This is an optimization exercise on Yosys and OpenROAD, whose aim is a short achievable clock period and few clock cycles, not a production implementation. In this exercise RTL edits were held to simulation tests only and were not proved equivalent to the original. Power is estimated from default activity; no workload was simulated.

<file path="design.v">
module Cpath(
  input         clock,
  input         reset,
  input  [63:0] io_dat_dec_inst,
  input         io_dat_exe_br_eq,
  input         io_dat_exe_br_lt,
  input         io_dat_exe_br_ltu,
  input  [3:0]  io_dat_exe_br_type,
  input         io_dat_csr_eret,
  output        io_ctl_dec_stall,
  output [1:0]  io_ctl_exe_pc_sel,
  output [3:0]  io_ctl_br_type,
  output        io_ctl_if_kill,
  output        io_ctl_dec_kill,
  output [1:0]  io_ctl_op1_sel,
  output [2:0]  io_ctl_op2_sel,
  output [4:0]  io_ctl_alu_fun,
  output [2:0]  io_ctl_wb_sel,
  output        io_ctl_rf_wen,
  output [1:0]  io_ctl_mem_fcn,
  output [7:0]  io_ctl_mem_typ,
  output [2:0]  io_ctl_mem_wid,
  output [2:0]  io_ctl_csr_cmd,
  output        io_ctl_fencei,
  output        io_ctl_pipeline_kill
);
  wire [63:0] _T = io_dat_dec_inst & 64'h707f;  
  wire  _T_1 = 64'h3003 == _T;  
  wire  _T_3 = 64'h2003 == _T;  
  wire  _T_5 = 64'h6003 == _T;  
  wire  _T_7 = 64'h3 == _T;  
  wire  _T_9 = 64'h4003 == _T;  
  wire  _T_11 = 64'h1003 == _T;  
  wire  _T_13 = 64'h5003 == _T;  
  wire  _T_15 = 64'h3023 == _T;  
  wire  _T_17 = 64'h2023 == _T;  
  wire  _T_19 = 64'h23 == _T;  
  wire  _T_21 = 64'h1023 == _T;  
  wire [63:0] _T_22 = io_dat_dec_inst & 64'h7f;  
  wire  _T_23 = 64'h17 == _T_22;  
  wire  _T_25 = 64'h37 == _T_22;  
  wire  _T_27 = 64'h13 == _T;  
  wire  _T_29 = 64'h7013 == _T;  
  wire  _T_31 = 64'h6013 == _T;  
  wire  _T_33 = 64'h4013 == _T;  
  wire  _T_35 = 64'h2013 == _T;  
  wire  _T_37 = 64'h3013 == _T;  
  wire [63:0] _T_38 = io_dat_dec_inst & 64'hfc00707f;  
  wire  _T_39 = 64'h1013 == _T_38;  
  wire  _T_41 = 64'h40005013 == _T_38;  
  wire  _T_43 = 64'h5013 == _T_38;  
  wire [63:0] _T_44 = io_dat_dec_inst & 64'hfe00707f;  
  wire  _T_45 = 64'h1033 == _T_44;  
  wire  _T_47 = 64'h33 == _T_44;  
  wire  _T_49 = 64'h40000033 == _T_44;  
  wire  _T_51 = 64'h2033 == _T_44;  
  wire  _T_53 = 64'h3033 == _T_44;  
  wire  _T_55 = 64'h7033 == _T_44;  
  wire  _T_57 = 64'h6033 == _T_44;  
  wire  _T_59 = 64'h4033 == _T_44;  
  wire  _T_61 = 64'h40005033 == _T_44;  
  wire  _T_63 = 64'h5033 == _T_44;  
  wire  _T_65 = 64'h1b == _T;  
  wire  _T_67 = 64'h101b == _T_44;  
  wire  _T_69 = 64'h501b == _T_44;  
  wire  _T_71 = 64'h4000501b == _T_44;  
  wire  _T_73 = 64'h3b == _T_44;  
  wire  _T_75 = 64'h4000003b == _T_44;  
  wire  _T_77 = 64'h103b == _T_44;  
  wire  _T_79 = 64'h4000503b == _T_44;  
  wire  _T_81 = 64'h503b == _T_44;  
  wire  _T_83 = 64'h6f == _T_22;  
  wire  _T_85 = 64'h67 == _T;  
  wire  _T_87 = 64'h63 == _T;  
  wire  _T_89 = 64'h1063 == _T;  
  wire  _T_91 = 64'h5063 == _T;  
  wire  _T_93 = 64'h7063 == _T;  
  wire  _T_95 = 64'h4063 == _T;  
  wire  _T_97 = 64'h6063 == _T;  
  wire  _T_99 = 64'h2000033 == _T_44;  
  wire  _T_101 = 64'h200003b == _T_44;  
  wire  _T_103 = 64'h2001033 == _T_44;  
  wire  _T_105 = 64'h2002033 == _T_44;  
  wire  _T_107 = 64'h2003033 == _T_44;  
  wire  _T_109 = 64'h2004033 == _T_44;  
  wire  _T_111 = 64'h200503b == _T_44;  
  wire  _T_113 = 64'h2005033 == _T_44;  
  wire  _T_115 = 64'h200403b == _T_44;  
  wire  _T_117 = 64'h200603b == _T_44;  
  wire  _T_119 = 64'h200703b == _T_44;  
  wire  _T_121 = 64'h2006033 == _T_44;  
  wire  _T_123 = 64'h2007033 == _T_44;  
  wire  _T_125 = 64'h5073 == _T;  
  wire  _T_127 = 64'h6073 == _T;  
  wire  _T_129 = 64'h1073 == _T;  
  wire  _T_131 = 64'h2073 == _T;  
  wire  _T_133 = 64'h3073 == _T;  
  wire  _T_135 = 64'h7073 == _T;  
  wire [63:0] _T_136 = io_dat_dec_inst & 64'hffffffff;  
  wire  _T_137 = 64'h73 == _T_136;  
  wire  _T_139 = 64'h30200073 == _T_136;  
  wire  _T_141 = 64'h10200073 == _T_136;  
  wire  _T_143 = 64'h100073 == _T_136;  
  wire  _T_145 = 64'h10500073 == _T_136;  
  wire  _T_147 = 64'h100f == _T;  
  wire  _T_149 = 64'hf == _T;  
  wire [3:0] _T_250 = _T_97 ? 4'h6 : 4'h0;  
  wire [3:0] _T_251 = _T_95 ? 4'h5 : _T_250;  
  wire [3:0] _T_252 = _T_93 ? 4'h4 : _T_251;  
  wire [3:0] _T_253 = _T_91 ? 4'h3 : _T_252;  
  wire [3:0] _T_254 = _T_89 ? 4'h1 : _T_253;  
  wire [3:0] _T_255 = _T_87 ? 4'h2 : _T_254;  
  wire [3:0] _T_256 = _T_85 ? 4'h8 : _T_255;  
  wire [3:0] _T_257 = _T_83 ? 4'h7 : _T_256;  
  wire [3:0] _T_258 = _T_81 ? 4'h0 : _T_257;  
  wire [3:0] _T_259 = _T_79 ? 4'h0 : _T_258;  
  wire [3:0] _T_260 = _T_77 ? 4'h0 : _T_259;  
  wire [3:0] _T_261 = _T_75 ? 4'h0 : _T_260;  
  wire [3:0] _T_262 = _T_73 ? 4'h0 : _T_261;  
  wire [3:0] _T_263 = _T_71 ? 4'h0 : _T_262;  
  wire [3:0] _T_264 = _T_69 ? 4'h0 : _T_263;  
  wire [3:0] _T_265 = _T_67 ? 4'h0 : _T_264;  
  wire [3:0] _T_266 = _T_65 ? 4'h0 : _T_265;  
  wire [3:0] _T_267 = _T_63 ? 4'h0 : _T_266;  
  wire [3:0] _T_268 = _T_61 ? 4'h0 : _T_267;  
  wire [3:0] _T_269 = _T_59 ? 4'h0 : _T_268;  
  wire [3:0] _T_270 = _T_57 ? 4'h0 : _T_269;  
  wire [3:0] _T_271 = _T_55 ? 4'h0 : _T_270;  
  wire [3:0] _T_272 = _T_53 ? 4'h0 : _T_271;  
  wire [3:0] _T_273 = _T_51 ? 4'h0 : _T_272;  
  wire [3:0] _T_274 = _T_49 ? 4'h0 : _T_273;  
  wire [3:0] _T_275 = _T_47 ? 4'h0 : _T_274;  
  wire [3:0] _T_276 = _T_45 ? 4'h0 : _T_275;  
  wire [3:0] _T_277 = _T_43 ? 4'h0 : _T_276;  
  wire [3:0] _T_278 = _T_41 ? 4'h0 : _T_277;  
  wire [3:0] _T_279 = _T_39 ? 4'h0 : _T_278;  
  wire [3:0] _T_280 = _T_37 ? 4'h0 : _T_279;  
  wire [3:0] _T_281 = _T_35 ? 4'h0 : _T_280;  
  wire [3:0] _T_282 = _T_33 ? 4'h0 : _T_281;  
  wire [3:0] _T_283 = _T_31 ? 4'h0 : _T_282;  
  wire [3:0] _T_284 = _T_29 ? 4'h0 : _T_283;  
  wire [3:0] _T_285 = _T_27 ? 4'h0 : _T_284;  
  wire [3:0] _T_286 = _T_25 ? 4'h0 : _T_285;  
  wire [3:0] _T_287 = _T_23 ? 4'h0 : _T_286;  
  wire [3:0] _T_288 = _T_21 ? 4'h0 : _T_287;  
  wire [3:0] _T_289 = _T_19 ? 4'h0 : _T_288;  
  wire [3:0] _T_290 = _T_17 ? 4'h0 : _T_289;  
  wire [3:0] _T_291 = _T_15 ? 4'h0 : _T_290;  
  wire [3:0] _T_292 = _T_13 ? 4'h0 : _T_291;  
  wire [3:0] _T_293 = _T_11 ? 4'h0 : _T_292;  
  wire [3:0] _T_294 = _T_9 ? 4'h0 : _T_293;  
  wire [3:0] _T_295 = _T_7 ? 4'h0 : _T_294;  
  wire [3:0] _T_296 = _T_5 ? 4'h0 : _T_295;  
  wire [3:0] _T_297 = _T_3 ? 4'h0 : _T_296;  
  wire [1:0] _T_305 = _T_135 ? 2'h2 : 2'h0;  
  wire [1:0] _T_306 = _T_133 ? 2'h0 : _T_305;  
  wire [1:0] _T_307 = _T_131 ? 2'h0 : _T_306;  
  wire [1:0] _T_308 = _T_129 ? 2'h0 : _T_307;  
  wire [1:0] _T_309 = _T_127 ? 2'h2 : _T_308;  
  wire [1:0] _T_310 = _T_125 ? 2'h2 : _T_309;  
  wire [1:0] _T_311 = _T_123 ? 2'h0 : _T_310;  
  wire [1:0] _T_312 = _T_121 ? 2'h0 : _T_311;  
  wire [1:0] _T_313 = _T_119 ? 2'h0 : _T_312;  
  wire [1:0] _T_314 = _T_117 ? 2'h0 : _T_313;  
  wire [1:0] _T_315 = _T_115 ? 2'h0 : _T_314;  
  wire [1:0] _T_316 = _T_113 ? 2'h0 : _T_315;  
  wire [1:0] _T_317 = _T_111 ? 2'h0 : _T_316;  
  wire [1:0] _T_318 = _T_109 ? 2'h0 : _T_317;  
  wire [1:0] _T_319 = _T_107 ? 2'h0 : _T_318;  
  wire [1:0] _T_320 = _T_105 ? 2'h0 : _T_319;  
  wire [1:0] _T_321 = _T_103 ? 2'h0 : _T_320;  
  wire [1:0] _T_322 = _T_101 ? 2'h0 : _T_321;  
  wire [1:0] _T_323 = _T_99 ? 2'h0 : _T_322;  
  wire [1:0] _T_324 = _T_97 ? 2'h0 : _T_323;  
  wire [1:0] _T_325 = _T_95 ? 2'h0 : _T_324;  
  wire [1:0] _T_326 = _T_93 ? 2'h0 : _T_325;  
  wire [1:0] _T_327 = _T_91 ? 2'h0 : _T_326;  
  wire [1:0] _T_328 = _T_89 ? 2'h0 : _T_327;  
  wire [1:0] _T_329 = _T_87 ? 2'h0 : _T_328;  
  wire [1:0] _T_330 = _T_85 ? 2'h0 : _T_329;  
  wire [1:0] _T_331 = _T_83 ? 2'h0 : _T_330;  
  wire [1:0] _T_332 = _T_81 ? 2'h3 : _T_331;  
  wire [1:0] _T_333 = _T_79 ? 2'h3 : _T_332;  
  wire [1:0] _T_334 = _T_77 ? 2'h3 : _T_333;  
  wire [1:0] _T_335 = _T_75 ? 2'h0 : _T_334;  
  wire [1:0] _T_336 = _T_73 ? 2'h0 : _T_335;  
  wire [1:0] _T_337 = _T_71 ? 2'h3 : _T_336;  
  wire [1:0] _T_338 = _T_69 ? 2'h3 : _T_337;  
  wire [1:0] _T_339 = _T_67 ? 2'h3 : _T_338;  
  wire [1:0] _T_340 = _T_65 ? 2'h0 : _T_339;  
  wire [1:0] _T_341 = _T_63 ? 2'h0 : _T_340;  
  wire [1:0] _T_342 = _T_61 ? 2'h0 : _T_341;  
  wire [1:0] _T_343 = _T_59 ? 2'h0 : _T_342;  
  wire [1:0] _T_344 = _T_57 ? 2'h0 : _T_343;  
  wire [1:0] _T_345 = _T_55 ? 2'h0 : _T_344;  
  wire [1:0] _T_346 = _T_53 ? 2'h0 : _T_345;  
  wire [1:0] _T_347 = _T_51 ? 2'h0 : _T_346;  
  wire [1:0] _T_348 = _T_49 ? 2'h0 : _T_347;  
  wire [1:0] _T_349 = _T_47 ? 2'h0 : _T_348;  
  wire [1:0] _T_350 = _T_45 ? 2'h0 : _T_349;  
  wire [1:0] _T_351 = _T_43 ? 2'h0 : _T_350;  
  wire [1:0] _T_352 = _T_41 ? 2'h0 : _T_351;  
  wire [1:0] _T_353 = _T_39 ? 2'h0 : _T_352;  
  wire [1:0] _T_354 = _T_37 ? 2'h0 : _T_353;  
  wire [1:0] _T_355 = _T_35 ? 2'h0 : _T_354;  
  wire [1:0] _T_356 = _T_33 ? 2'h0 : _T_355;  
  wire [1:0] _T_357 = _T_31 ? 2'h0 : _T_356;  
  wire [1:0] _T_358 = _T_29 ? 2'h0 : _T_357;  
  wire [1:0] _T_359 = _T_27 ? 2'h0 : _T_358;  
  wire [1:0] _T_360 = _T_25 ? 2'h0 : _T_359;  
  wire [1:0] _T_361 = _T_23 ? 2'h1 : _T_360;  
  wire [1:0] _T_362 = _T_21 ? 2'h0 : _T_361;  
  wire [1:0] _T_363 = _T_19 ? 2'h0 : _T_362;  
  wire [1:0] _T_364 = _T_17 ? 2'h0 : _T_363;  
  wire [1:0] _T_365 = _T_15 ? 2'h0 : _T_364;  
  wire [1:0] _T_366 = _T_13 ? 2'h0 : _T_365;  
  wire [1:0] _T_367 = _T_11 ? 2'h0 : _T_366;  
  wire [1:0] _T_368 = _T_9 ? 2'h0 : _T_367;  
  wire [1:0] _T_369 = _T_7 ? 2'h0 : _T_368;  
  wire [1:0] _T_370 = _T_5 ? 2'h0 : _T_369;  
  wire [1:0] _T_371 = _T_3 ? 2'h0 : _T_370;  
  wire [2:0] _T_398 = _T_97 ? 3'h3 : 3'h0;  
  wire [2:0] _T_399 = _T_95 ? 3'h3 : _T_398;  
  wire [2:0] _T_400 = _T_93 ? 3'h3 : _T_399;  
  wire [2:0] _T_401 = _T_91 ? 3'h3 : _T_400;  
  wire [2:0] _T_402 = _T_89 ? 3'h3 : _T_401;  
  wire [2:0] _T_403 = _T_87 ? 3'h3 : _T_402;  
  wire [2:0] _T_404 = _T_85 ? 3'h1 : _T_403;  
  wire [2:0] _T_405 = _T_83 ? 3'h5 : _T_404;  
  wire [2:0] _T_406 = _T_81 ? 3'h0 : _T_405;  
  wire [2:0] _T_407 = _T_79 ? 3'h0 : _T_406;  
  wire [2:0] _T_408 = _T_77 ? 3'h0 : _T_407;  
  wire [2:0] _T_409 = _T_75 ? 3'h0 : _T_408;  
  wire [2:0] _T_410 = _T_73 ? 3'h0 : _T_409;  
  wire [2:0] _T_411 = _T_71 ? 3'h1 : _T_410;  
  wire [2:0] _T_412 = _T_69 ? 3'h1 : _T_411;  
  wire [2:0] _T_413 = _T_67 ? 3'h1 : _T_412;  
  wire [2:0] _T_414 = _T_65 ? 3'h1 : _T_413;  
  wire [2:0] _T_415 = _T_63 ? 3'h0 : _T_414;  
  wire [2:0] _T_416 = _T_61 ? 3'h0 : _T_415;  
  wire [2:0] _T_417 = _T_59 ? 3'h0 : _T_416;  
  wire [2:0] _T_418 = _T_57 ? 3'h0 : _T_417;  
  wire [2:0] _T_419 = _T_55 ? 3'h0 : _T_418;  
  wire [2:0] _T_420 = _T_53 ? 3'h0 : _T_419;  
  wire [2:0] _T_421 = _T_51 ? 3'h0 : _T_420;  
  wire [2:0] _T_422 = _T_49 ? 3'h0 : _T_421;  
  wire [2:0] _T_423 = _T_47 ? 3'h0 : _T_422;  
  wire [2:0] _T_424 = _T_45 ? 3'h0 : _T_423;  
  wire [2:0] _T_425 = _T_43 ? 3'h1 : _T_424;  
  wire [2:0] _T_426 = _T_41 ? 3'h1 : _T_425;  
  wire [2:0] _T_427 = _T_39 ? 3'h1 : _T_426;  
  wire [2:0] _T_428 = _T_37 ? 3'h1 : _T_427;  
  wire [2:0] _T_429 = _T_35 ? 3'h1 : _T_428;  
  wire [2:0] _T_430 = _T_33 ? 3'h1 : _T_429;  
  wire [2:0] _T_431 = _T_31 ? 3'h1 : _T_430;  
  wire [2:0] _T_432 = _T_29 ? 3'h1 : _T_431;  
  wire [2:0] _T_433 = _T_27 ? 3'h1 : _T_432;  
  wire [2:0] _T_434 = _T_25 ? 3'h4 : _T_433;  
  wire [2:0] _T_435 = _T_23 ? 3'h4 : _T_434;  
  wire [2:0] _T_436 = _T_21 ? 3'h2 : _T_435;  
  wire [2:0] _T_437 = _T_19 ? 3'h2 : _T_436;  
  wire [2:0] _T_438 = _T_17 ? 3'h2 : _T_437;  
  wire [2:0] _T_439 = _T_15 ? 3'h2 : _T_438;  
  wire [2:0] _T_440 = _T_13 ? 3'h1 : _T_439;  
  wire [2:0] _T_441 = _T_11 ? 3'h1 : _T_440;  
  wire [2:0] _T_442 = _T_9 ? 3'h1 : _T_441;  
  wire [2:0] _T_443 = _T_7 ? 3'h1 : _T_442;  
  wire [2:0] _T_444 = _T_5 ? 3'h1 : _T_443;  
  wire [2:0] _T_445 = _T_3 ? 3'h1 : _T_444;  
  wire  _T_454 = _T_133 | _T_135;  
  wire  _T_455 = _T_131 | _T_454;  
  wire  _T_456 = _T_129 | _T_455;  
  wire  _T_457 = _T_127 | _T_456;  
  wire  _T_458 = _T_125 | _T_457;  
  wire  _T_459 = _T_123 | _T_458;  
  wire  _T_460 = _T_121 | _T_459;  
  wire  _T_461 = _T_119 | _T_460;  
  wire  _T_462 = _T_117 | _T_461;  
  wire  _T_463 = _T_115 | _T_462;  
  wire  _T_464 = _T_113 | _T_463;  
  wire  _T_465 = _T_111 | _T_464;  
  wire  _T_466 = _T_109 | _T_465;  
  wire  _T_467 = _T_107 | _T_466;  
  wire  _T_468 = _T_105 | _T_467;  
  wire  _T_469 = _T_103 | _T_468;  
  wire  _T_470 = _T_101 | _T_469;  
  wire  _T_471 = _T_99 | _T_470;  
  wire  _T_472 = _T_97 | _T_471;  
  wire  _T_473 = _T_95 | _T_472;  
  wire  _T_474 = _T_93 | _T_473;  
  wire  _T_475 = _T_91 | _T_474;  
  wire  _T_476 = _T_89 | _T_475;  
  wire  _T_477 = _T_87 | _T_476;  
  wire  _T_478 = _T_85 | _T_477;  
  wire  _T_479 = _T_83 ? 1'h0 : _T_478;  
  wire  _T_480 = _T_81 | _T_479;  
  wire  _T_481 = _T_79 | _T_480;  
  wire  _T_482 = _T_77 | _T_481;  
  wire  _T_483 = _T_75 | _T_482;  
  wire  _T_484 = _T_73 | _T_483;  
  wire  _T_485 = _T_71 | _T_484;  
  wire  _T_486 = _T_69 | _T_485;  
  wire  _T_487 = _T_67 | _T_486;  
  wire  _T_488 = _T_65 | _T_487;  
  wire  _T_489 = _T_63 | _T_488;  
  wire  _T_490 = _T_61 | _T_489;  
  wire  _T_491 = _T_59 | _T_490;  
  wire  _T_492 = _T_57 | _T_491;  
  wire  _T_493 = _T_55 | _T_492;  
  wire  _T_494 = _T_53 | _T_493;  
  wire  _T_495 = _T_51 | _T_494;  
  wire  _T_496 = _T_49 | _T_495;  
  wire  _T_497 = _T_47 | _T_496;  
  wire  _T_498 = _T_45 | _T_497;  
  wire  _T_499 = _T_43 | _T_498;  
  wire  _T_500 = _T_41 | _T_499;  
  wire  _T_501 = _T_39 | _T_500;  
  wire  _T_502 = _T_37 | _T_501;  
  wire  _T_503 = _T_35 | _T_502;  
  wire  _T_504 = _T_33 | _T_503;  
  wire  _T_505 = _T_31 | _T_504;  
  wire  _T_506 = _T_29 | _T_505;  
  wire  _T_507 = _T_27 | _T_506;  
  wire  _T_508 = _T_25 ? 1'h0 : _T_507;  
  wire  _T_509 = _T_23 ? 1'h0 : _T_508;  
  wire  _T_510 = _T_21 | _T_509;  
  wire  _T_511 = _T_19 | _T_510;  
  wire  _T_512 = _T_17 | _T_511;  
  wire  _T_513 = _T_15 | _T_512;  
  wire  _T_514 = _T_13 | _T_513;  
  wire  _T_515 = _T_11 | _T_514;  
  wire  _T_516 = _T_9 | _T_515;  
  wire  _T_517 = _T_7 | _T_516;  
  wire  _T_518 = _T_5 | _T_517;  
  wire  _T_519 = _T_3 | _T_518;  
  wire  cs_rs1_oen = _T_1 | _T_519;  
  wire  _T_552 = _T_85 ? 1'h0 : _T_477;  
  wire  _T_553 = _T_83 ? 1'h0 : _T_552;  
  wire  _T_554 = _T_81 | _T_553;  
  wire  _T_555 = _T_79 | _T_554;  
  wire  _T_556 = _T_77 | _T_555;  
  wire  _T_557 = _T_75 | _T_556;  
  wire  _T_558 = _T_73 | _T_557;  
  wire  _T_559 = _T_71 ? 1'h0 : _T_558;  
  wire  _T_560 = _T_69 ? 1'h0 : _T_559;  
  wire  _T_561 = _T_67 ? 1'h0 : _T_560;  
  wire  _T_562 = _T_65 ? 1'h0 : _T_561;  
  wire  _T_563 = _T_63 | _T_562;  
  wire  _T_564 = _T_61 | _T_563;  
  wire  _T_565 = _T_59 | _T_564;  
  wire  _T_566 = _T_57 | _T_565;  
  wire  _T_567 = _T_55 | _T_566;  
  wire  _T_568 = _T_53 | _T_567;  
  wire  _T_569 = _T_51 | _T_568;  
  wire  _T_570 = _T_49 | _T_569;  
  wire  _T_571 = _T_47 | _T_570;  
  wire  _T_572 = _T_45 | _T_571;  
  wire  _T_573 = _T_43 ? 1'h0 : _T_572;  
  wire  _T_574 = _T_41 ? 1'h0 : _T_573;  
  wire  _T_575 = _T_39 ? 1'h0 : _T_574;  
  wire  _T_576 = _T_37 ? 1'h0 : _T_575;  
  wire  _T_577 = _T_35 ? 1'h0 : _T_576;  
  wire  _T_578 = _T_33 ? 1'h0 : _T_577;  
  wire  _T_579 = _T_31 ? 1'h0 : _T_578;  
  wire  _T_580 = _T_29 ? 1'h0 : _T_579;  
  wire  _T_581 = _T_27 ? 1'h0 : _T_580;  
  wire  _T_582 = _T_25 ? 1'h0 : _T_581;  
  wire  _T_583 = _T_23 ? 1'h0 : _T_582;  
  wire  _T_584 = _T_21 | _T_583;  
  wire  _T_585 = _T_19 | _T_584;  
  wire  _T_586 = _T_17 | _T_585;  
  wire  _T_587 = _T_15 | _T_586;  
  wire  _T_588 = _T_13 ? 1'h0 : _T_587;  
  wire  _T_589 = _T_11 ? 1'h0 : _T_588;  
  wire  _T_590 = _T_9 ? 1'h0 : _T_589;  
  wire  _T_591 = _T_7 ? 1'h0 : _T_590;  
  wire  _T_592 = _T_5 ? 1'h0 : _T_591;  
  wire  _T_593 = _T_3 ? 1'h0 : _T_592;  
  wire  cs_rs2_oen = _T_1 ? 1'h0 : _T_593;  
  wire [4:0] _T_601 = _T_135 ? 5'ha : 5'h0;  
  wire [4:0] _T_602 = _T_133 ? 5'ha : _T_601;  
  wire [4:0] _T_603 = _T_131 ? 5'ha : _T_602;  
  wire [4:0] _T_604 = _T_129 ? 5'ha : _T_603;  
  wire [4:0] _T_605 = _T_127 ? 5'ha : _T_604;  
  wire [4:0] _T_606 = _T_125 ? 5'ha : _T_605;  
  wire [4:0] _T_607 = _T_123 ? 5'h18 : _T_606;  
  wire [4:0] _T_608 = _T_121 ? 5'h17 : _T_607;  
  wire [4:0] _T_609 = _T_119 ? 5'h10 : _T_608;  
  wire [4:0] _T_610 = _T_117 ? 5'hf : _T_609;  
  wire [4:0] _T_611 = _T_115 ? 5'h16 : _T_610;  
  wire [4:0] _T_612 = _T_113 ? 5'h15 : _T_611;  
  wire [4:0] _T_613 = _T_111 ? 5'h11 : _T_612;  
  wire [4:0] _T_614 = _T_109 ? 5'he : _T_613;  
  wire [4:0] _T_615 = _T_107 ? 5'h14 : _T_614;  
  wire [4:0] _T_616 = _T_105 ? 5'h13 : _T_615;  
  wire [4:0] _T_617 = _T_103 ? 5'h12 : _T_616;  
  wire [4:0] _T_618 = _T_101 ? 5'hd : _T_617;  
  wire [4:0] _T_619 = _T_99 ? 5'hd : _T_618;  
  wire [4:0] _T_620 = _T_97 ? 5'h0 : _T_619;  
  wire [4:0] _T_621 = _T_95 ? 5'h0 : _T_620;  
  wire [4:0] _T_622 = _T_93 ? 5'h0 : _T_621;  
  wire [4:0] _T_623 = _T_91 ? 5'h0 : _T_622;  
  wire [4:0] _T_624 = _T_89 ? 5'h0 : _T_623;  
  wire [4:0] _T_625 = _T_87 ? 5'h0 : _T_624;  
  wire [4:0] _T_626 = _T_85 ? 5'h0 : _T_625;  
  wire [4:0] _T_627 = _T_83 ? 5'h0 : _T_626;  
  wire [4:0] _T_628 = _T_81 ? 5'h1a : _T_627;  
  wire [4:0] _T_629 = _T_79 ? 5'hc : _T_628;  
  wire [4:0] _T_630 = _T_77 ? 5'h2 : _T_629;  
  wire [4:0] _T_631 = _T_75 ? 5'h1 : _T_630;  
  wire [4:0] _T_632 = _T_73 ? 5'h0 : _T_631;  
  wire [4:0] _T_633 = _T_71 ? 5'hc : _T_632;  
  wire [4:0] _T_634 = _T_69 ? 5'h3 : _T_633;  
  wire [4:0] _T_635 = _T_67 ? 5'h2 : _T_634;  
  wire [4:0] _T_636 = _T_65 ? 5'h0 : _T_635;  
  wire [4:0] _T_637 = _T_63 ? 5'h3 : _T_636;  
  wire [4:0] _T_638 = _T_61 ? 5'h4 : _T_637;  
  wire [4:0] _T_639 = _T_59 ? 5'h7 : _T_638;  
  wire [4:0] _T_640 = _T_57 ? 5'h6 : _T_639;  
  wire [4:0] _T_641 = _T_55 ? 5'h5 : _T_640;  
  wire [4:0] _T_642 = _T_53 ? 5'h9 : _T_641;  
  wire [4:0] _T_643 = _T_51 ? 5'h8 : _T_642;  
  wire [4:0] _T_644 = _T_49 ? 5'h1 : _T_643;  
  wire [4:0] _T_645 = _T_47 ? 5'h0 : _T_644;  
  wire [4:0] _T_646 = _T_45 ? 5'h2 : _T_645;  
  wire [4:0] _T_647 = _T_43 ? 5'h3 : _T_646;  
  wire [4:0] _T_648 = _T_41 ? 5'h4 : _T_647;  
  wire [4:0] _T_649 = _T_39 ? 5'h2 : _T_648;  
  wire [4:0] _T_650 = _T_37 ? 5'h9 : _T_649;  
  wire [4:0] _T_651 = _T_35 ? 5'h8 : _T_650;  
  wire [4:0] _T_652 = _T_33 ? 5'h7 : _T_651;  
  wire [4:0] _T_653 = _T_31 ? 5'h6 : _T_652;  
  wire [4:0] _T_654 = _T_29 ? 5'h5 : _T_653;  
  wire [4:0] _T_655 = _T_27 ? 5'h0 : _T_654;  
  wire [4:0] _T_656 = _T_25 ? 5'hb : _T_655;  
  wire [4:0] _T_657 = _T_23 ? 5'h0 : _T_656;  
  wire [4:0] _T_658 = _T_21 ? 5'h0 : _T_657;  
  wire [4:0] _T_659 = _T_19 ? 5'h0 : _T_658;  
  wire [4:0] _T_660 = _T_17 ? 5'h0 : _T_659;  
  wire [4:0] _T_661 = _T_15 ? 5'h0 : _T_660;  
  wire [4:0] _T_662 = _T_13 ? 5'h0 : _T_661;  
  wire [4:0] _T_663 = _T_11 ? 5'h0 : _T_662;  
  wire [4:0] _T_664 = _T_9 ? 5'h0 : _T_663;  
  wire [4:0] _T_665 = _T_7 ? 5'h0 : _T_664;  
  wire [4:0] _T_666 = _T_5 ? 5'h0 : _T_665;  
  wire [4:0] _T_667 = _T_3 ? 5'h0 : _T_666;  
  wire [2:0] _T_675 = _T_135 ? 3'h3 : 3'h0;  
  wire [2:0] _T_676 = _T_133 ? 3'h3 : _T_675;  
  wire [2:0] _T_677 = _T_131 ? 3'h3 : _T_676;  
  wire [2:0] _T_678 = _T_129 ? 3'h3 : _T_677;  
  wire [2:0] _T_679 = _T_127 ? 3'h3 : _T_678;  
  wire [2:0] _T_680 = _T_125 ? 3'h3 : _T_679;  
  wire [2:0] _T_681 = _T_123 ? 3'h0 : _T_680;  
  wire [2:0] _T_682 = _T_121 ? 3'h0 : _T_681;  
  wire [2:0] _T_683 = _T_119 ? 3'h0 : _T_682;  
  wire [2:0] _T_684 = _T_117 ? 3'h0 : _T_683;  
  wire [2:0] _T_685 = _T_115 ? 3'h0 : _T_684;  
  wire [2:0] _T_686 = _T_113 ? 3'h0 : _T_685;  
  wire [2:0] _T_687 = _T_111 ? 3'h0 : _T_686;  
  wire [2:0] _T_688 = _T_109 ? 3'h0 : _T_687;  
  wire [2:0] _T_689 = _T_107 ? 3'h0 : _T_688;  
  wire [2:0] _T_690 = _T_105 ? 3'h0 : _T_689;  
  wire [2:0] _T_691 = _T_103 ? 3'h0 : _T_690;  
  wire [2:0] _T_692 = _T_101 ? 3'h4 : _T_691;  
  wire [2:0] _T_693 = _T_99 ? 3'h0 : _T_692;  
  wire [2:0] _T_694 = _T_97 ? 3'h0 : _T_693;  
  wire [2:0] _T_695 = _T_95 ? 3'h0 : _T_694;  
  wire [2:0] _T_696 = _T_93 ? 3'h0 : _T_695;  
  wire [2:0] _T_697 = _T_91 ? 3'h0 : _T_696;  
  wire [2:0] _T_698 = _T_89 ? 3'h0 : _T_697;  
  wire [2:0] _T_699 = _T_87 ? 3'h0 : _T_698;  
  wire [2:0] _T_700 = _T_85 ? 3'h2 : _T_699;  
  wire [2:0] _T_701 = _T_83 ? 3'h2 : _T_700;  
  wire [2:0] _T_702 = _T_81 ? 3'h4 : _T_701;  
  wire [2:0] _T_703 = _T_79 ? 3'h4 : _T_702;  
  wire [2:0] _T_704 = _T_77 ? 3'h4 : _T_703;  
  wire [2:0] _T_705 = _T_75 ? 3'h4 : _T_704;  
  wire [2:0] _T_706 = _T_73 ? 3'h4 : _T_705;  
  wire [2:0] _T_707 = _T_71 ? 3'h4 : _T_706;  
  wire [2:0] _T_708 = _T_69 ? 3'h4 : _T_707;  
  wire [2:0] _T_709 = _T_67 ? 3'h4 : _T_708;  
  wire [2:0] _T_710 = _T_65 ? 3'h4 : _T_709;  
  wire [2:0] _T_711 = _T_63 ? 3'h0 : _T_710;  
  wire [2:0] _T_712 = _T_61 ? 3'h0 : _T_711;  
  wire [2:0] _T_713 = _T_59 ? 3'h0 : _T_712;  
  wire [2:0] _T_714 = _T_57 ? 3'h0 : _T_713;  
  wire [2:0] _T_715 = _T_55 ? 3'h0 : _T_714;  
  wire [2:0] _T_716 = _T_53 ? 3'h0 : _T_715;  
  wire [2:0] _T_717 = _T_51 ? 3'h0 : _T_716;  
  wire [2:0] _T_718 = _T_49 ? 3'h0 : _T_717;  
  wire [2:0] _T_719 = _T_47 ? 3'h0 : _T_718;  
  wire [2:0] _T_720 = _T_45 ? 3'h0 : _T_719;  
  wire [2:0] _T_721 = _T_43 ? 3'h0 : _T_720;  
  wire [2:0] _T_722 = _T_41 ? 3'h0 : _T_721;  
  wire [2:0] _T_723 = _T_39 ? 3'h0 : _T_722;  
  wire [2:0] _T_724 = _T_37 ? 3'h0 : _T_723;  
  wire [2:0] _T_725 = _T_35 ? 3'h0 : _T_724;  
  wire [2:0] _T_726 = _T_33 ? 3'h0 : _T_725;  
  wire [2:0] _T_727 = _T_31 ? 3'h0 : _T_726;  
  wire [2:0] _T_728 = _T_29 ? 3'h0 : _T_727;  
  wire [2:0] _T_729 = _T_27 ? 3'h0 : _T_728;  
  wire [2:0] _T_730 = _T_25 ? 3'h0 : _T_729;  
  wire [2:0] _T_731 = _T_23 ? 3'h0 : _T_730;  
  wire [2:0] _T_732 = _T_21 ? 3'h0 : _T_731;  
  wire [2:0] _T_733 = _T_19 ? 3'h0 : _T_732;  
  wire [2:0] _T_734 = _T_17 ? 3'h0 : _T_733;  
  wire [2:0] _T_735 = _T_15 ? 3'h0 : _T_734;  
  wire [2:0] _T_736 = _T_13 ? 3'h1 : _T_735;  
  wire [2:0] _T_737 = _T_11 ? 3'h1 : _T_736;  
  wire [2:0] _T_738 = _T_9 ? 3'h1 : _T_737;  
  wire [2:0] _T_739 = _T_7 ? 3'h1 : _T_738;  
  wire [2:0] _T_740 = _T_5 ? 3'h1 : _T_739;  
  wire [2:0] _T_741 = _T_3 ? 3'h1 : _T_740;  
  wire  _T_768 = _T_97 ? 1'h0 : _T_471;  
  wire  _T_769 = _T_95 ? 1'h0 : _T_768;  
  wire  _T_770 = _T_93 ? 1'h0 : _T_769;  
  wire  _T_771 = _T_91 ? 1'h0 : _T_770;  
  wire  _T_772 = _T_89 ? 1'h0 : _T_771;  
  wire  _T_773 = _T_87 ? 1'h0 : _T_772;  
  wire  _T_774 = _T_85 | _T_773;  
  wire  _T_775 = _T_83 | _T_774;  
  wire  _T_776 = _T_81 | _T_775;  
  wire  _T_777 = _T_79 | _T_776;  
  wire  _T_778 = _T_77 | _T_777;  
  wire  _T_779 = _T_75 | _T_778;  
  wire  _T_780 = _T_73 | _T_779;  
  wire  _T_781 = _T_71 | _T_780;  
  wire  _T_782 = _T_69 | _T_781;  
  wire  _T_783 = _T_67 | _T_782;  
  wire  _T_784 = _T_65 | _T_783;  
  wire  _T_785 = _T_63 | _T_784;  
  wire  _T_786 = _T_61 | _T_785;  
  wire  _T_787 = _T_59 | _T_786;  
  wire  _T_788 = _T_57 | _T_787;  
  wire  _T_789 = _T_55 | _T_788;  
  wire  _T_790 = _T_53 | _T_789;  
  wire  _T_791 = _T_51 | _T_790;  
  wire  _T_792 = _T_49 | _T_791;  
  wire  _T_793 = _T_47 | _T_792;  
  wire  _T_794 = _T_45 | _T_793;  
  wire  _T_795 = _T_43 | _T_794;  
  wire  _T_796 = _T_41 | _T_795;  
  wire  _T_797 = _T_39 | _T_796;  
  wire  _T_798 = _T_37 | _T_797;  
  wire  _T_799 = _T_35 | _T_798;  
  wire  _T_800 = _T_33 | _T_799;  
  wire  _T_801 = _T_31 | _T_800;  
  wire  _T_802 = _T_29 | _T_801;  
  wire  _T_803 = _T_27 | _T_802;  
  wire  _T_804 = _T_25 | _T_803;  
  wire  _T_805 = _T_23 | _T_804;  
  wire  _T_806 = _T_21 ? 1'h0 : _T_805;  
  wire  _T_807 = _T_19 ? 1'h0 : _T_806;  
  wire  _T_808 = _T_17 ? 1'h0 : _T_807;  
  wire  _T_809 = _T_15 ? 1'h0 : _T_808;  
  wire  _T_810 = _T_13 | _T_809;  
  wire  _T_811 = _T_11 | _T_810;  
  wire  _T_812 = _T_9 | _T_811;  
  wire  _T_813 = _T_7 | _T_812;  
  wire  _T_814 = _T_5 | _T_813;  
  wire  _T_815 = _T_3 | _T_814;  
  wire  _T_817 = _T_147 ? 1'h0 : _T_149;  
  wire  _T_818 = _T_145 ? 1'h0 : _T_817;  
  wire  _T_819 = _T_143 ? 1'h0 : _T_818;  
  wire  _T_820 = _T_141 ? 1'h0 : _T_819;  
  wire  _T_821 = _T_139 ? 1'h0 : _T_820;  
  wire  _T_822 = _T_137 ? 1'h0 : _T_821;  
  wire  _T_823 = _T_135 ? 1'h0 : _T_822;  
  wire  _T_824 = _T_133 ? 1'h0 : _T_823;  
  wire  _T_825 = _T_131 ? 1'h0 : _T_824;  
  wire  _T_826 = _T_129 ? 1'h0 : _T_825;  
  wire  _T_827 = _T_127 ? 1'h0 : _T_826;  
  wire  _T_828 = _T_125 ? 1'h0 : _T_827;  
  wire  _T_829 = _T_123 ? 1'h0 : _T_828;  
  wire  _T_830 = _T_121 ? 1'h0 : _T_829;  
  wire  _T_831 = _T_119 ? 1'h0 : _T_830;  
  wire  _T_832 = _T_117 ? 1'h0 : _T_831;  
  wire  _T_833 = _T_115 ? 1'h0 : _T_832;  
  wire  _T_834 = _T_113 ? 1'h0 : _T_833;  
  wire  _T_835 = _T_111 ? 1'h0 : _T_834;  
  wire  _T_836 = _T_109 ? 1'h0 : _T_835;  
  wire  _T_837 = _T_107 ? 1'h0 : _T_836;  
  wire  _T_838 = _T_105 ? 1'h0 : _T_837;  
  wire  _T_839 = _T_103 ? 1'h0 : _T_838;  
  wire  _T_840 = _T_101 ? 1'h0 : _T_839;  
  wire  _T_841 = _T_99 ? 1'h0 : _T_840;  
  wire  _T_842 = _T_97 ? 1'h0 : _T_841;  
  wire  _T_843 = _T_95 ? 1'h0 : _T_842;  
  wire  _T_844 = _T_93 ? 1'h0 : _T_843;  
  wire  _T_845 = _T_91 ? 1'h0 : _T_844;  
  wire  _T_846 = _T_89 ? 1'h0 : _T_845;  
  wire  _T_847 = _T_87 ? 1'h0 : _T_846;  
  wire  _T_848 = _T_85 ? 1'h0 : _T_847;  
  wire  _T_849 = _T_83 ? 1'h0 : _T_848;  
  wire  _T_850 = _T_81 ? 1'h0 : _T_849;  
  wire  _T_851 = _T_79 ? 1'h0 : _T_850;  
  wire  _T_852 = _T_77 ? 1'h0 : _T_851;  
  wire  _T_853 = _T_75 ? 1'h0 : _T_852;  
  wire  _T_854 = _T_73 ? 1'h0 : _T_853;  
  wire  _T_855 = _T_71 ? 1'h0 : _T_854;  
  wire  _T_856 = _T_69 ? 1'h0 : _T_855;  
  wire  _T_857 = _T_67 ? 1'h0 : _T_856;  
  wire  _T_858 = _T_65 ? 1'h0 : _T_857;  
  wire  _T_859 = _T_63 ? 1'h0 : _T_858;  
  wire  _T_860 = _T_61 ? 1'h0 : _T_859;  
  wire  _T_861 = _T_59 ? 1'h0 : _T_860;  
  wire  _T_862 = _T_57 ? 1'h0 : _T_861;  
  wire  _T_863 = _T_55 ? 1'h0 : _T_862;  
  wire  _T_864 = _T_53 ? 1'h0 : _T_863;  
  wire  _T_865 = _T_51 ? 1'h0 : _T_864;  
  wire  _T_866 = _T_49 ? 1'h0 : _T_865;  
  wire  _T_867 = _T_47 ? 1'h0 : _T_866;  
  wire  _T_868 = _T_45 ? 1'h0 : _T_867;  
  wire  _T_869 = _T_43 ? 1'h0 : _T_868;  
  wire  _T_870 = _T_41 ? 1'h0 : _T_869;  
  wire  _T_871 = _T_39 ? 1'h0 : _T_870;  
  wire  _T_872 = _T_37 ? 1'h0 : _T_871;  
  wire  _T_873 = _T_35 ? 1'h0 : _T_872;  
  wire  _T_874 = _T_33 ? 1'h0 : _T_873;  
  wire  _T_875 = _T_31 ? 1'h0 : _T_874;  
  wire  _T_876 = _T_29 ? 1'h0 : _T_875;  
  wire  _T_877 = _T_27 ? 1'h0 : _T_876;  
  wire  _T_878 = _T_25 ? 1'h0 : _T_877;  
  wire  _T_879 = _T_23 ? 1'h0 : _T_878;  
  wire  _T_880 = _T_21 | _T_879;  
  wire  _T_881 = _T_19 | _T_880;  
  wire  _T_882 = _T_17 | _T_881;  
  wire  _T_883 = _T_15 | _T_882;  
  wire  _T_884 = _T_13 | _T_883;  
  wire  _T_885 = _T_11 | _T_884;  
  wire  _T_886 = _T_9 | _T_885;  
  wire  _T_887 = _T_7 | _T_886;  
  wire  _T_888 = _T_5 | _T_887;  
  wire  _T_889 = _T_3 | _T_888;  
  wire  cs0_3 = _T_1 | _T_889;  
  wire [1:0] _T_954 = _T_21 ? 2'h2 : 2'h0;  
  wire [1:0] _T_955 = _T_19 ? 2'h2 : _T_954;  
  wire [1:0] _T_956 = _T_17 ? 2'h2 : _T_955;  
  wire [1:0] _T_957 = _T_15 ? 2'h2 : _T_956;  
  wire [1:0] _T_958 = _T_13 ? 2'h1 : _T_957;  
  wire [1:0] _T_959 = _T_11 ? 2'h1 : _T_958;  
  wire [1:0] _T_960 = _T_9 ? 2'h1 : _T_959;  
  wire [1:0] _T_961 = _T_7 ? 2'h1 : _T_960;  
  wire [1:0] _T_962 = _T_5 ? 2'h1 : _T_961;  
  wire [1:0] _T_963 = _T_3 ? 2'h1 : _T_962;  
  wire [1:0] cs0_4 = _T_1 ? 2'h1 : _T_963;  
  wire [7:0] _T_1028 = _T_21 ? 8'h3 : 8'hff;  
  wire [7:0] _T_1029 = _T_19 ? 8'h1 : _T_1028;  
  wire [7:0] _T_1030 = _T_17 ? 8'hf : _T_1029;  
  wire [7:0] _T_1031 = _T_15 ? 8'hff : _T_1030;  
  wire [7:0] _T_1032 = _T_13 ? 8'hff : _T_1031;  
  wire [7:0] _T_1033 = _T_11 ? 8'hff : _T_1032;  
  wire [7:0] _T_1034 = _T_9 ? 8'hff : _T_1033;  
  wire [7:0] _T_1035 = _T_7 ? 8'hff : _T_1034;  
  wire [7:0] _T_1036 = _T_5 ? 8'hff : _T_1035;  
  wire [7:0] _T_1037 = _T_3 ? 8'hff : _T_1036;  
  wire [2:0] _T_1106 = _T_13 ? 3'h3 : 3'h0;  
  wire [2:0] _T_1107 = _T_11 ? 3'h2 : _T_1106;  
  wire [2:0] _T_1108 = _T_9 ? 3'h1 : _T_1107;  
  wire [2:0] _T_1109 = _T_7 ? 3'h0 : _T_1108;  
  wire [2:0] _T_1110 = _T_5 ? 3'h5 : _T_1109;  
  wire [2:0] _T_1111 = _T_3 ? 3'h4 : _T_1110;  
  wire [2:0] _T_1115 = _T_143 ? 3'h5 : 3'h0;  
  wire [2:0] _T_1116 = _T_141 ? 3'h5 : _T_1115;  
  wire [2:0] _T_1117 = _T_139 ? 3'h5 : _T_1116;  
  wire [2:0] _T_1118 = _T_137 ? 3'h5 : _T_1117;  
  wire [2:0] _T_1119 = _T_135 ? 3'h3 : _T_1118;  
  wire [2:0] _T_1120 = _T_133 ? 3'h3 : _T_1119;  
  wire [2:0] _T_1121 = _T_131 ? 3'h4 : _T_1120;  
  wire [2:0] _T_1122 = _T_129 ? 3'h2 : _T_1121;  
  wire [2:0] _T_1123 = _T_127 ? 3'h4 : _T_1122;  
  wire [2:0] _T_1124 = _T_125 ? 3'h2 : _T_1123;  
  wire [2:0] _T_1125 = _T_123 ? 3'h0 : _T_1124;  
  wire [2:0] _T_1126 = _T_121 ? 3'h0 : _T_1125;  
  wire [2:0] _T_1127 = _T_119 ? 3'h0 : _T_1126;  
  wire [2:0] _T_1128 = _T_117 ? 3'h0 : _T_1127;  
  wire [2:0] _T_1129 = _T_115 ? 3'h0 : _T_1128;  
  wire [2:0] _T_1130 = _T_113 ? 3'h0 : _T_1129;  
  wire [2:0] _T_1131 = _T_111 ? 3'h0 : _T_1130;  
  wire [2:0] _T_1132 = _T_109 ? 3'h0 : _T_1131;  
  wire [2:0] _T_1133 = _T_107 ? 3'h0 : _T_1132;  
  wire [2:0] _T_1134 = _T_105 ? 3'h0 : _T_1133;  
  wire [2:0] _T_1135 = _T_103 ? 3'h0 : _T_1134;  
  wire [2:0] _T_1136 = _T_101 ? 3'h0 : _T_1135;  
  wire [2:0] _T_1137 = _T_99 ? 3'h0 : _T_1136;  
  wire [2:0] _T_1138 = _T_97 ? 3'h0 : _T_1137;  
  wire [2:0] _T_1139 = _T_95 ? 3'h0 : _T_1138;  
  wire [2:0] _T_1140 = _T_93 ? 3'h0 : _T_1139;  
  wire [2:0] _T_1141 = _T_91 ? 3'h0 : _T_1140;  
  wire [2:0] _T_1142 = _T_89 ? 3'h0 : _T_1141;  
  wire [2:0] _T_1143 = _T_87 ? 3'h0 : _T_1142;  
  wire [2:0] _T_1144 = _T_85 ? 3'h0 : _T_1143;  
  wire [2:0] _T_1145 = _T_83 ? 3'h0 : _T_1144;  
  wire [2:0] _T_1146 = _T_81 ? 3'h0 : _T_1145;  
  wire [2:0] _T_1147 = _T_79 ? 3'h0 : _T_1146;  
  wire [2:0] _T_1148 = _T_77 ? 3'h0 : _T_1147;  
  wire [2:0] _T_1149 = _T_75 ? 3'h0 : _T_1148;  
  wire [2:0] _T_1150 = _T_73 ? 3'h0 : _T_1149;  
  wire [2:0] _T_1151 = _T_71 ? 3'h0 : _T_1150;  
  wire [2:0] _T_1152 = _T_69 ? 3'h0 : _T_1151;  
  wire [2:0] _T_1153 = _T_67 ? 3'h0 : _T_1152;  
  wire [2:0] _T_1154 = _T_65 ? 3'h0 : _T_1153;  
  wire [2:0] _T_1155 = _T_63 ? 3'h0 : _T_1154;  
  wire [2:0] _T_1156 = _T_61 ? 3'h0 : _T_1155;  
  wire [2:0] _T_1157 = _T_59 ? 3'h0 : _T_1156;  
  wire [2:0] _T_1158 = _T_57 ? 3'h0 : _T_1157;  
  wire [2:0] _T_1159 = _T_55 ? 3'h0 : _T_1158;  
  wire [2:0] _T_1160 = _T_53 ? 3'h0 : _T_1159;  
  wire [2:0] _T_1161 = _T_51 ? 3'h0 : _T_1160;  
  wire [2:0] _T_1162 = _T_49 ? 3'h0 : _T_1161;  
  wire [2:0] _T_1163 = _T_47 ? 3'h0 : _T_1162;  
  wire [2:0] _T_1164 = _T_45 ? 3'h0 : _T_1163;  
  wire [2:0] _T_1165 = _T_43 ? 3'h0 : _T_1164;  
  wire [2:0] _T_1166 = _T_41 ? 3'h0 : _T_1165;  
  wire [2:0] _T_1167 = _T_39 ? 3'h0 : _T_1166;  
  wire [2:0] _T_1168 = _T_37 ? 3'h0 : _T_1167;  
  wire [2:0] _T_1169 = _T_35 ? 3'h0 : _T_1168;  
  wire [2:0] _T_1170 = _T_33 ? 3'h0 : _T_1169;  
  wire [2:0] _T_1171 = _T_31 ? 3'h0 : _T_1170;  
  wire [2:0] _T_1172 = _T_29 ? 3'h0 : _T_1171;  
  wire [2:0] _T_1173 = _T_27 ? 3'h0 : _T_1172;  
  wire [2:0] _T_1174 = _T_25 ? 3'h0 : _T_1173;  
  wire [2:0] _T_1175 = _T_23 ? 3'h0 : _T_1174;  
  wire [2:0] _T_1176 = _T_21 ? 3'h0 : _T_1175;  
  wire [2:0] _T_1177 = _T_19 ? 3'h0 : _T_1176;  
  wire [2:0] _T_1178 = _T_17 ? 3'h0 : _T_1177;  
  wire [2:0] _T_1179 = _T_15 ? 3'h0 : _T_1178;  
  wire [2:0] _T_1180 = _T_13 ? 3'h0 : _T_1179;  
  wire [2:0] _T_1181 = _T_11 ? 3'h0 : _T_1180;  
  wire [2:0] _T_1182 = _T_9 ? 3'h0 : _T_1181;  
  wire [2:0] _T_1183 = _T_7 ? 3'h0 : _T_1182;  
  wire [2:0] _T_1184 = _T_5 ? 3'h0 : _T_1183;  
  wire [2:0] _T_1185 = _T_3 ? 3'h0 : _T_1184;  
  wire [2:0] cs0_7 = _T_1 ? 3'h0 : _T_1185;  
  wire  _T_1188 = _T_145 ? 1'h0 : _T_147;  
  wire  _T_1189 = _T_143 ? 1'h0 : _T_1188;  
  wire  _T_1190 = _T_141 ? 1'h0 : _T_1189;  
  wire  _T_1191 = _T_139 ? 1'h0 : _T_1190;  
  wire  _T_1192 = _T_137 ? 1'h0 : _T_1191;  
  wire  _T_1193 = _T_135 ? 1'h0 : _T_1192;  
  wire  _T_1194 = _T_133 ? 1'h0 : _T_1193;  
  wire  _T_1195 = _T_131 ? 1'h0 : _T_1194;  
  wire  _T_1196 = _T_129 ? 1'h0 : _T_1195;  
  wire  _T_1197 = _T_127 ? 1'h0 : _T_1196;  
  wire  _T_1198 = _T_125 ? 1'h0 : _T_1197;  
  wire  _T_1199 = _T_123 ? 1'h0 : _T_1198;  
  wire  _T_1200 = _T_121 ? 1'h0 : _T_1199;  
  wire  _T_1201 = _T_119 ? 1'h0 : _T_1200;  
  wire  _T_1202 = _T_117 ? 1'h0 : _T_1201;  
  wire  _T_1203 = _T_115 ? 1'h0 : _T_1202;  
  wire  _T_1204 = _T_113 ? 1'h0 : _T_1203;  
  wire  _T_1205 = _T_111 ? 1'h0 : _T_1204;  
  wire  _T_1206 = _T_109 ? 1'h0 : _T_1205;  
  wire  _T_1207 = _T_107 ? 1'h0 : _T_1206;  
  wire  _T_1208 = _T_105 ? 1'h0 : _T_1207;  
  wire  _T_1209 = _T_103 ? 1'h0 : _T_1208;  
  wire  _T_1210 = _T_101 ? 1'h0 : _T_1209;  
  wire  _T_1211 = _T_99 ? 1'h0 : _T_1210;  
  wire  _T_1212 = _T_97 ? 1'h0 : _T_1211;  
  wire  _T_1213 = _T_95 ? 1'h0 : _T_1212;  
  wire  _T_1214 = _T_93 ? 1'h0 : _T_1213;  
  wire  _T_1215 = _T_91 ? 1'h0 : _T_1214;  
  wire  _T_1216 = _T_89 ? 1'h0 : _T_1215;  
  wire  _T_1217 = _T_87 ? 1'h0 : _T_1216;  
  wire  _T_1218 = _T_85 ? 1'h0 : _T_1217;  
  wire  _T_1219 = _T_83 ? 1'h0 : _T_1218;  
  wire  _T_1220 = _T_81 ? 1'h0 : _T_1219;  
  wire  _T_1221 = _T_79 ? 1'h0 : _T_1220;  
  wire  _T_1222 = _T_77 ? 1'h0 : _T_1221;  
  wire  _T_1223 = _T_75 ? 1'h0 : _T_1222;  
  wire  _T_1224 = _T_73 ? 1'h0 : _T_1223;  
  wire  _T_1225 = _T_71 ? 1'h0 : _T_1224;  
  wire  _T_1226 = _T_69 ? 1'h0 : _T_1225;  
  wire  _T_1227 = _T_67 ? 1'h0 : _T_1226;  
  wire  _T_1228 = _T_65 ? 1'h0 : _T_1227;  
  wire  _T_1229 = _T_63 ? 1'h0 : _T_1228;  
  wire  _T_1230 = _T_61 ? 1'h0 : _T_1229;  
  wire  _T_1231 = _T_59 ? 1'h0 : _T_1230;  
  wire  _T_1232 = _T_57 ? 1'h0 : _T_1231;  
  wire  _T_1233 = _T_55 ? 1'h0 : _T_1232;  
  wire  _T_1234 = _T_53 ? 1'h0 : _T_1233;  
  wire  _T_1235 = _T_51 ? 1'h0 : _T_1234;  
  wire  _T_1236 = _T_49 ? 1'h0 : _T_1235;  
  wire  _T_1237 = _T_47 ? 1'h0 : _T_1236;  
  wire  _T_1238 = _T_45 ? 1'h0 : _T_1237;  
  wire  _T_1239 = _T_43 ? 1'h0 : _T_1238;  
  wire  _T_1240 = _T_41 ? 1'h0 : _T_1239;  
  wire  _T_1241 = _T_39 ? 1'h0 : _T_1240;  
  wire  _T_1242 = _T_37 ? 1'h0 : _T_1241;  
  wire  _T_1243 = _T_35 ? 1'h0 : _T_1242;  
  wire  _T_1244 = _T_33 ? 1'h0 : _T_1243;  
  wire  _T_1245 = _T_31 ? 1'h0 : _T_1244;  
  wire  _T_1246 = _T_29 ? 1'h0 : _T_1245;  
  wire  _T_1247 = _T_27 ? 1'h0 : _T_1246;  
  wire  _T_1248 = _T_25 ? 1'h0 : _T_1247;  
  wire  _T_1249 = _T_23 ? 1'h0 : _T_1248;  
  wire  _T_1250 = _T_21 ? 1'h0 : _T_1249;  
  wire  _T_1251 = _T_19 ? 1'h0 : _T_1250;  
  wire  _T_1252 = _T_17 ? 1'h0 : _T_1251;  
  wire  _T_1253 = _T_15 ? 1'h0 : _T_1252;  
  wire  _T_1254 = _T_13 ? 1'h0 : _T_1253;  
  wire  _T_1255 = _T_11 ? 1'h0 : _T_1254;  
  wire  _T_1256 = _T_9 ? 1'h0 : _T_1255;  
  wire  _T_1257 = _T_7 ? 1'h0 : _T_1256;  
  wire  _T_1258 = _T_5 ? 1'h0 : _T_1257;  
  wire  _T_1259 = _T_3 ? 1'h0 : _T_1258;  
  wire  cs0_8 = _T_1 ? 1'h0 : _T_1259;  
  wire  _T_1260 = io_dat_exe_br_type == 4'h0;  
  wire  _T_1261 = io_dat_exe_br_type == 4'h1;  
  wire  _T_1262 = ~io_dat_exe_br_eq;  
  wire [1:0] _T_1263 = _T_1262 ? 2'h1 : 2'h0;  
  wire  _T_1264 = io_dat_exe_br_type == 4'h2;  
  wire [1:0] _T_1265 = io_dat_exe_br_eq ? 2'h1 : 2'h0;  
  wire  _T_1266 = io_dat_exe_br_type == 4'h3;  
  wire  _T_1267 = ~io_dat_exe_br_lt;  
  wire [1:0] _T_1268 = _T_1267 ? 2'h1 : 2'h0;  
  wire  _T_1269 = io_dat_exe_br_type == 4'h4;  
  wire  _T_1270 = ~io_dat_exe_br_ltu;  
  wire [1:0] _T_1271 = _T_1270 ? 2'h1 : 2'h0;  
  wire  _T_1272 = io_dat_exe_br_type == 4'h5;  
  wire [1:0] _T_1273 = io_dat_exe_br_lt ? 2'h1 : 2'h0;  
  wire  _T_1274 = io_dat_exe_br_type == 4'h6;  
  wire [1:0] _T_1275 = io_dat_exe_br_ltu ? 2'h1 : 2'h0;  
  wire  _T_1276 = io_dat_exe_br_type == 4'h7;  
  wire  _T_1277 = io_dat_exe_br_type == 4'h8;  
  wire [1:0] _T_1278 = _T_1277 ? 2'h2 : 2'h0;  
  wire [1:0] _T_1279 = _T_1276 ? 2'h1 : _T_1278;  
  wire [1:0] _T_1280 = _T_1274 ? _T_1275 : _T_1279;  
  wire [1:0] _T_1281 = _T_1272 ? _T_1273 : _T_1280;  
  wire [1:0] _T_1282 = _T_1269 ? _T_1271 : _T_1281;  
  wire [1:0] _T_1283 = _T_1266 ? _T_1268 : _T_1282;  
  wire [1:0] _T_1284 = _T_1264 ? _T_1265 : _T_1283;  
  wire [1:0] _T_1285 = _T_1261 ? _T_1263 : _T_1284;  
  wire [1:0] ctrl_exe_pc_sel = _T_1260 ? 2'h0 : _T_1285;  
  wire  _T_1287 = ctrl_exe_pc_sel != 2'h0;  
  wire  _T_1288 = _T_1287 | cs0_8;  
  reg  _T_1289;  
  wire [4:0] dec_rs1_addr = io_dat_dec_inst[19:15];  
  wire [4:0] dec_rs2_addr = io_dat_dec_inst[24:20];  
  wire [4:0] dec_wbaddr = io_dat_dec_inst[11:7];  
  wire  dec_rs1_oen = _T_1287 ? 1'h0 : cs_rs1_oen;  
  wire  dec_rs2_oen = _T_1287 ? 1'h0 : cs_rs2_oen;  
  reg [4:0] exe_reg_wbaddr;  
  reg  exe_reg_is_csr;  
  reg  exe_inst_is_load;  
  wire  _T_1301 = exe_reg_wbaddr == dec_rs1_addr;  
  wire  _T_1302 = exe_inst_is_load & _T_1301;  
  wire  _T_1303 = exe_reg_wbaddr != 5'h0;  
  wire  _T_1304 = _T_1302 & _T_1303;  
  wire  _T_1305 = _T_1304 & dec_rs1_oen;  
  wire  _T_1306 = exe_reg_wbaddr == dec_rs2_addr;  
  wire  _T_1307 = exe_inst_is_load & _T_1306;  
  wire  _T_1309 = _T_1307 & _T_1303;  
  wire  _T_1310 = _T_1309 & dec_rs2_oen;  
  wire  _T_1311 = _T_1305 | _T_1310;  
  wire  stall = _T_1311 | exe_reg_is_csr;  
  wire  _T_1290 = ~stall;  
  wire  _T_1293 = cs0_7 != 3'h0;  
  wire  _T_1294 = cs0_7 != 3'h5;  
  wire  _T_1295 = _T_1293 & _T_1294;  
  wire  _T_1299 = cs0_4 == 2'h1;  
  wire  _T_1300 = cs0_3 & _T_1299;  
  reg  _T_1313;  
  assign io_ctl_dec_stall = _T_1311 | exe_reg_is_csr;  
  assign io_ctl_exe_pc_sel = _T_1260 ? 2'h0 : _T_1285;  
  assign io_ctl_br_type = _T_1 ? 4'h0 : _T_297;  
  assign io_ctl_if_kill = _T_1288 | _T_1289;  
  assign io_ctl_dec_kill = ctrl_exe_pc_sel != 2'h0;  
  assign io_ctl_op1_sel = _T_1 ? 2'h0 : _T_371;  
  assign io_ctl_op2_sel = _T_1 ? 3'h1 : _T_445;  
  assign io_ctl_alu_fun = _T_1 ? 5'h0 : _T_667;  
  assign io_ctl_wb_sel = _T_1 ? 3'h1 : _T_741;  
  assign io_ctl_rf_wen = _T_1 | _T_815;  
  assign io_ctl_mem_fcn = _T_1 ? 2'h1 : _T_963;  
  assign io_ctl_mem_typ = _T_1 ? 8'hff : _T_1037;  
  assign io_ctl_mem_wid = _T_1 ? 3'h6 : _T_1111;  
  assign io_ctl_csr_cmd = _T_1295 ? 3'h1 : cs0_7;  
  assign io_ctl_fencei = cs0_8 | _T_1313;  
  assign io_ctl_pipeline_kill = io_dat_csr_eret;  
  always @(posedge clock) begin
    if (_T_1) begin
      _T_1289 <= 1'h0;
    end else if (_T_3) begin
      _T_1289 <= 1'h0;
    end else if (_T_5) begin
      _T_1289 <= 1'h0;
    end else if (_T_7) begin
      _T_1289 <= 1'h0;
    end else if (_T_9) begin
      _T_1289 <= 1'h0;
    end else if (_T_11) begin
      _T_1289 <= 1'h0;
    end else if (_T_13) begin
      _T_1289 <= 1'h0;
    end else if (_T_15) begin
      _T_1289 <= 1'h0;
    end else if (_T_17) begin
      _T_1289 <= 1'h0;
    end else if (_T_19) begin
      _T_1289 <= 1'h0;
    end else if (_T_21) begin
      _T_1289 <= 1'h0;
    end else if (_T_23) begin
      _T_1289 <= 1'h0;
    end else if (_T_25) begin
      _T_1289 <= 1'h0;
    end else if (_T_27) begin
      _T_1289 <= 1'h0;
    end else if (_T_29) begin
      _T_1289 <= 1'h0;
    end else if (_T_31) begin
      _T_1289 <= 1'h0;
    end else if (_T_33) begin
      _T_1289 <= 1'h0;
    end else if (_T_35) begin
      _T_1289 <= 1'h0;
    end else if (_T_37) begin
      _T_1289 <= 1'h0;
    end else if (_T_39) begin
      _T_1289 <= 1'h0;
    end else if (_T_41) begin
      _T_1289 <= 1'h0;
    end else if (_T_43) begin
      _T_1289 <= 1'h0;
    end else if (_T_45) begin
      _T_1289 <= 1'h0;
    end else if (_T_47) begin
      _T_1289 <= 1'h0;
    end else if (_T_49) begin
      _T_1289 <= 1'h0;
    end else if (_T_51) begin
      _T_1289 <= 1'h0;
    end else if (_T_53) begin
      _T_1289 <= 1'h0;
    end else if (_T_55) begin
      _T_1289 <= 1'h0;
    end else if (_T_57) begin
      _T_1289 <= 1'h0;
    end else if (_T_59) begin
      _T_1289 <= 1'h0;
    end else if (_T_61) begin
      _T_1289 <= 1'h0;
    end else if (_T_63) begin
      _T_1289 <= 1'h0;
    end else if (_T_65) begin
      _T_1289 <= 1'h0;
    end else if (_T_67) begin
      _T_1289 <= 1'h0;
    end else if (_T_69) begin
      _T_1289 <= 1'h0;
    end else if (_T_71) begin
      _T_1289 <= 1'h0;
    end else if (_T_73) begin
      _T_1289 <= 1'h0;
    end else if (_T_75) begin
      _T_1289 <= 1'h0;
    end else if (_T_77) begin
      _T_1289 <= 1'h0;
    end else if (_T_79) begin
      _T_1289 <= 1'h0;
    end else if (_T_81) begin
      _T_1289 <= 1'h0;
    end else if (_T_83) begin
      _T_1289 <= 1'h0;
    end else if (_T_85) begin
      _T_1289 <= 1'h0;
    end else if (_T_87) begin
      _T_1289 <= 1'h0;
    end else if (_T_89) begin
      _T_1289 <= 1'h0;
    end else if (_T_91) begin
      _T_1289 <= 1'h0;
    end else if (_T_93) begin
      _T_1289 <= 1'h0;
    end else if (_T_95) begin
      _T_1289 <= 1'h0;
    end else if (_T_97) begin
      _T_1289 <= 1'h0;
    end else if (_T_99) begin
      _T_1289 <= 1'h0;
    end else if (_T_101) begin
      _T_1289 <= 1'h0;
    end else if (_T_103) begin
      _T_1289 <= 1'h0;
    end else if (_T_105) begin
      _T_1289 <= 1'h0;
    end else if (_T_107) begin
      _T_1289 <= 1'h0;
    end else if (_T_109) begin
      _T_1289 <= 1'h0;
    end else if (_T_111) begin
      _T_1289 <= 1'h0;
    end else if (_T_113) begin
      _T_1289 <= 1'h0;
    end else if (_T_115) begin
      _T_1289 <= 1'h0;
    end else if (_T_117) begin
      _T_1289 <= 1'h0;
    end else if (_T_119) begin
      _T_1289 <= 1'h0;
    end else if (_T_121) begin
      _T_1289 <= 1'h0;
    end else if (_T_123) begin
      _T_1289 <= 1'h0;
    end else if (_T_125) begin
      _T_1289 <= 1'h0;
    end else if (_T_127) begin
      _T_1289 <= 1'h0;
    end else if (_T_129) begin
      _T_1289 <= 1'h0;
    end else if (_T_131) begin
      _T_1289 <= 1'h0;
    end else if (_T_133) begin
      _T_1289 <= 1'h0;
    end else if (_T_135) begin
      _T_1289 <= 1'h0;
    end else if (_T_137) begin
      _T_1289 <= 1'h0;
    end else if (_T_139) begin
      _T_1289 <= 1'h0;
    end else if (_T_141) begin
      _T_1289 <= 1'h0;
    end else if (_T_143) begin
      _T_1289 <= 1'h0;
    end else if (_T_145) begin
      _T_1289 <= 1'h0;
    end else begin
      _T_1289 <= _T_147;
    end
    if (_T_1290) begin
      if (_T_1287) begin
        exe_reg_wbaddr <= 5'h0;
      end else begin
        exe_reg_wbaddr <= dec_wbaddr;
      end
    end else if (stall) begin
      exe_reg_wbaddr <= 5'h0;
    end
    if (reset) begin
      exe_reg_is_csr <= 1'h0;
    end else if (_T_1290) begin
      if (_T_1287) begin
        exe_reg_is_csr <= 1'h0;
      end else begin
        exe_reg_is_csr <= _T_1295;
      end
    end else if (stall) begin
      exe_reg_is_csr <= 1'h0;
    end
    if (reset) begin
      exe_inst_is_load <= 1'h0;
    end else begin
      exe_inst_is_load <= _T_1300;
    end
    if (_T_1) begin
      _T_1313 <= 1'h0;
    end else if (_T_3) begin
      _T_1313 <= 1'h0;
    end else if (_T_5) begin
      _T_1313 <= 1'h0;
    end else if (_T_7) begin
      _T_1313 <= 1'h0;
    end else if (_T_9) begin
      _T_1313 <= 1'h0;
    end else if (_T_11) begin
      _T_1313 <= 1'h0;
    end else if (_T_13) begin
      _T_1313 <= 1'h0;
    end else if (_T_15) begin
      _T_1313 <= 1'h0;
    end else if (_T_17) begin
      _T_1313 <= 1'h0;
    end else if (_T_19) begin
      _T_1313 <= 1'h0;
    end else if (_T_21) begin
      _T_1313 <= 1'h0;
    end else if (_T_23) begin
      _T_1313 <= 1'h0;
    end else if (_T_25) begin
      _T_1313 <= 1'h0;
    end else if (_T_27) begin
      _T_1313 <= 1'h0;
    end else if (_T_29) begin
      _T_1313 <= 1'h0;
    end else if (_T_31) begin
      _T_1313 <= 1'h0;
    end else if (_T_33) begin
      _T_1313 <= 1'h0;
    end else if (_T_35) begin
      _T_1313 <= 1'h0;
    end else if (_T_37) begin
      _T_1313 <= 1'h0;
    end else if (_T_39) begin
      _T_1313 <= 1'h0;
    end else if (_T_41) begin
      _T_1313 <= 1'h0;
    end else if (_T_43) begin
      _T_1313 <= 1'h0;
    end else if (_T_45) begin
      _T_1313 <= 1'h0;
    end else if (_T_47) begin
      _T_1313 <= 1'h0;
    end else if (_T_49) begin
      _T_1313 <= 1'h0;
    end else if (_T_51) begin
      _T_1313 <= 1'h0;
    end else if (_T_53) begin
      _T_1313 <= 1'h0;
    end else if (_T_55) begin
      _T_1313 <= 1'h0;
    end else if (_T_57) begin
      _T_1313 <= 1'h0;
    end else if (_T_59) begin
      _T_1313 <= 1'h0;
    end else if (_T_61) begin
      _T_1313 <= 1'h0;
    end else if (_T_63) begin
      _T_1313 <= 1'h0;
    end else if (_T_65) begin
      _T_1313 <= 1'h0;
    end else if (_T_67) begin
      _T_1313 <= 1'h0;
    end else if (_T_69) begin
      _T_1313 <= 1'h0;
    end else if (_T_71) begin
      _T_1313 <= 1'h0;
    end else if (_T_73) begin
      _T_1313 <= 1'h0;
    end else if (_T_75) begin
      _T_1313 <= 1'h0;
    end else if (_T_77) begin
      _T_1313 <= 1'h0;
    end else if (_T_79) begin
      _T_1313 <= 1'h0;
    end else if (_T_81) begin
      _T_1313 <= 1'h0;
    end else if (_T_83) begin
      _T_1313 <= 1'h0;
    end else if (_T_85) begin
      _T_1313 <= 1'h0;
    end else if (_T_87) begin
      _T_1313 <= 1'h0;
    end else if (_T_89) begin
      _T_1313 <= 1'h0;
    end else if (_T_91) begin
      _T_1313 <= 1'h0;
    end else if (_T_93) begin
      _T_1313 <= 1'h0;
    end else if (_T_95) begin
      _T_1313 <= 1'h0;
    end else if (_T_97) begin
      _T_1313 <= 1'h0;
    end else if (_T_99) begin
      _T_1313 <= 1'h0;
    end else if (_T_101) begin
      _T_1313 <= 1'h0;
    end else if (_T_103) begin
      _T_1313 <= 1'h0;
    end else if (_T_105) begin
      _T_1313 <= 1'h0;
    end else if (_T_107) begin
      _T_1313 <= 1'h0;
    end else if (_T_109) begin
      _T_1313 <= 1'h0;
    end else if (_T_111) begin
      _T_1313 <= 1'h0;
    end else if (_T_113) begin
      _T_1313 <= 1'h0;
    end else if (_T_115) begin
      _T_1313 <= 1'h0;
    end else if (_T_117) begin
      _T_1313 <= 1'h0;
    end else if (_T_119) begin
      _T_1313 <= 1'h0;
    end else if (_T_121) begin
      _T_1313 <= 1'h0;
    end else if (_T_123) begin
      _T_1313 <= 1'h0;
    end else if (_T_125) begin
      _T_1313 <= 1'h0;
    end else if (_T_127) begin
      _T_1313 <= 1'h0;
    end else if (_T_129) begin
      _T_1313 <= 1'h0;
    end else if (_T_131) begin
      _T_1313 <= 1'h0;
    end else if (_T_133) begin
      _T_1313 <= 1'h0;
    end else if (_T_135) begin
      _T_1313 <= 1'h0;
    end else if (_T_137) begin
      _T_1313 <= 1'h0;
    end else if (_T_139) begin
      _T_1313 <= 1'h0;
    end else if (_T_141) begin
      _T_1313 <= 1'h0;
    end else if (_T_143) begin
      _T_1313 <= 1'h0;
    end else if (_T_145) begin
      _T_1313 <= 1'h0;
    end else begin
      _T_1313 <= _T_147;
    end
  end
endmodule
module regfile(
  input         clock,
  input  [4:0]  io_rs1_addr,
  output [63:0] io_rs1_data,
  input  [4:0]  io_rs2_addr,
  output [63:0] io_rs2_data,
  input  [4:0]  io_waddr,
  input  [63:0] io_wdata,
  input         io_wen,
  output [63:0] _T_42_0_0,
  output [63:0] _T_42_0_1,
  output [63:0] _T_42_0_2,
  output [63:0] _T_42_0_3,
  output [63:0] _T_42_0_4,
  output [63:0] _T_42_0_5,
  output [63:0] _T_42_0_6,
  output [63:0] _T_42_0_7,
  output [63:0] _T_42_0_8,
  output [63:0] _T_42_0_9,
  output [63:0] _T_42_0_10,
  output [63:0] _T_42_0_11,
  output [63:0] _T_42_0_12,
  output [63:0] _T_42_0_13,
  output [63:0] _T_42_0_14,
  output [63:0] _T_42_0_15,
  output [63:0] _T_42_0_16,
  output [63:0] _T_42_0_17,
  output [63:0] _T_42_0_18,
  output [63:0] _T_42_0_19,
  output [63:0] _T_42_0_20,
  output [63:0] _T_42_0_21,
  output [63:0] _T_42_0_22,
  output [63:0] _T_42_0_23,
  output [63:0] _T_42_0_24,
  output [63:0] _T_42_0_25,
  output [63:0] _T_42_0_26,
  output [63:0] _T_42_0_27,
  output [63:0] _T_42_0_28,
  output [63:0] _T_42_0_29,
  output [63:0] _T_42_0_30,
  output [63:0] _T_42_0_31
);
  reg [63:0] regfile [0:31];  
  wire [63:0] regfile__T_1_data;  
  wire [4:0] regfile__T_1_addr;  
  wire [63:0] regfile__T_4_data;  
  wire [4:0] regfile__T_4_addr;  
  wire [63:0] regfile__T_10_data;  
  wire [4:0] regfile__T_10_addr;  
  wire [63:0] regfile__T_11_data;  
  wire [4:0] regfile__T_11_addr;  
  wire [63:0] regfile__T_12_data;  
  wire [4:0] regfile__T_12_addr;  
  wire [63:0] regfile__T_13_data;  
  wire [4:0] regfile__T_13_addr;  
  wire [63:0] regfile__T_14_data;  
  wire [4:0] regfile__T_14_addr;  
  wire [63:0] regfile__T_15_data;  
  wire [4:0] regfile__T_15_addr;  
  wire [63:0] regfile__T_16_data;  
  wire [4:0] regfile__T_16_addr;  
  wire [63:0] regfile__T_17_data;  
  wire [4:0] regfile__T_17_addr;  
  wire [63:0] regfile__T_18_data;  
  wire [4:0] regfile__T_18_addr;  
  wire [63:0] regfile__T_19_data;  
  wire [4:0] regfile__T_19_addr;  
  wire [63:0] regfile__T_20_data;  
  wire [4:0] regfile__T_20_addr;  
  wire [63:0] regfile__T_21_data;  
  wire [4:0] regfile__T_21_addr;  
  wire [63:0] regfile__T_22_data;  
  wire [4:0] regfile__T_22_addr;  
  wire [63:0] regfile__T_23_data;  
  wire [4:0] regfile__T_23_addr;  
  wire [63:0] regfile__T_24_data;  
  wire [4:0] regfile__T_24_addr;  
  wire [63:0] regfile__T_25_data;  
  wire [4:0] regfile__T_25_addr;  
  wire [63:0] regfile__T_26_data;  
  wire [4:0] regfile__T_26_addr;  
  wire [63:0] regfile__T_27_data;  
  wire [4:0] regfile__T_27_addr;  
  wire [63:0] regfile__T_28_data;  
  wire [4:0] regfile__T_28_addr;  
  wire [63:0] regfile__T_29_data;  
  wire [4:0] regfile__T_29_addr;  
  wire [63:0] regfile__T_30_data;  
  wire [4:0] regfile__T_30_addr;  
  wire [63:0] regfile__T_31_data;  
  wire [4:0] regfile__T_31_addr;  
  wire [63:0] regfile__T_32_data;  
  wire [4:0] regfile__T_32_addr;  
  wire [63:0] regfile__T_33_data;  
  wire [4:0] regfile__T_33_addr;  
  wire [63:0] regfile__T_34_data;  
  wire [4:0] regfile__T_34_addr;  
  wire [63:0] regfile__T_35_data;  
  wire [4:0] regfile__T_35_addr;  
  wire [63:0] regfile__T_36_data;  
  wire [4:0] regfile__T_36_addr;  
  wire [63:0] regfile__T_37_data;  
  wire [4:0] regfile__T_37_addr;  
  wire [63:0] regfile__T_38_data;  
  wire [4:0] regfile__T_38_addr;  
  wire [63:0] regfile__T_39_data;  
  wire [4:0] regfile__T_39_addr;  
  wire [63:0] regfile__T_40_data;  
  wire [4:0] regfile__T_40_addr;  
  wire [63:0] regfile__T_41_data;  
  wire [4:0] regfile__T_41_addr;  
  wire [63:0] regfile__T_9_data;  
  wire [4:0] regfile__T_9_addr;  
  wire  regfile__T_9_mask;  
  wire  regfile__T_9_en;  
  wire  _T = io_rs1_addr != 5'h0;  
  wire  _T_3 = io_rs2_addr != 5'h0;  
  wire  _T_7 = io_waddr != 5'h0;  
  wire [63:0] _T_42_0 = regfile__T_10_data;  
  wire [63:0] _T_42_1 = regfile__T_11_data;  
  wire [63:0] _T_42_2 = regfile__T_12_data;  
  wire [63:0] _T_42_3 = regfile__T_13_data;  
  wire [63:0] _T_42_4 = regfile__T_14_data;  
  wire [63:0] _T_42_5 = regfile__T_15_data;  
  wire [63:0] _T_42_6 = regfile__T_16_data;  
  wire [63:0] _T_42_7 = regfile__T_17_data;  
  wire [63:0] _T_42_8 = regfile__T_18_data;  
  wire [63:0] _T_42_9 = regfile__T_19_data;  
  wire [63:0] _T_42_10 = regfile__T_20_data;  
  wire [63:0] _T_42_11 = regfile__T_21_data;  
  wire [63:0] _T_42_12 = regfile__T_22_data;  
  wire [63:0] _T_42_13 = regfile__T_23_data;  
  wire [63:0] _T_42_14 = regfile__T_24_data;  
  wire [63:0] _T_42_15 = regfile__T_25_data;  
  wire [63:0] _T_42_16 = regfile__T_26_data;  
  wire [63:0] _T_42_17 = regfile__T_27_data;  
  wire [63:0] _T_42_18 = regfile__T_28_data;  
  wire [63:0] _T_42_19 = regfile__T_29_data;  
  wire [63:0] _T_42_20 = regfile__T_30_data;  
  wire [63:0] _T_42_21 = regfile__T_31_data;  
  wire [63:0] _T_42_22 = regfile__T_32_data;  
  wire [63:0] _T_42_23 = regfile__T_33_data;  
  wire [63:0] _T_42_24 = regfile__T_34_data;  
  wire [63:0] _T_42_25 = regfile__T_35_data;  
  wire [63:0] _T_42_26 = regfile__T_36_data;  
  wire [63:0] _T_42_27 = regfile__T_37_data;  
  wire [63:0] _T_42_28 = regfile__T_38_data;  
  wire [63:0] _T_42_29 = regfile__T_39_data;  
  wire [63:0] _T_42_30 = regfile__T_40_data;  
  wire [63:0] _T_42_31 = regfile__T_41_data;  
  assign regfile__T_1_addr = io_rs1_addr;
  assign regfile__T_1_data = regfile[regfile__T_1_addr];  
  assign regfile__T_4_addr = io_rs2_addr;
  assign regfile__T_4_data = regfile[regfile__T_4_addr];  
  assign regfile__T_10_addr = 5'h0;
  assign regfile__T_10_data = regfile[regfile__T_10_addr];  
  assign regfile__T_11_addr = 5'h1;
  assign regfile__T_11_data = regfile[regfile__T_11_addr];  
  assign regfile__T_12_addr = 5'h2;
  assign regfile__T_12_data = regfile[regfile__T_12_addr];  
  assign regfile__T_13_addr = 5'h3;
  assign regfile__T_13_data = regfile[regfile__T_13_addr];  
  assign regfile__T_14_addr = 5'h4;
  assign regfile__T_14_data = regfile[regfile__T_14_addr];  
  assign regfile__T_15_addr = 5'h5;
  assign regfile__T_15_data = regfile[regfile__T_15_addr];  
  assign regfile__T_16_addr = 5'h6;
  assign regfile__T_16_data = regfile[regfile__T_16_addr];  
  assign regfile__T_17_addr = 5'h7;
  assign regfile__T_17_data = regfile[regfile__T_17_addr];  
  assign regfile__T_18_addr = 5'h8;
  assign regfile__T_18_data = regfile[regfile__T_18_addr];  
  assign regfile__T_19_addr = 5'h9;
  assign regfile__T_19_data = regfile[regfile__T_19_addr];  
  assign regfile__T_20_addr = 5'ha;
  assign regfile__T_20_data = regfile[regfile__T_20_addr];  
  assign regfile__T_21_addr = 5'hb;
  assign regfile__T_21_data = regfile[regfile__T_21_addr];  
  assign regfile__T_22_addr = 5'hc;
  assign regfile__T_22_data = regfile[regfile__T_22_addr];  
  assign regfile__T_23_addr = 5'hd;
  assign regfile__T_23_data = regfile[regfile__T_23_addr];  
  assign regfile__T_24_addr = 5'he;
  assign regfile__T_24_data = regfile[regfile__T_24_addr];  
  assign regfile__T_25_addr = 5'hf;
  assign regfile__T_25_data = regfile[regfile__T_25_addr];  
  assign regfile__T_26_addr = 5'h10;
  assign regfile__T_26_data = regfile[regfile__T_26_addr];  
  assign regfile__T_27_addr = 5'h11;
  assign regfile__T_27_data = regfile[regfile__T_27_addr];  
  assign regfile__T_28_addr = 5'h12;
  assign regfile__T_28_data = regfile[regfile__T_28_addr];  
  assign regfile__T_29_addr = 5'h13;
  assign regfile__T_29_data = regfile[regfile__T_29_addr];  
  assign regfile__T_30_addr = 5'h14;
  assign regfile__T_30_data = regfile[regfile__T_30_addr];  
  assign regfile__T_31_addr = 5'h15;
  assign regfile__T_31_data = regfile[regfile__T_31_addr];  
  assign regfile__T_32_addr = 5'h16;
  assign regfile__T_32_data = regfile[regfile__T_32_addr];  
  assign regfile__T_33_addr = 5'h17;
  assign regfile__T_33_data = regfile[regfile__T_33_addr];  
  assign regfile__T_34_addr = 5'h18;
  assign regfile__T_34_data = regfile[regfile__T_34_addr];  
  assign regfile__T_35_addr = 5'h19;
  assign regfile__T_35_data = regfile[regfile__T_35_addr];  
  assign regfile__T_36_addr = 5'h1a;
  assign regfile__T_36_data = regfile[regfile__T_36_addr];  
  assign regfile__T_37_addr = 5'h1b;
  assign regfile__T_37_data = regfile[regfile__T_37_addr];  
  assign regfile__T_38_addr = 5'h1c;
  assign regfile__T_38_data = regfile[regfile__T_38_addr];  
  assign regfile__T_39_addr = 5'h1d;
  assign regfile__T_39_data = regfile[regfile__T_39_addr];  
  assign regfile__T_40_addr = 5'h1e;
  assign regfile__T_40_data = regfile[regfile__T_40_addr];  
  assign regfile__T_41_addr = 5'h1f;
  assign regfile__T_41_data = regfile[regfile__T_41_addr];  
  assign regfile__T_9_data = io_wdata;
  assign regfile__T_9_addr = io_waddr;
  assign regfile__T_9_mask = 1'h1;
  assign regfile__T_9_en = io_wen & _T_7;
  assign io_rs1_data = _T ? regfile__T_1_data : 64'h0;  
  assign io_rs2_data = _T_3 ? regfile__T_4_data : 64'h0;  
  assign _T_42_0_0 = 64'h0;  
  assign _T_42_0_1 = _T_42_1;
  assign _T_42_0_2 = _T_42_2;
  assign _T_42_0_3 = _T_42_3;
  assign _T_42_0_4 = _T_42_4;
  assign _T_42_0_5 = _T_42_5;
  assign _T_42_0_6 = _T_42_6;
  assign _T_42_0_7 = _T_42_7;
  assign _T_42_0_8 = _T_42_8;
  assign _T_42_0_9 = _T_42_9;
  assign _T_42_0_10 = _T_42_10;
  assign _T_42_0_11 = _T_42_11;
  assign _T_42_0_12 = _T_42_12;
  assign _T_42_0_13 = _T_42_13;
  assign _T_42_0_14 = _T_42_14;
  assign _T_42_0_15 = _T_42_15;
  assign _T_42_0_16 = _T_42_16;
  assign _T_42_0_17 = _T_42_17;
  assign _T_42_0_18 = _T_42_18;
  assign _T_42_0_19 = _T_42_19;
  assign _T_42_0_20 = _T_42_20;
  assign _T_42_0_21 = _T_42_21;
  assign _T_42_0_22 = _T_42_22;
  assign _T_42_0_23 = _T_42_23;
  assign _T_42_0_24 = _T_42_24;
  assign _T_42_0_25 = _T_42_25;
  assign _T_42_0_26 = _T_42_26;
  assign _T_42_0_27 = _T_42_27;
  assign _T_42_0_28 = _T_42_28;
  assign _T_42_0_29 = _T_42_29;
  assign _T_42_0_30 = _T_42_30;
  assign _T_42_0_31 = _T_42_31;
  always @(posedge clock) begin
    if(regfile__T_9_en & regfile__T_9_mask) begin
      regfile[regfile__T_9_addr] <= regfile__T_9_data;  
    end
  end
endmodule
module Multiplier(
  input         clock,
  input         reset,
  input         io_start,
  input  [63:0] io_a,
  input  [63:0] io_b,
  input  [4:0]  io_op,
  output        io_stall_req,
  output [63:0] io_mult_out
);
  wire  _T = io_op == 5'hd;  
  wire  _T_1 = io_op == 5'h12;  
  wire  _T_2 = _T | _T_1;  
  wire  _T_3 = io_op == 5'h13;  
  wire  _T_4 = _T_2 | _T_3;  
  wire  _T_5 = io_op == 5'h14;  
  wire  _T_6 = _T_4 | _T_5;  
  wire  _T_7 = io_op == 5'h19;  
  wire  is_mult = _T_6 | _T_7;  
  reg [127:0] res;  
  reg [6:0] mult_cnt;  
  reg [6:0] div_cnt;  
  wire  sign_a = io_a[63];  
  wire  sign_wa = io_a[31];  
  wire [63:0] _T_10 = {32'h0,io_a[31:0]};  
  wire [63:0] _T_12 = ~io_a;  
  wire [63:0] _T_14 = _T_12 + 64'h1;  
  wire [63:0] _T_15 = sign_a ? _T_14 : io_a;  
  wire [31:0] _T_36 = sign_wa ? _T_14[31:0] : io_a[31:0];  
  wire [63:0] _T_37 = {32'h0,_T_36};  
  wire  _T_58 = 5'hd == io_op;  
  wire [63:0] _T_59 = _T_58 ? io_a : _T_10;  
  wire  _T_60 = 5'h12 == io_op;  
  wire [63:0] _T_61 = _T_60 ? _T_15 : _T_59;  
  wire  _T_62 = 5'h13 == io_op;  
  wire [63:0] _T_63 = _T_62 ? _T_15 : _T_61;  
  wire  _T_64 = 5'h14 == io_op;  
  wire [63:0] _T_65 = _T_64 ? io_a : _T_63;  
  wire  _T_66 = 5'h19 == io_op;  
  wire [63:0] _T_67 = _T_66 ? _T_10 : _T_65;  
  wire  _T_68 = 5'he == io_op;  
  wire [63:0] _T_69 = _T_68 ? _T_15 : _T_67;  
  wire  _T_70 = 5'h15 == io_op;  
  wire [63:0] _T_71 = _T_70 ? io_a : _T_69;  
  wire  _T_72 = 5'h16 == io_op;  
  wire [63:0] _T_73 = _T_72 ? _T_37 : _T_71;  
  wire  _T_74 = 5'h11 == io_op;  
  wire [63:0] _T_75 = _T_74 ? _T_10 : _T_73;  
  wire  _T_76 = 5'h17 == io_op;  
  wire [63:0] _T_77 = _T_76 ? _T_15 : _T_75;  
  wire  _T_78 = 5'h18 == io_op;  
  wire [63:0] _T_79 = _T_78 ? io_a : _T_77;  
  wire  _T_80 = 5'hf == io_op;  
  wire [63:0] _T_81 = _T_80 ? _T_37 : _T_79;  
  wire  _T_82 = 5'h10 == io_op;  
  wire [63:0] abs_a = _T_82 ? _T_10 : _T_81;  
  wire  sign_b = io_b[63];  
  wire  sign_wb = io_b[31];  
  wire [63:0] _T_85 = {32'h0,io_b[31:0]};  
  wire [63:0] _T_87 = ~io_b;  
  wire [63:0] _T_89 = _T_87 + 64'h1;  
  wire [63:0] _T_90 = sign_b ? _T_89 : io_b;  
  wire [31:0] _T_106 = sign_wb ? _T_89[31:0] : io_b[31:0];  
  wire [63:0] _T_107 = {32'h0,_T_106};  
  wire [63:0] _T_129 = _T_58 ? io_b : _T_85;  
  wire [63:0] _T_131 = _T_60 ? _T_90 : _T_129;  
  wire [63:0] _T_133 = _T_62 ? io_b : _T_131;  
  wire [63:0] _T_135 = _T_64 ? io_b : _T_133;  
  wire [63:0] _T_137 = _T_66 ? _T_85 : _T_135;  
  wire [63:0] _T_139 = _T_68 ? _T_90 : _T_137;  
  wire [63:0] _T_141 = _T_70 ? io_b : _T_139;  
  wire [63:0] _T_143 = _T_72 ? _T_107 : _T_141;  
  wire [63:0] _T_145 = _T_74 ? _T_85 : _T_143;  
  wire [63:0] _T_147 = _T_76 ? _T_90 : _T_145;  
  wire [63:0] _T_149 = _T_78 ? io_b : _T_147;  
  wire [63:0] _T_151 = _T_80 ? _T_107 : _T_149;  
  wire [63:0] abs_b = _T_82 ? _T_85 : _T_151;  
  wire  _T_153 = sign_a == sign_b;  
  wire [127:0] _T_154 = ~res;  
  wire [127:0] _T_156 = _T_154 + 128'h1;  
  wire [127:0] res_ss = _T_153 ? res : _T_156;  
  wire  _T_157 = ~sign_a;  
  wire [127:0] res_su = _T_157 ? res : _T_156;  
  wire [63:0] _T_164 = ~res[63:0];  
  wire [63:0] _T_166 = _T_164 + 64'h1;  
  wire [63:0] res_divs = _T_153 ? res[63:0] : _T_166;  
  wire [63:0] _T_170 = ~res[127:64];  
  wire [63:0] _T_172 = _T_170 + 64'h1;  
  wire [63:0] res_rems = _T_157 ? res[127:64] : _T_172;  
  wire  _T_173 = sign_wa == sign_wb;  
  wire [31:0] _T_176 = ~res[31:0];  
  wire [31:0] _T_178 = _T_176 + 32'h1;  
  wire [31:0] res_divsw = _T_173 ? res[31:0] : _T_178;  
  wire [31:0] _T_182 = ~res[95:64];  
  wire [31:0] _T_184 = _T_182 + 32'h1;  
  wire [31:0] res_remsw = ~sign_wa ? res[95:64] : _T_184;  
  reg  last_stall_req;  
  wire [6:0] _T_186 = mult_cnt + 7'h1;  
  wire  _T_187 = ~last_stall_req;  
  wire [127:0] _T_189 = {64'h0,abs_b};  
  wire [63:0] _T_206 = res[0] ? abs_a : 64'h0;  
  wire [64:0] _T_207 = {1'h0,_T_206};  
  wire [64:0] _T_209 = {1'h0,res[127:64]};  
  wire [64:0] _T_211 = _T_207 + _T_209;  
  wire  _T_289 = res[127:64] >= abs_b;  
  wire [63:0] _T_292 = res[127:64] - abs_b;  
  wire [63:0] _T_294 = _T_289 ? _T_292 : res[127:64];  
  wire [64:0] front_val = is_mult ? _T_211 : {{1'd0}, _T_294};  
  wire [127:0] _T_214 = {front_val[63:0],res[63:0]};  
  wire [127:0] _T_300 = {front_val[62:0],res[63:0],_T_289};  
  wire [127:0] step_result = is_mult ? _T_214 : _T_300;  
  wire [127:0] _T_192 = {front_val[64],step_result[127:1]};  
  wire [6:0] _T_194 = div_cnt + 7'h1;  
  wire [127:0] _T_198 = {63'h0,abs_a,1'h0};  
  wire  _T_199 = div_cnt == 7'h40;  
  wire [127:0] _T_204 = {front_val[63],step_result[127:65],step_result[63:0]};  
  wire  _T_215 = mult_cnt != 7'h41;  
  wire  _T_262 = _T_215;
  wire  _T_263 = io_start & _T_262;  
  wire [31:0] _T_266 = res[31] ? 32'hffffffff : 32'h0;  
  wire [63:0] _T_268 = {_T_266,res[31:0]};  
  wire [63:0] _T_279 = _T_58 ? res[63:0] : _T_268;  
  wire [63:0] _T_281 = _T_60 ? res_ss[127:64] : _T_279;  
  wire [63:0] _T_283 = _T_62 ? res_su[127:64] : _T_281;  
  wire [63:0] _T_285 = _T_64 ? res[127:64] : _T_283;  
  wire [63:0] _T_287 = _T_66 ? _T_268 : _T_285;  
  wire  _T_301 = div_cnt != 7'h41;  
  wire  _T_348 = _T_301;
  wire  _T_349 = io_start & _T_348;  
  wire  _T_350 = |io_b;  
  wire [63:0] _T_352 = _T_350 ? res_divs : 64'hffffffffffffffff;  
  wire [63:0] _T_356 = _T_350 ? res[63:0] : 64'hffffffffffffffff;  
  wire  _T_358 = |io_b[31:0];  
  wire [31:0] _T_361 = res_divsw[31] ? 32'hffffffff : 32'h0;  
  wire [63:0] _T_362 = {_T_361,res_divsw};  
  wire [63:0] _T_364 = _T_358 ? _T_362 : 64'hffffffffffffffff;  
  wire [63:0] _T_373 = _T_358 ? _T_268 : 64'hffffffffffffffff;  
  wire [63:0] _T_375 = _T_350 ? res_rems : io_a;  
  wire [63:0] _T_378 = _T_350 ? res[127:64] : io_a;  
  wire [31:0] _T_383 = res_remsw[31] ? 32'hffffffff : 32'h0;  
  wire [63:0] _T_384 = {_T_383,res_remsw};  
  wire [63:0] _T_385 = _T_358 ? _T_384 : {{32{io_a[31]}}, io_a[31:0]};  
  wire [31:0] _T_390 = res[95] ? 32'hffffffff : 32'h0;  
  wire [63:0] _T_392 = {_T_390,res[95:64]};  
  wire [63:0] _T_393 = _T_358 ? _T_392 : {{32{io_a[31]}}, io_a[31:0]};  
  wire [63:0] _T_395 = _T_68 ? _T_352 : 64'h0;  
  wire [63:0] _T_397 = _T_70 ? _T_356 : _T_395;  
  wire [63:0] _T_399 = _T_72 ? _T_364 : _T_397;  
  wire [63:0] _T_401 = _T_74 ? _T_373 : _T_399;  
  wire [63:0] _T_403 = _T_76 ? _T_375 : _T_401;  
  wire [63:0] _T_405 = _T_78 ? _T_378 : _T_403;  
  wire [63:0] _T_407 = _T_80 ? _T_385 : _T_405;  
  wire [63:0] _T_409 = _T_82 ? _T_393 : _T_407;  
  assign io_stall_req = is_mult ? _T_263 : _T_349;  
  assign io_mult_out = is_mult ? _T_287 : _T_409;  
  always @(posedge clock) begin
    if (reset) begin
      res <= 128'h0;
    end else if (io_start) begin
      if (is_mult) begin
        if (io_stall_req) begin
          if (_T_187) begin
            res <= _T_189;
          end else begin
            res <= _T_192;
          end
        end
      end else if (io_stall_req) begin
        if (_T_187) begin
          res <= _T_198;
        end else if (_T_199) begin
          res <= _T_204;
        end else if (is_mult) begin
          res <= _T_214;
        end else begin
          res <= _T_300;
        end
      end
    end
    if (reset) begin
      mult_cnt <= 7'h0;
    end else if (io_start) begin
      if (is_mult) begin
        if (io_stall_req) begin
          mult_cnt <= _T_186;
        end else begin
          mult_cnt <= 7'h0;
        end
      end
    end
    if (reset) begin
      div_cnt <= 7'h0;
    end else if (io_start) begin
      if (!(is_mult)) begin
        if (io_stall_req) begin
          div_cnt <= _T_194;
        end else begin
          div_cnt <= 7'h0;
        end
      end
    end
    if (reset) begin
      last_stall_req <= 1'h0;
    end else begin
      last_stall_req <= io_stall_req;
    end
  end
endmodule
module alu(
  input         clock,
  input         reset,
  input  [63:0] io_src1,
  input  [63:0] io_src2,
  input  [4:0]  io_op,
  input         io_w,
  output [63:0] io_res,
  output        io_stall
);
  wire  mdu_clock;  
  wire  mdu_reset;  
  wire  mdu_io_start;  
  wire [63:0] mdu_io_a;  
  wire [63:0] mdu_io_b;  
  wire [4:0] mdu_io_op;  
  wire  mdu_io_stall_req;  
  wire [63:0] mdu_io_mult_out;  
  wire [5:0] shamt = io_src2[5:0];  
  wire  _T = io_op == 5'hd;  
  wire  _T_1 = io_op == 5'he;  
  wire  _T_2 = _T | _T_1;  
  wire  _T_3 = io_op == 5'hf;  
  wire  _T_4 = _T_2 | _T_3;  
  wire  _T_5 = io_op == 5'h10;  
  wire  _T_6 = _T_4 | _T_5;  
  wire  _T_7 = io_op == 5'h11;  
  wire  _T_8 = _T_6 | _T_7;  
  wire  _T_9 = io_op == 5'h12;  
  wire  _T_10 = _T_8 | _T_9;  
  wire  _T_11 = io_op == 5'h13;  
  wire  _T_12 = _T_10 | _T_11;  
  wire  _T_13 = io_op == 5'h14;  
  wire  _T_14 = _T_12 | _T_13;  
  wire  _T_15 = io_op == 5'h15;  
  wire  _T_16 = _T_14 | _T_15;  
  wire  _T_17 = io_op == 5'h16;  
  wire  _T_18 = _T_16 | _T_17;  
  wire  _T_19 = io_op == 5'h17;  
  wire  _T_20 = _T_18 | _T_19;  
  wire  _T_21 = io_op == 5'h18;  
  wire  use_mdu = _T_20 | _T_21;  
  wire  _T_23 = io_op == 5'h0;  
  wire [63:0] _T_25 = io_src1 + io_src2;  
  wire  _T_26 = io_op == 5'h1;  
  wire [63:0] _T_28 = io_src1 - io_src2;  
  wire  _T_29 = io_op == 5'h5;  
  wire [63:0] _T_30 = io_src1 & io_src2;  
  wire  _T_31 = io_op == 5'h6;  
  wire [63:0] _T_32 = io_src1 | io_src2;  
  wire  _T_33 = io_op == 5'h7;  
  wire [63:0] _T_34 = io_src1 ^ io_src2;  
  wire  _T_35 = io_op == 5'h8;  
  wire  _T_38 = $signed(io_src1) < $signed(io_src2);  
  wire  _T_39 = io_op == 5'h9;  
  wire  _T_40 = io_src1 < io_src2;  
  wire  _T_41 = io_op == 5'h2;  
  wire [126:0] _GEN_0 = {{63'd0}, io_src1};  
  wire [126:0] _T_42 = _GEN_0 << (io_w ? {1'b0, io_src2[4:0]} : shamt);  
  wire  _T_44 = io_op == 5'h4;  
  wire [63:0] _T_47 = $signed(io_src1) >>> shamt;  
  wire  _T_48 = io_op == 5'h3;  
  wire [63:0] _T_49 = io_src1 >> shamt;  
  wire  _T_50 = io_op == 5'h1a;  
  wire [63:0] _T_52 = io_src1 >> io_src2[4:0];  
  wire  _T_53 = io_op == 5'ha;  
  wire  _T_54 = io_op == 5'hb;  
  wire  _T_55 = io_op == 5'hc;  
  wire [31:0] _T_58 = io_src1[31] ? 32'hffffffff : 32'h0;  
  wire [31:0] _T_60 = io_src1[31:0];  
  wire [31:0] _T_62 = $signed(_T_60) >>> io_src2[4:0];  
  wire [63:0] _T_63 = {_T_58,_T_62};  
  wire [63:0] _T_64 = use_mdu ? mdu_io_mult_out : 64'h0;  
  wire [63:0] _T_65 = _T_55 ? _T_63 : _T_64;  
  wire [63:0] _T_66 = _T_54 ? io_src2 : _T_65;  
  wire [63:0] _T_67 = _T_53 ? io_src1 : _T_66;  
  wire [63:0] _T_68 = _T_50 ? _T_52 : _T_67;  
  wire [63:0] _T_69 = _T_48 ? _T_49 : _T_68;  
  wire [63:0] _T_70 = _T_44 ? _T_47 : _T_69;  
  wire [63:0] _T_71 = _T_41 ? _T_42[63:0] : _T_70;  
  wire [63:0] _T_72 = _T_39 ? {{63'd0}, _T_40} : _T_71;  
  wire [63:0] _T_73 = _T_35 ? {{63'd0}, _T_38} : _T_72;  
  wire [63:0] _T_74 = _T_33 ? _T_34 : _T_73;  
  wire [63:0] _T_75 = _T_31 ? _T_32 : _T_74;  
  wire [63:0] _T_76 = _T_29 ? _T_30 : _T_75;  
  wire [63:0] _T_77 = _T_26 ? _T_28 : _T_76;  
  Multiplier mdu (  
    .clock(mdu_clock),
    .reset(mdu_reset),
    .io_start(mdu_io_start),
    .io_a(mdu_io_a),
    .io_b(mdu_io_b),
    .io_op(mdu_io_op),
    .io_stall_req(mdu_io_stall_req),
    .io_mult_out(mdu_io_mult_out)
  );
  assign io_res = _T_23 ? _T_25 : _T_77;  
  assign io_stall = use_mdu & mdu_io_stall_req;  
  assign mdu_clock = clock;
  assign mdu_reset = reset;
  assign mdu_io_start = _T_20 | _T_21;  
  assign mdu_io_a = io_src1;  
  assign mdu_io_b = io_src2;  
  assign mdu_io_op = io_op;  
endmodule
module Dpath(
  input         clock,
  input         reset,
  input         io_ctl_dec_stall,
  input  [1:0]  io_ctl_exe_pc_sel,
  input  [3:0]  io_ctl_br_type,
  input         io_ctl_if_kill,
  input         io_ctl_dec_kill,
  input  [1:0]  io_ctl_op1_sel,
  input  [2:0]  io_ctl_op2_sel,
  input  [4:0]  io_ctl_alu_fun,
  input  [2:0]  io_ctl_wb_sel,
  input         io_ctl_rf_wen,
  input  [1:0]  io_ctl_mem_fcn,
  input  [7:0]  io_ctl_mem_typ,
  input  [2:0]  io_ctl_mem_wid,
  input  [2:0]  io_ctl_csr_cmd,
  input         io_ctl_fencei,
  input         io_ctl_pipeline_kill,
  output [63:0] io_dat_dec_inst,
  output        io_dat_exe_br_eq,
  output        io_dat_exe_br_lt,
  output        io_dat_exe_br_ltu,
  output [3:0]  io_dat_exe_br_type,
  output        io_dat_csr_eret,
  output [63:0] io_inst_readIO_addr,
  input  [63:0] io_inst_readIO_data,
  output [63:0] io_data_readIO_addr,
  output        io_data_readIO_en,
  input  [63:0] io_data_readIO_data,
  output [63:0] io_data_writeIO_addr,
  output [63:0] io_data_writeIO_data,
  output [7:0]  io_data_writeIO_mask,
  output        io_data_writeIO_en,
  output        wb_reg_valid_0,
  output [63:0] _T_42_0_0,
  output [63:0] _T_42_0_1,
  output [63:0] _T_42_0_2,
  output [63:0] _T_42_0_3,
  output [63:0] _T_42_0_4,
  output [63:0] _T_42_0_5,
  output [63:0] _T_42_0_6,
  output [63:0] _T_42_0_7,
  output [63:0] _T_42_0_8,
  output [63:0] _T_42_0_9,
  output [63:0] _T_42_0_10,
  output [63:0] _T_42_0_11,
  output [63:0] _T_42_0_12,
  output [63:0] _T_42_0_13,
  output [63:0] _T_42_0_14,
  output [63:0] _T_42_0_15,
  output [63:0] _T_42_0_16,
  output [63:0] _T_42_0_17,
  output [63:0] _T_42_0_18,
  output [63:0] _T_42_0_19,
  output [63:0] _T_42_0_20,
  output [63:0] _T_42_0_21,
  output [63:0] _T_42_0_22,
  output [63:0] _T_42_0_23,
  output [63:0] _T_42_0_24,
  output [63:0] _T_42_0_25,
  output [63:0] _T_42_0_26,
  output [63:0] _T_42_0_27,
  output [63:0] _T_42_0_28,
  output [63:0] _T_42_0_29,
  output [63:0] _T_42_0_30,
  output [63:0] _T_42_0_31,
  output [63:0] wb_reg_pc_0
);
  wire  regfile_clock;  
  wire [4:0] regfile_io_rs1_addr;  
  wire [63:0] regfile_io_rs1_data;  
  wire [4:0] regfile_io_rs2_addr;  
  wire [63:0] regfile_io_rs2_data;  
  wire [4:0] regfile_io_waddr;  
  wire [63:0] regfile_io_wdata;  
  wire  regfile_io_wen;  
  wire [63:0] regfile__T_42_0_0;  
  wire [63:0] regfile__T_42_0_1;  
  wire [63:0] regfile__T_42_0_2;  
  wire [63:0] regfile__T_42_0_3;  
  wire [63:0] regfile__T_42_0_4;  
  wire [63:0] regfile__T_42_0_5;  
  wire [63:0] regfile__T_42_0_6;  
  wire [63:0] regfile__T_42_0_7;  
  wire [63:0] regfile__T_42_0_8;  
  wire [63:0] regfile__T_42_0_9;  
  wire [63:0] regfile__T_42_0_10;  
  wire [63:0] regfile__T_42_0_11;  
  wire [63:0] regfile__T_42_0_12;  
  wire [63:0] regfile__T_42_0_13;  
  wire [63:0] regfile__T_42_0_14;  
  wire [63:0] regfile__T_42_0_15;  
  wire [63:0] regfile__T_42_0_16;  
  wire [63:0] regfile__T_42_0_17;  
  wire [63:0] regfile__T_42_0_18;  
  wire [63:0] regfile__T_42_0_19;  
  wire [63:0] regfile__T_42_0_20;  
  wire [63:0] regfile__T_42_0_21;  
  wire [63:0] regfile__T_42_0_22;  
  wire [63:0] regfile__T_42_0_23;  
  wire [63:0] regfile__T_42_0_24;  
  wire [63:0] regfile__T_42_0_25;  
  wire [63:0] regfile__T_42_0_26;  
  wire [63:0] regfile__T_42_0_27;  
  wire [63:0] regfile__T_42_0_28;  
  wire [63:0] regfile__T_42_0_29;  
  wire [63:0] regfile__T_42_0_30;  
  wire [63:0] regfile__T_42_0_31;  
  wire  alu_clock;  
  wire  alu_reset;  
  wire [63:0] alu_io_src1;  
  wire [63:0] alu_io_src2;  
  wire [4:0] alu_io_op;  
  wire [63:0] alu_io_res;  
  wire  alu_io_stall;  
  reg [63:0] if_reg_pc;  
  reg  dec_reg_valid;  
  reg [63:0] dec_reg_inst;  
  reg [63:0] dec_reg_pc;  
  reg  exe_reg_valid;  
  reg [63:0] exe_reg_inst;  
  reg [63:0] exe_reg_pc;  
  reg [4:0] exe_reg_wbaddr;  
  reg [63:0] exe_alu_op1;  
  reg [63:0] brjmp_offset;  
  reg [63:0] exe_reg_rs2_data;  
  reg [3:0] exe_reg_ctrl_br_type;  
  reg [4:0] exe_reg_ctrl_alu_fun;  
  reg [2:0] exe_reg_ctrl_wb_sel;  
  reg  exe_reg_ctrl_rf_wen;  
  reg [1:0] exe_reg_ctrl_mem_fcn;  
  reg [7:0] exe_reg_ctrl_mem_typ;  
  reg [2:0] exe_reg_ctrl_mem_wid;  
  reg [2:0] exe_reg_ctrl_csr_cmd;  
  reg  mem_reg_valid;  
  reg [63:0] mem_reg_pc;  
  reg [63:0] mem_reg_inst;  
  reg [63:0] mem_reg_alu_out;  
  reg [4:0] mem_reg_wbaddr;  
  reg  mem_reg_ctrl_rf_wen;  
  reg [2:0] mem_reg_ctrl_wb_sel;  
  reg [2:0] mem_reg_ctrl_mem_wid;  
  reg [2:0] mem_reg_ctrl_csr_cmd;  
  reg [63:0] mem_reg_dram_data;  
  reg  wb_reg_valid;  
  reg [63:0] wb_reg_pc;  
  reg [4:0] wb_reg_wbaddr;  
  reg [63:0] wb_reg_wbdata;  
  reg  wb_reg_ctrl_rf_wen;  
  wire  _T = ~io_ctl_dec_stall;  
  wire  alu_stall = alu_io_stall;  
  wire  _T_3 = ~alu_stall;  
  wire  _T_4 = _T & _T_3;  
  wire  _T_5 = _T_4 | io_ctl_pipeline_kill;  
  wire  _T_13 = io_ctl_exe_pc_sel == 2'h0;  
  wire  _T_14 = io_ctl_fencei & _T_13;  
  wire  _T_16 = _T_14 & _T;  
  wire  _T_20 = _T_16 & _T_3;  
  wire  _T_21 = ~io_ctl_pipeline_kill;  
  wire  _T_22 = _T_20 & _T_21;  
  wire [63:0] if_pc_plus4 = if_reg_pc + 64'h4;  
  wire  _T_8 = io_ctl_exe_pc_sel == 2'h1;  
  wire [63:0] exe_brjmp_target = exe_reg_pc + brjmp_offset;  
  wire  _T_9 = io_ctl_exe_pc_sel == 2'h2;  
  wire [63:0] exe_adder_out = exe_alu_op1 + brjmp_offset;  
  wire [4:0] dec_rs1_addr = dec_reg_inst[19:15];  
  wire [4:0] dec_rs2_addr = dec_reg_inst[24:20];  
  wire [4:0] dec_wbaddr = dec_reg_inst[11:7];  
  wire [11:0] imm_itype = dec_reg_inst[31:20];  
  wire [11:0] imm_stype = {dec_reg_inst[31:25],dec_wbaddr};  
  wire [11:0] imm_sbtype = {dec_reg_inst[31],dec_reg_inst[7],dec_reg_inst[30:25],dec_reg_inst[11:8]};  
  wire [19:0] imm_utype = dec_reg_inst[31:12];  
  wire [19:0] imm_ujtype = {dec_reg_inst[31],dec_reg_inst[19:12],dec_reg_inst[20],dec_reg_inst[30:21]};  
  wire [31:0] imm_z = {27'h0,dec_rs1_addr};  
  wire [51:0] _T_48 = imm_itype[11] ? 52'hfffffffffffff : 52'h0;  
  wire [63:0] imm_itype_sext = {_T_48,imm_itype};  
  wire [51:0] _T_51 = imm_stype[11] ? 52'hfffffffffffff : 52'h0;  
  wire [63:0] imm_stype_sext = {_T_51,dec_reg_inst[31:25],dec_wbaddr};  
  wire [50:0] _T_54 = imm_sbtype[11] ? 51'h7ffffffffffff : 51'h0;  
  wire [63:0] imm_sbtype_sext = {_T_54,dec_reg_inst[31],dec_reg_inst[7],dec_reg_inst[30:25],dec_reg_inst[11:8],1'h0};  
  wire [31:0] _T_58 = imm_utype[19] ? 32'hffffffff : 32'h0;  
  wire [63:0] imm_utype_sext = {_T_58,imm_utype,12'h0};  
  wire [42:0] _T_63 = imm_ujtype[19] ? 43'h7ffffffffff : 43'h0;  
  wire [63:0] imm_ujtype_sext = {_T_63,dec_reg_inst[31],dec_reg_inst[19:12],dec_reg_inst[20],dec_reg_inst[30:21],1'h0};  
  wire  _T_65 = io_ctl_op2_sel == 3'h0;  
  wire  _T_66 = io_ctl_op2_sel == 3'h1;  
  wire  _T_67 = io_ctl_op2_sel == 3'h2;  
  wire  _T_68 = io_ctl_op2_sel == 3'h3;  
  wire  _T_69 = io_ctl_op2_sel == 3'h4;  
  wire  _T_70 = io_ctl_op2_sel == 3'h5;  
  wire  _T_76 = exe_reg_wbaddr == dec_rs1_addr;  
  wire  _T_77 = dec_rs1_addr != 5'h0;  
  wire  _T_78 = _T_76 & _T_77;  
  wire  _T_79 = _T_78 & exe_reg_ctrl_rf_wen;  
  wire  _T_80 = mem_reg_wbaddr == dec_rs1_addr;  
  wire  _T_82 = _T_80 & _T_77;  
  wire  _T_83 = _T_82 & mem_reg_ctrl_rf_wen;  
  wire  _T_84 = wb_reg_wbaddr == dec_rs1_addr;  
  wire  _T_86 = _T_84 & _T_77;  
  wire  _T_87 = _T_86 & wb_reg_ctrl_rf_wen;  
  wire [63:0] _T_88 = _T_87 ? wb_reg_wbdata : regfile_io_rs1_data;  
  wire  _T_206 = mem_reg_ctrl_wb_sel == 3'h1;  
  wire  _T_169 = mem_reg_ctrl_mem_wid == 3'h0;  
  wire [55:0] _T_172 = mem_reg_dram_data[7] ? 56'hffffffffffffff : 56'h0;  
  wire [63:0] _T_174 = {_T_172,mem_reg_dram_data[7:0]};  
  wire  _T_175 = mem_reg_ctrl_mem_wid == 3'h1;  
  wire [63:0] _T_178 = {56'h0,mem_reg_dram_data[7:0]};  
  wire  _T_179 = mem_reg_ctrl_mem_wid == 3'h2;  
  wire [47:0] _T_182 = mem_reg_dram_data[15] ? 48'hffffffffffff : 48'h0;  
  wire [63:0] _T_184 = {_T_182,mem_reg_dram_data[15:0]};  
  wire  _T_185 = mem_reg_ctrl_mem_wid == 3'h3;  
  wire [63:0] _T_188 = {48'h0,mem_reg_dram_data[15:0]};  
  wire  _T_189 = mem_reg_ctrl_mem_wid == 3'h4;  
  wire [31:0] _T_192 = mem_reg_dram_data[31] ? 32'hffffffff : 32'h0;  
  wire [63:0] _T_194 = {_T_192,mem_reg_dram_data[31:0]};  
  wire  _T_195 = mem_reg_ctrl_mem_wid == 3'h5;  
  wire [63:0] _T_198 = {32'h0,mem_reg_dram_data[31:0]};  
  wire [63:0] _T_201 = _T_195 ? _T_198 : mem_reg_dram_data;  
  wire [63:0] _T_202 = _T_189 ? _T_194 : _T_201;  
  wire [63:0] _T_203 = _T_185 ? _T_188 : _T_202;  
  wire [63:0] _T_204 = _T_179 ? _T_184 : _T_203;  
  wire [63:0] _T_205 = _T_175 ? _T_178 : _T_204;  
  wire [63:0] mem_data = _T_169 ? _T_174 : _T_205;  
  wire [63:0] mem_wbdata = _T_206 ? mem_data : mem_reg_alu_out;  
  wire [63:0] _T_89 = _T_83 ? mem_wbdata : _T_88;  
  wire  _T_146 = exe_reg_ctrl_wb_sel == 3'h4;  
  wire [31:0] _T_149 = alu_io_res[31] ? 32'hffffffff : 32'h0;  
  wire [63:0] _T_151 = {_T_149,alu_io_res[31:0]};  
  wire [63:0] exe_alu_out = _T_146 ? _T_151 : alu_io_res;  
  wire [63:0] dec_rs1_data = _T_79 ? exe_alu_out : _T_89;  
  wire  _T_91 = io_ctl_op1_sel == 2'h2;  
  wire  _T_92 = io_ctl_op1_sel == 2'h1;  
  wire  _T_93 = io_ctl_op1_sel == 2'h3;  
  wire [63:0] _T_96 = {32'h0,dec_rs1_data[31:0]};  
  wire  _T_100 = exe_reg_wbaddr == dec_rs2_addr;  
  wire  _T_101 = dec_rs2_addr != 5'h0;  
  wire  _T_102 = _T_100 & _T_101;  
  wire  _T_103 = _T_102 & exe_reg_ctrl_rf_wen;  
  wire  _T_105 = _T_103 & _T_65;  
  wire  _T_106 = mem_reg_wbaddr == dec_rs2_addr;  
  wire  _T_108 = _T_106 & _T_101;  
  wire  _T_109 = _T_108 & mem_reg_ctrl_rf_wen;  
  wire  _T_111 = _T_109 & _T_65;  
  wire  _T_112 = wb_reg_wbaddr == dec_rs2_addr;  
  wire  _T_114 = _T_112 & _T_101;  
  wire  _T_115 = _T_114 & wb_reg_ctrl_rf_wen;  
  wire  _T_117 = _T_115 & _T_65;  
  wire  _T_139 = io_ctl_dec_stall & _T_3;  
  wire  _T_140 = _T_139 | io_ctl_pipeline_kill;  
  wire [63:0] exe_pc_plus4 = exe_reg_pc + 64'h4;  
  wire  _T_159 = io_ctl_pipeline_kill | alu_stall;  
  wire  _T_161 = exe_reg_ctrl_wb_sel == 3'h2;  
  wire  _T_218 = exe_reg_ctrl_mem_typ == 8'h1;  
  wire [63:0] _T_222 = {exe_reg_rs2_data[7:0],exe_reg_rs2_data[7:0],exe_reg_rs2_data[7:0],exe_reg_rs2_data[7:0],exe_reg_rs2_data[7:0],exe_reg_rs2_data[7:0],exe_reg_rs2_data[7:0],exe_reg_rs2_data[7:0]};  
  wire  _T_223 = exe_reg_ctrl_mem_typ == 8'h3;  
  wire [63:0] _T_226 = {exe_reg_rs2_data[15:0],exe_reg_rs2_data[15:0],exe_reg_rs2_data[15:0],exe_reg_rs2_data[15:0]};  
  wire  _T_227 = exe_reg_ctrl_mem_typ == 8'hf;  
  wire [63:0] _T_229 = {exe_reg_rs2_data[31:0],exe_reg_rs2_data[31:0]};  
  wire [63:0] _T_232 = _T_227 ? _T_229 : exe_reg_rs2_data;  
  wire [63:0] _T_233 = _T_223 ? _T_226 : _T_232;  
  wire [14:0] _GEN_92 = {{7'd0}, exe_reg_ctrl_mem_typ};  
  wire [14:0] _T_235 = _GEN_92 << exe_alu_out[2:0];  
  regfile regfile (  
    .clock(regfile_clock),
    .io_rs1_addr(regfile_io_rs1_addr),
    .io_rs1_data(regfile_io_rs1_data),
    .io_rs2_addr(regfile_io_rs2_addr),
    .io_rs2_data(regfile_io_rs2_data),
    .io_waddr(regfile_io_waddr),
    .io_wdata(regfile_io_wdata),
    .io_wen(regfile_io_wen),
    ._T_42_0_0(regfile__T_42_0_0),
    ._T_42_0_1(regfile__T_42_0_1),
    ._T_42_0_2(regfile__T_42_0_2),
    ._T_42_0_3(regfile__T_42_0_3),
    ._T_42_0_4(regfile__T_42_0_4),
    ._T_42_0_5(regfile__T_42_0_5),
    ._T_42_0_6(regfile__T_42_0_6),
    ._T_42_0_7(regfile__T_42_0_7),
    ._T_42_0_8(regfile__T_42_0_8),
    ._T_42_0_9(regfile__T_42_0_9),
    ._T_42_0_10(regfile__T_42_0_10),
    ._T_42_0_11(regfile__T_42_0_11),
    ._T_42_0_12(regfile__T_42_0_12),
    ._T_42_0_13(regfile__T_42_0_13),
    ._T_42_0_14(regfile__T_42_0_14),
    ._T_42_0_15(regfile__T_42_0_15),
    ._T_42_0_16(regfile__T_42_0_16),
    ._T_42_0_17(regfile__T_42_0_17),
    ._T_42_0_18(regfile__T_42_0_18),
    ._T_42_0_19(regfile__T_42_0_19),
    ._T_42_0_20(regfile__T_42_0_20),
    ._T_42_0_21(regfile__T_42_0_21),
    ._T_42_0_22(regfile__T_42_0_22),
    ._T_42_0_23(regfile__T_42_0_23),
    ._T_42_0_24(regfile__T_42_0_24),
    ._T_42_0_25(regfile__T_42_0_25),
    ._T_42_0_26(regfile__T_42_0_26),
    ._T_42_0_27(regfile__T_42_0_27),
    ._T_42_0_28(regfile__T_42_0_28),
    ._T_42_0_29(regfile__T_42_0_29),
    ._T_42_0_30(regfile__T_42_0_30),
    ._T_42_0_31(regfile__T_42_0_31)
  );
  alu alu (  
    .clock(alu_clock),
    .reset(alu_reset),
    .io_src1(alu_io_src1),
    .io_src2(alu_io_src2),
    .io_op(alu_io_op),
    .io_w(exe_reg_ctrl_wb_sel == 3'h4),
    .io_res(alu_io_res),
    .io_stall(alu_io_stall)
  );
  assign io_dat_dec_inst = dec_reg_inst;  
  assign io_dat_exe_br_eq = exe_alu_op1 == exe_reg_rs2_data;  
  assign io_dat_exe_br_lt = $signed(exe_alu_op1) < $signed(exe_reg_rs2_data);  
  assign io_dat_exe_br_ltu = exe_alu_op1 < exe_reg_rs2_data;  
  assign io_dat_exe_br_type = exe_reg_ctrl_br_type;  
  assign io_dat_csr_eret = 1'h0;
  assign io_inst_readIO_addr = if_reg_pc;  
  assign io_data_readIO_addr = _T_146 ? _T_151 : alu_io_res;  
  assign io_data_readIO_en = exe_reg_ctrl_mem_fcn == 2'h1;  
  assign io_data_writeIO_addr = _T_146 ? _T_151 : alu_io_res;  
  assign io_data_writeIO_data = _T_218 ? _T_222 : _T_233;  
  assign io_data_writeIO_mask = _T_235[7:0];  
  assign io_data_writeIO_en = exe_reg_ctrl_mem_fcn == 2'h2;  
  assign wb_reg_valid_0 = wb_reg_valid;
  assign _T_42_0_0 = regfile__T_42_0_0;
  assign _T_42_0_1 = regfile__T_42_0_1;
  assign _T_42_0_2 = regfile__T_42_0_2;
  assign _T_42_0_3 = regfile__T_42_0_3;
  assign _T_42_0_4 = regfile__T_42_0_4;
  assign _T_42_0_5 = regfile__T_42_0_5;
  assign _T_42_0_6 = regfile__T_42_0_6;
  assign _T_42_0_7 = regfile__T_42_0_7;
  assign _T_42_0_8 = regfile__T_42_0_8;
  assign _T_42_0_9 = regfile__T_42_0_9;
  assign _T_42_0_10 = regfile__T_42_0_10;
  assign _T_42_0_11 = regfile__T_42_0_11;
  assign _T_42_0_12 = regfile__T_42_0_12;
  assign _T_42_0_13 = regfile__T_42_0_13;
  assign _T_42_0_14 = regfile__T_42_0_14;
  assign _T_42_0_15 = regfile__T_42_0_15;
  assign _T_42_0_16 = regfile__T_42_0_16;
  assign _T_42_0_17 = regfile__T_42_0_17;
  assign _T_42_0_18 = regfile__T_42_0_18;
  assign _T_42_0_19 = regfile__T_42_0_19;
  assign _T_42_0_20 = regfile__T_42_0_20;
  assign _T_42_0_21 = regfile__T_42_0_21;
  assign _T_42_0_22 = regfile__T_42_0_22;
  assign _T_42_0_23 = regfile__T_42_0_23;
  assign _T_42_0_24 = regfile__T_42_0_24;
  assign _T_42_0_25 = regfile__T_42_0_25;
  assign _T_42_0_26 = regfile__T_42_0_26;
  assign _T_42_0_27 = regfile__T_42_0_27;
  assign _T_42_0_28 = regfile__T_42_0_28;
  assign _T_42_0_29 = regfile__T_42_0_29;
  assign _T_42_0_30 = regfile__T_42_0_30;
  assign _T_42_0_31 = regfile__T_42_0_31;
  assign wb_reg_pc_0 = wb_reg_pc;
  assign regfile_clock = clock;
  assign regfile_io_rs1_addr = dec_reg_inst[19:15];  
  assign regfile_io_rs2_addr = dec_reg_inst[24:20];  
  assign regfile_io_waddr = wb_reg_wbaddr;  
  assign regfile_io_wdata = wb_reg_wbdata;  
  assign regfile_io_wen = wb_reg_ctrl_rf_wen;  
  assign alu_clock = clock;
  assign alu_reset = reset;
  assign alu_io_src1 = exe_alu_op1;  
  assign alu_io_src2 = brjmp_offset;  
  assign alu_io_op = exe_reg_ctrl_alu_fun;  
  always @(posedge clock) begin
    if (reset) begin
      if_reg_pc <= 64'h80000000;
    end else if (_T_5) begin
      if (!(_T_22)) begin
        if (_T_13) begin
          if_reg_pc <= if_pc_plus4;
        end else if (_T_8) begin
          if_reg_pc <= exe_brjmp_target;
        end else if (_T_9) begin
          if_reg_pc <= {exe_adder_out[63:1], 1'b0};
        end else begin
          if_reg_pc <= 64'h4033;
        end
      end
    end
    if (reset) begin
      dec_reg_valid <= 1'h0;
    end else if (io_ctl_pipeline_kill) begin
      dec_reg_valid <= 1'h0;
    end else if (_T_4) begin
      if (io_ctl_if_kill) begin
        dec_reg_valid <= 1'h0;
      end else begin
        dec_reg_valid <= 1'h1;
      end
    end
    if (reset) begin
      dec_reg_inst <= 64'h4033;
    end else if (io_ctl_pipeline_kill) begin
      dec_reg_inst <= 64'h4033;
    end else if (_T_4) begin
      if (io_ctl_if_kill) begin
        dec_reg_inst <= 64'h4033;
      end else begin
        dec_reg_inst <= io_inst_readIO_data;
      end
    end
    if (reset) begin
      dec_reg_pc <= 64'h0;
    end else if (!(io_ctl_pipeline_kill)) begin
      if (_T_4) begin
        dec_reg_pc <= if_reg_pc;
      end
    end
    if (reset) begin
      exe_reg_valid <= 1'h0;
    end else if (_T_140) begin
      exe_reg_valid <= 1'h0;
    end else if (_T_4) begin
      if (io_ctl_dec_kill) begin
        exe_reg_valid <= 1'h0;
      end else begin
        exe_reg_valid <= dec_reg_valid;
      end
    end
    if (reset) begin
      exe_reg_inst <= 64'h4033;
    end else if (_T_140) begin
      exe_reg_inst <= 64'h4033;
    end else if (_T_4) begin
      if (io_ctl_dec_kill) begin
        exe_reg_inst <= 64'h4033;
      end else begin
        exe_reg_inst <= dec_reg_inst;
      end
    end
    if (reset) begin
      exe_reg_pc <= 64'h0;
    end else if (!(_T_140)) begin
      if (_T_4) begin
        exe_reg_pc <= dec_reg_pc;
      end
    end
    if (_T_140) begin
      exe_reg_wbaddr <= 5'h0;
    end else if (_T_4) begin
      if (io_ctl_dec_kill) begin
        exe_reg_wbaddr <= 5'h0;
      end else begin
        exe_reg_wbaddr <= dec_wbaddr;
      end
    end
    if (!(_T_140)) begin
      if (_T_4) begin
        if (_T_91) begin
          exe_alu_op1 <= {{32'd0}, imm_z};
        end else if (_T_92) begin
          exe_alu_op1 <= dec_reg_pc;
        end else if (_T_93) begin
          exe_alu_op1 <= _T_96;
        end else if (_T_79) begin
          if (_T_146) begin
            exe_alu_op1 <= _T_151;
          end else begin
            exe_alu_op1 <= alu_io_res;
          end
        end else if (_T_83) begin
          if (_T_206) begin
            if (_T_169) begin
              exe_alu_op1 <= _T_174;
            end else if (_T_175) begin
              exe_alu_op1 <= _T_178;
            end else if (_T_179) begin
              exe_alu_op1 <= _T_184;
            end else if (_T_185) begin
              exe_alu_op1 <= _T_188;
            end else if (_T_189) begin
              exe_alu_op1 <= _T_194;
            end else if (_T_195) begin
              exe_alu_op1 <= _T_198;
            end else begin
              exe_alu_op1 <= mem_reg_dram_data;
            end
          end else begin
            exe_alu_op1 <= mem_reg_alu_out;
          end
        end else if (_T_87) begin
          exe_alu_op1 <= wb_reg_wbdata;
        end else begin
          exe_alu_op1 <= regfile_io_rs1_data;
        end
      end
    end
    if (!(_T_140)) begin
      if (_T_4) begin
        if (_T_105) begin
          if (_T_146) begin
            brjmp_offset <= _T_151;
          end else begin
            brjmp_offset <= alu_io_res;
          end
        end else if (_T_111) begin
          if (_T_206) begin
            if (_T_169) begin
              brjmp_offset <= _T_174;
            end else if (_T_175) begin
              brjmp_offset <= _T_178;
            end else if (_T_179) begin
              brjmp_offset <= _T_184;
            end else if (_T_185) begin
              brjmp_offset <= _T_188;
            end else if (_T_189) begin
              brjmp_offset <= _T_194;
            end else if (_T_195) begin
              brjmp_offset <= _T_198;
            end else begin
              brjmp_offset <= mem_reg_dram_data;
            end
          end else begin
            brjmp_offset <= mem_reg_alu_out;
          end
        end else if (_T_117) begin
          brjmp_offset <= wb_reg_wbdata;
        end else if (_T_65) begin
          brjmp_offset <= regfile_io_rs2_data;
        end else if (_T_66) begin
          brjmp_offset <= imm_itype_sext;
        end else if (_T_67) begin
          brjmp_offset <= imm_stype_sext;
        end else if (_T_68) begin
          brjmp_offset <= imm_sbtype_sext;
        end else if (_T_69) begin
          brjmp_offset <= imm_utype_sext;
        end else if (_T_70) begin
          brjmp_offset <= imm_ujtype_sext;
        end else begin
          brjmp_offset <= 64'h0;
        end
      end
    end
    if (!(_T_140)) begin
      if (_T_4) begin
        if (_T_103) begin
          if (_T_146) begin
            exe_reg_rs2_data <= _T_151;
          end else begin
            exe_reg_rs2_data <= alu_io_res;
          end
        end else if (_T_109) begin
          if (_T_206) begin
            if (_T_169) begin
              exe_reg_rs2_data <= _T_174;
            end else if (_T_175) begin
              exe_reg_rs2_data <= _T_178;
            end else if (_T_179) begin
              exe_reg_rs2_data <= _T_184;
            end else if (_T_185) begin
              exe_reg_rs2_data <= _T_188;
            end else if (_T_189) begin
              exe_reg_rs2_data <= _T_194;
            end else if (_T_195) begin
              exe_reg_rs2_data <= _T_198;
            end else begin
              exe_reg_rs2_data <= mem_reg_dram_data;
            end
          end else begin
            exe_reg_rs2_data <= mem_reg_alu_out;
          end
        end else if (_T_115) begin
          exe_reg_rs2_data <= wb_reg_wbdata;
        end else begin
          exe_reg_rs2_data <= regfile_io_rs2_data;
        end
      end
    end
    if (reset) begin
      exe_reg_ctrl_br_type <= 4'h0;
    end else if (_T_140) begin
      exe_reg_ctrl_br_type <= 4'h0;
    end else if (_T_4) begin
      if (io_ctl_dec_kill) begin
        exe_reg_ctrl_br_type <= 4'h0;
      end else begin
        exe_reg_ctrl_br_type <= io_ctl_br_type;
      end
    end
    if (reset) begin
      exe_reg_ctrl_alu_fun <= 5'h0;
    end else if (!(_T_140)) begin
      if (_T_4) begin
        exe_reg_ctrl_alu_fun <= io_ctl_alu_fun;
      end
    end
    if (!(_T_140)) begin
      if (_T_4) begin
        exe_reg_ctrl_wb_sel <= io_ctl_wb_sel;
      end
    end
    if (reset) begin
      exe_reg_ctrl_rf_wen <= 1'h0;
    end else if (_T_140) begin
      exe_reg_ctrl_rf_wen <= 1'h0;
    end else if (_T_4) begin
      if (io_ctl_dec_kill) begin
        exe_reg_ctrl_rf_wen <= 1'h0;
      end else begin
        exe_reg_ctrl_rf_wen <= io_ctl_rf_wen;
      end
    end
    if (reset) begin
      exe_reg_ctrl_mem_fcn <= 2'h0;
    end else if (_T_140) begin
      exe_reg_ctrl_mem_fcn <= 2'h0;
    end else if (_T_4) begin
      if (io_ctl_dec_kill) begin
        exe_reg_ctrl_mem_fcn <= 2'h0;
      end else begin
        exe_reg_ctrl_mem_fcn <= io_ctl_mem_fcn;
      end
    end
    if (reset) begin
      exe_reg_ctrl_mem_typ <= 8'hff;
    end else if (!(_T_140)) begin
      if (_T_4) begin
        if (!(io_ctl_dec_kill)) begin
          exe_reg_ctrl_mem_typ <= io_ctl_mem_typ;
        end
      end
    end
    if (reset) begin
      exe_reg_ctrl_mem_wid <= 3'h0;
    end else if (_T_140) begin
      exe_reg_ctrl_mem_wid <= 3'h0;
    end else if (_T_4) begin
      if (io_ctl_dec_kill) begin
        exe_reg_ctrl_mem_wid <= 3'h0;
      end else begin
        exe_reg_ctrl_mem_wid <= io_ctl_mem_wid;
      end
    end
    if (reset) begin
      exe_reg_ctrl_csr_cmd <= 3'h0;
    end else if (_T_140) begin
      exe_reg_ctrl_csr_cmd <= 3'h0;
    end else if (_T_4) begin
      if (io_ctl_dec_kill) begin
        exe_reg_ctrl_csr_cmd <= 3'h0;
      end else begin
        exe_reg_ctrl_csr_cmd <= io_ctl_csr_cmd;
      end
    end
    if (reset) begin
      mem_reg_valid <= 1'h0;
    end else if (_T_159) begin
      mem_reg_valid <= 1'h0;
    end else begin
      mem_reg_valid <= exe_reg_valid;
    end
    if (!(_T_159)) begin
      mem_reg_pc <= exe_reg_pc;
    end
    if (_T_159) begin
      mem_reg_inst <= 64'h4033;
    end else begin
      mem_reg_inst <= exe_reg_inst;
    end
    if (!(_T_159)) begin
      if (_T_161) begin
        mem_reg_alu_out <= exe_pc_plus4;
      end else if (_T_146) begin
        mem_reg_alu_out <= _T_151;
      end else begin
        mem_reg_alu_out <= alu_io_res;
      end
    end
    if (!(_T_159)) begin
      mem_reg_wbaddr <= exe_reg_wbaddr;
    end
    if (reset) begin
      mem_reg_ctrl_rf_wen <= 1'h0;
    end else if (_T_159) begin
      mem_reg_ctrl_rf_wen <= 1'h0;
    end else begin
      mem_reg_ctrl_rf_wen <= exe_reg_ctrl_rf_wen;
    end
    if (!(_T_159)) begin
      mem_reg_ctrl_wb_sel <= exe_reg_ctrl_wb_sel;
    end
    if (reset) begin
      mem_reg_ctrl_mem_wid <= 3'h0;
    end else if (!(_T_159)) begin
      mem_reg_ctrl_mem_wid <= exe_reg_ctrl_mem_wid;
    end
    if (reset) begin
      mem_reg_ctrl_csr_cmd <= 3'h0;
    end else if (_T_159) begin
      mem_reg_ctrl_csr_cmd <= 3'h0;
    end else begin
      mem_reg_ctrl_csr_cmd <= exe_reg_ctrl_csr_cmd;
    end
    if (reset) begin
      mem_reg_dram_data <= 64'h0;
    end else begin
      mem_reg_dram_data <= io_data_readIO_data;
    end
    if (reset) begin
      wb_reg_valid <= 1'h0;
    end else begin
      wb_reg_valid <= mem_reg_valid;
    end
    wb_reg_pc <= mem_reg_pc;
    wb_reg_wbaddr <= mem_reg_wbaddr;
    if (_T_206) begin
      if (_T_169) begin
        wb_reg_wbdata <= _T_174;
      end else if (_T_175) begin
        wb_reg_wbdata <= _T_178;
      end else if (_T_179) begin
        wb_reg_wbdata <= _T_184;
      end else if (_T_185) begin
        wb_reg_wbdata <= _T_188;
      end else if (_T_189) begin
        wb_reg_wbdata <= _T_194;
      end else if (_T_195) begin
        wb_reg_wbdata <= _T_198;
      end else begin
        wb_reg_wbdata <= mem_reg_dram_data;
      end
    end else begin
      wb_reg_wbdata <= mem_reg_alu_out;
    end
    if (reset) begin
      wb_reg_ctrl_rf_wen <= 1'h0;
    end else begin
      wb_reg_ctrl_rf_wen <= mem_reg_ctrl_rf_wen;
    end
  end
endmodule
module njucore(
  input         clock,
  input         reset,
  output [63:0] io_inst_readIO_addr,
  input  [63:0] io_inst_readIO_data,
  output [63:0] io_data_readIO_addr,
  output        io_data_readIO_en,
  input  [63:0] io_data_readIO_data,
  output [63:0] io_data_writeIO_addr,
  output [63:0] io_data_writeIO_data,
  output [7:0]  io_data_writeIO_mask,
  output        io_data_writeIO_en,
  output        wb_reg_valid,
  output [63:0] _T_42_0,
  output [63:0] _T_42_1,
  output [63:0] _T_42_2,
  output [63:0] _T_42_3,
  output [63:0] _T_42_4,
  output [63:0] _T_42_5,
  output [63:0] _T_42_6,
  output [63:0] _T_42_7,
  output [63:0] _T_42_8,
  output [63:0] _T_42_9,
  output [63:0] _T_42_10,
  output [63:0] _T_42_11,
  output [63:0] _T_42_12,
  output [63:0] _T_42_13,
  output [63:0] _T_42_14,
  output [63:0] _T_42_15,
  output [63:0] _T_42_16,
  output [63:0] _T_42_17,
  output [63:0] _T_42_18,
  output [63:0] _T_42_19,
  output [63:0] _T_42_20,
  output [63:0] _T_42_21,
  output [63:0] _T_42_22,
  output [63:0] _T_42_23,
  output [63:0] _T_42_24,
  output [63:0] _T_42_25,
  output [63:0] _T_42_26,
  output [63:0] _T_42_27,
  output [63:0] _T_42_28,
  output [63:0] _T_42_29,
  output [63:0] _T_42_30,
  output [63:0] _T_42_31,
  output [63:0] wb_reg_pc
);
  wire  cpath_clock;  
  wire  cpath_reset;  
  wire [63:0] cpath_io_dat_dec_inst;  
  wire  cpath_io_dat_exe_br_eq;  
  wire  cpath_io_dat_exe_br_lt;  
  wire  cpath_io_dat_exe_br_ltu;  
  wire [3:0] cpath_io_dat_exe_br_type;  
  wire  cpath_io_dat_csr_eret;  
  wire  cpath_io_ctl_dec_stall;  
  wire [1:0] cpath_io_ctl_exe_pc_sel;  
  wire [3:0] cpath_io_ctl_br_type;  
  wire  cpath_io_ctl_if_kill;  
  wire  cpath_io_ctl_dec_kill;  
  wire [1:0] cpath_io_ctl_op1_sel;  
  wire [2:0] cpath_io_ctl_op2_sel;  
  wire [4:0] cpath_io_ctl_alu_fun;  
  wire [2:0] cpath_io_ctl_wb_sel;  
  wire  cpath_io_ctl_rf_wen;  
  wire [1:0] cpath_io_ctl_mem_fcn;  
  wire [7:0] cpath_io_ctl_mem_typ;  
  wire [2:0] cpath_io_ctl_mem_wid;  
  wire [2:0] cpath_io_ctl_csr_cmd;  
  wire  cpath_io_ctl_fencei;  
  wire  cpath_io_ctl_pipeline_kill;  
  wire  dpath_clock;  
  wire  dpath_reset;  
  wire  dpath_io_ctl_dec_stall;  
  wire [1:0] dpath_io_ctl_exe_pc_sel;  
  wire [3:0] dpath_io_ctl_br_type;  
  wire  dpath_io_ctl_if_kill;  
  wire  dpath_io_ctl_dec_kill;  
  wire [1:0] dpath_io_ctl_op1_sel;  
  wire [2:0] dpath_io_ctl_op2_sel;  
  wire [4:0] dpath_io_ctl_alu_fun;  
  wire [2:0] dpath_io_ctl_wb_sel;  
  wire  dpath_io_ctl_rf_wen;  
  wire [1:0] dpath_io_ctl_mem_fcn;  
  wire [7:0] dpath_io_ctl_mem_typ;  
  wire [2:0] dpath_io_ctl_mem_wid;  
  wire [2:0] dpath_io_ctl_csr_cmd;  
  wire  dpath_io_ctl_fencei;  
  wire  dpath_io_ctl_pipeline_kill;  
  wire [63:0] dpath_io_dat_dec_inst;  
  wire  dpath_io_dat_exe_br_eq;  
  wire  dpath_io_dat_exe_br_lt;  
  wire  dpath_io_dat_exe_br_ltu;  
  wire [3:0] dpath_io_dat_exe_br_type;  
  wire  dpath_io_dat_csr_eret;  
  wire [63:0] dpath_io_inst_readIO_addr;  
  wire [63:0] dpath_io_inst_readIO_data;  
  wire [63:0] dpath_io_data_readIO_addr;  
  wire  dpath_io_data_readIO_en;  
  wire [63:0] dpath_io_data_readIO_data;  
  wire [63:0] dpath_io_data_writeIO_addr;  
  wire [63:0] dpath_io_data_writeIO_data;  
  wire [7:0] dpath_io_data_writeIO_mask;  
  wire  dpath_io_data_writeIO_en;  
  wire  dpath_wb_reg_valid_0;  
  wire [63:0] dpath__T_42_0_0;  
  wire [63:0] dpath__T_42_0_1;  
  wire [63:0] dpath__T_42_0_2;  
  wire [63:0] dpath__T_42_0_3;  
  wire [63:0] dpath__T_42_0_4;  
  wire [63:0] dpath__T_42_0_5;  
  wire [63:0] dpath__T_42_0_6;  
  wire [63:0] dpath__T_42_0_7;  
  wire [63:0] dpath__T_42_0_8;  
  wire [63:0] dpath__T_42_0_9;  
  wire [63:0] dpath__T_42_0_10;  
  wire [63:0] dpath__T_42_0_11;  
  wire [63:0] dpath__T_42_0_12;  
  wire [63:0] dpath__T_42_0_13;  
  wire [63:0] dpath__T_42_0_14;  
  wire [63:0] dpath__T_42_0_15;  
  wire [63:0] dpath__T_42_0_16;  
  wire [63:0] dpath__T_42_0_17;  
  wire [63:0] dpath__T_42_0_18;  
  wire [63:0] dpath__T_42_0_19;  
  wire [63:0] dpath__T_42_0_20;  
  wire [63:0] dpath__T_42_0_21;  
  wire [63:0] dpath__T_42_0_22;  
  wire [63:0] dpath__T_42_0_23;  
  wire [63:0] dpath__T_42_0_24;  
  wire [63:0] dpath__T_42_0_25;  
  wire [63:0] dpath__T_42_0_26;  
  wire [63:0] dpath__T_42_0_27;  
  wire [63:0] dpath__T_42_0_28;  
  wire [63:0] dpath__T_42_0_29;  
  wire [63:0] dpath__T_42_0_30;  
  wire [63:0] dpath__T_42_0_31;  
  wire [63:0] dpath_wb_reg_pc_0;  
  Cpath cpath (  
    .clock(cpath_clock),
    .reset(cpath_reset),
    .io_dat_dec_inst(cpath_io_dat_dec_inst),
    .io_dat_exe_br_eq(cpath_io_dat_exe_br_eq),
    .io_dat_exe_br_lt(cpath_io_dat_exe_br_lt),
    .io_dat_exe_br_ltu(cpath_io_dat_exe_br_ltu),
    .io_dat_exe_br_type(cpath_io_dat_exe_br_type),
    .io_dat_csr_eret(cpath_io_dat_csr_eret),
    .io_ctl_dec_stall(cpath_io_ctl_dec_stall),
    .io_ctl_exe_pc_sel(cpath_io_ctl_exe_pc_sel),
    .io_ctl_br_type(cpath_io_ctl_br_type),
    .io_ctl_if_kill(cpath_io_ctl_if_kill),
    .io_ctl_dec_kill(cpath_io_ctl_dec_kill),
    .io_ctl_op1_sel(cpath_io_ctl_op1_sel),
    .io_ctl_op2_sel(cpath_io_ctl_op2_sel),
    .io_ctl_alu_fun(cpath_io_ctl_alu_fun),
    .io_ctl_wb_sel(cpath_io_ctl_wb_sel),
    .io_ctl_rf_wen(cpath_io_ctl_rf_wen),
    .io_ctl_mem_fcn(cpath_io_ctl_mem_fcn),
    .io_ctl_mem_typ(cpath_io_ctl_mem_typ),
    .io_ctl_mem_wid(cpath_io_ctl_mem_wid),
    .io_ctl_csr_cmd(cpath_io_ctl_csr_cmd),
    .io_ctl_fencei(cpath_io_ctl_fencei),
    .io_ctl_pipeline_kill(cpath_io_ctl_pipeline_kill)
  );
  Dpath dpath (  
    .clock(dpath_clock),
    .reset(dpath_reset),
    .io_ctl_dec_stall(dpath_io_ctl_dec_stall),
    .io_ctl_exe_pc_sel(dpath_io_ctl_exe_pc_sel),
    .io_ctl_br_type(dpath_io_ctl_br_type),
    .io_ctl_if_kill(dpath_io_ctl_if_kill),
    .io_ctl_dec_kill(dpath_io_ctl_dec_kill),
    .io_ctl_op1_sel(dpath_io_ctl_op1_sel),
    .io_ctl_op2_sel(dpath_io_ctl_op2_sel),
    .io_ctl_alu_fun(dpath_io_ctl_alu_fun),
    .io_ctl_wb_sel(dpath_io_ctl_wb_sel),
    .io_ctl_rf_wen(dpath_io_ctl_rf_wen),
    .io_ctl_mem_fcn(dpath_io_ctl_mem_fcn),
    .io_ctl_mem_typ(dpath_io_ctl_mem_typ),
    .io_ctl_mem_wid(dpath_io_ctl_mem_wid),
    .io_ctl_csr_cmd(dpath_io_ctl_csr_cmd),
    .io_ctl_fencei(dpath_io_ctl_fencei),
    .io_ctl_pipeline_kill(dpath_io_ctl_pipeline_kill),
    .io_dat_dec_inst(dpath_io_dat_dec_inst),
    .io_dat_exe_br_eq(dpath_io_dat_exe_br_eq),
    .io_dat_exe_br_lt(dpath_io_dat_exe_br_lt),
    .io_dat_exe_br_ltu(dpath_io_dat_exe_br_ltu),
    .io_dat_exe_br_type(dpath_io_dat_exe_br_type),
    .io_dat_csr_eret(dpath_io_dat_csr_eret),
    .io_inst_readIO_addr(dpath_io_inst_readIO_addr),
    .io_inst_readIO_data(dpath_io_inst_readIO_data),
    .io_data_readIO_addr(dpath_io_data_readIO_addr),
    .io_data_readIO_en(dpath_io_data_readIO_en),
    .io_data_readIO_data(dpath_io_data_readIO_data),
    .io_data_writeIO_addr(dpath_io_data_writeIO_addr),
    .io_data_writeIO_data(dpath_io_data_writeIO_data),
    .io_data_writeIO_mask(dpath_io_data_writeIO_mask),
    .io_data_writeIO_en(dpath_io_data_writeIO_en),
    .wb_reg_valid_0(dpath_wb_reg_valid_0),
    ._T_42_0_0(dpath__T_42_0_0),
    ._T_42_0_1(dpath__T_42_0_1),
    ._T_42_0_2(dpath__T_42_0_2),
    ._T_42_0_3(dpath__T_42_0_3),
    ._T_42_0_4(dpath__T_42_0_4),
    ._T_42_0_5(dpath__T_42_0_5),
    ._T_42_0_6(dpath__T_42_0_6),
    ._T_42_0_7(dpath__T_42_0_7),
    ._T_42_0_8(dpath__T_42_0_8),
    ._T_42_0_9(dpath__T_42_0_9),
    ._T_42_0_10(dpath__T_42_0_10),
    ._T_42_0_11(dpath__T_42_0_11),
    ._T_42_0_12(dpath__T_42_0_12),
    ._T_42_0_13(dpath__T_42_0_13),
    ._T_42_0_14(dpath__T_42_0_14),
    ._T_42_0_15(dpath__T_42_0_15),
    ._T_42_0_16(dpath__T_42_0_16),
    ._T_42_0_17(dpath__T_42_0_17),
    ._T_42_0_18(dpath__T_42_0_18),
    ._T_42_0_19(dpath__T_42_0_19),
    ._T_42_0_20(dpath__T_42_0_20),
    ._T_42_0_21(dpath__T_42_0_21),
    ._T_42_0_22(dpath__T_42_0_22),
    ._T_42_0_23(dpath__T_42_0_23),
    ._T_42_0_24(dpath__T_42_0_24),
    ._T_42_0_25(dpath__T_42_0_25),
    ._T_42_0_26(dpath__T_42_0_26),
    ._T_42_0_27(dpath__T_42_0_27),
    ._T_42_0_28(dpath__T_42_0_28),
    ._T_42_0_29(dpath__T_42_0_29),
    ._T_42_0_30(dpath__T_42_0_30),
    ._T_42_0_31(dpath__T_42_0_31),
    .wb_reg_pc_0(dpath_wb_reg_pc_0)
  );
  assign io_inst_readIO_addr = dpath_io_inst_readIO_addr;  
  assign io_data_readIO_addr = dpath_io_data_readIO_addr;  
  assign io_data_readIO_en = dpath_io_data_readIO_en;  
  assign io_data_writeIO_addr = dpath_io_data_writeIO_addr;  
  assign io_data_writeIO_data = dpath_io_data_writeIO_data;  
  assign io_data_writeIO_mask = dpath_io_data_writeIO_mask;  
  assign io_data_writeIO_en = dpath_io_data_writeIO_en;  
  assign wb_reg_valid = dpath_wb_reg_valid_0;
  assign _T_42_0 = dpath__T_42_0_0;
  assign _T_42_1 = dpath__T_42_0_1;
  assign _T_42_2 = dpath__T_42_0_2;
  assign _T_42_3 = dpath__T_42_0_3;
  assign _T_42_4 = dpath__T_42_0_4;
  assign _T_42_5 = dpath__T_42_0_5;
  assign _T_42_6 = dpath__T_42_0_6;
  assign _T_42_7 = dpath__T_42_0_7;
  assign _T_42_8 = dpath__T_42_0_8;
  assign _T_42_9 = dpath__T_42_0_9;
  assign _T_42_10 = dpath__T_42_0_10;
  assign _T_42_11 = dpath__T_42_0_11;
  assign _T_42_12 = dpath__T_42_0_12;
  assign _T_42_13 = dpath__T_42_0_13;
  assign _T_42_14 = dpath__T_42_0_14;
  assign _T_42_15 = dpath__T_42_0_15;
  assign _T_42_16 = dpath__T_42_0_16;
  assign _T_42_17 = dpath__T_42_0_17;
  assign _T_42_18 = dpath__T_42_0_18;
  assign _T_42_19 = dpath__T_42_0_19;
  assign _T_42_20 = dpath__T_42_0_20;
  assign _T_42_21 = dpath__T_42_0_21;
  assign _T_42_22 = dpath__T_42_0_22;
  assign _T_42_23 = dpath__T_42_0_23;
  assign _T_42_24 = dpath__T_42_0_24;
  assign _T_42_25 = dpath__T_42_0_25;
  assign _T_42_26 = dpath__T_42_0_26;
  assign _T_42_27 = dpath__T_42_0_27;
  assign _T_42_28 = dpath__T_42_0_28;
  assign _T_42_29 = dpath__T_42_0_29;
  assign _T_42_30 = dpath__T_42_0_30;
  assign _T_42_31 = dpath__T_42_0_31;
  assign wb_reg_pc = dpath_wb_reg_pc_0;
  assign cpath_clock = clock;
  assign cpath_reset = reset;
  assign cpath_io_dat_dec_inst = dpath_io_dat_dec_inst;  
  assign cpath_io_dat_exe_br_eq = dpath_io_dat_exe_br_eq;  
  assign cpath_io_dat_exe_br_lt = dpath_io_dat_exe_br_lt;  
  assign cpath_io_dat_exe_br_ltu = dpath_io_dat_exe_br_ltu;  
  assign cpath_io_dat_exe_br_type = dpath_io_dat_exe_br_type;  
  assign cpath_io_dat_csr_eret = dpath_io_dat_csr_eret;  
  assign dpath_clock = clock;
  assign dpath_reset = reset;
  assign dpath_io_ctl_dec_stall = cpath_io_ctl_dec_stall;  
  assign dpath_io_ctl_exe_pc_sel = cpath_io_ctl_exe_pc_sel;  
  assign dpath_io_ctl_br_type = cpath_io_ctl_br_type;  
  assign dpath_io_ctl_if_kill = cpath_io_ctl_if_kill;  
  assign dpath_io_ctl_dec_kill = cpath_io_ctl_dec_kill;  
  assign dpath_io_ctl_op1_sel = cpath_io_ctl_op1_sel;  
  assign dpath_io_ctl_op2_sel = cpath_io_ctl_op2_sel;  
  assign dpath_io_ctl_alu_fun = cpath_io_ctl_alu_fun;  
  assign dpath_io_ctl_wb_sel = cpath_io_ctl_wb_sel;  
  assign dpath_io_ctl_rf_wen = cpath_io_ctl_rf_wen;  
  assign dpath_io_ctl_mem_fcn = cpath_io_ctl_mem_fcn;  
  assign dpath_io_ctl_mem_typ = cpath_io_ctl_mem_typ;  
  assign dpath_io_ctl_mem_wid = cpath_io_ctl_mem_wid;  
  assign dpath_io_ctl_csr_cmd = cpath_io_ctl_csr_cmd;  
  assign dpath_io_ctl_fencei = cpath_io_ctl_fencei;  
  assign dpath_io_ctl_pipeline_kill = cpath_io_ctl_pipeline_kill;  
  assign dpath_io_inst_readIO_data = io_inst_readIO_data;  
  assign dpath_io_data_readIO_data = io_data_readIO_data;  
endmodule
module simTop(
  input         clock,
  input         reset,
  output [63:0] io_diffTestIO_regfile_0,
  output [63:0] io_diffTestIO_regfile_1,
  output [63:0] io_diffTestIO_regfile_2,
  output [63:0] io_diffTestIO_regfile_3,
  output [63:0] io_diffTestIO_regfile_4,
  output [63:0] io_diffTestIO_regfile_5,
  output [63:0] io_diffTestIO_regfile_6,
  output [63:0] io_diffTestIO_regfile_7,
  output [63:0] io_diffTestIO_regfile_8,
  output [63:0] io_diffTestIO_regfile_9,
  output [63:0] io_diffTestIO_regfile_10,
  output [63:0] io_diffTestIO_regfile_11,
  output [63:0] io_diffTestIO_regfile_12,
  output [63:0] io_diffTestIO_regfile_13,
  output [63:0] io_diffTestIO_regfile_14,
  output [63:0] io_diffTestIO_regfile_15,
  output [63:0] io_diffTestIO_regfile_16,
  output [63:0] io_diffTestIO_regfile_17,
  output [63:0] io_diffTestIO_regfile_18,
  output [63:0] io_diffTestIO_regfile_19,
  output [63:0] io_diffTestIO_regfile_20,
  output [63:0] io_diffTestIO_regfile_21,
  output [63:0] io_diffTestIO_regfile_22,
  output [63:0] io_diffTestIO_regfile_23,
  output [63:0] io_diffTestIO_regfile_24,
  output [63:0] io_diffTestIO_regfile_25,
  output [63:0] io_diffTestIO_regfile_26,
  output [63:0] io_diffTestIO_regfile_27,
  output [63:0] io_diffTestIO_regfile_28,
  output [63:0] io_diffTestIO_regfile_29,
  output [63:0] io_diffTestIO_regfile_30,
  output [63:0] io_diffTestIO_regfile_31,
  output [63:0] io_diffTestIO_pc,
  output        io_diffTestIO_valid,
  input         io_coreIO_inst_readIO_ready,
  output [63:0] io_coreIO_inst_readIO_addr,
  output        io_coreIO_inst_readIO_en,
  input         io_coreIO_inst_readIO_valid,
  input  [63:0] io_coreIO_inst_readIO_data,
  input         io_coreIO_data_readIO_ready,
  output [63:0] io_coreIO_data_readIO_addr,
  output        io_coreIO_data_readIO_en,
  input         io_coreIO_data_readIO_valid,
  input  [63:0] io_coreIO_data_readIO_data,
  input         io_coreIO_data_writeIO_ready,
  output [63:0] io_coreIO_data_writeIO_addr,
  output [63:0] io_coreIO_data_writeIO_data,
  output [7:0]  io_coreIO_data_writeIO_mask,
  output        io_coreIO_data_writeIO_en,
  input         io_coreIO_data_writeIO_valid
);
  wire  mycore_clock;  
  wire  mycore_reset;  
  wire [63:0] mycore_io_inst_readIO_addr;  
  wire [63:0] mycore_io_inst_readIO_data;  
  wire [63:0] mycore_io_data_readIO_addr;  
  wire  mycore_io_data_readIO_en;  
  wire [63:0] mycore_io_data_readIO_data;  
  wire [63:0] mycore_io_data_writeIO_addr;  
  wire [63:0] mycore_io_data_writeIO_data;  
  wire [7:0] mycore_io_data_writeIO_mask;  
  wire  mycore_io_data_writeIO_en;  
  wire  mycore_wb_reg_valid;  
  wire [63:0] mycore__T_42_0;  
  wire [63:0] mycore__T_42_1;  
  wire [63:0] mycore__T_42_2;  
  wire [63:0] mycore__T_42_3;  
  wire [63:0] mycore__T_42_4;  
  wire [63:0] mycore__T_42_5;  
  wire [63:0] mycore__T_42_6;  
  wire [63:0] mycore__T_42_7;  
  wire [63:0] mycore__T_42_8;  
  wire [63:0] mycore__T_42_9;  
  wire [63:0] mycore__T_42_10;  
  wire [63:0] mycore__T_42_11;  
  wire [63:0] mycore__T_42_12;  
  wire [63:0] mycore__T_42_13;  
  wire [63:0] mycore__T_42_14;  
  wire [63:0] mycore__T_42_15;  
  wire [63:0] mycore__T_42_16;  
  wire [63:0] mycore__T_42_17;  
  wire [63:0] mycore__T_42_18;  
  wire [63:0] mycore__T_42_19;  
  wire [63:0] mycore__T_42_20;  
  wire [63:0] mycore__T_42_21;  
  wire [63:0] mycore__T_42_22;  
  wire [63:0] mycore__T_42_23;  
  wire [63:0] mycore__T_42_24;  
  wire [63:0] mycore__T_42_25;  
  wire [63:0] mycore__T_42_26;  
  wire [63:0] mycore__T_42_27;  
  wire [63:0] mycore__T_42_28;  
  wire [63:0] mycore__T_42_29;  
  wire [63:0] mycore__T_42_30;  
  wire [63:0] mycore__T_42_31;  
  wire [63:0] mycore_wb_reg_pc;  
  njucore mycore (  
    .clock(mycore_clock),
    .reset(mycore_reset),
    .io_inst_readIO_addr(mycore_io_inst_readIO_addr),
    .io_inst_readIO_data(mycore_io_inst_readIO_data),
    .io_data_readIO_addr(mycore_io_data_readIO_addr),
    .io_data_readIO_en(mycore_io_data_readIO_en),
    .io_data_readIO_data(mycore_io_data_readIO_data),
    .io_data_writeIO_addr(mycore_io_data_writeIO_addr),
    .io_data_writeIO_data(mycore_io_data_writeIO_data),
    .io_data_writeIO_mask(mycore_io_data_writeIO_mask),
    .io_data_writeIO_en(mycore_io_data_writeIO_en),
    .wb_reg_valid(mycore_wb_reg_valid),
    ._T_42_0(mycore__T_42_0),
    ._T_42_1(mycore__T_42_1),
    ._T_42_2(mycore__T_42_2),
    ._T_42_3(mycore__T_42_3),
    ._T_42_4(mycore__T_42_4),
    ._T_42_5(mycore__T_42_5),
    ._T_42_6(mycore__T_42_6),
    ._T_42_7(mycore__T_42_7),
    ._T_42_8(mycore__T_42_8),
    ._T_42_9(mycore__T_42_9),
    ._T_42_10(mycore__T_42_10),
    ._T_42_11(mycore__T_42_11),
    ._T_42_12(mycore__T_42_12),
    ._T_42_13(mycore__T_42_13),
    ._T_42_14(mycore__T_42_14),
    ._T_42_15(mycore__T_42_15),
    ._T_42_16(mycore__T_42_16),
    ._T_42_17(mycore__T_42_17),
    ._T_42_18(mycore__T_42_18),
    ._T_42_19(mycore__T_42_19),
    ._T_42_20(mycore__T_42_20),
    ._T_42_21(mycore__T_42_21),
    ._T_42_22(mycore__T_42_22),
    ._T_42_23(mycore__T_42_23),
    ._T_42_24(mycore__T_42_24),
    ._T_42_25(mycore__T_42_25),
    ._T_42_26(mycore__T_42_26),
    ._T_42_27(mycore__T_42_27),
    ._T_42_28(mycore__T_42_28),
    ._T_42_29(mycore__T_42_29),
    ._T_42_30(mycore__T_42_30),
    ._T_42_31(mycore__T_42_31),
    .wb_reg_pc(mycore_wb_reg_pc)
  );
  assign io_diffTestIO_regfile_0 = mycore__T_42_0;
  assign io_diffTestIO_regfile_1 = mycore__T_42_1;
  assign io_diffTestIO_regfile_2 = mycore__T_42_2;
  assign io_diffTestIO_regfile_3 = mycore__T_42_3;
  assign io_diffTestIO_regfile_4 = mycore__T_42_4;
  assign io_diffTestIO_regfile_5 = mycore__T_42_5;
  assign io_diffTestIO_regfile_6 = mycore__T_42_6;
  assign io_diffTestIO_regfile_7 = mycore__T_42_7;
  assign io_diffTestIO_regfile_8 = mycore__T_42_8;
  assign io_diffTestIO_regfile_9 = mycore__T_42_9;
  assign io_diffTestIO_regfile_10 = mycore__T_42_10;
  assign io_diffTestIO_regfile_11 = mycore__T_42_11;
  assign io_diffTestIO_regfile_12 = mycore__T_42_12;
  assign io_diffTestIO_regfile_13 = mycore__T_42_13;
  assign io_diffTestIO_regfile_14 = mycore__T_42_14;
  assign io_diffTestIO_regfile_15 = mycore__T_42_15;
  assign io_diffTestIO_regfile_16 = mycore__T_42_16;
  assign io_diffTestIO_regfile_17 = mycore__T_42_17;
  assign io_diffTestIO_regfile_18 = mycore__T_42_18;
  assign io_diffTestIO_regfile_19 = mycore__T_42_19;
  assign io_diffTestIO_regfile_20 = mycore__T_42_20;
  assign io_diffTestIO_regfile_21 = mycore__T_42_21;
  assign io_diffTestIO_regfile_22 = mycore__T_42_22;
  assign io_diffTestIO_regfile_23 = mycore__T_42_23;
  assign io_diffTestIO_regfile_24 = mycore__T_42_24;
  assign io_diffTestIO_regfile_25 = mycore__T_42_25;
  assign io_diffTestIO_regfile_26 = mycore__T_42_26;
  assign io_diffTestIO_regfile_27 = mycore__T_42_27;
  assign io_diffTestIO_regfile_28 = mycore__T_42_28;
  assign io_diffTestIO_regfile_29 = mycore__T_42_29;
  assign io_diffTestIO_regfile_30 = mycore__T_42_30;
  assign io_diffTestIO_regfile_31 = mycore__T_42_31;
  assign io_diffTestIO_pc = mycore_wb_reg_pc;
  assign io_diffTestIO_valid = mycore_wb_reg_valid;
  assign io_coreIO_inst_readIO_addr = mycore_io_inst_readIO_addr;  
  assign io_coreIO_inst_readIO_en = 1'h1;  
  assign io_coreIO_data_readIO_addr = mycore_io_data_readIO_addr;  
  assign io_coreIO_data_readIO_en = mycore_io_data_readIO_en;  
  assign io_coreIO_data_writeIO_addr = mycore_io_data_writeIO_addr;  
  assign io_coreIO_data_writeIO_data = mycore_io_data_writeIO_data;  
  assign io_coreIO_data_writeIO_mask = mycore_io_data_writeIO_mask;  
  assign io_coreIO_data_writeIO_en = mycore_io_data_writeIO_en;  
  assign mycore_clock = clock;
  assign mycore_reset = reset;
  assign mycore_io_inst_readIO_data = io_coreIO_inst_readIO_data;  
  assign mycore_io_data_readIO_data = io_coreIO_data_readIO_data;  
endmodule
</file>
<file path="run.sh">
#!/bin/bash
# synth_recipe.tcl (not shown) runs the flow's synth.tcl, then flattens the netlist and writes it again
# the make line also repeats each setting of config.mk as NAME=value (left out here)
make -C /OpenROAD-flow-scripts/flow DESIGN_CONFIG=/design/flow/config.mk WORK_HOME=/design/flow/orfs CLKGATE_MAP_FILE= SYNTH_SCRIPT=/design/flow/synth_recipe.tcl finish
</file>
<file path="config.mk">
export PLATFORM = sky130hd
export DESIGN_NAME = simTop
export DESIGN_NICKNAME = simTop
export VERILOG_FILES = /design/flow/design.v
export SDC_FILE = /design/flow/constraint.sdc
export NUM_CORES = 8
export LEC_CHECK = 0
export CAP_MARGIN = 40
export CORE_MARGIN = 2
export CORE_UTILIZATION = 20
export SLEW_MARGIN = 40
</file>
<file path="constraint.sdc">
create_clock -name core_clock -period 13.0 [get_ports {clock}]
set_input_delay 2.6000 -clock core_clock [delete_from_list [all_inputs] [get_ports {clock}]]
set_output_delay 2.6000 -clock core_clock [all_outputs]
set_load 0.01 [all_outputs]
</file>
Sequential cells grouped by signal name:
Scale bar: 200 microns.
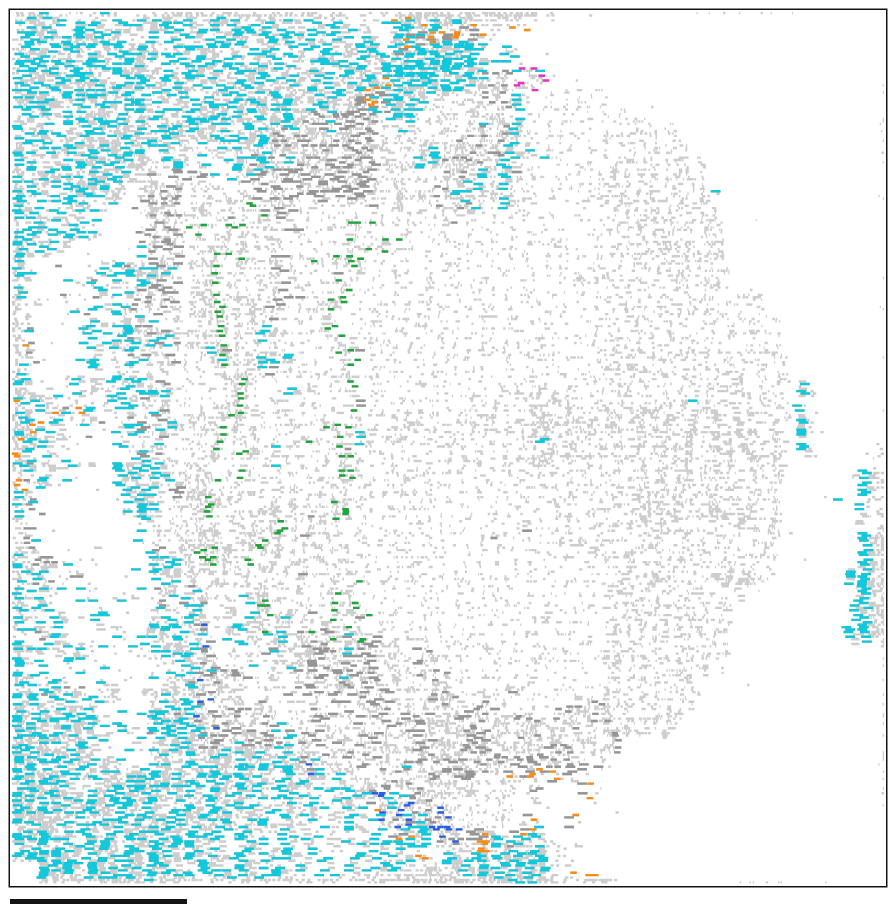
- cyan: mycore.dpath.regfile.regfile (flops 2,048)
- blue: mycore.dpath.dec_reg_inst (flops 32; where south)
- magenta: mycore.dpath.alu.mdu.mult_cnt (flops 7; where north)
- orange: mycore.dpath.wb_reg_pc (flops 64; where widely spread)
- green: mycore.dpath.alu.mdu.res (flops 128)
- not colored: 714

Routed clock nets over the placement:
Scale bar: 200 microns.
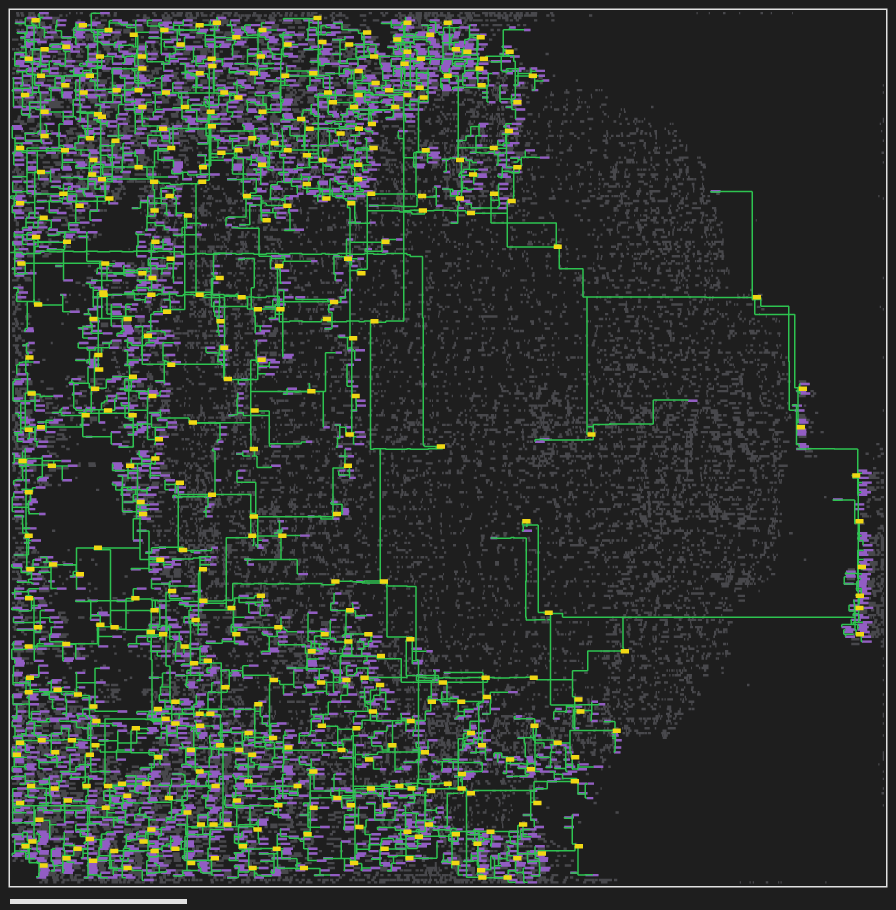
- yellow: clock-net drivers (count 388)
- purple: flip-flops (count 2,993)
- green: clock wires (length 52.4 mm)
- routed clock nets: 389
clk pwr: 11.3 mW
final setup skew: 0.182 ns
Clock power frac: 0.222
Clock Latency Late Sink: 1.15 ns

==> run_results.csv <==
group,metric,value,unit
status,status,"timing/DRC/antenna clean",
worst_hold_path,hold_path_depth,0,
layout,final_common_cell,"edfxtp_1",
critical_path,critPathSlowestCell,"o311a_1",
floorplanning,taps,12900,
power_and_ir_drop,powerComb,26.2,mW
placed_design,place_ws,2.14,ns
critical_path,critPathMaxStageDelay,0.76,ns
synth,synth_ff_type,"edfxtp_1",
floorplanning,die_x,990,microns
layout,n_fill_cell,102000,
critical_path,cp.required,10.40,ns
critical_path,critical_path_class,"flop to output pin",
power_and_ir_drop,p_per_area,197,mW/mm^2
critical_path,crit_arrival,9.38,ns
grt,grt_max_degree,119,
power_and_ir_drop,p_int,24.7,mW
worst_hold_path,hold_class,"flop to flop",
synth,synth_top_area_frac,0.368,
timing,finalCritPeriodShare,0.922,
power_and_ir_drop,p_seq_frac,0.260,
timing,maxSlewViolCount,0,
synth,ys_top_cells_by_count,"edfxtp_1, nand2_1, a21oi_1",
timing,fmax,0.0835,GHz
grt,antenna_found_initial,462,
synth,synth-seq-cells,2993,
routing,drtIter0Drc,40800,
cts,ctsHoldBuffers,0,
routing,drtPass1Iterations,9,
layout,n_antenna_cell,667,
power_and_ir_drop,pg_seq,13.2,mW
layout,seq-cell-share,0.327,
critical_path,critPathLaunchType,"flop",
floorplanning,io_pins,2516,
timing,whs,0.293,ns
routing,routed_via_density,6.11,
synth,synthesis.area,0.194,sq mm
layout,multi_input_area,0.106,sq mm
timing,tightest_slew,1.18,ns
timing,setup_violations,0,
critical_path,reg2reg_to,"mycore.dpath.alu.mdu.res[71]$_SDFFE_PP0P_",
layout,nNetsFinal,21000,
floorplanning,dieArea,0.979,sq mm
layout,drive_above_1_share,0.219,
synth,synth_fa_ha_area_frac,0.0301,
layout,clk_share,0.0486,
critical_path,crit-reg2reg-launch,"mycore.dpath.brjmp_offset[0]$_DFFE_PP_",
power_and_ir_drop,p_sw_frac,0.513,
routing,vias,210000,
floorplanning,core_area,0.970,sq mm
layout,multi_input_area_share,0.413,
layout,num-multi-input-gates,12900,
critical_path,critPathCaptureType,"output pin",
placed_design,placed_area,0.242,sq mm
critical_path,ff2ff_path_depth,25,
power_and_ir_drop,power,50.7,mW
cts,numCtsBuffers,388,
cts,cts_tree,"built",
layout,post-route-util,0.265,
layout,seq_area,0.0839,sq mm
power_and_ir_drop,comb_power_share,0.518,
timing,worst_slack,1.02,ns
critical_path,worstSetupEndpoint,"io_coreIO_data_writeIO_addr[61]",
routing,drc,0,
Testbench counts, summed over its fixed seeds: cycles 1,742,840.
## flip-flops by register name, summed over array words and instances (netlist names), 7 cells and up, named ones only
name and flops:
mycore.dpath.regfile.regfile 2048, mycore.dpath.alu.mdu.res 128, mycore.dpath.brjmp_offset 64, mycore.dpath.dec_reg_pc 64, mycore.dpath.exe_alu_op1 64, mycore.dpath.exe_reg_pc 64
mycore.dpath.exe_reg_rs2_data 64, mycore.dpath.if_reg_pc 64, mycore.dpath.mem_reg_alu_out 64, mycore.dpath.mem_reg_dram_data 64, mycore.dpath.mem_reg_pc 64, mycore.dpath.wb_reg_pc 64
mycore.dpath.wb_reg_wbdata 64, mycore.dpath.dec_reg_inst 32, mycore.dpath.alu.mdu.div_cnt 7, mycore.dpath.alu.mdu.mult_cnt 7
## routing by layer
layer | up-vias | wire length [microns] | track usage
met5 | - | 2160 | 0.0169
met4 | 158 | 191000 | 0.291
met3 | 4152 | 358000 | 0.266
met2 | 19200 | 822000 | 0.561
met1 | 111000 | 788000 | 0.490
li1 | 75200 | - | -

separate check: timing with driven ports:
In the flow no input, the clock included, has a driving cell. The finished layout below was timed again as built, in two steps. Step 1, drivers: a clkbuf_16 drives clock and a buf_2 each remaining input, both assumed. Step 2 times the ports against the registers' clock, not the clock port: input delays grow and output delays shrink by t, the midpoint of the rising clock arrivals with the driver on. Three values: no drivers, after step 1, after step 2; two values: the first two.
shift t [ns]: 1.216
slack for setup (ns): 1.019 / 0.864 / 2.080
latest minus earliest clock arrival (ns): 0.194 / 0.193
worst slew at a driven data input, ns: 0.19
cell pins on the clock port's net: 1
After both steps setup and hold are still met in this run. The setup slack of this run moves by -0.155 ns with the drivers and by +1.061 ns with both steps.
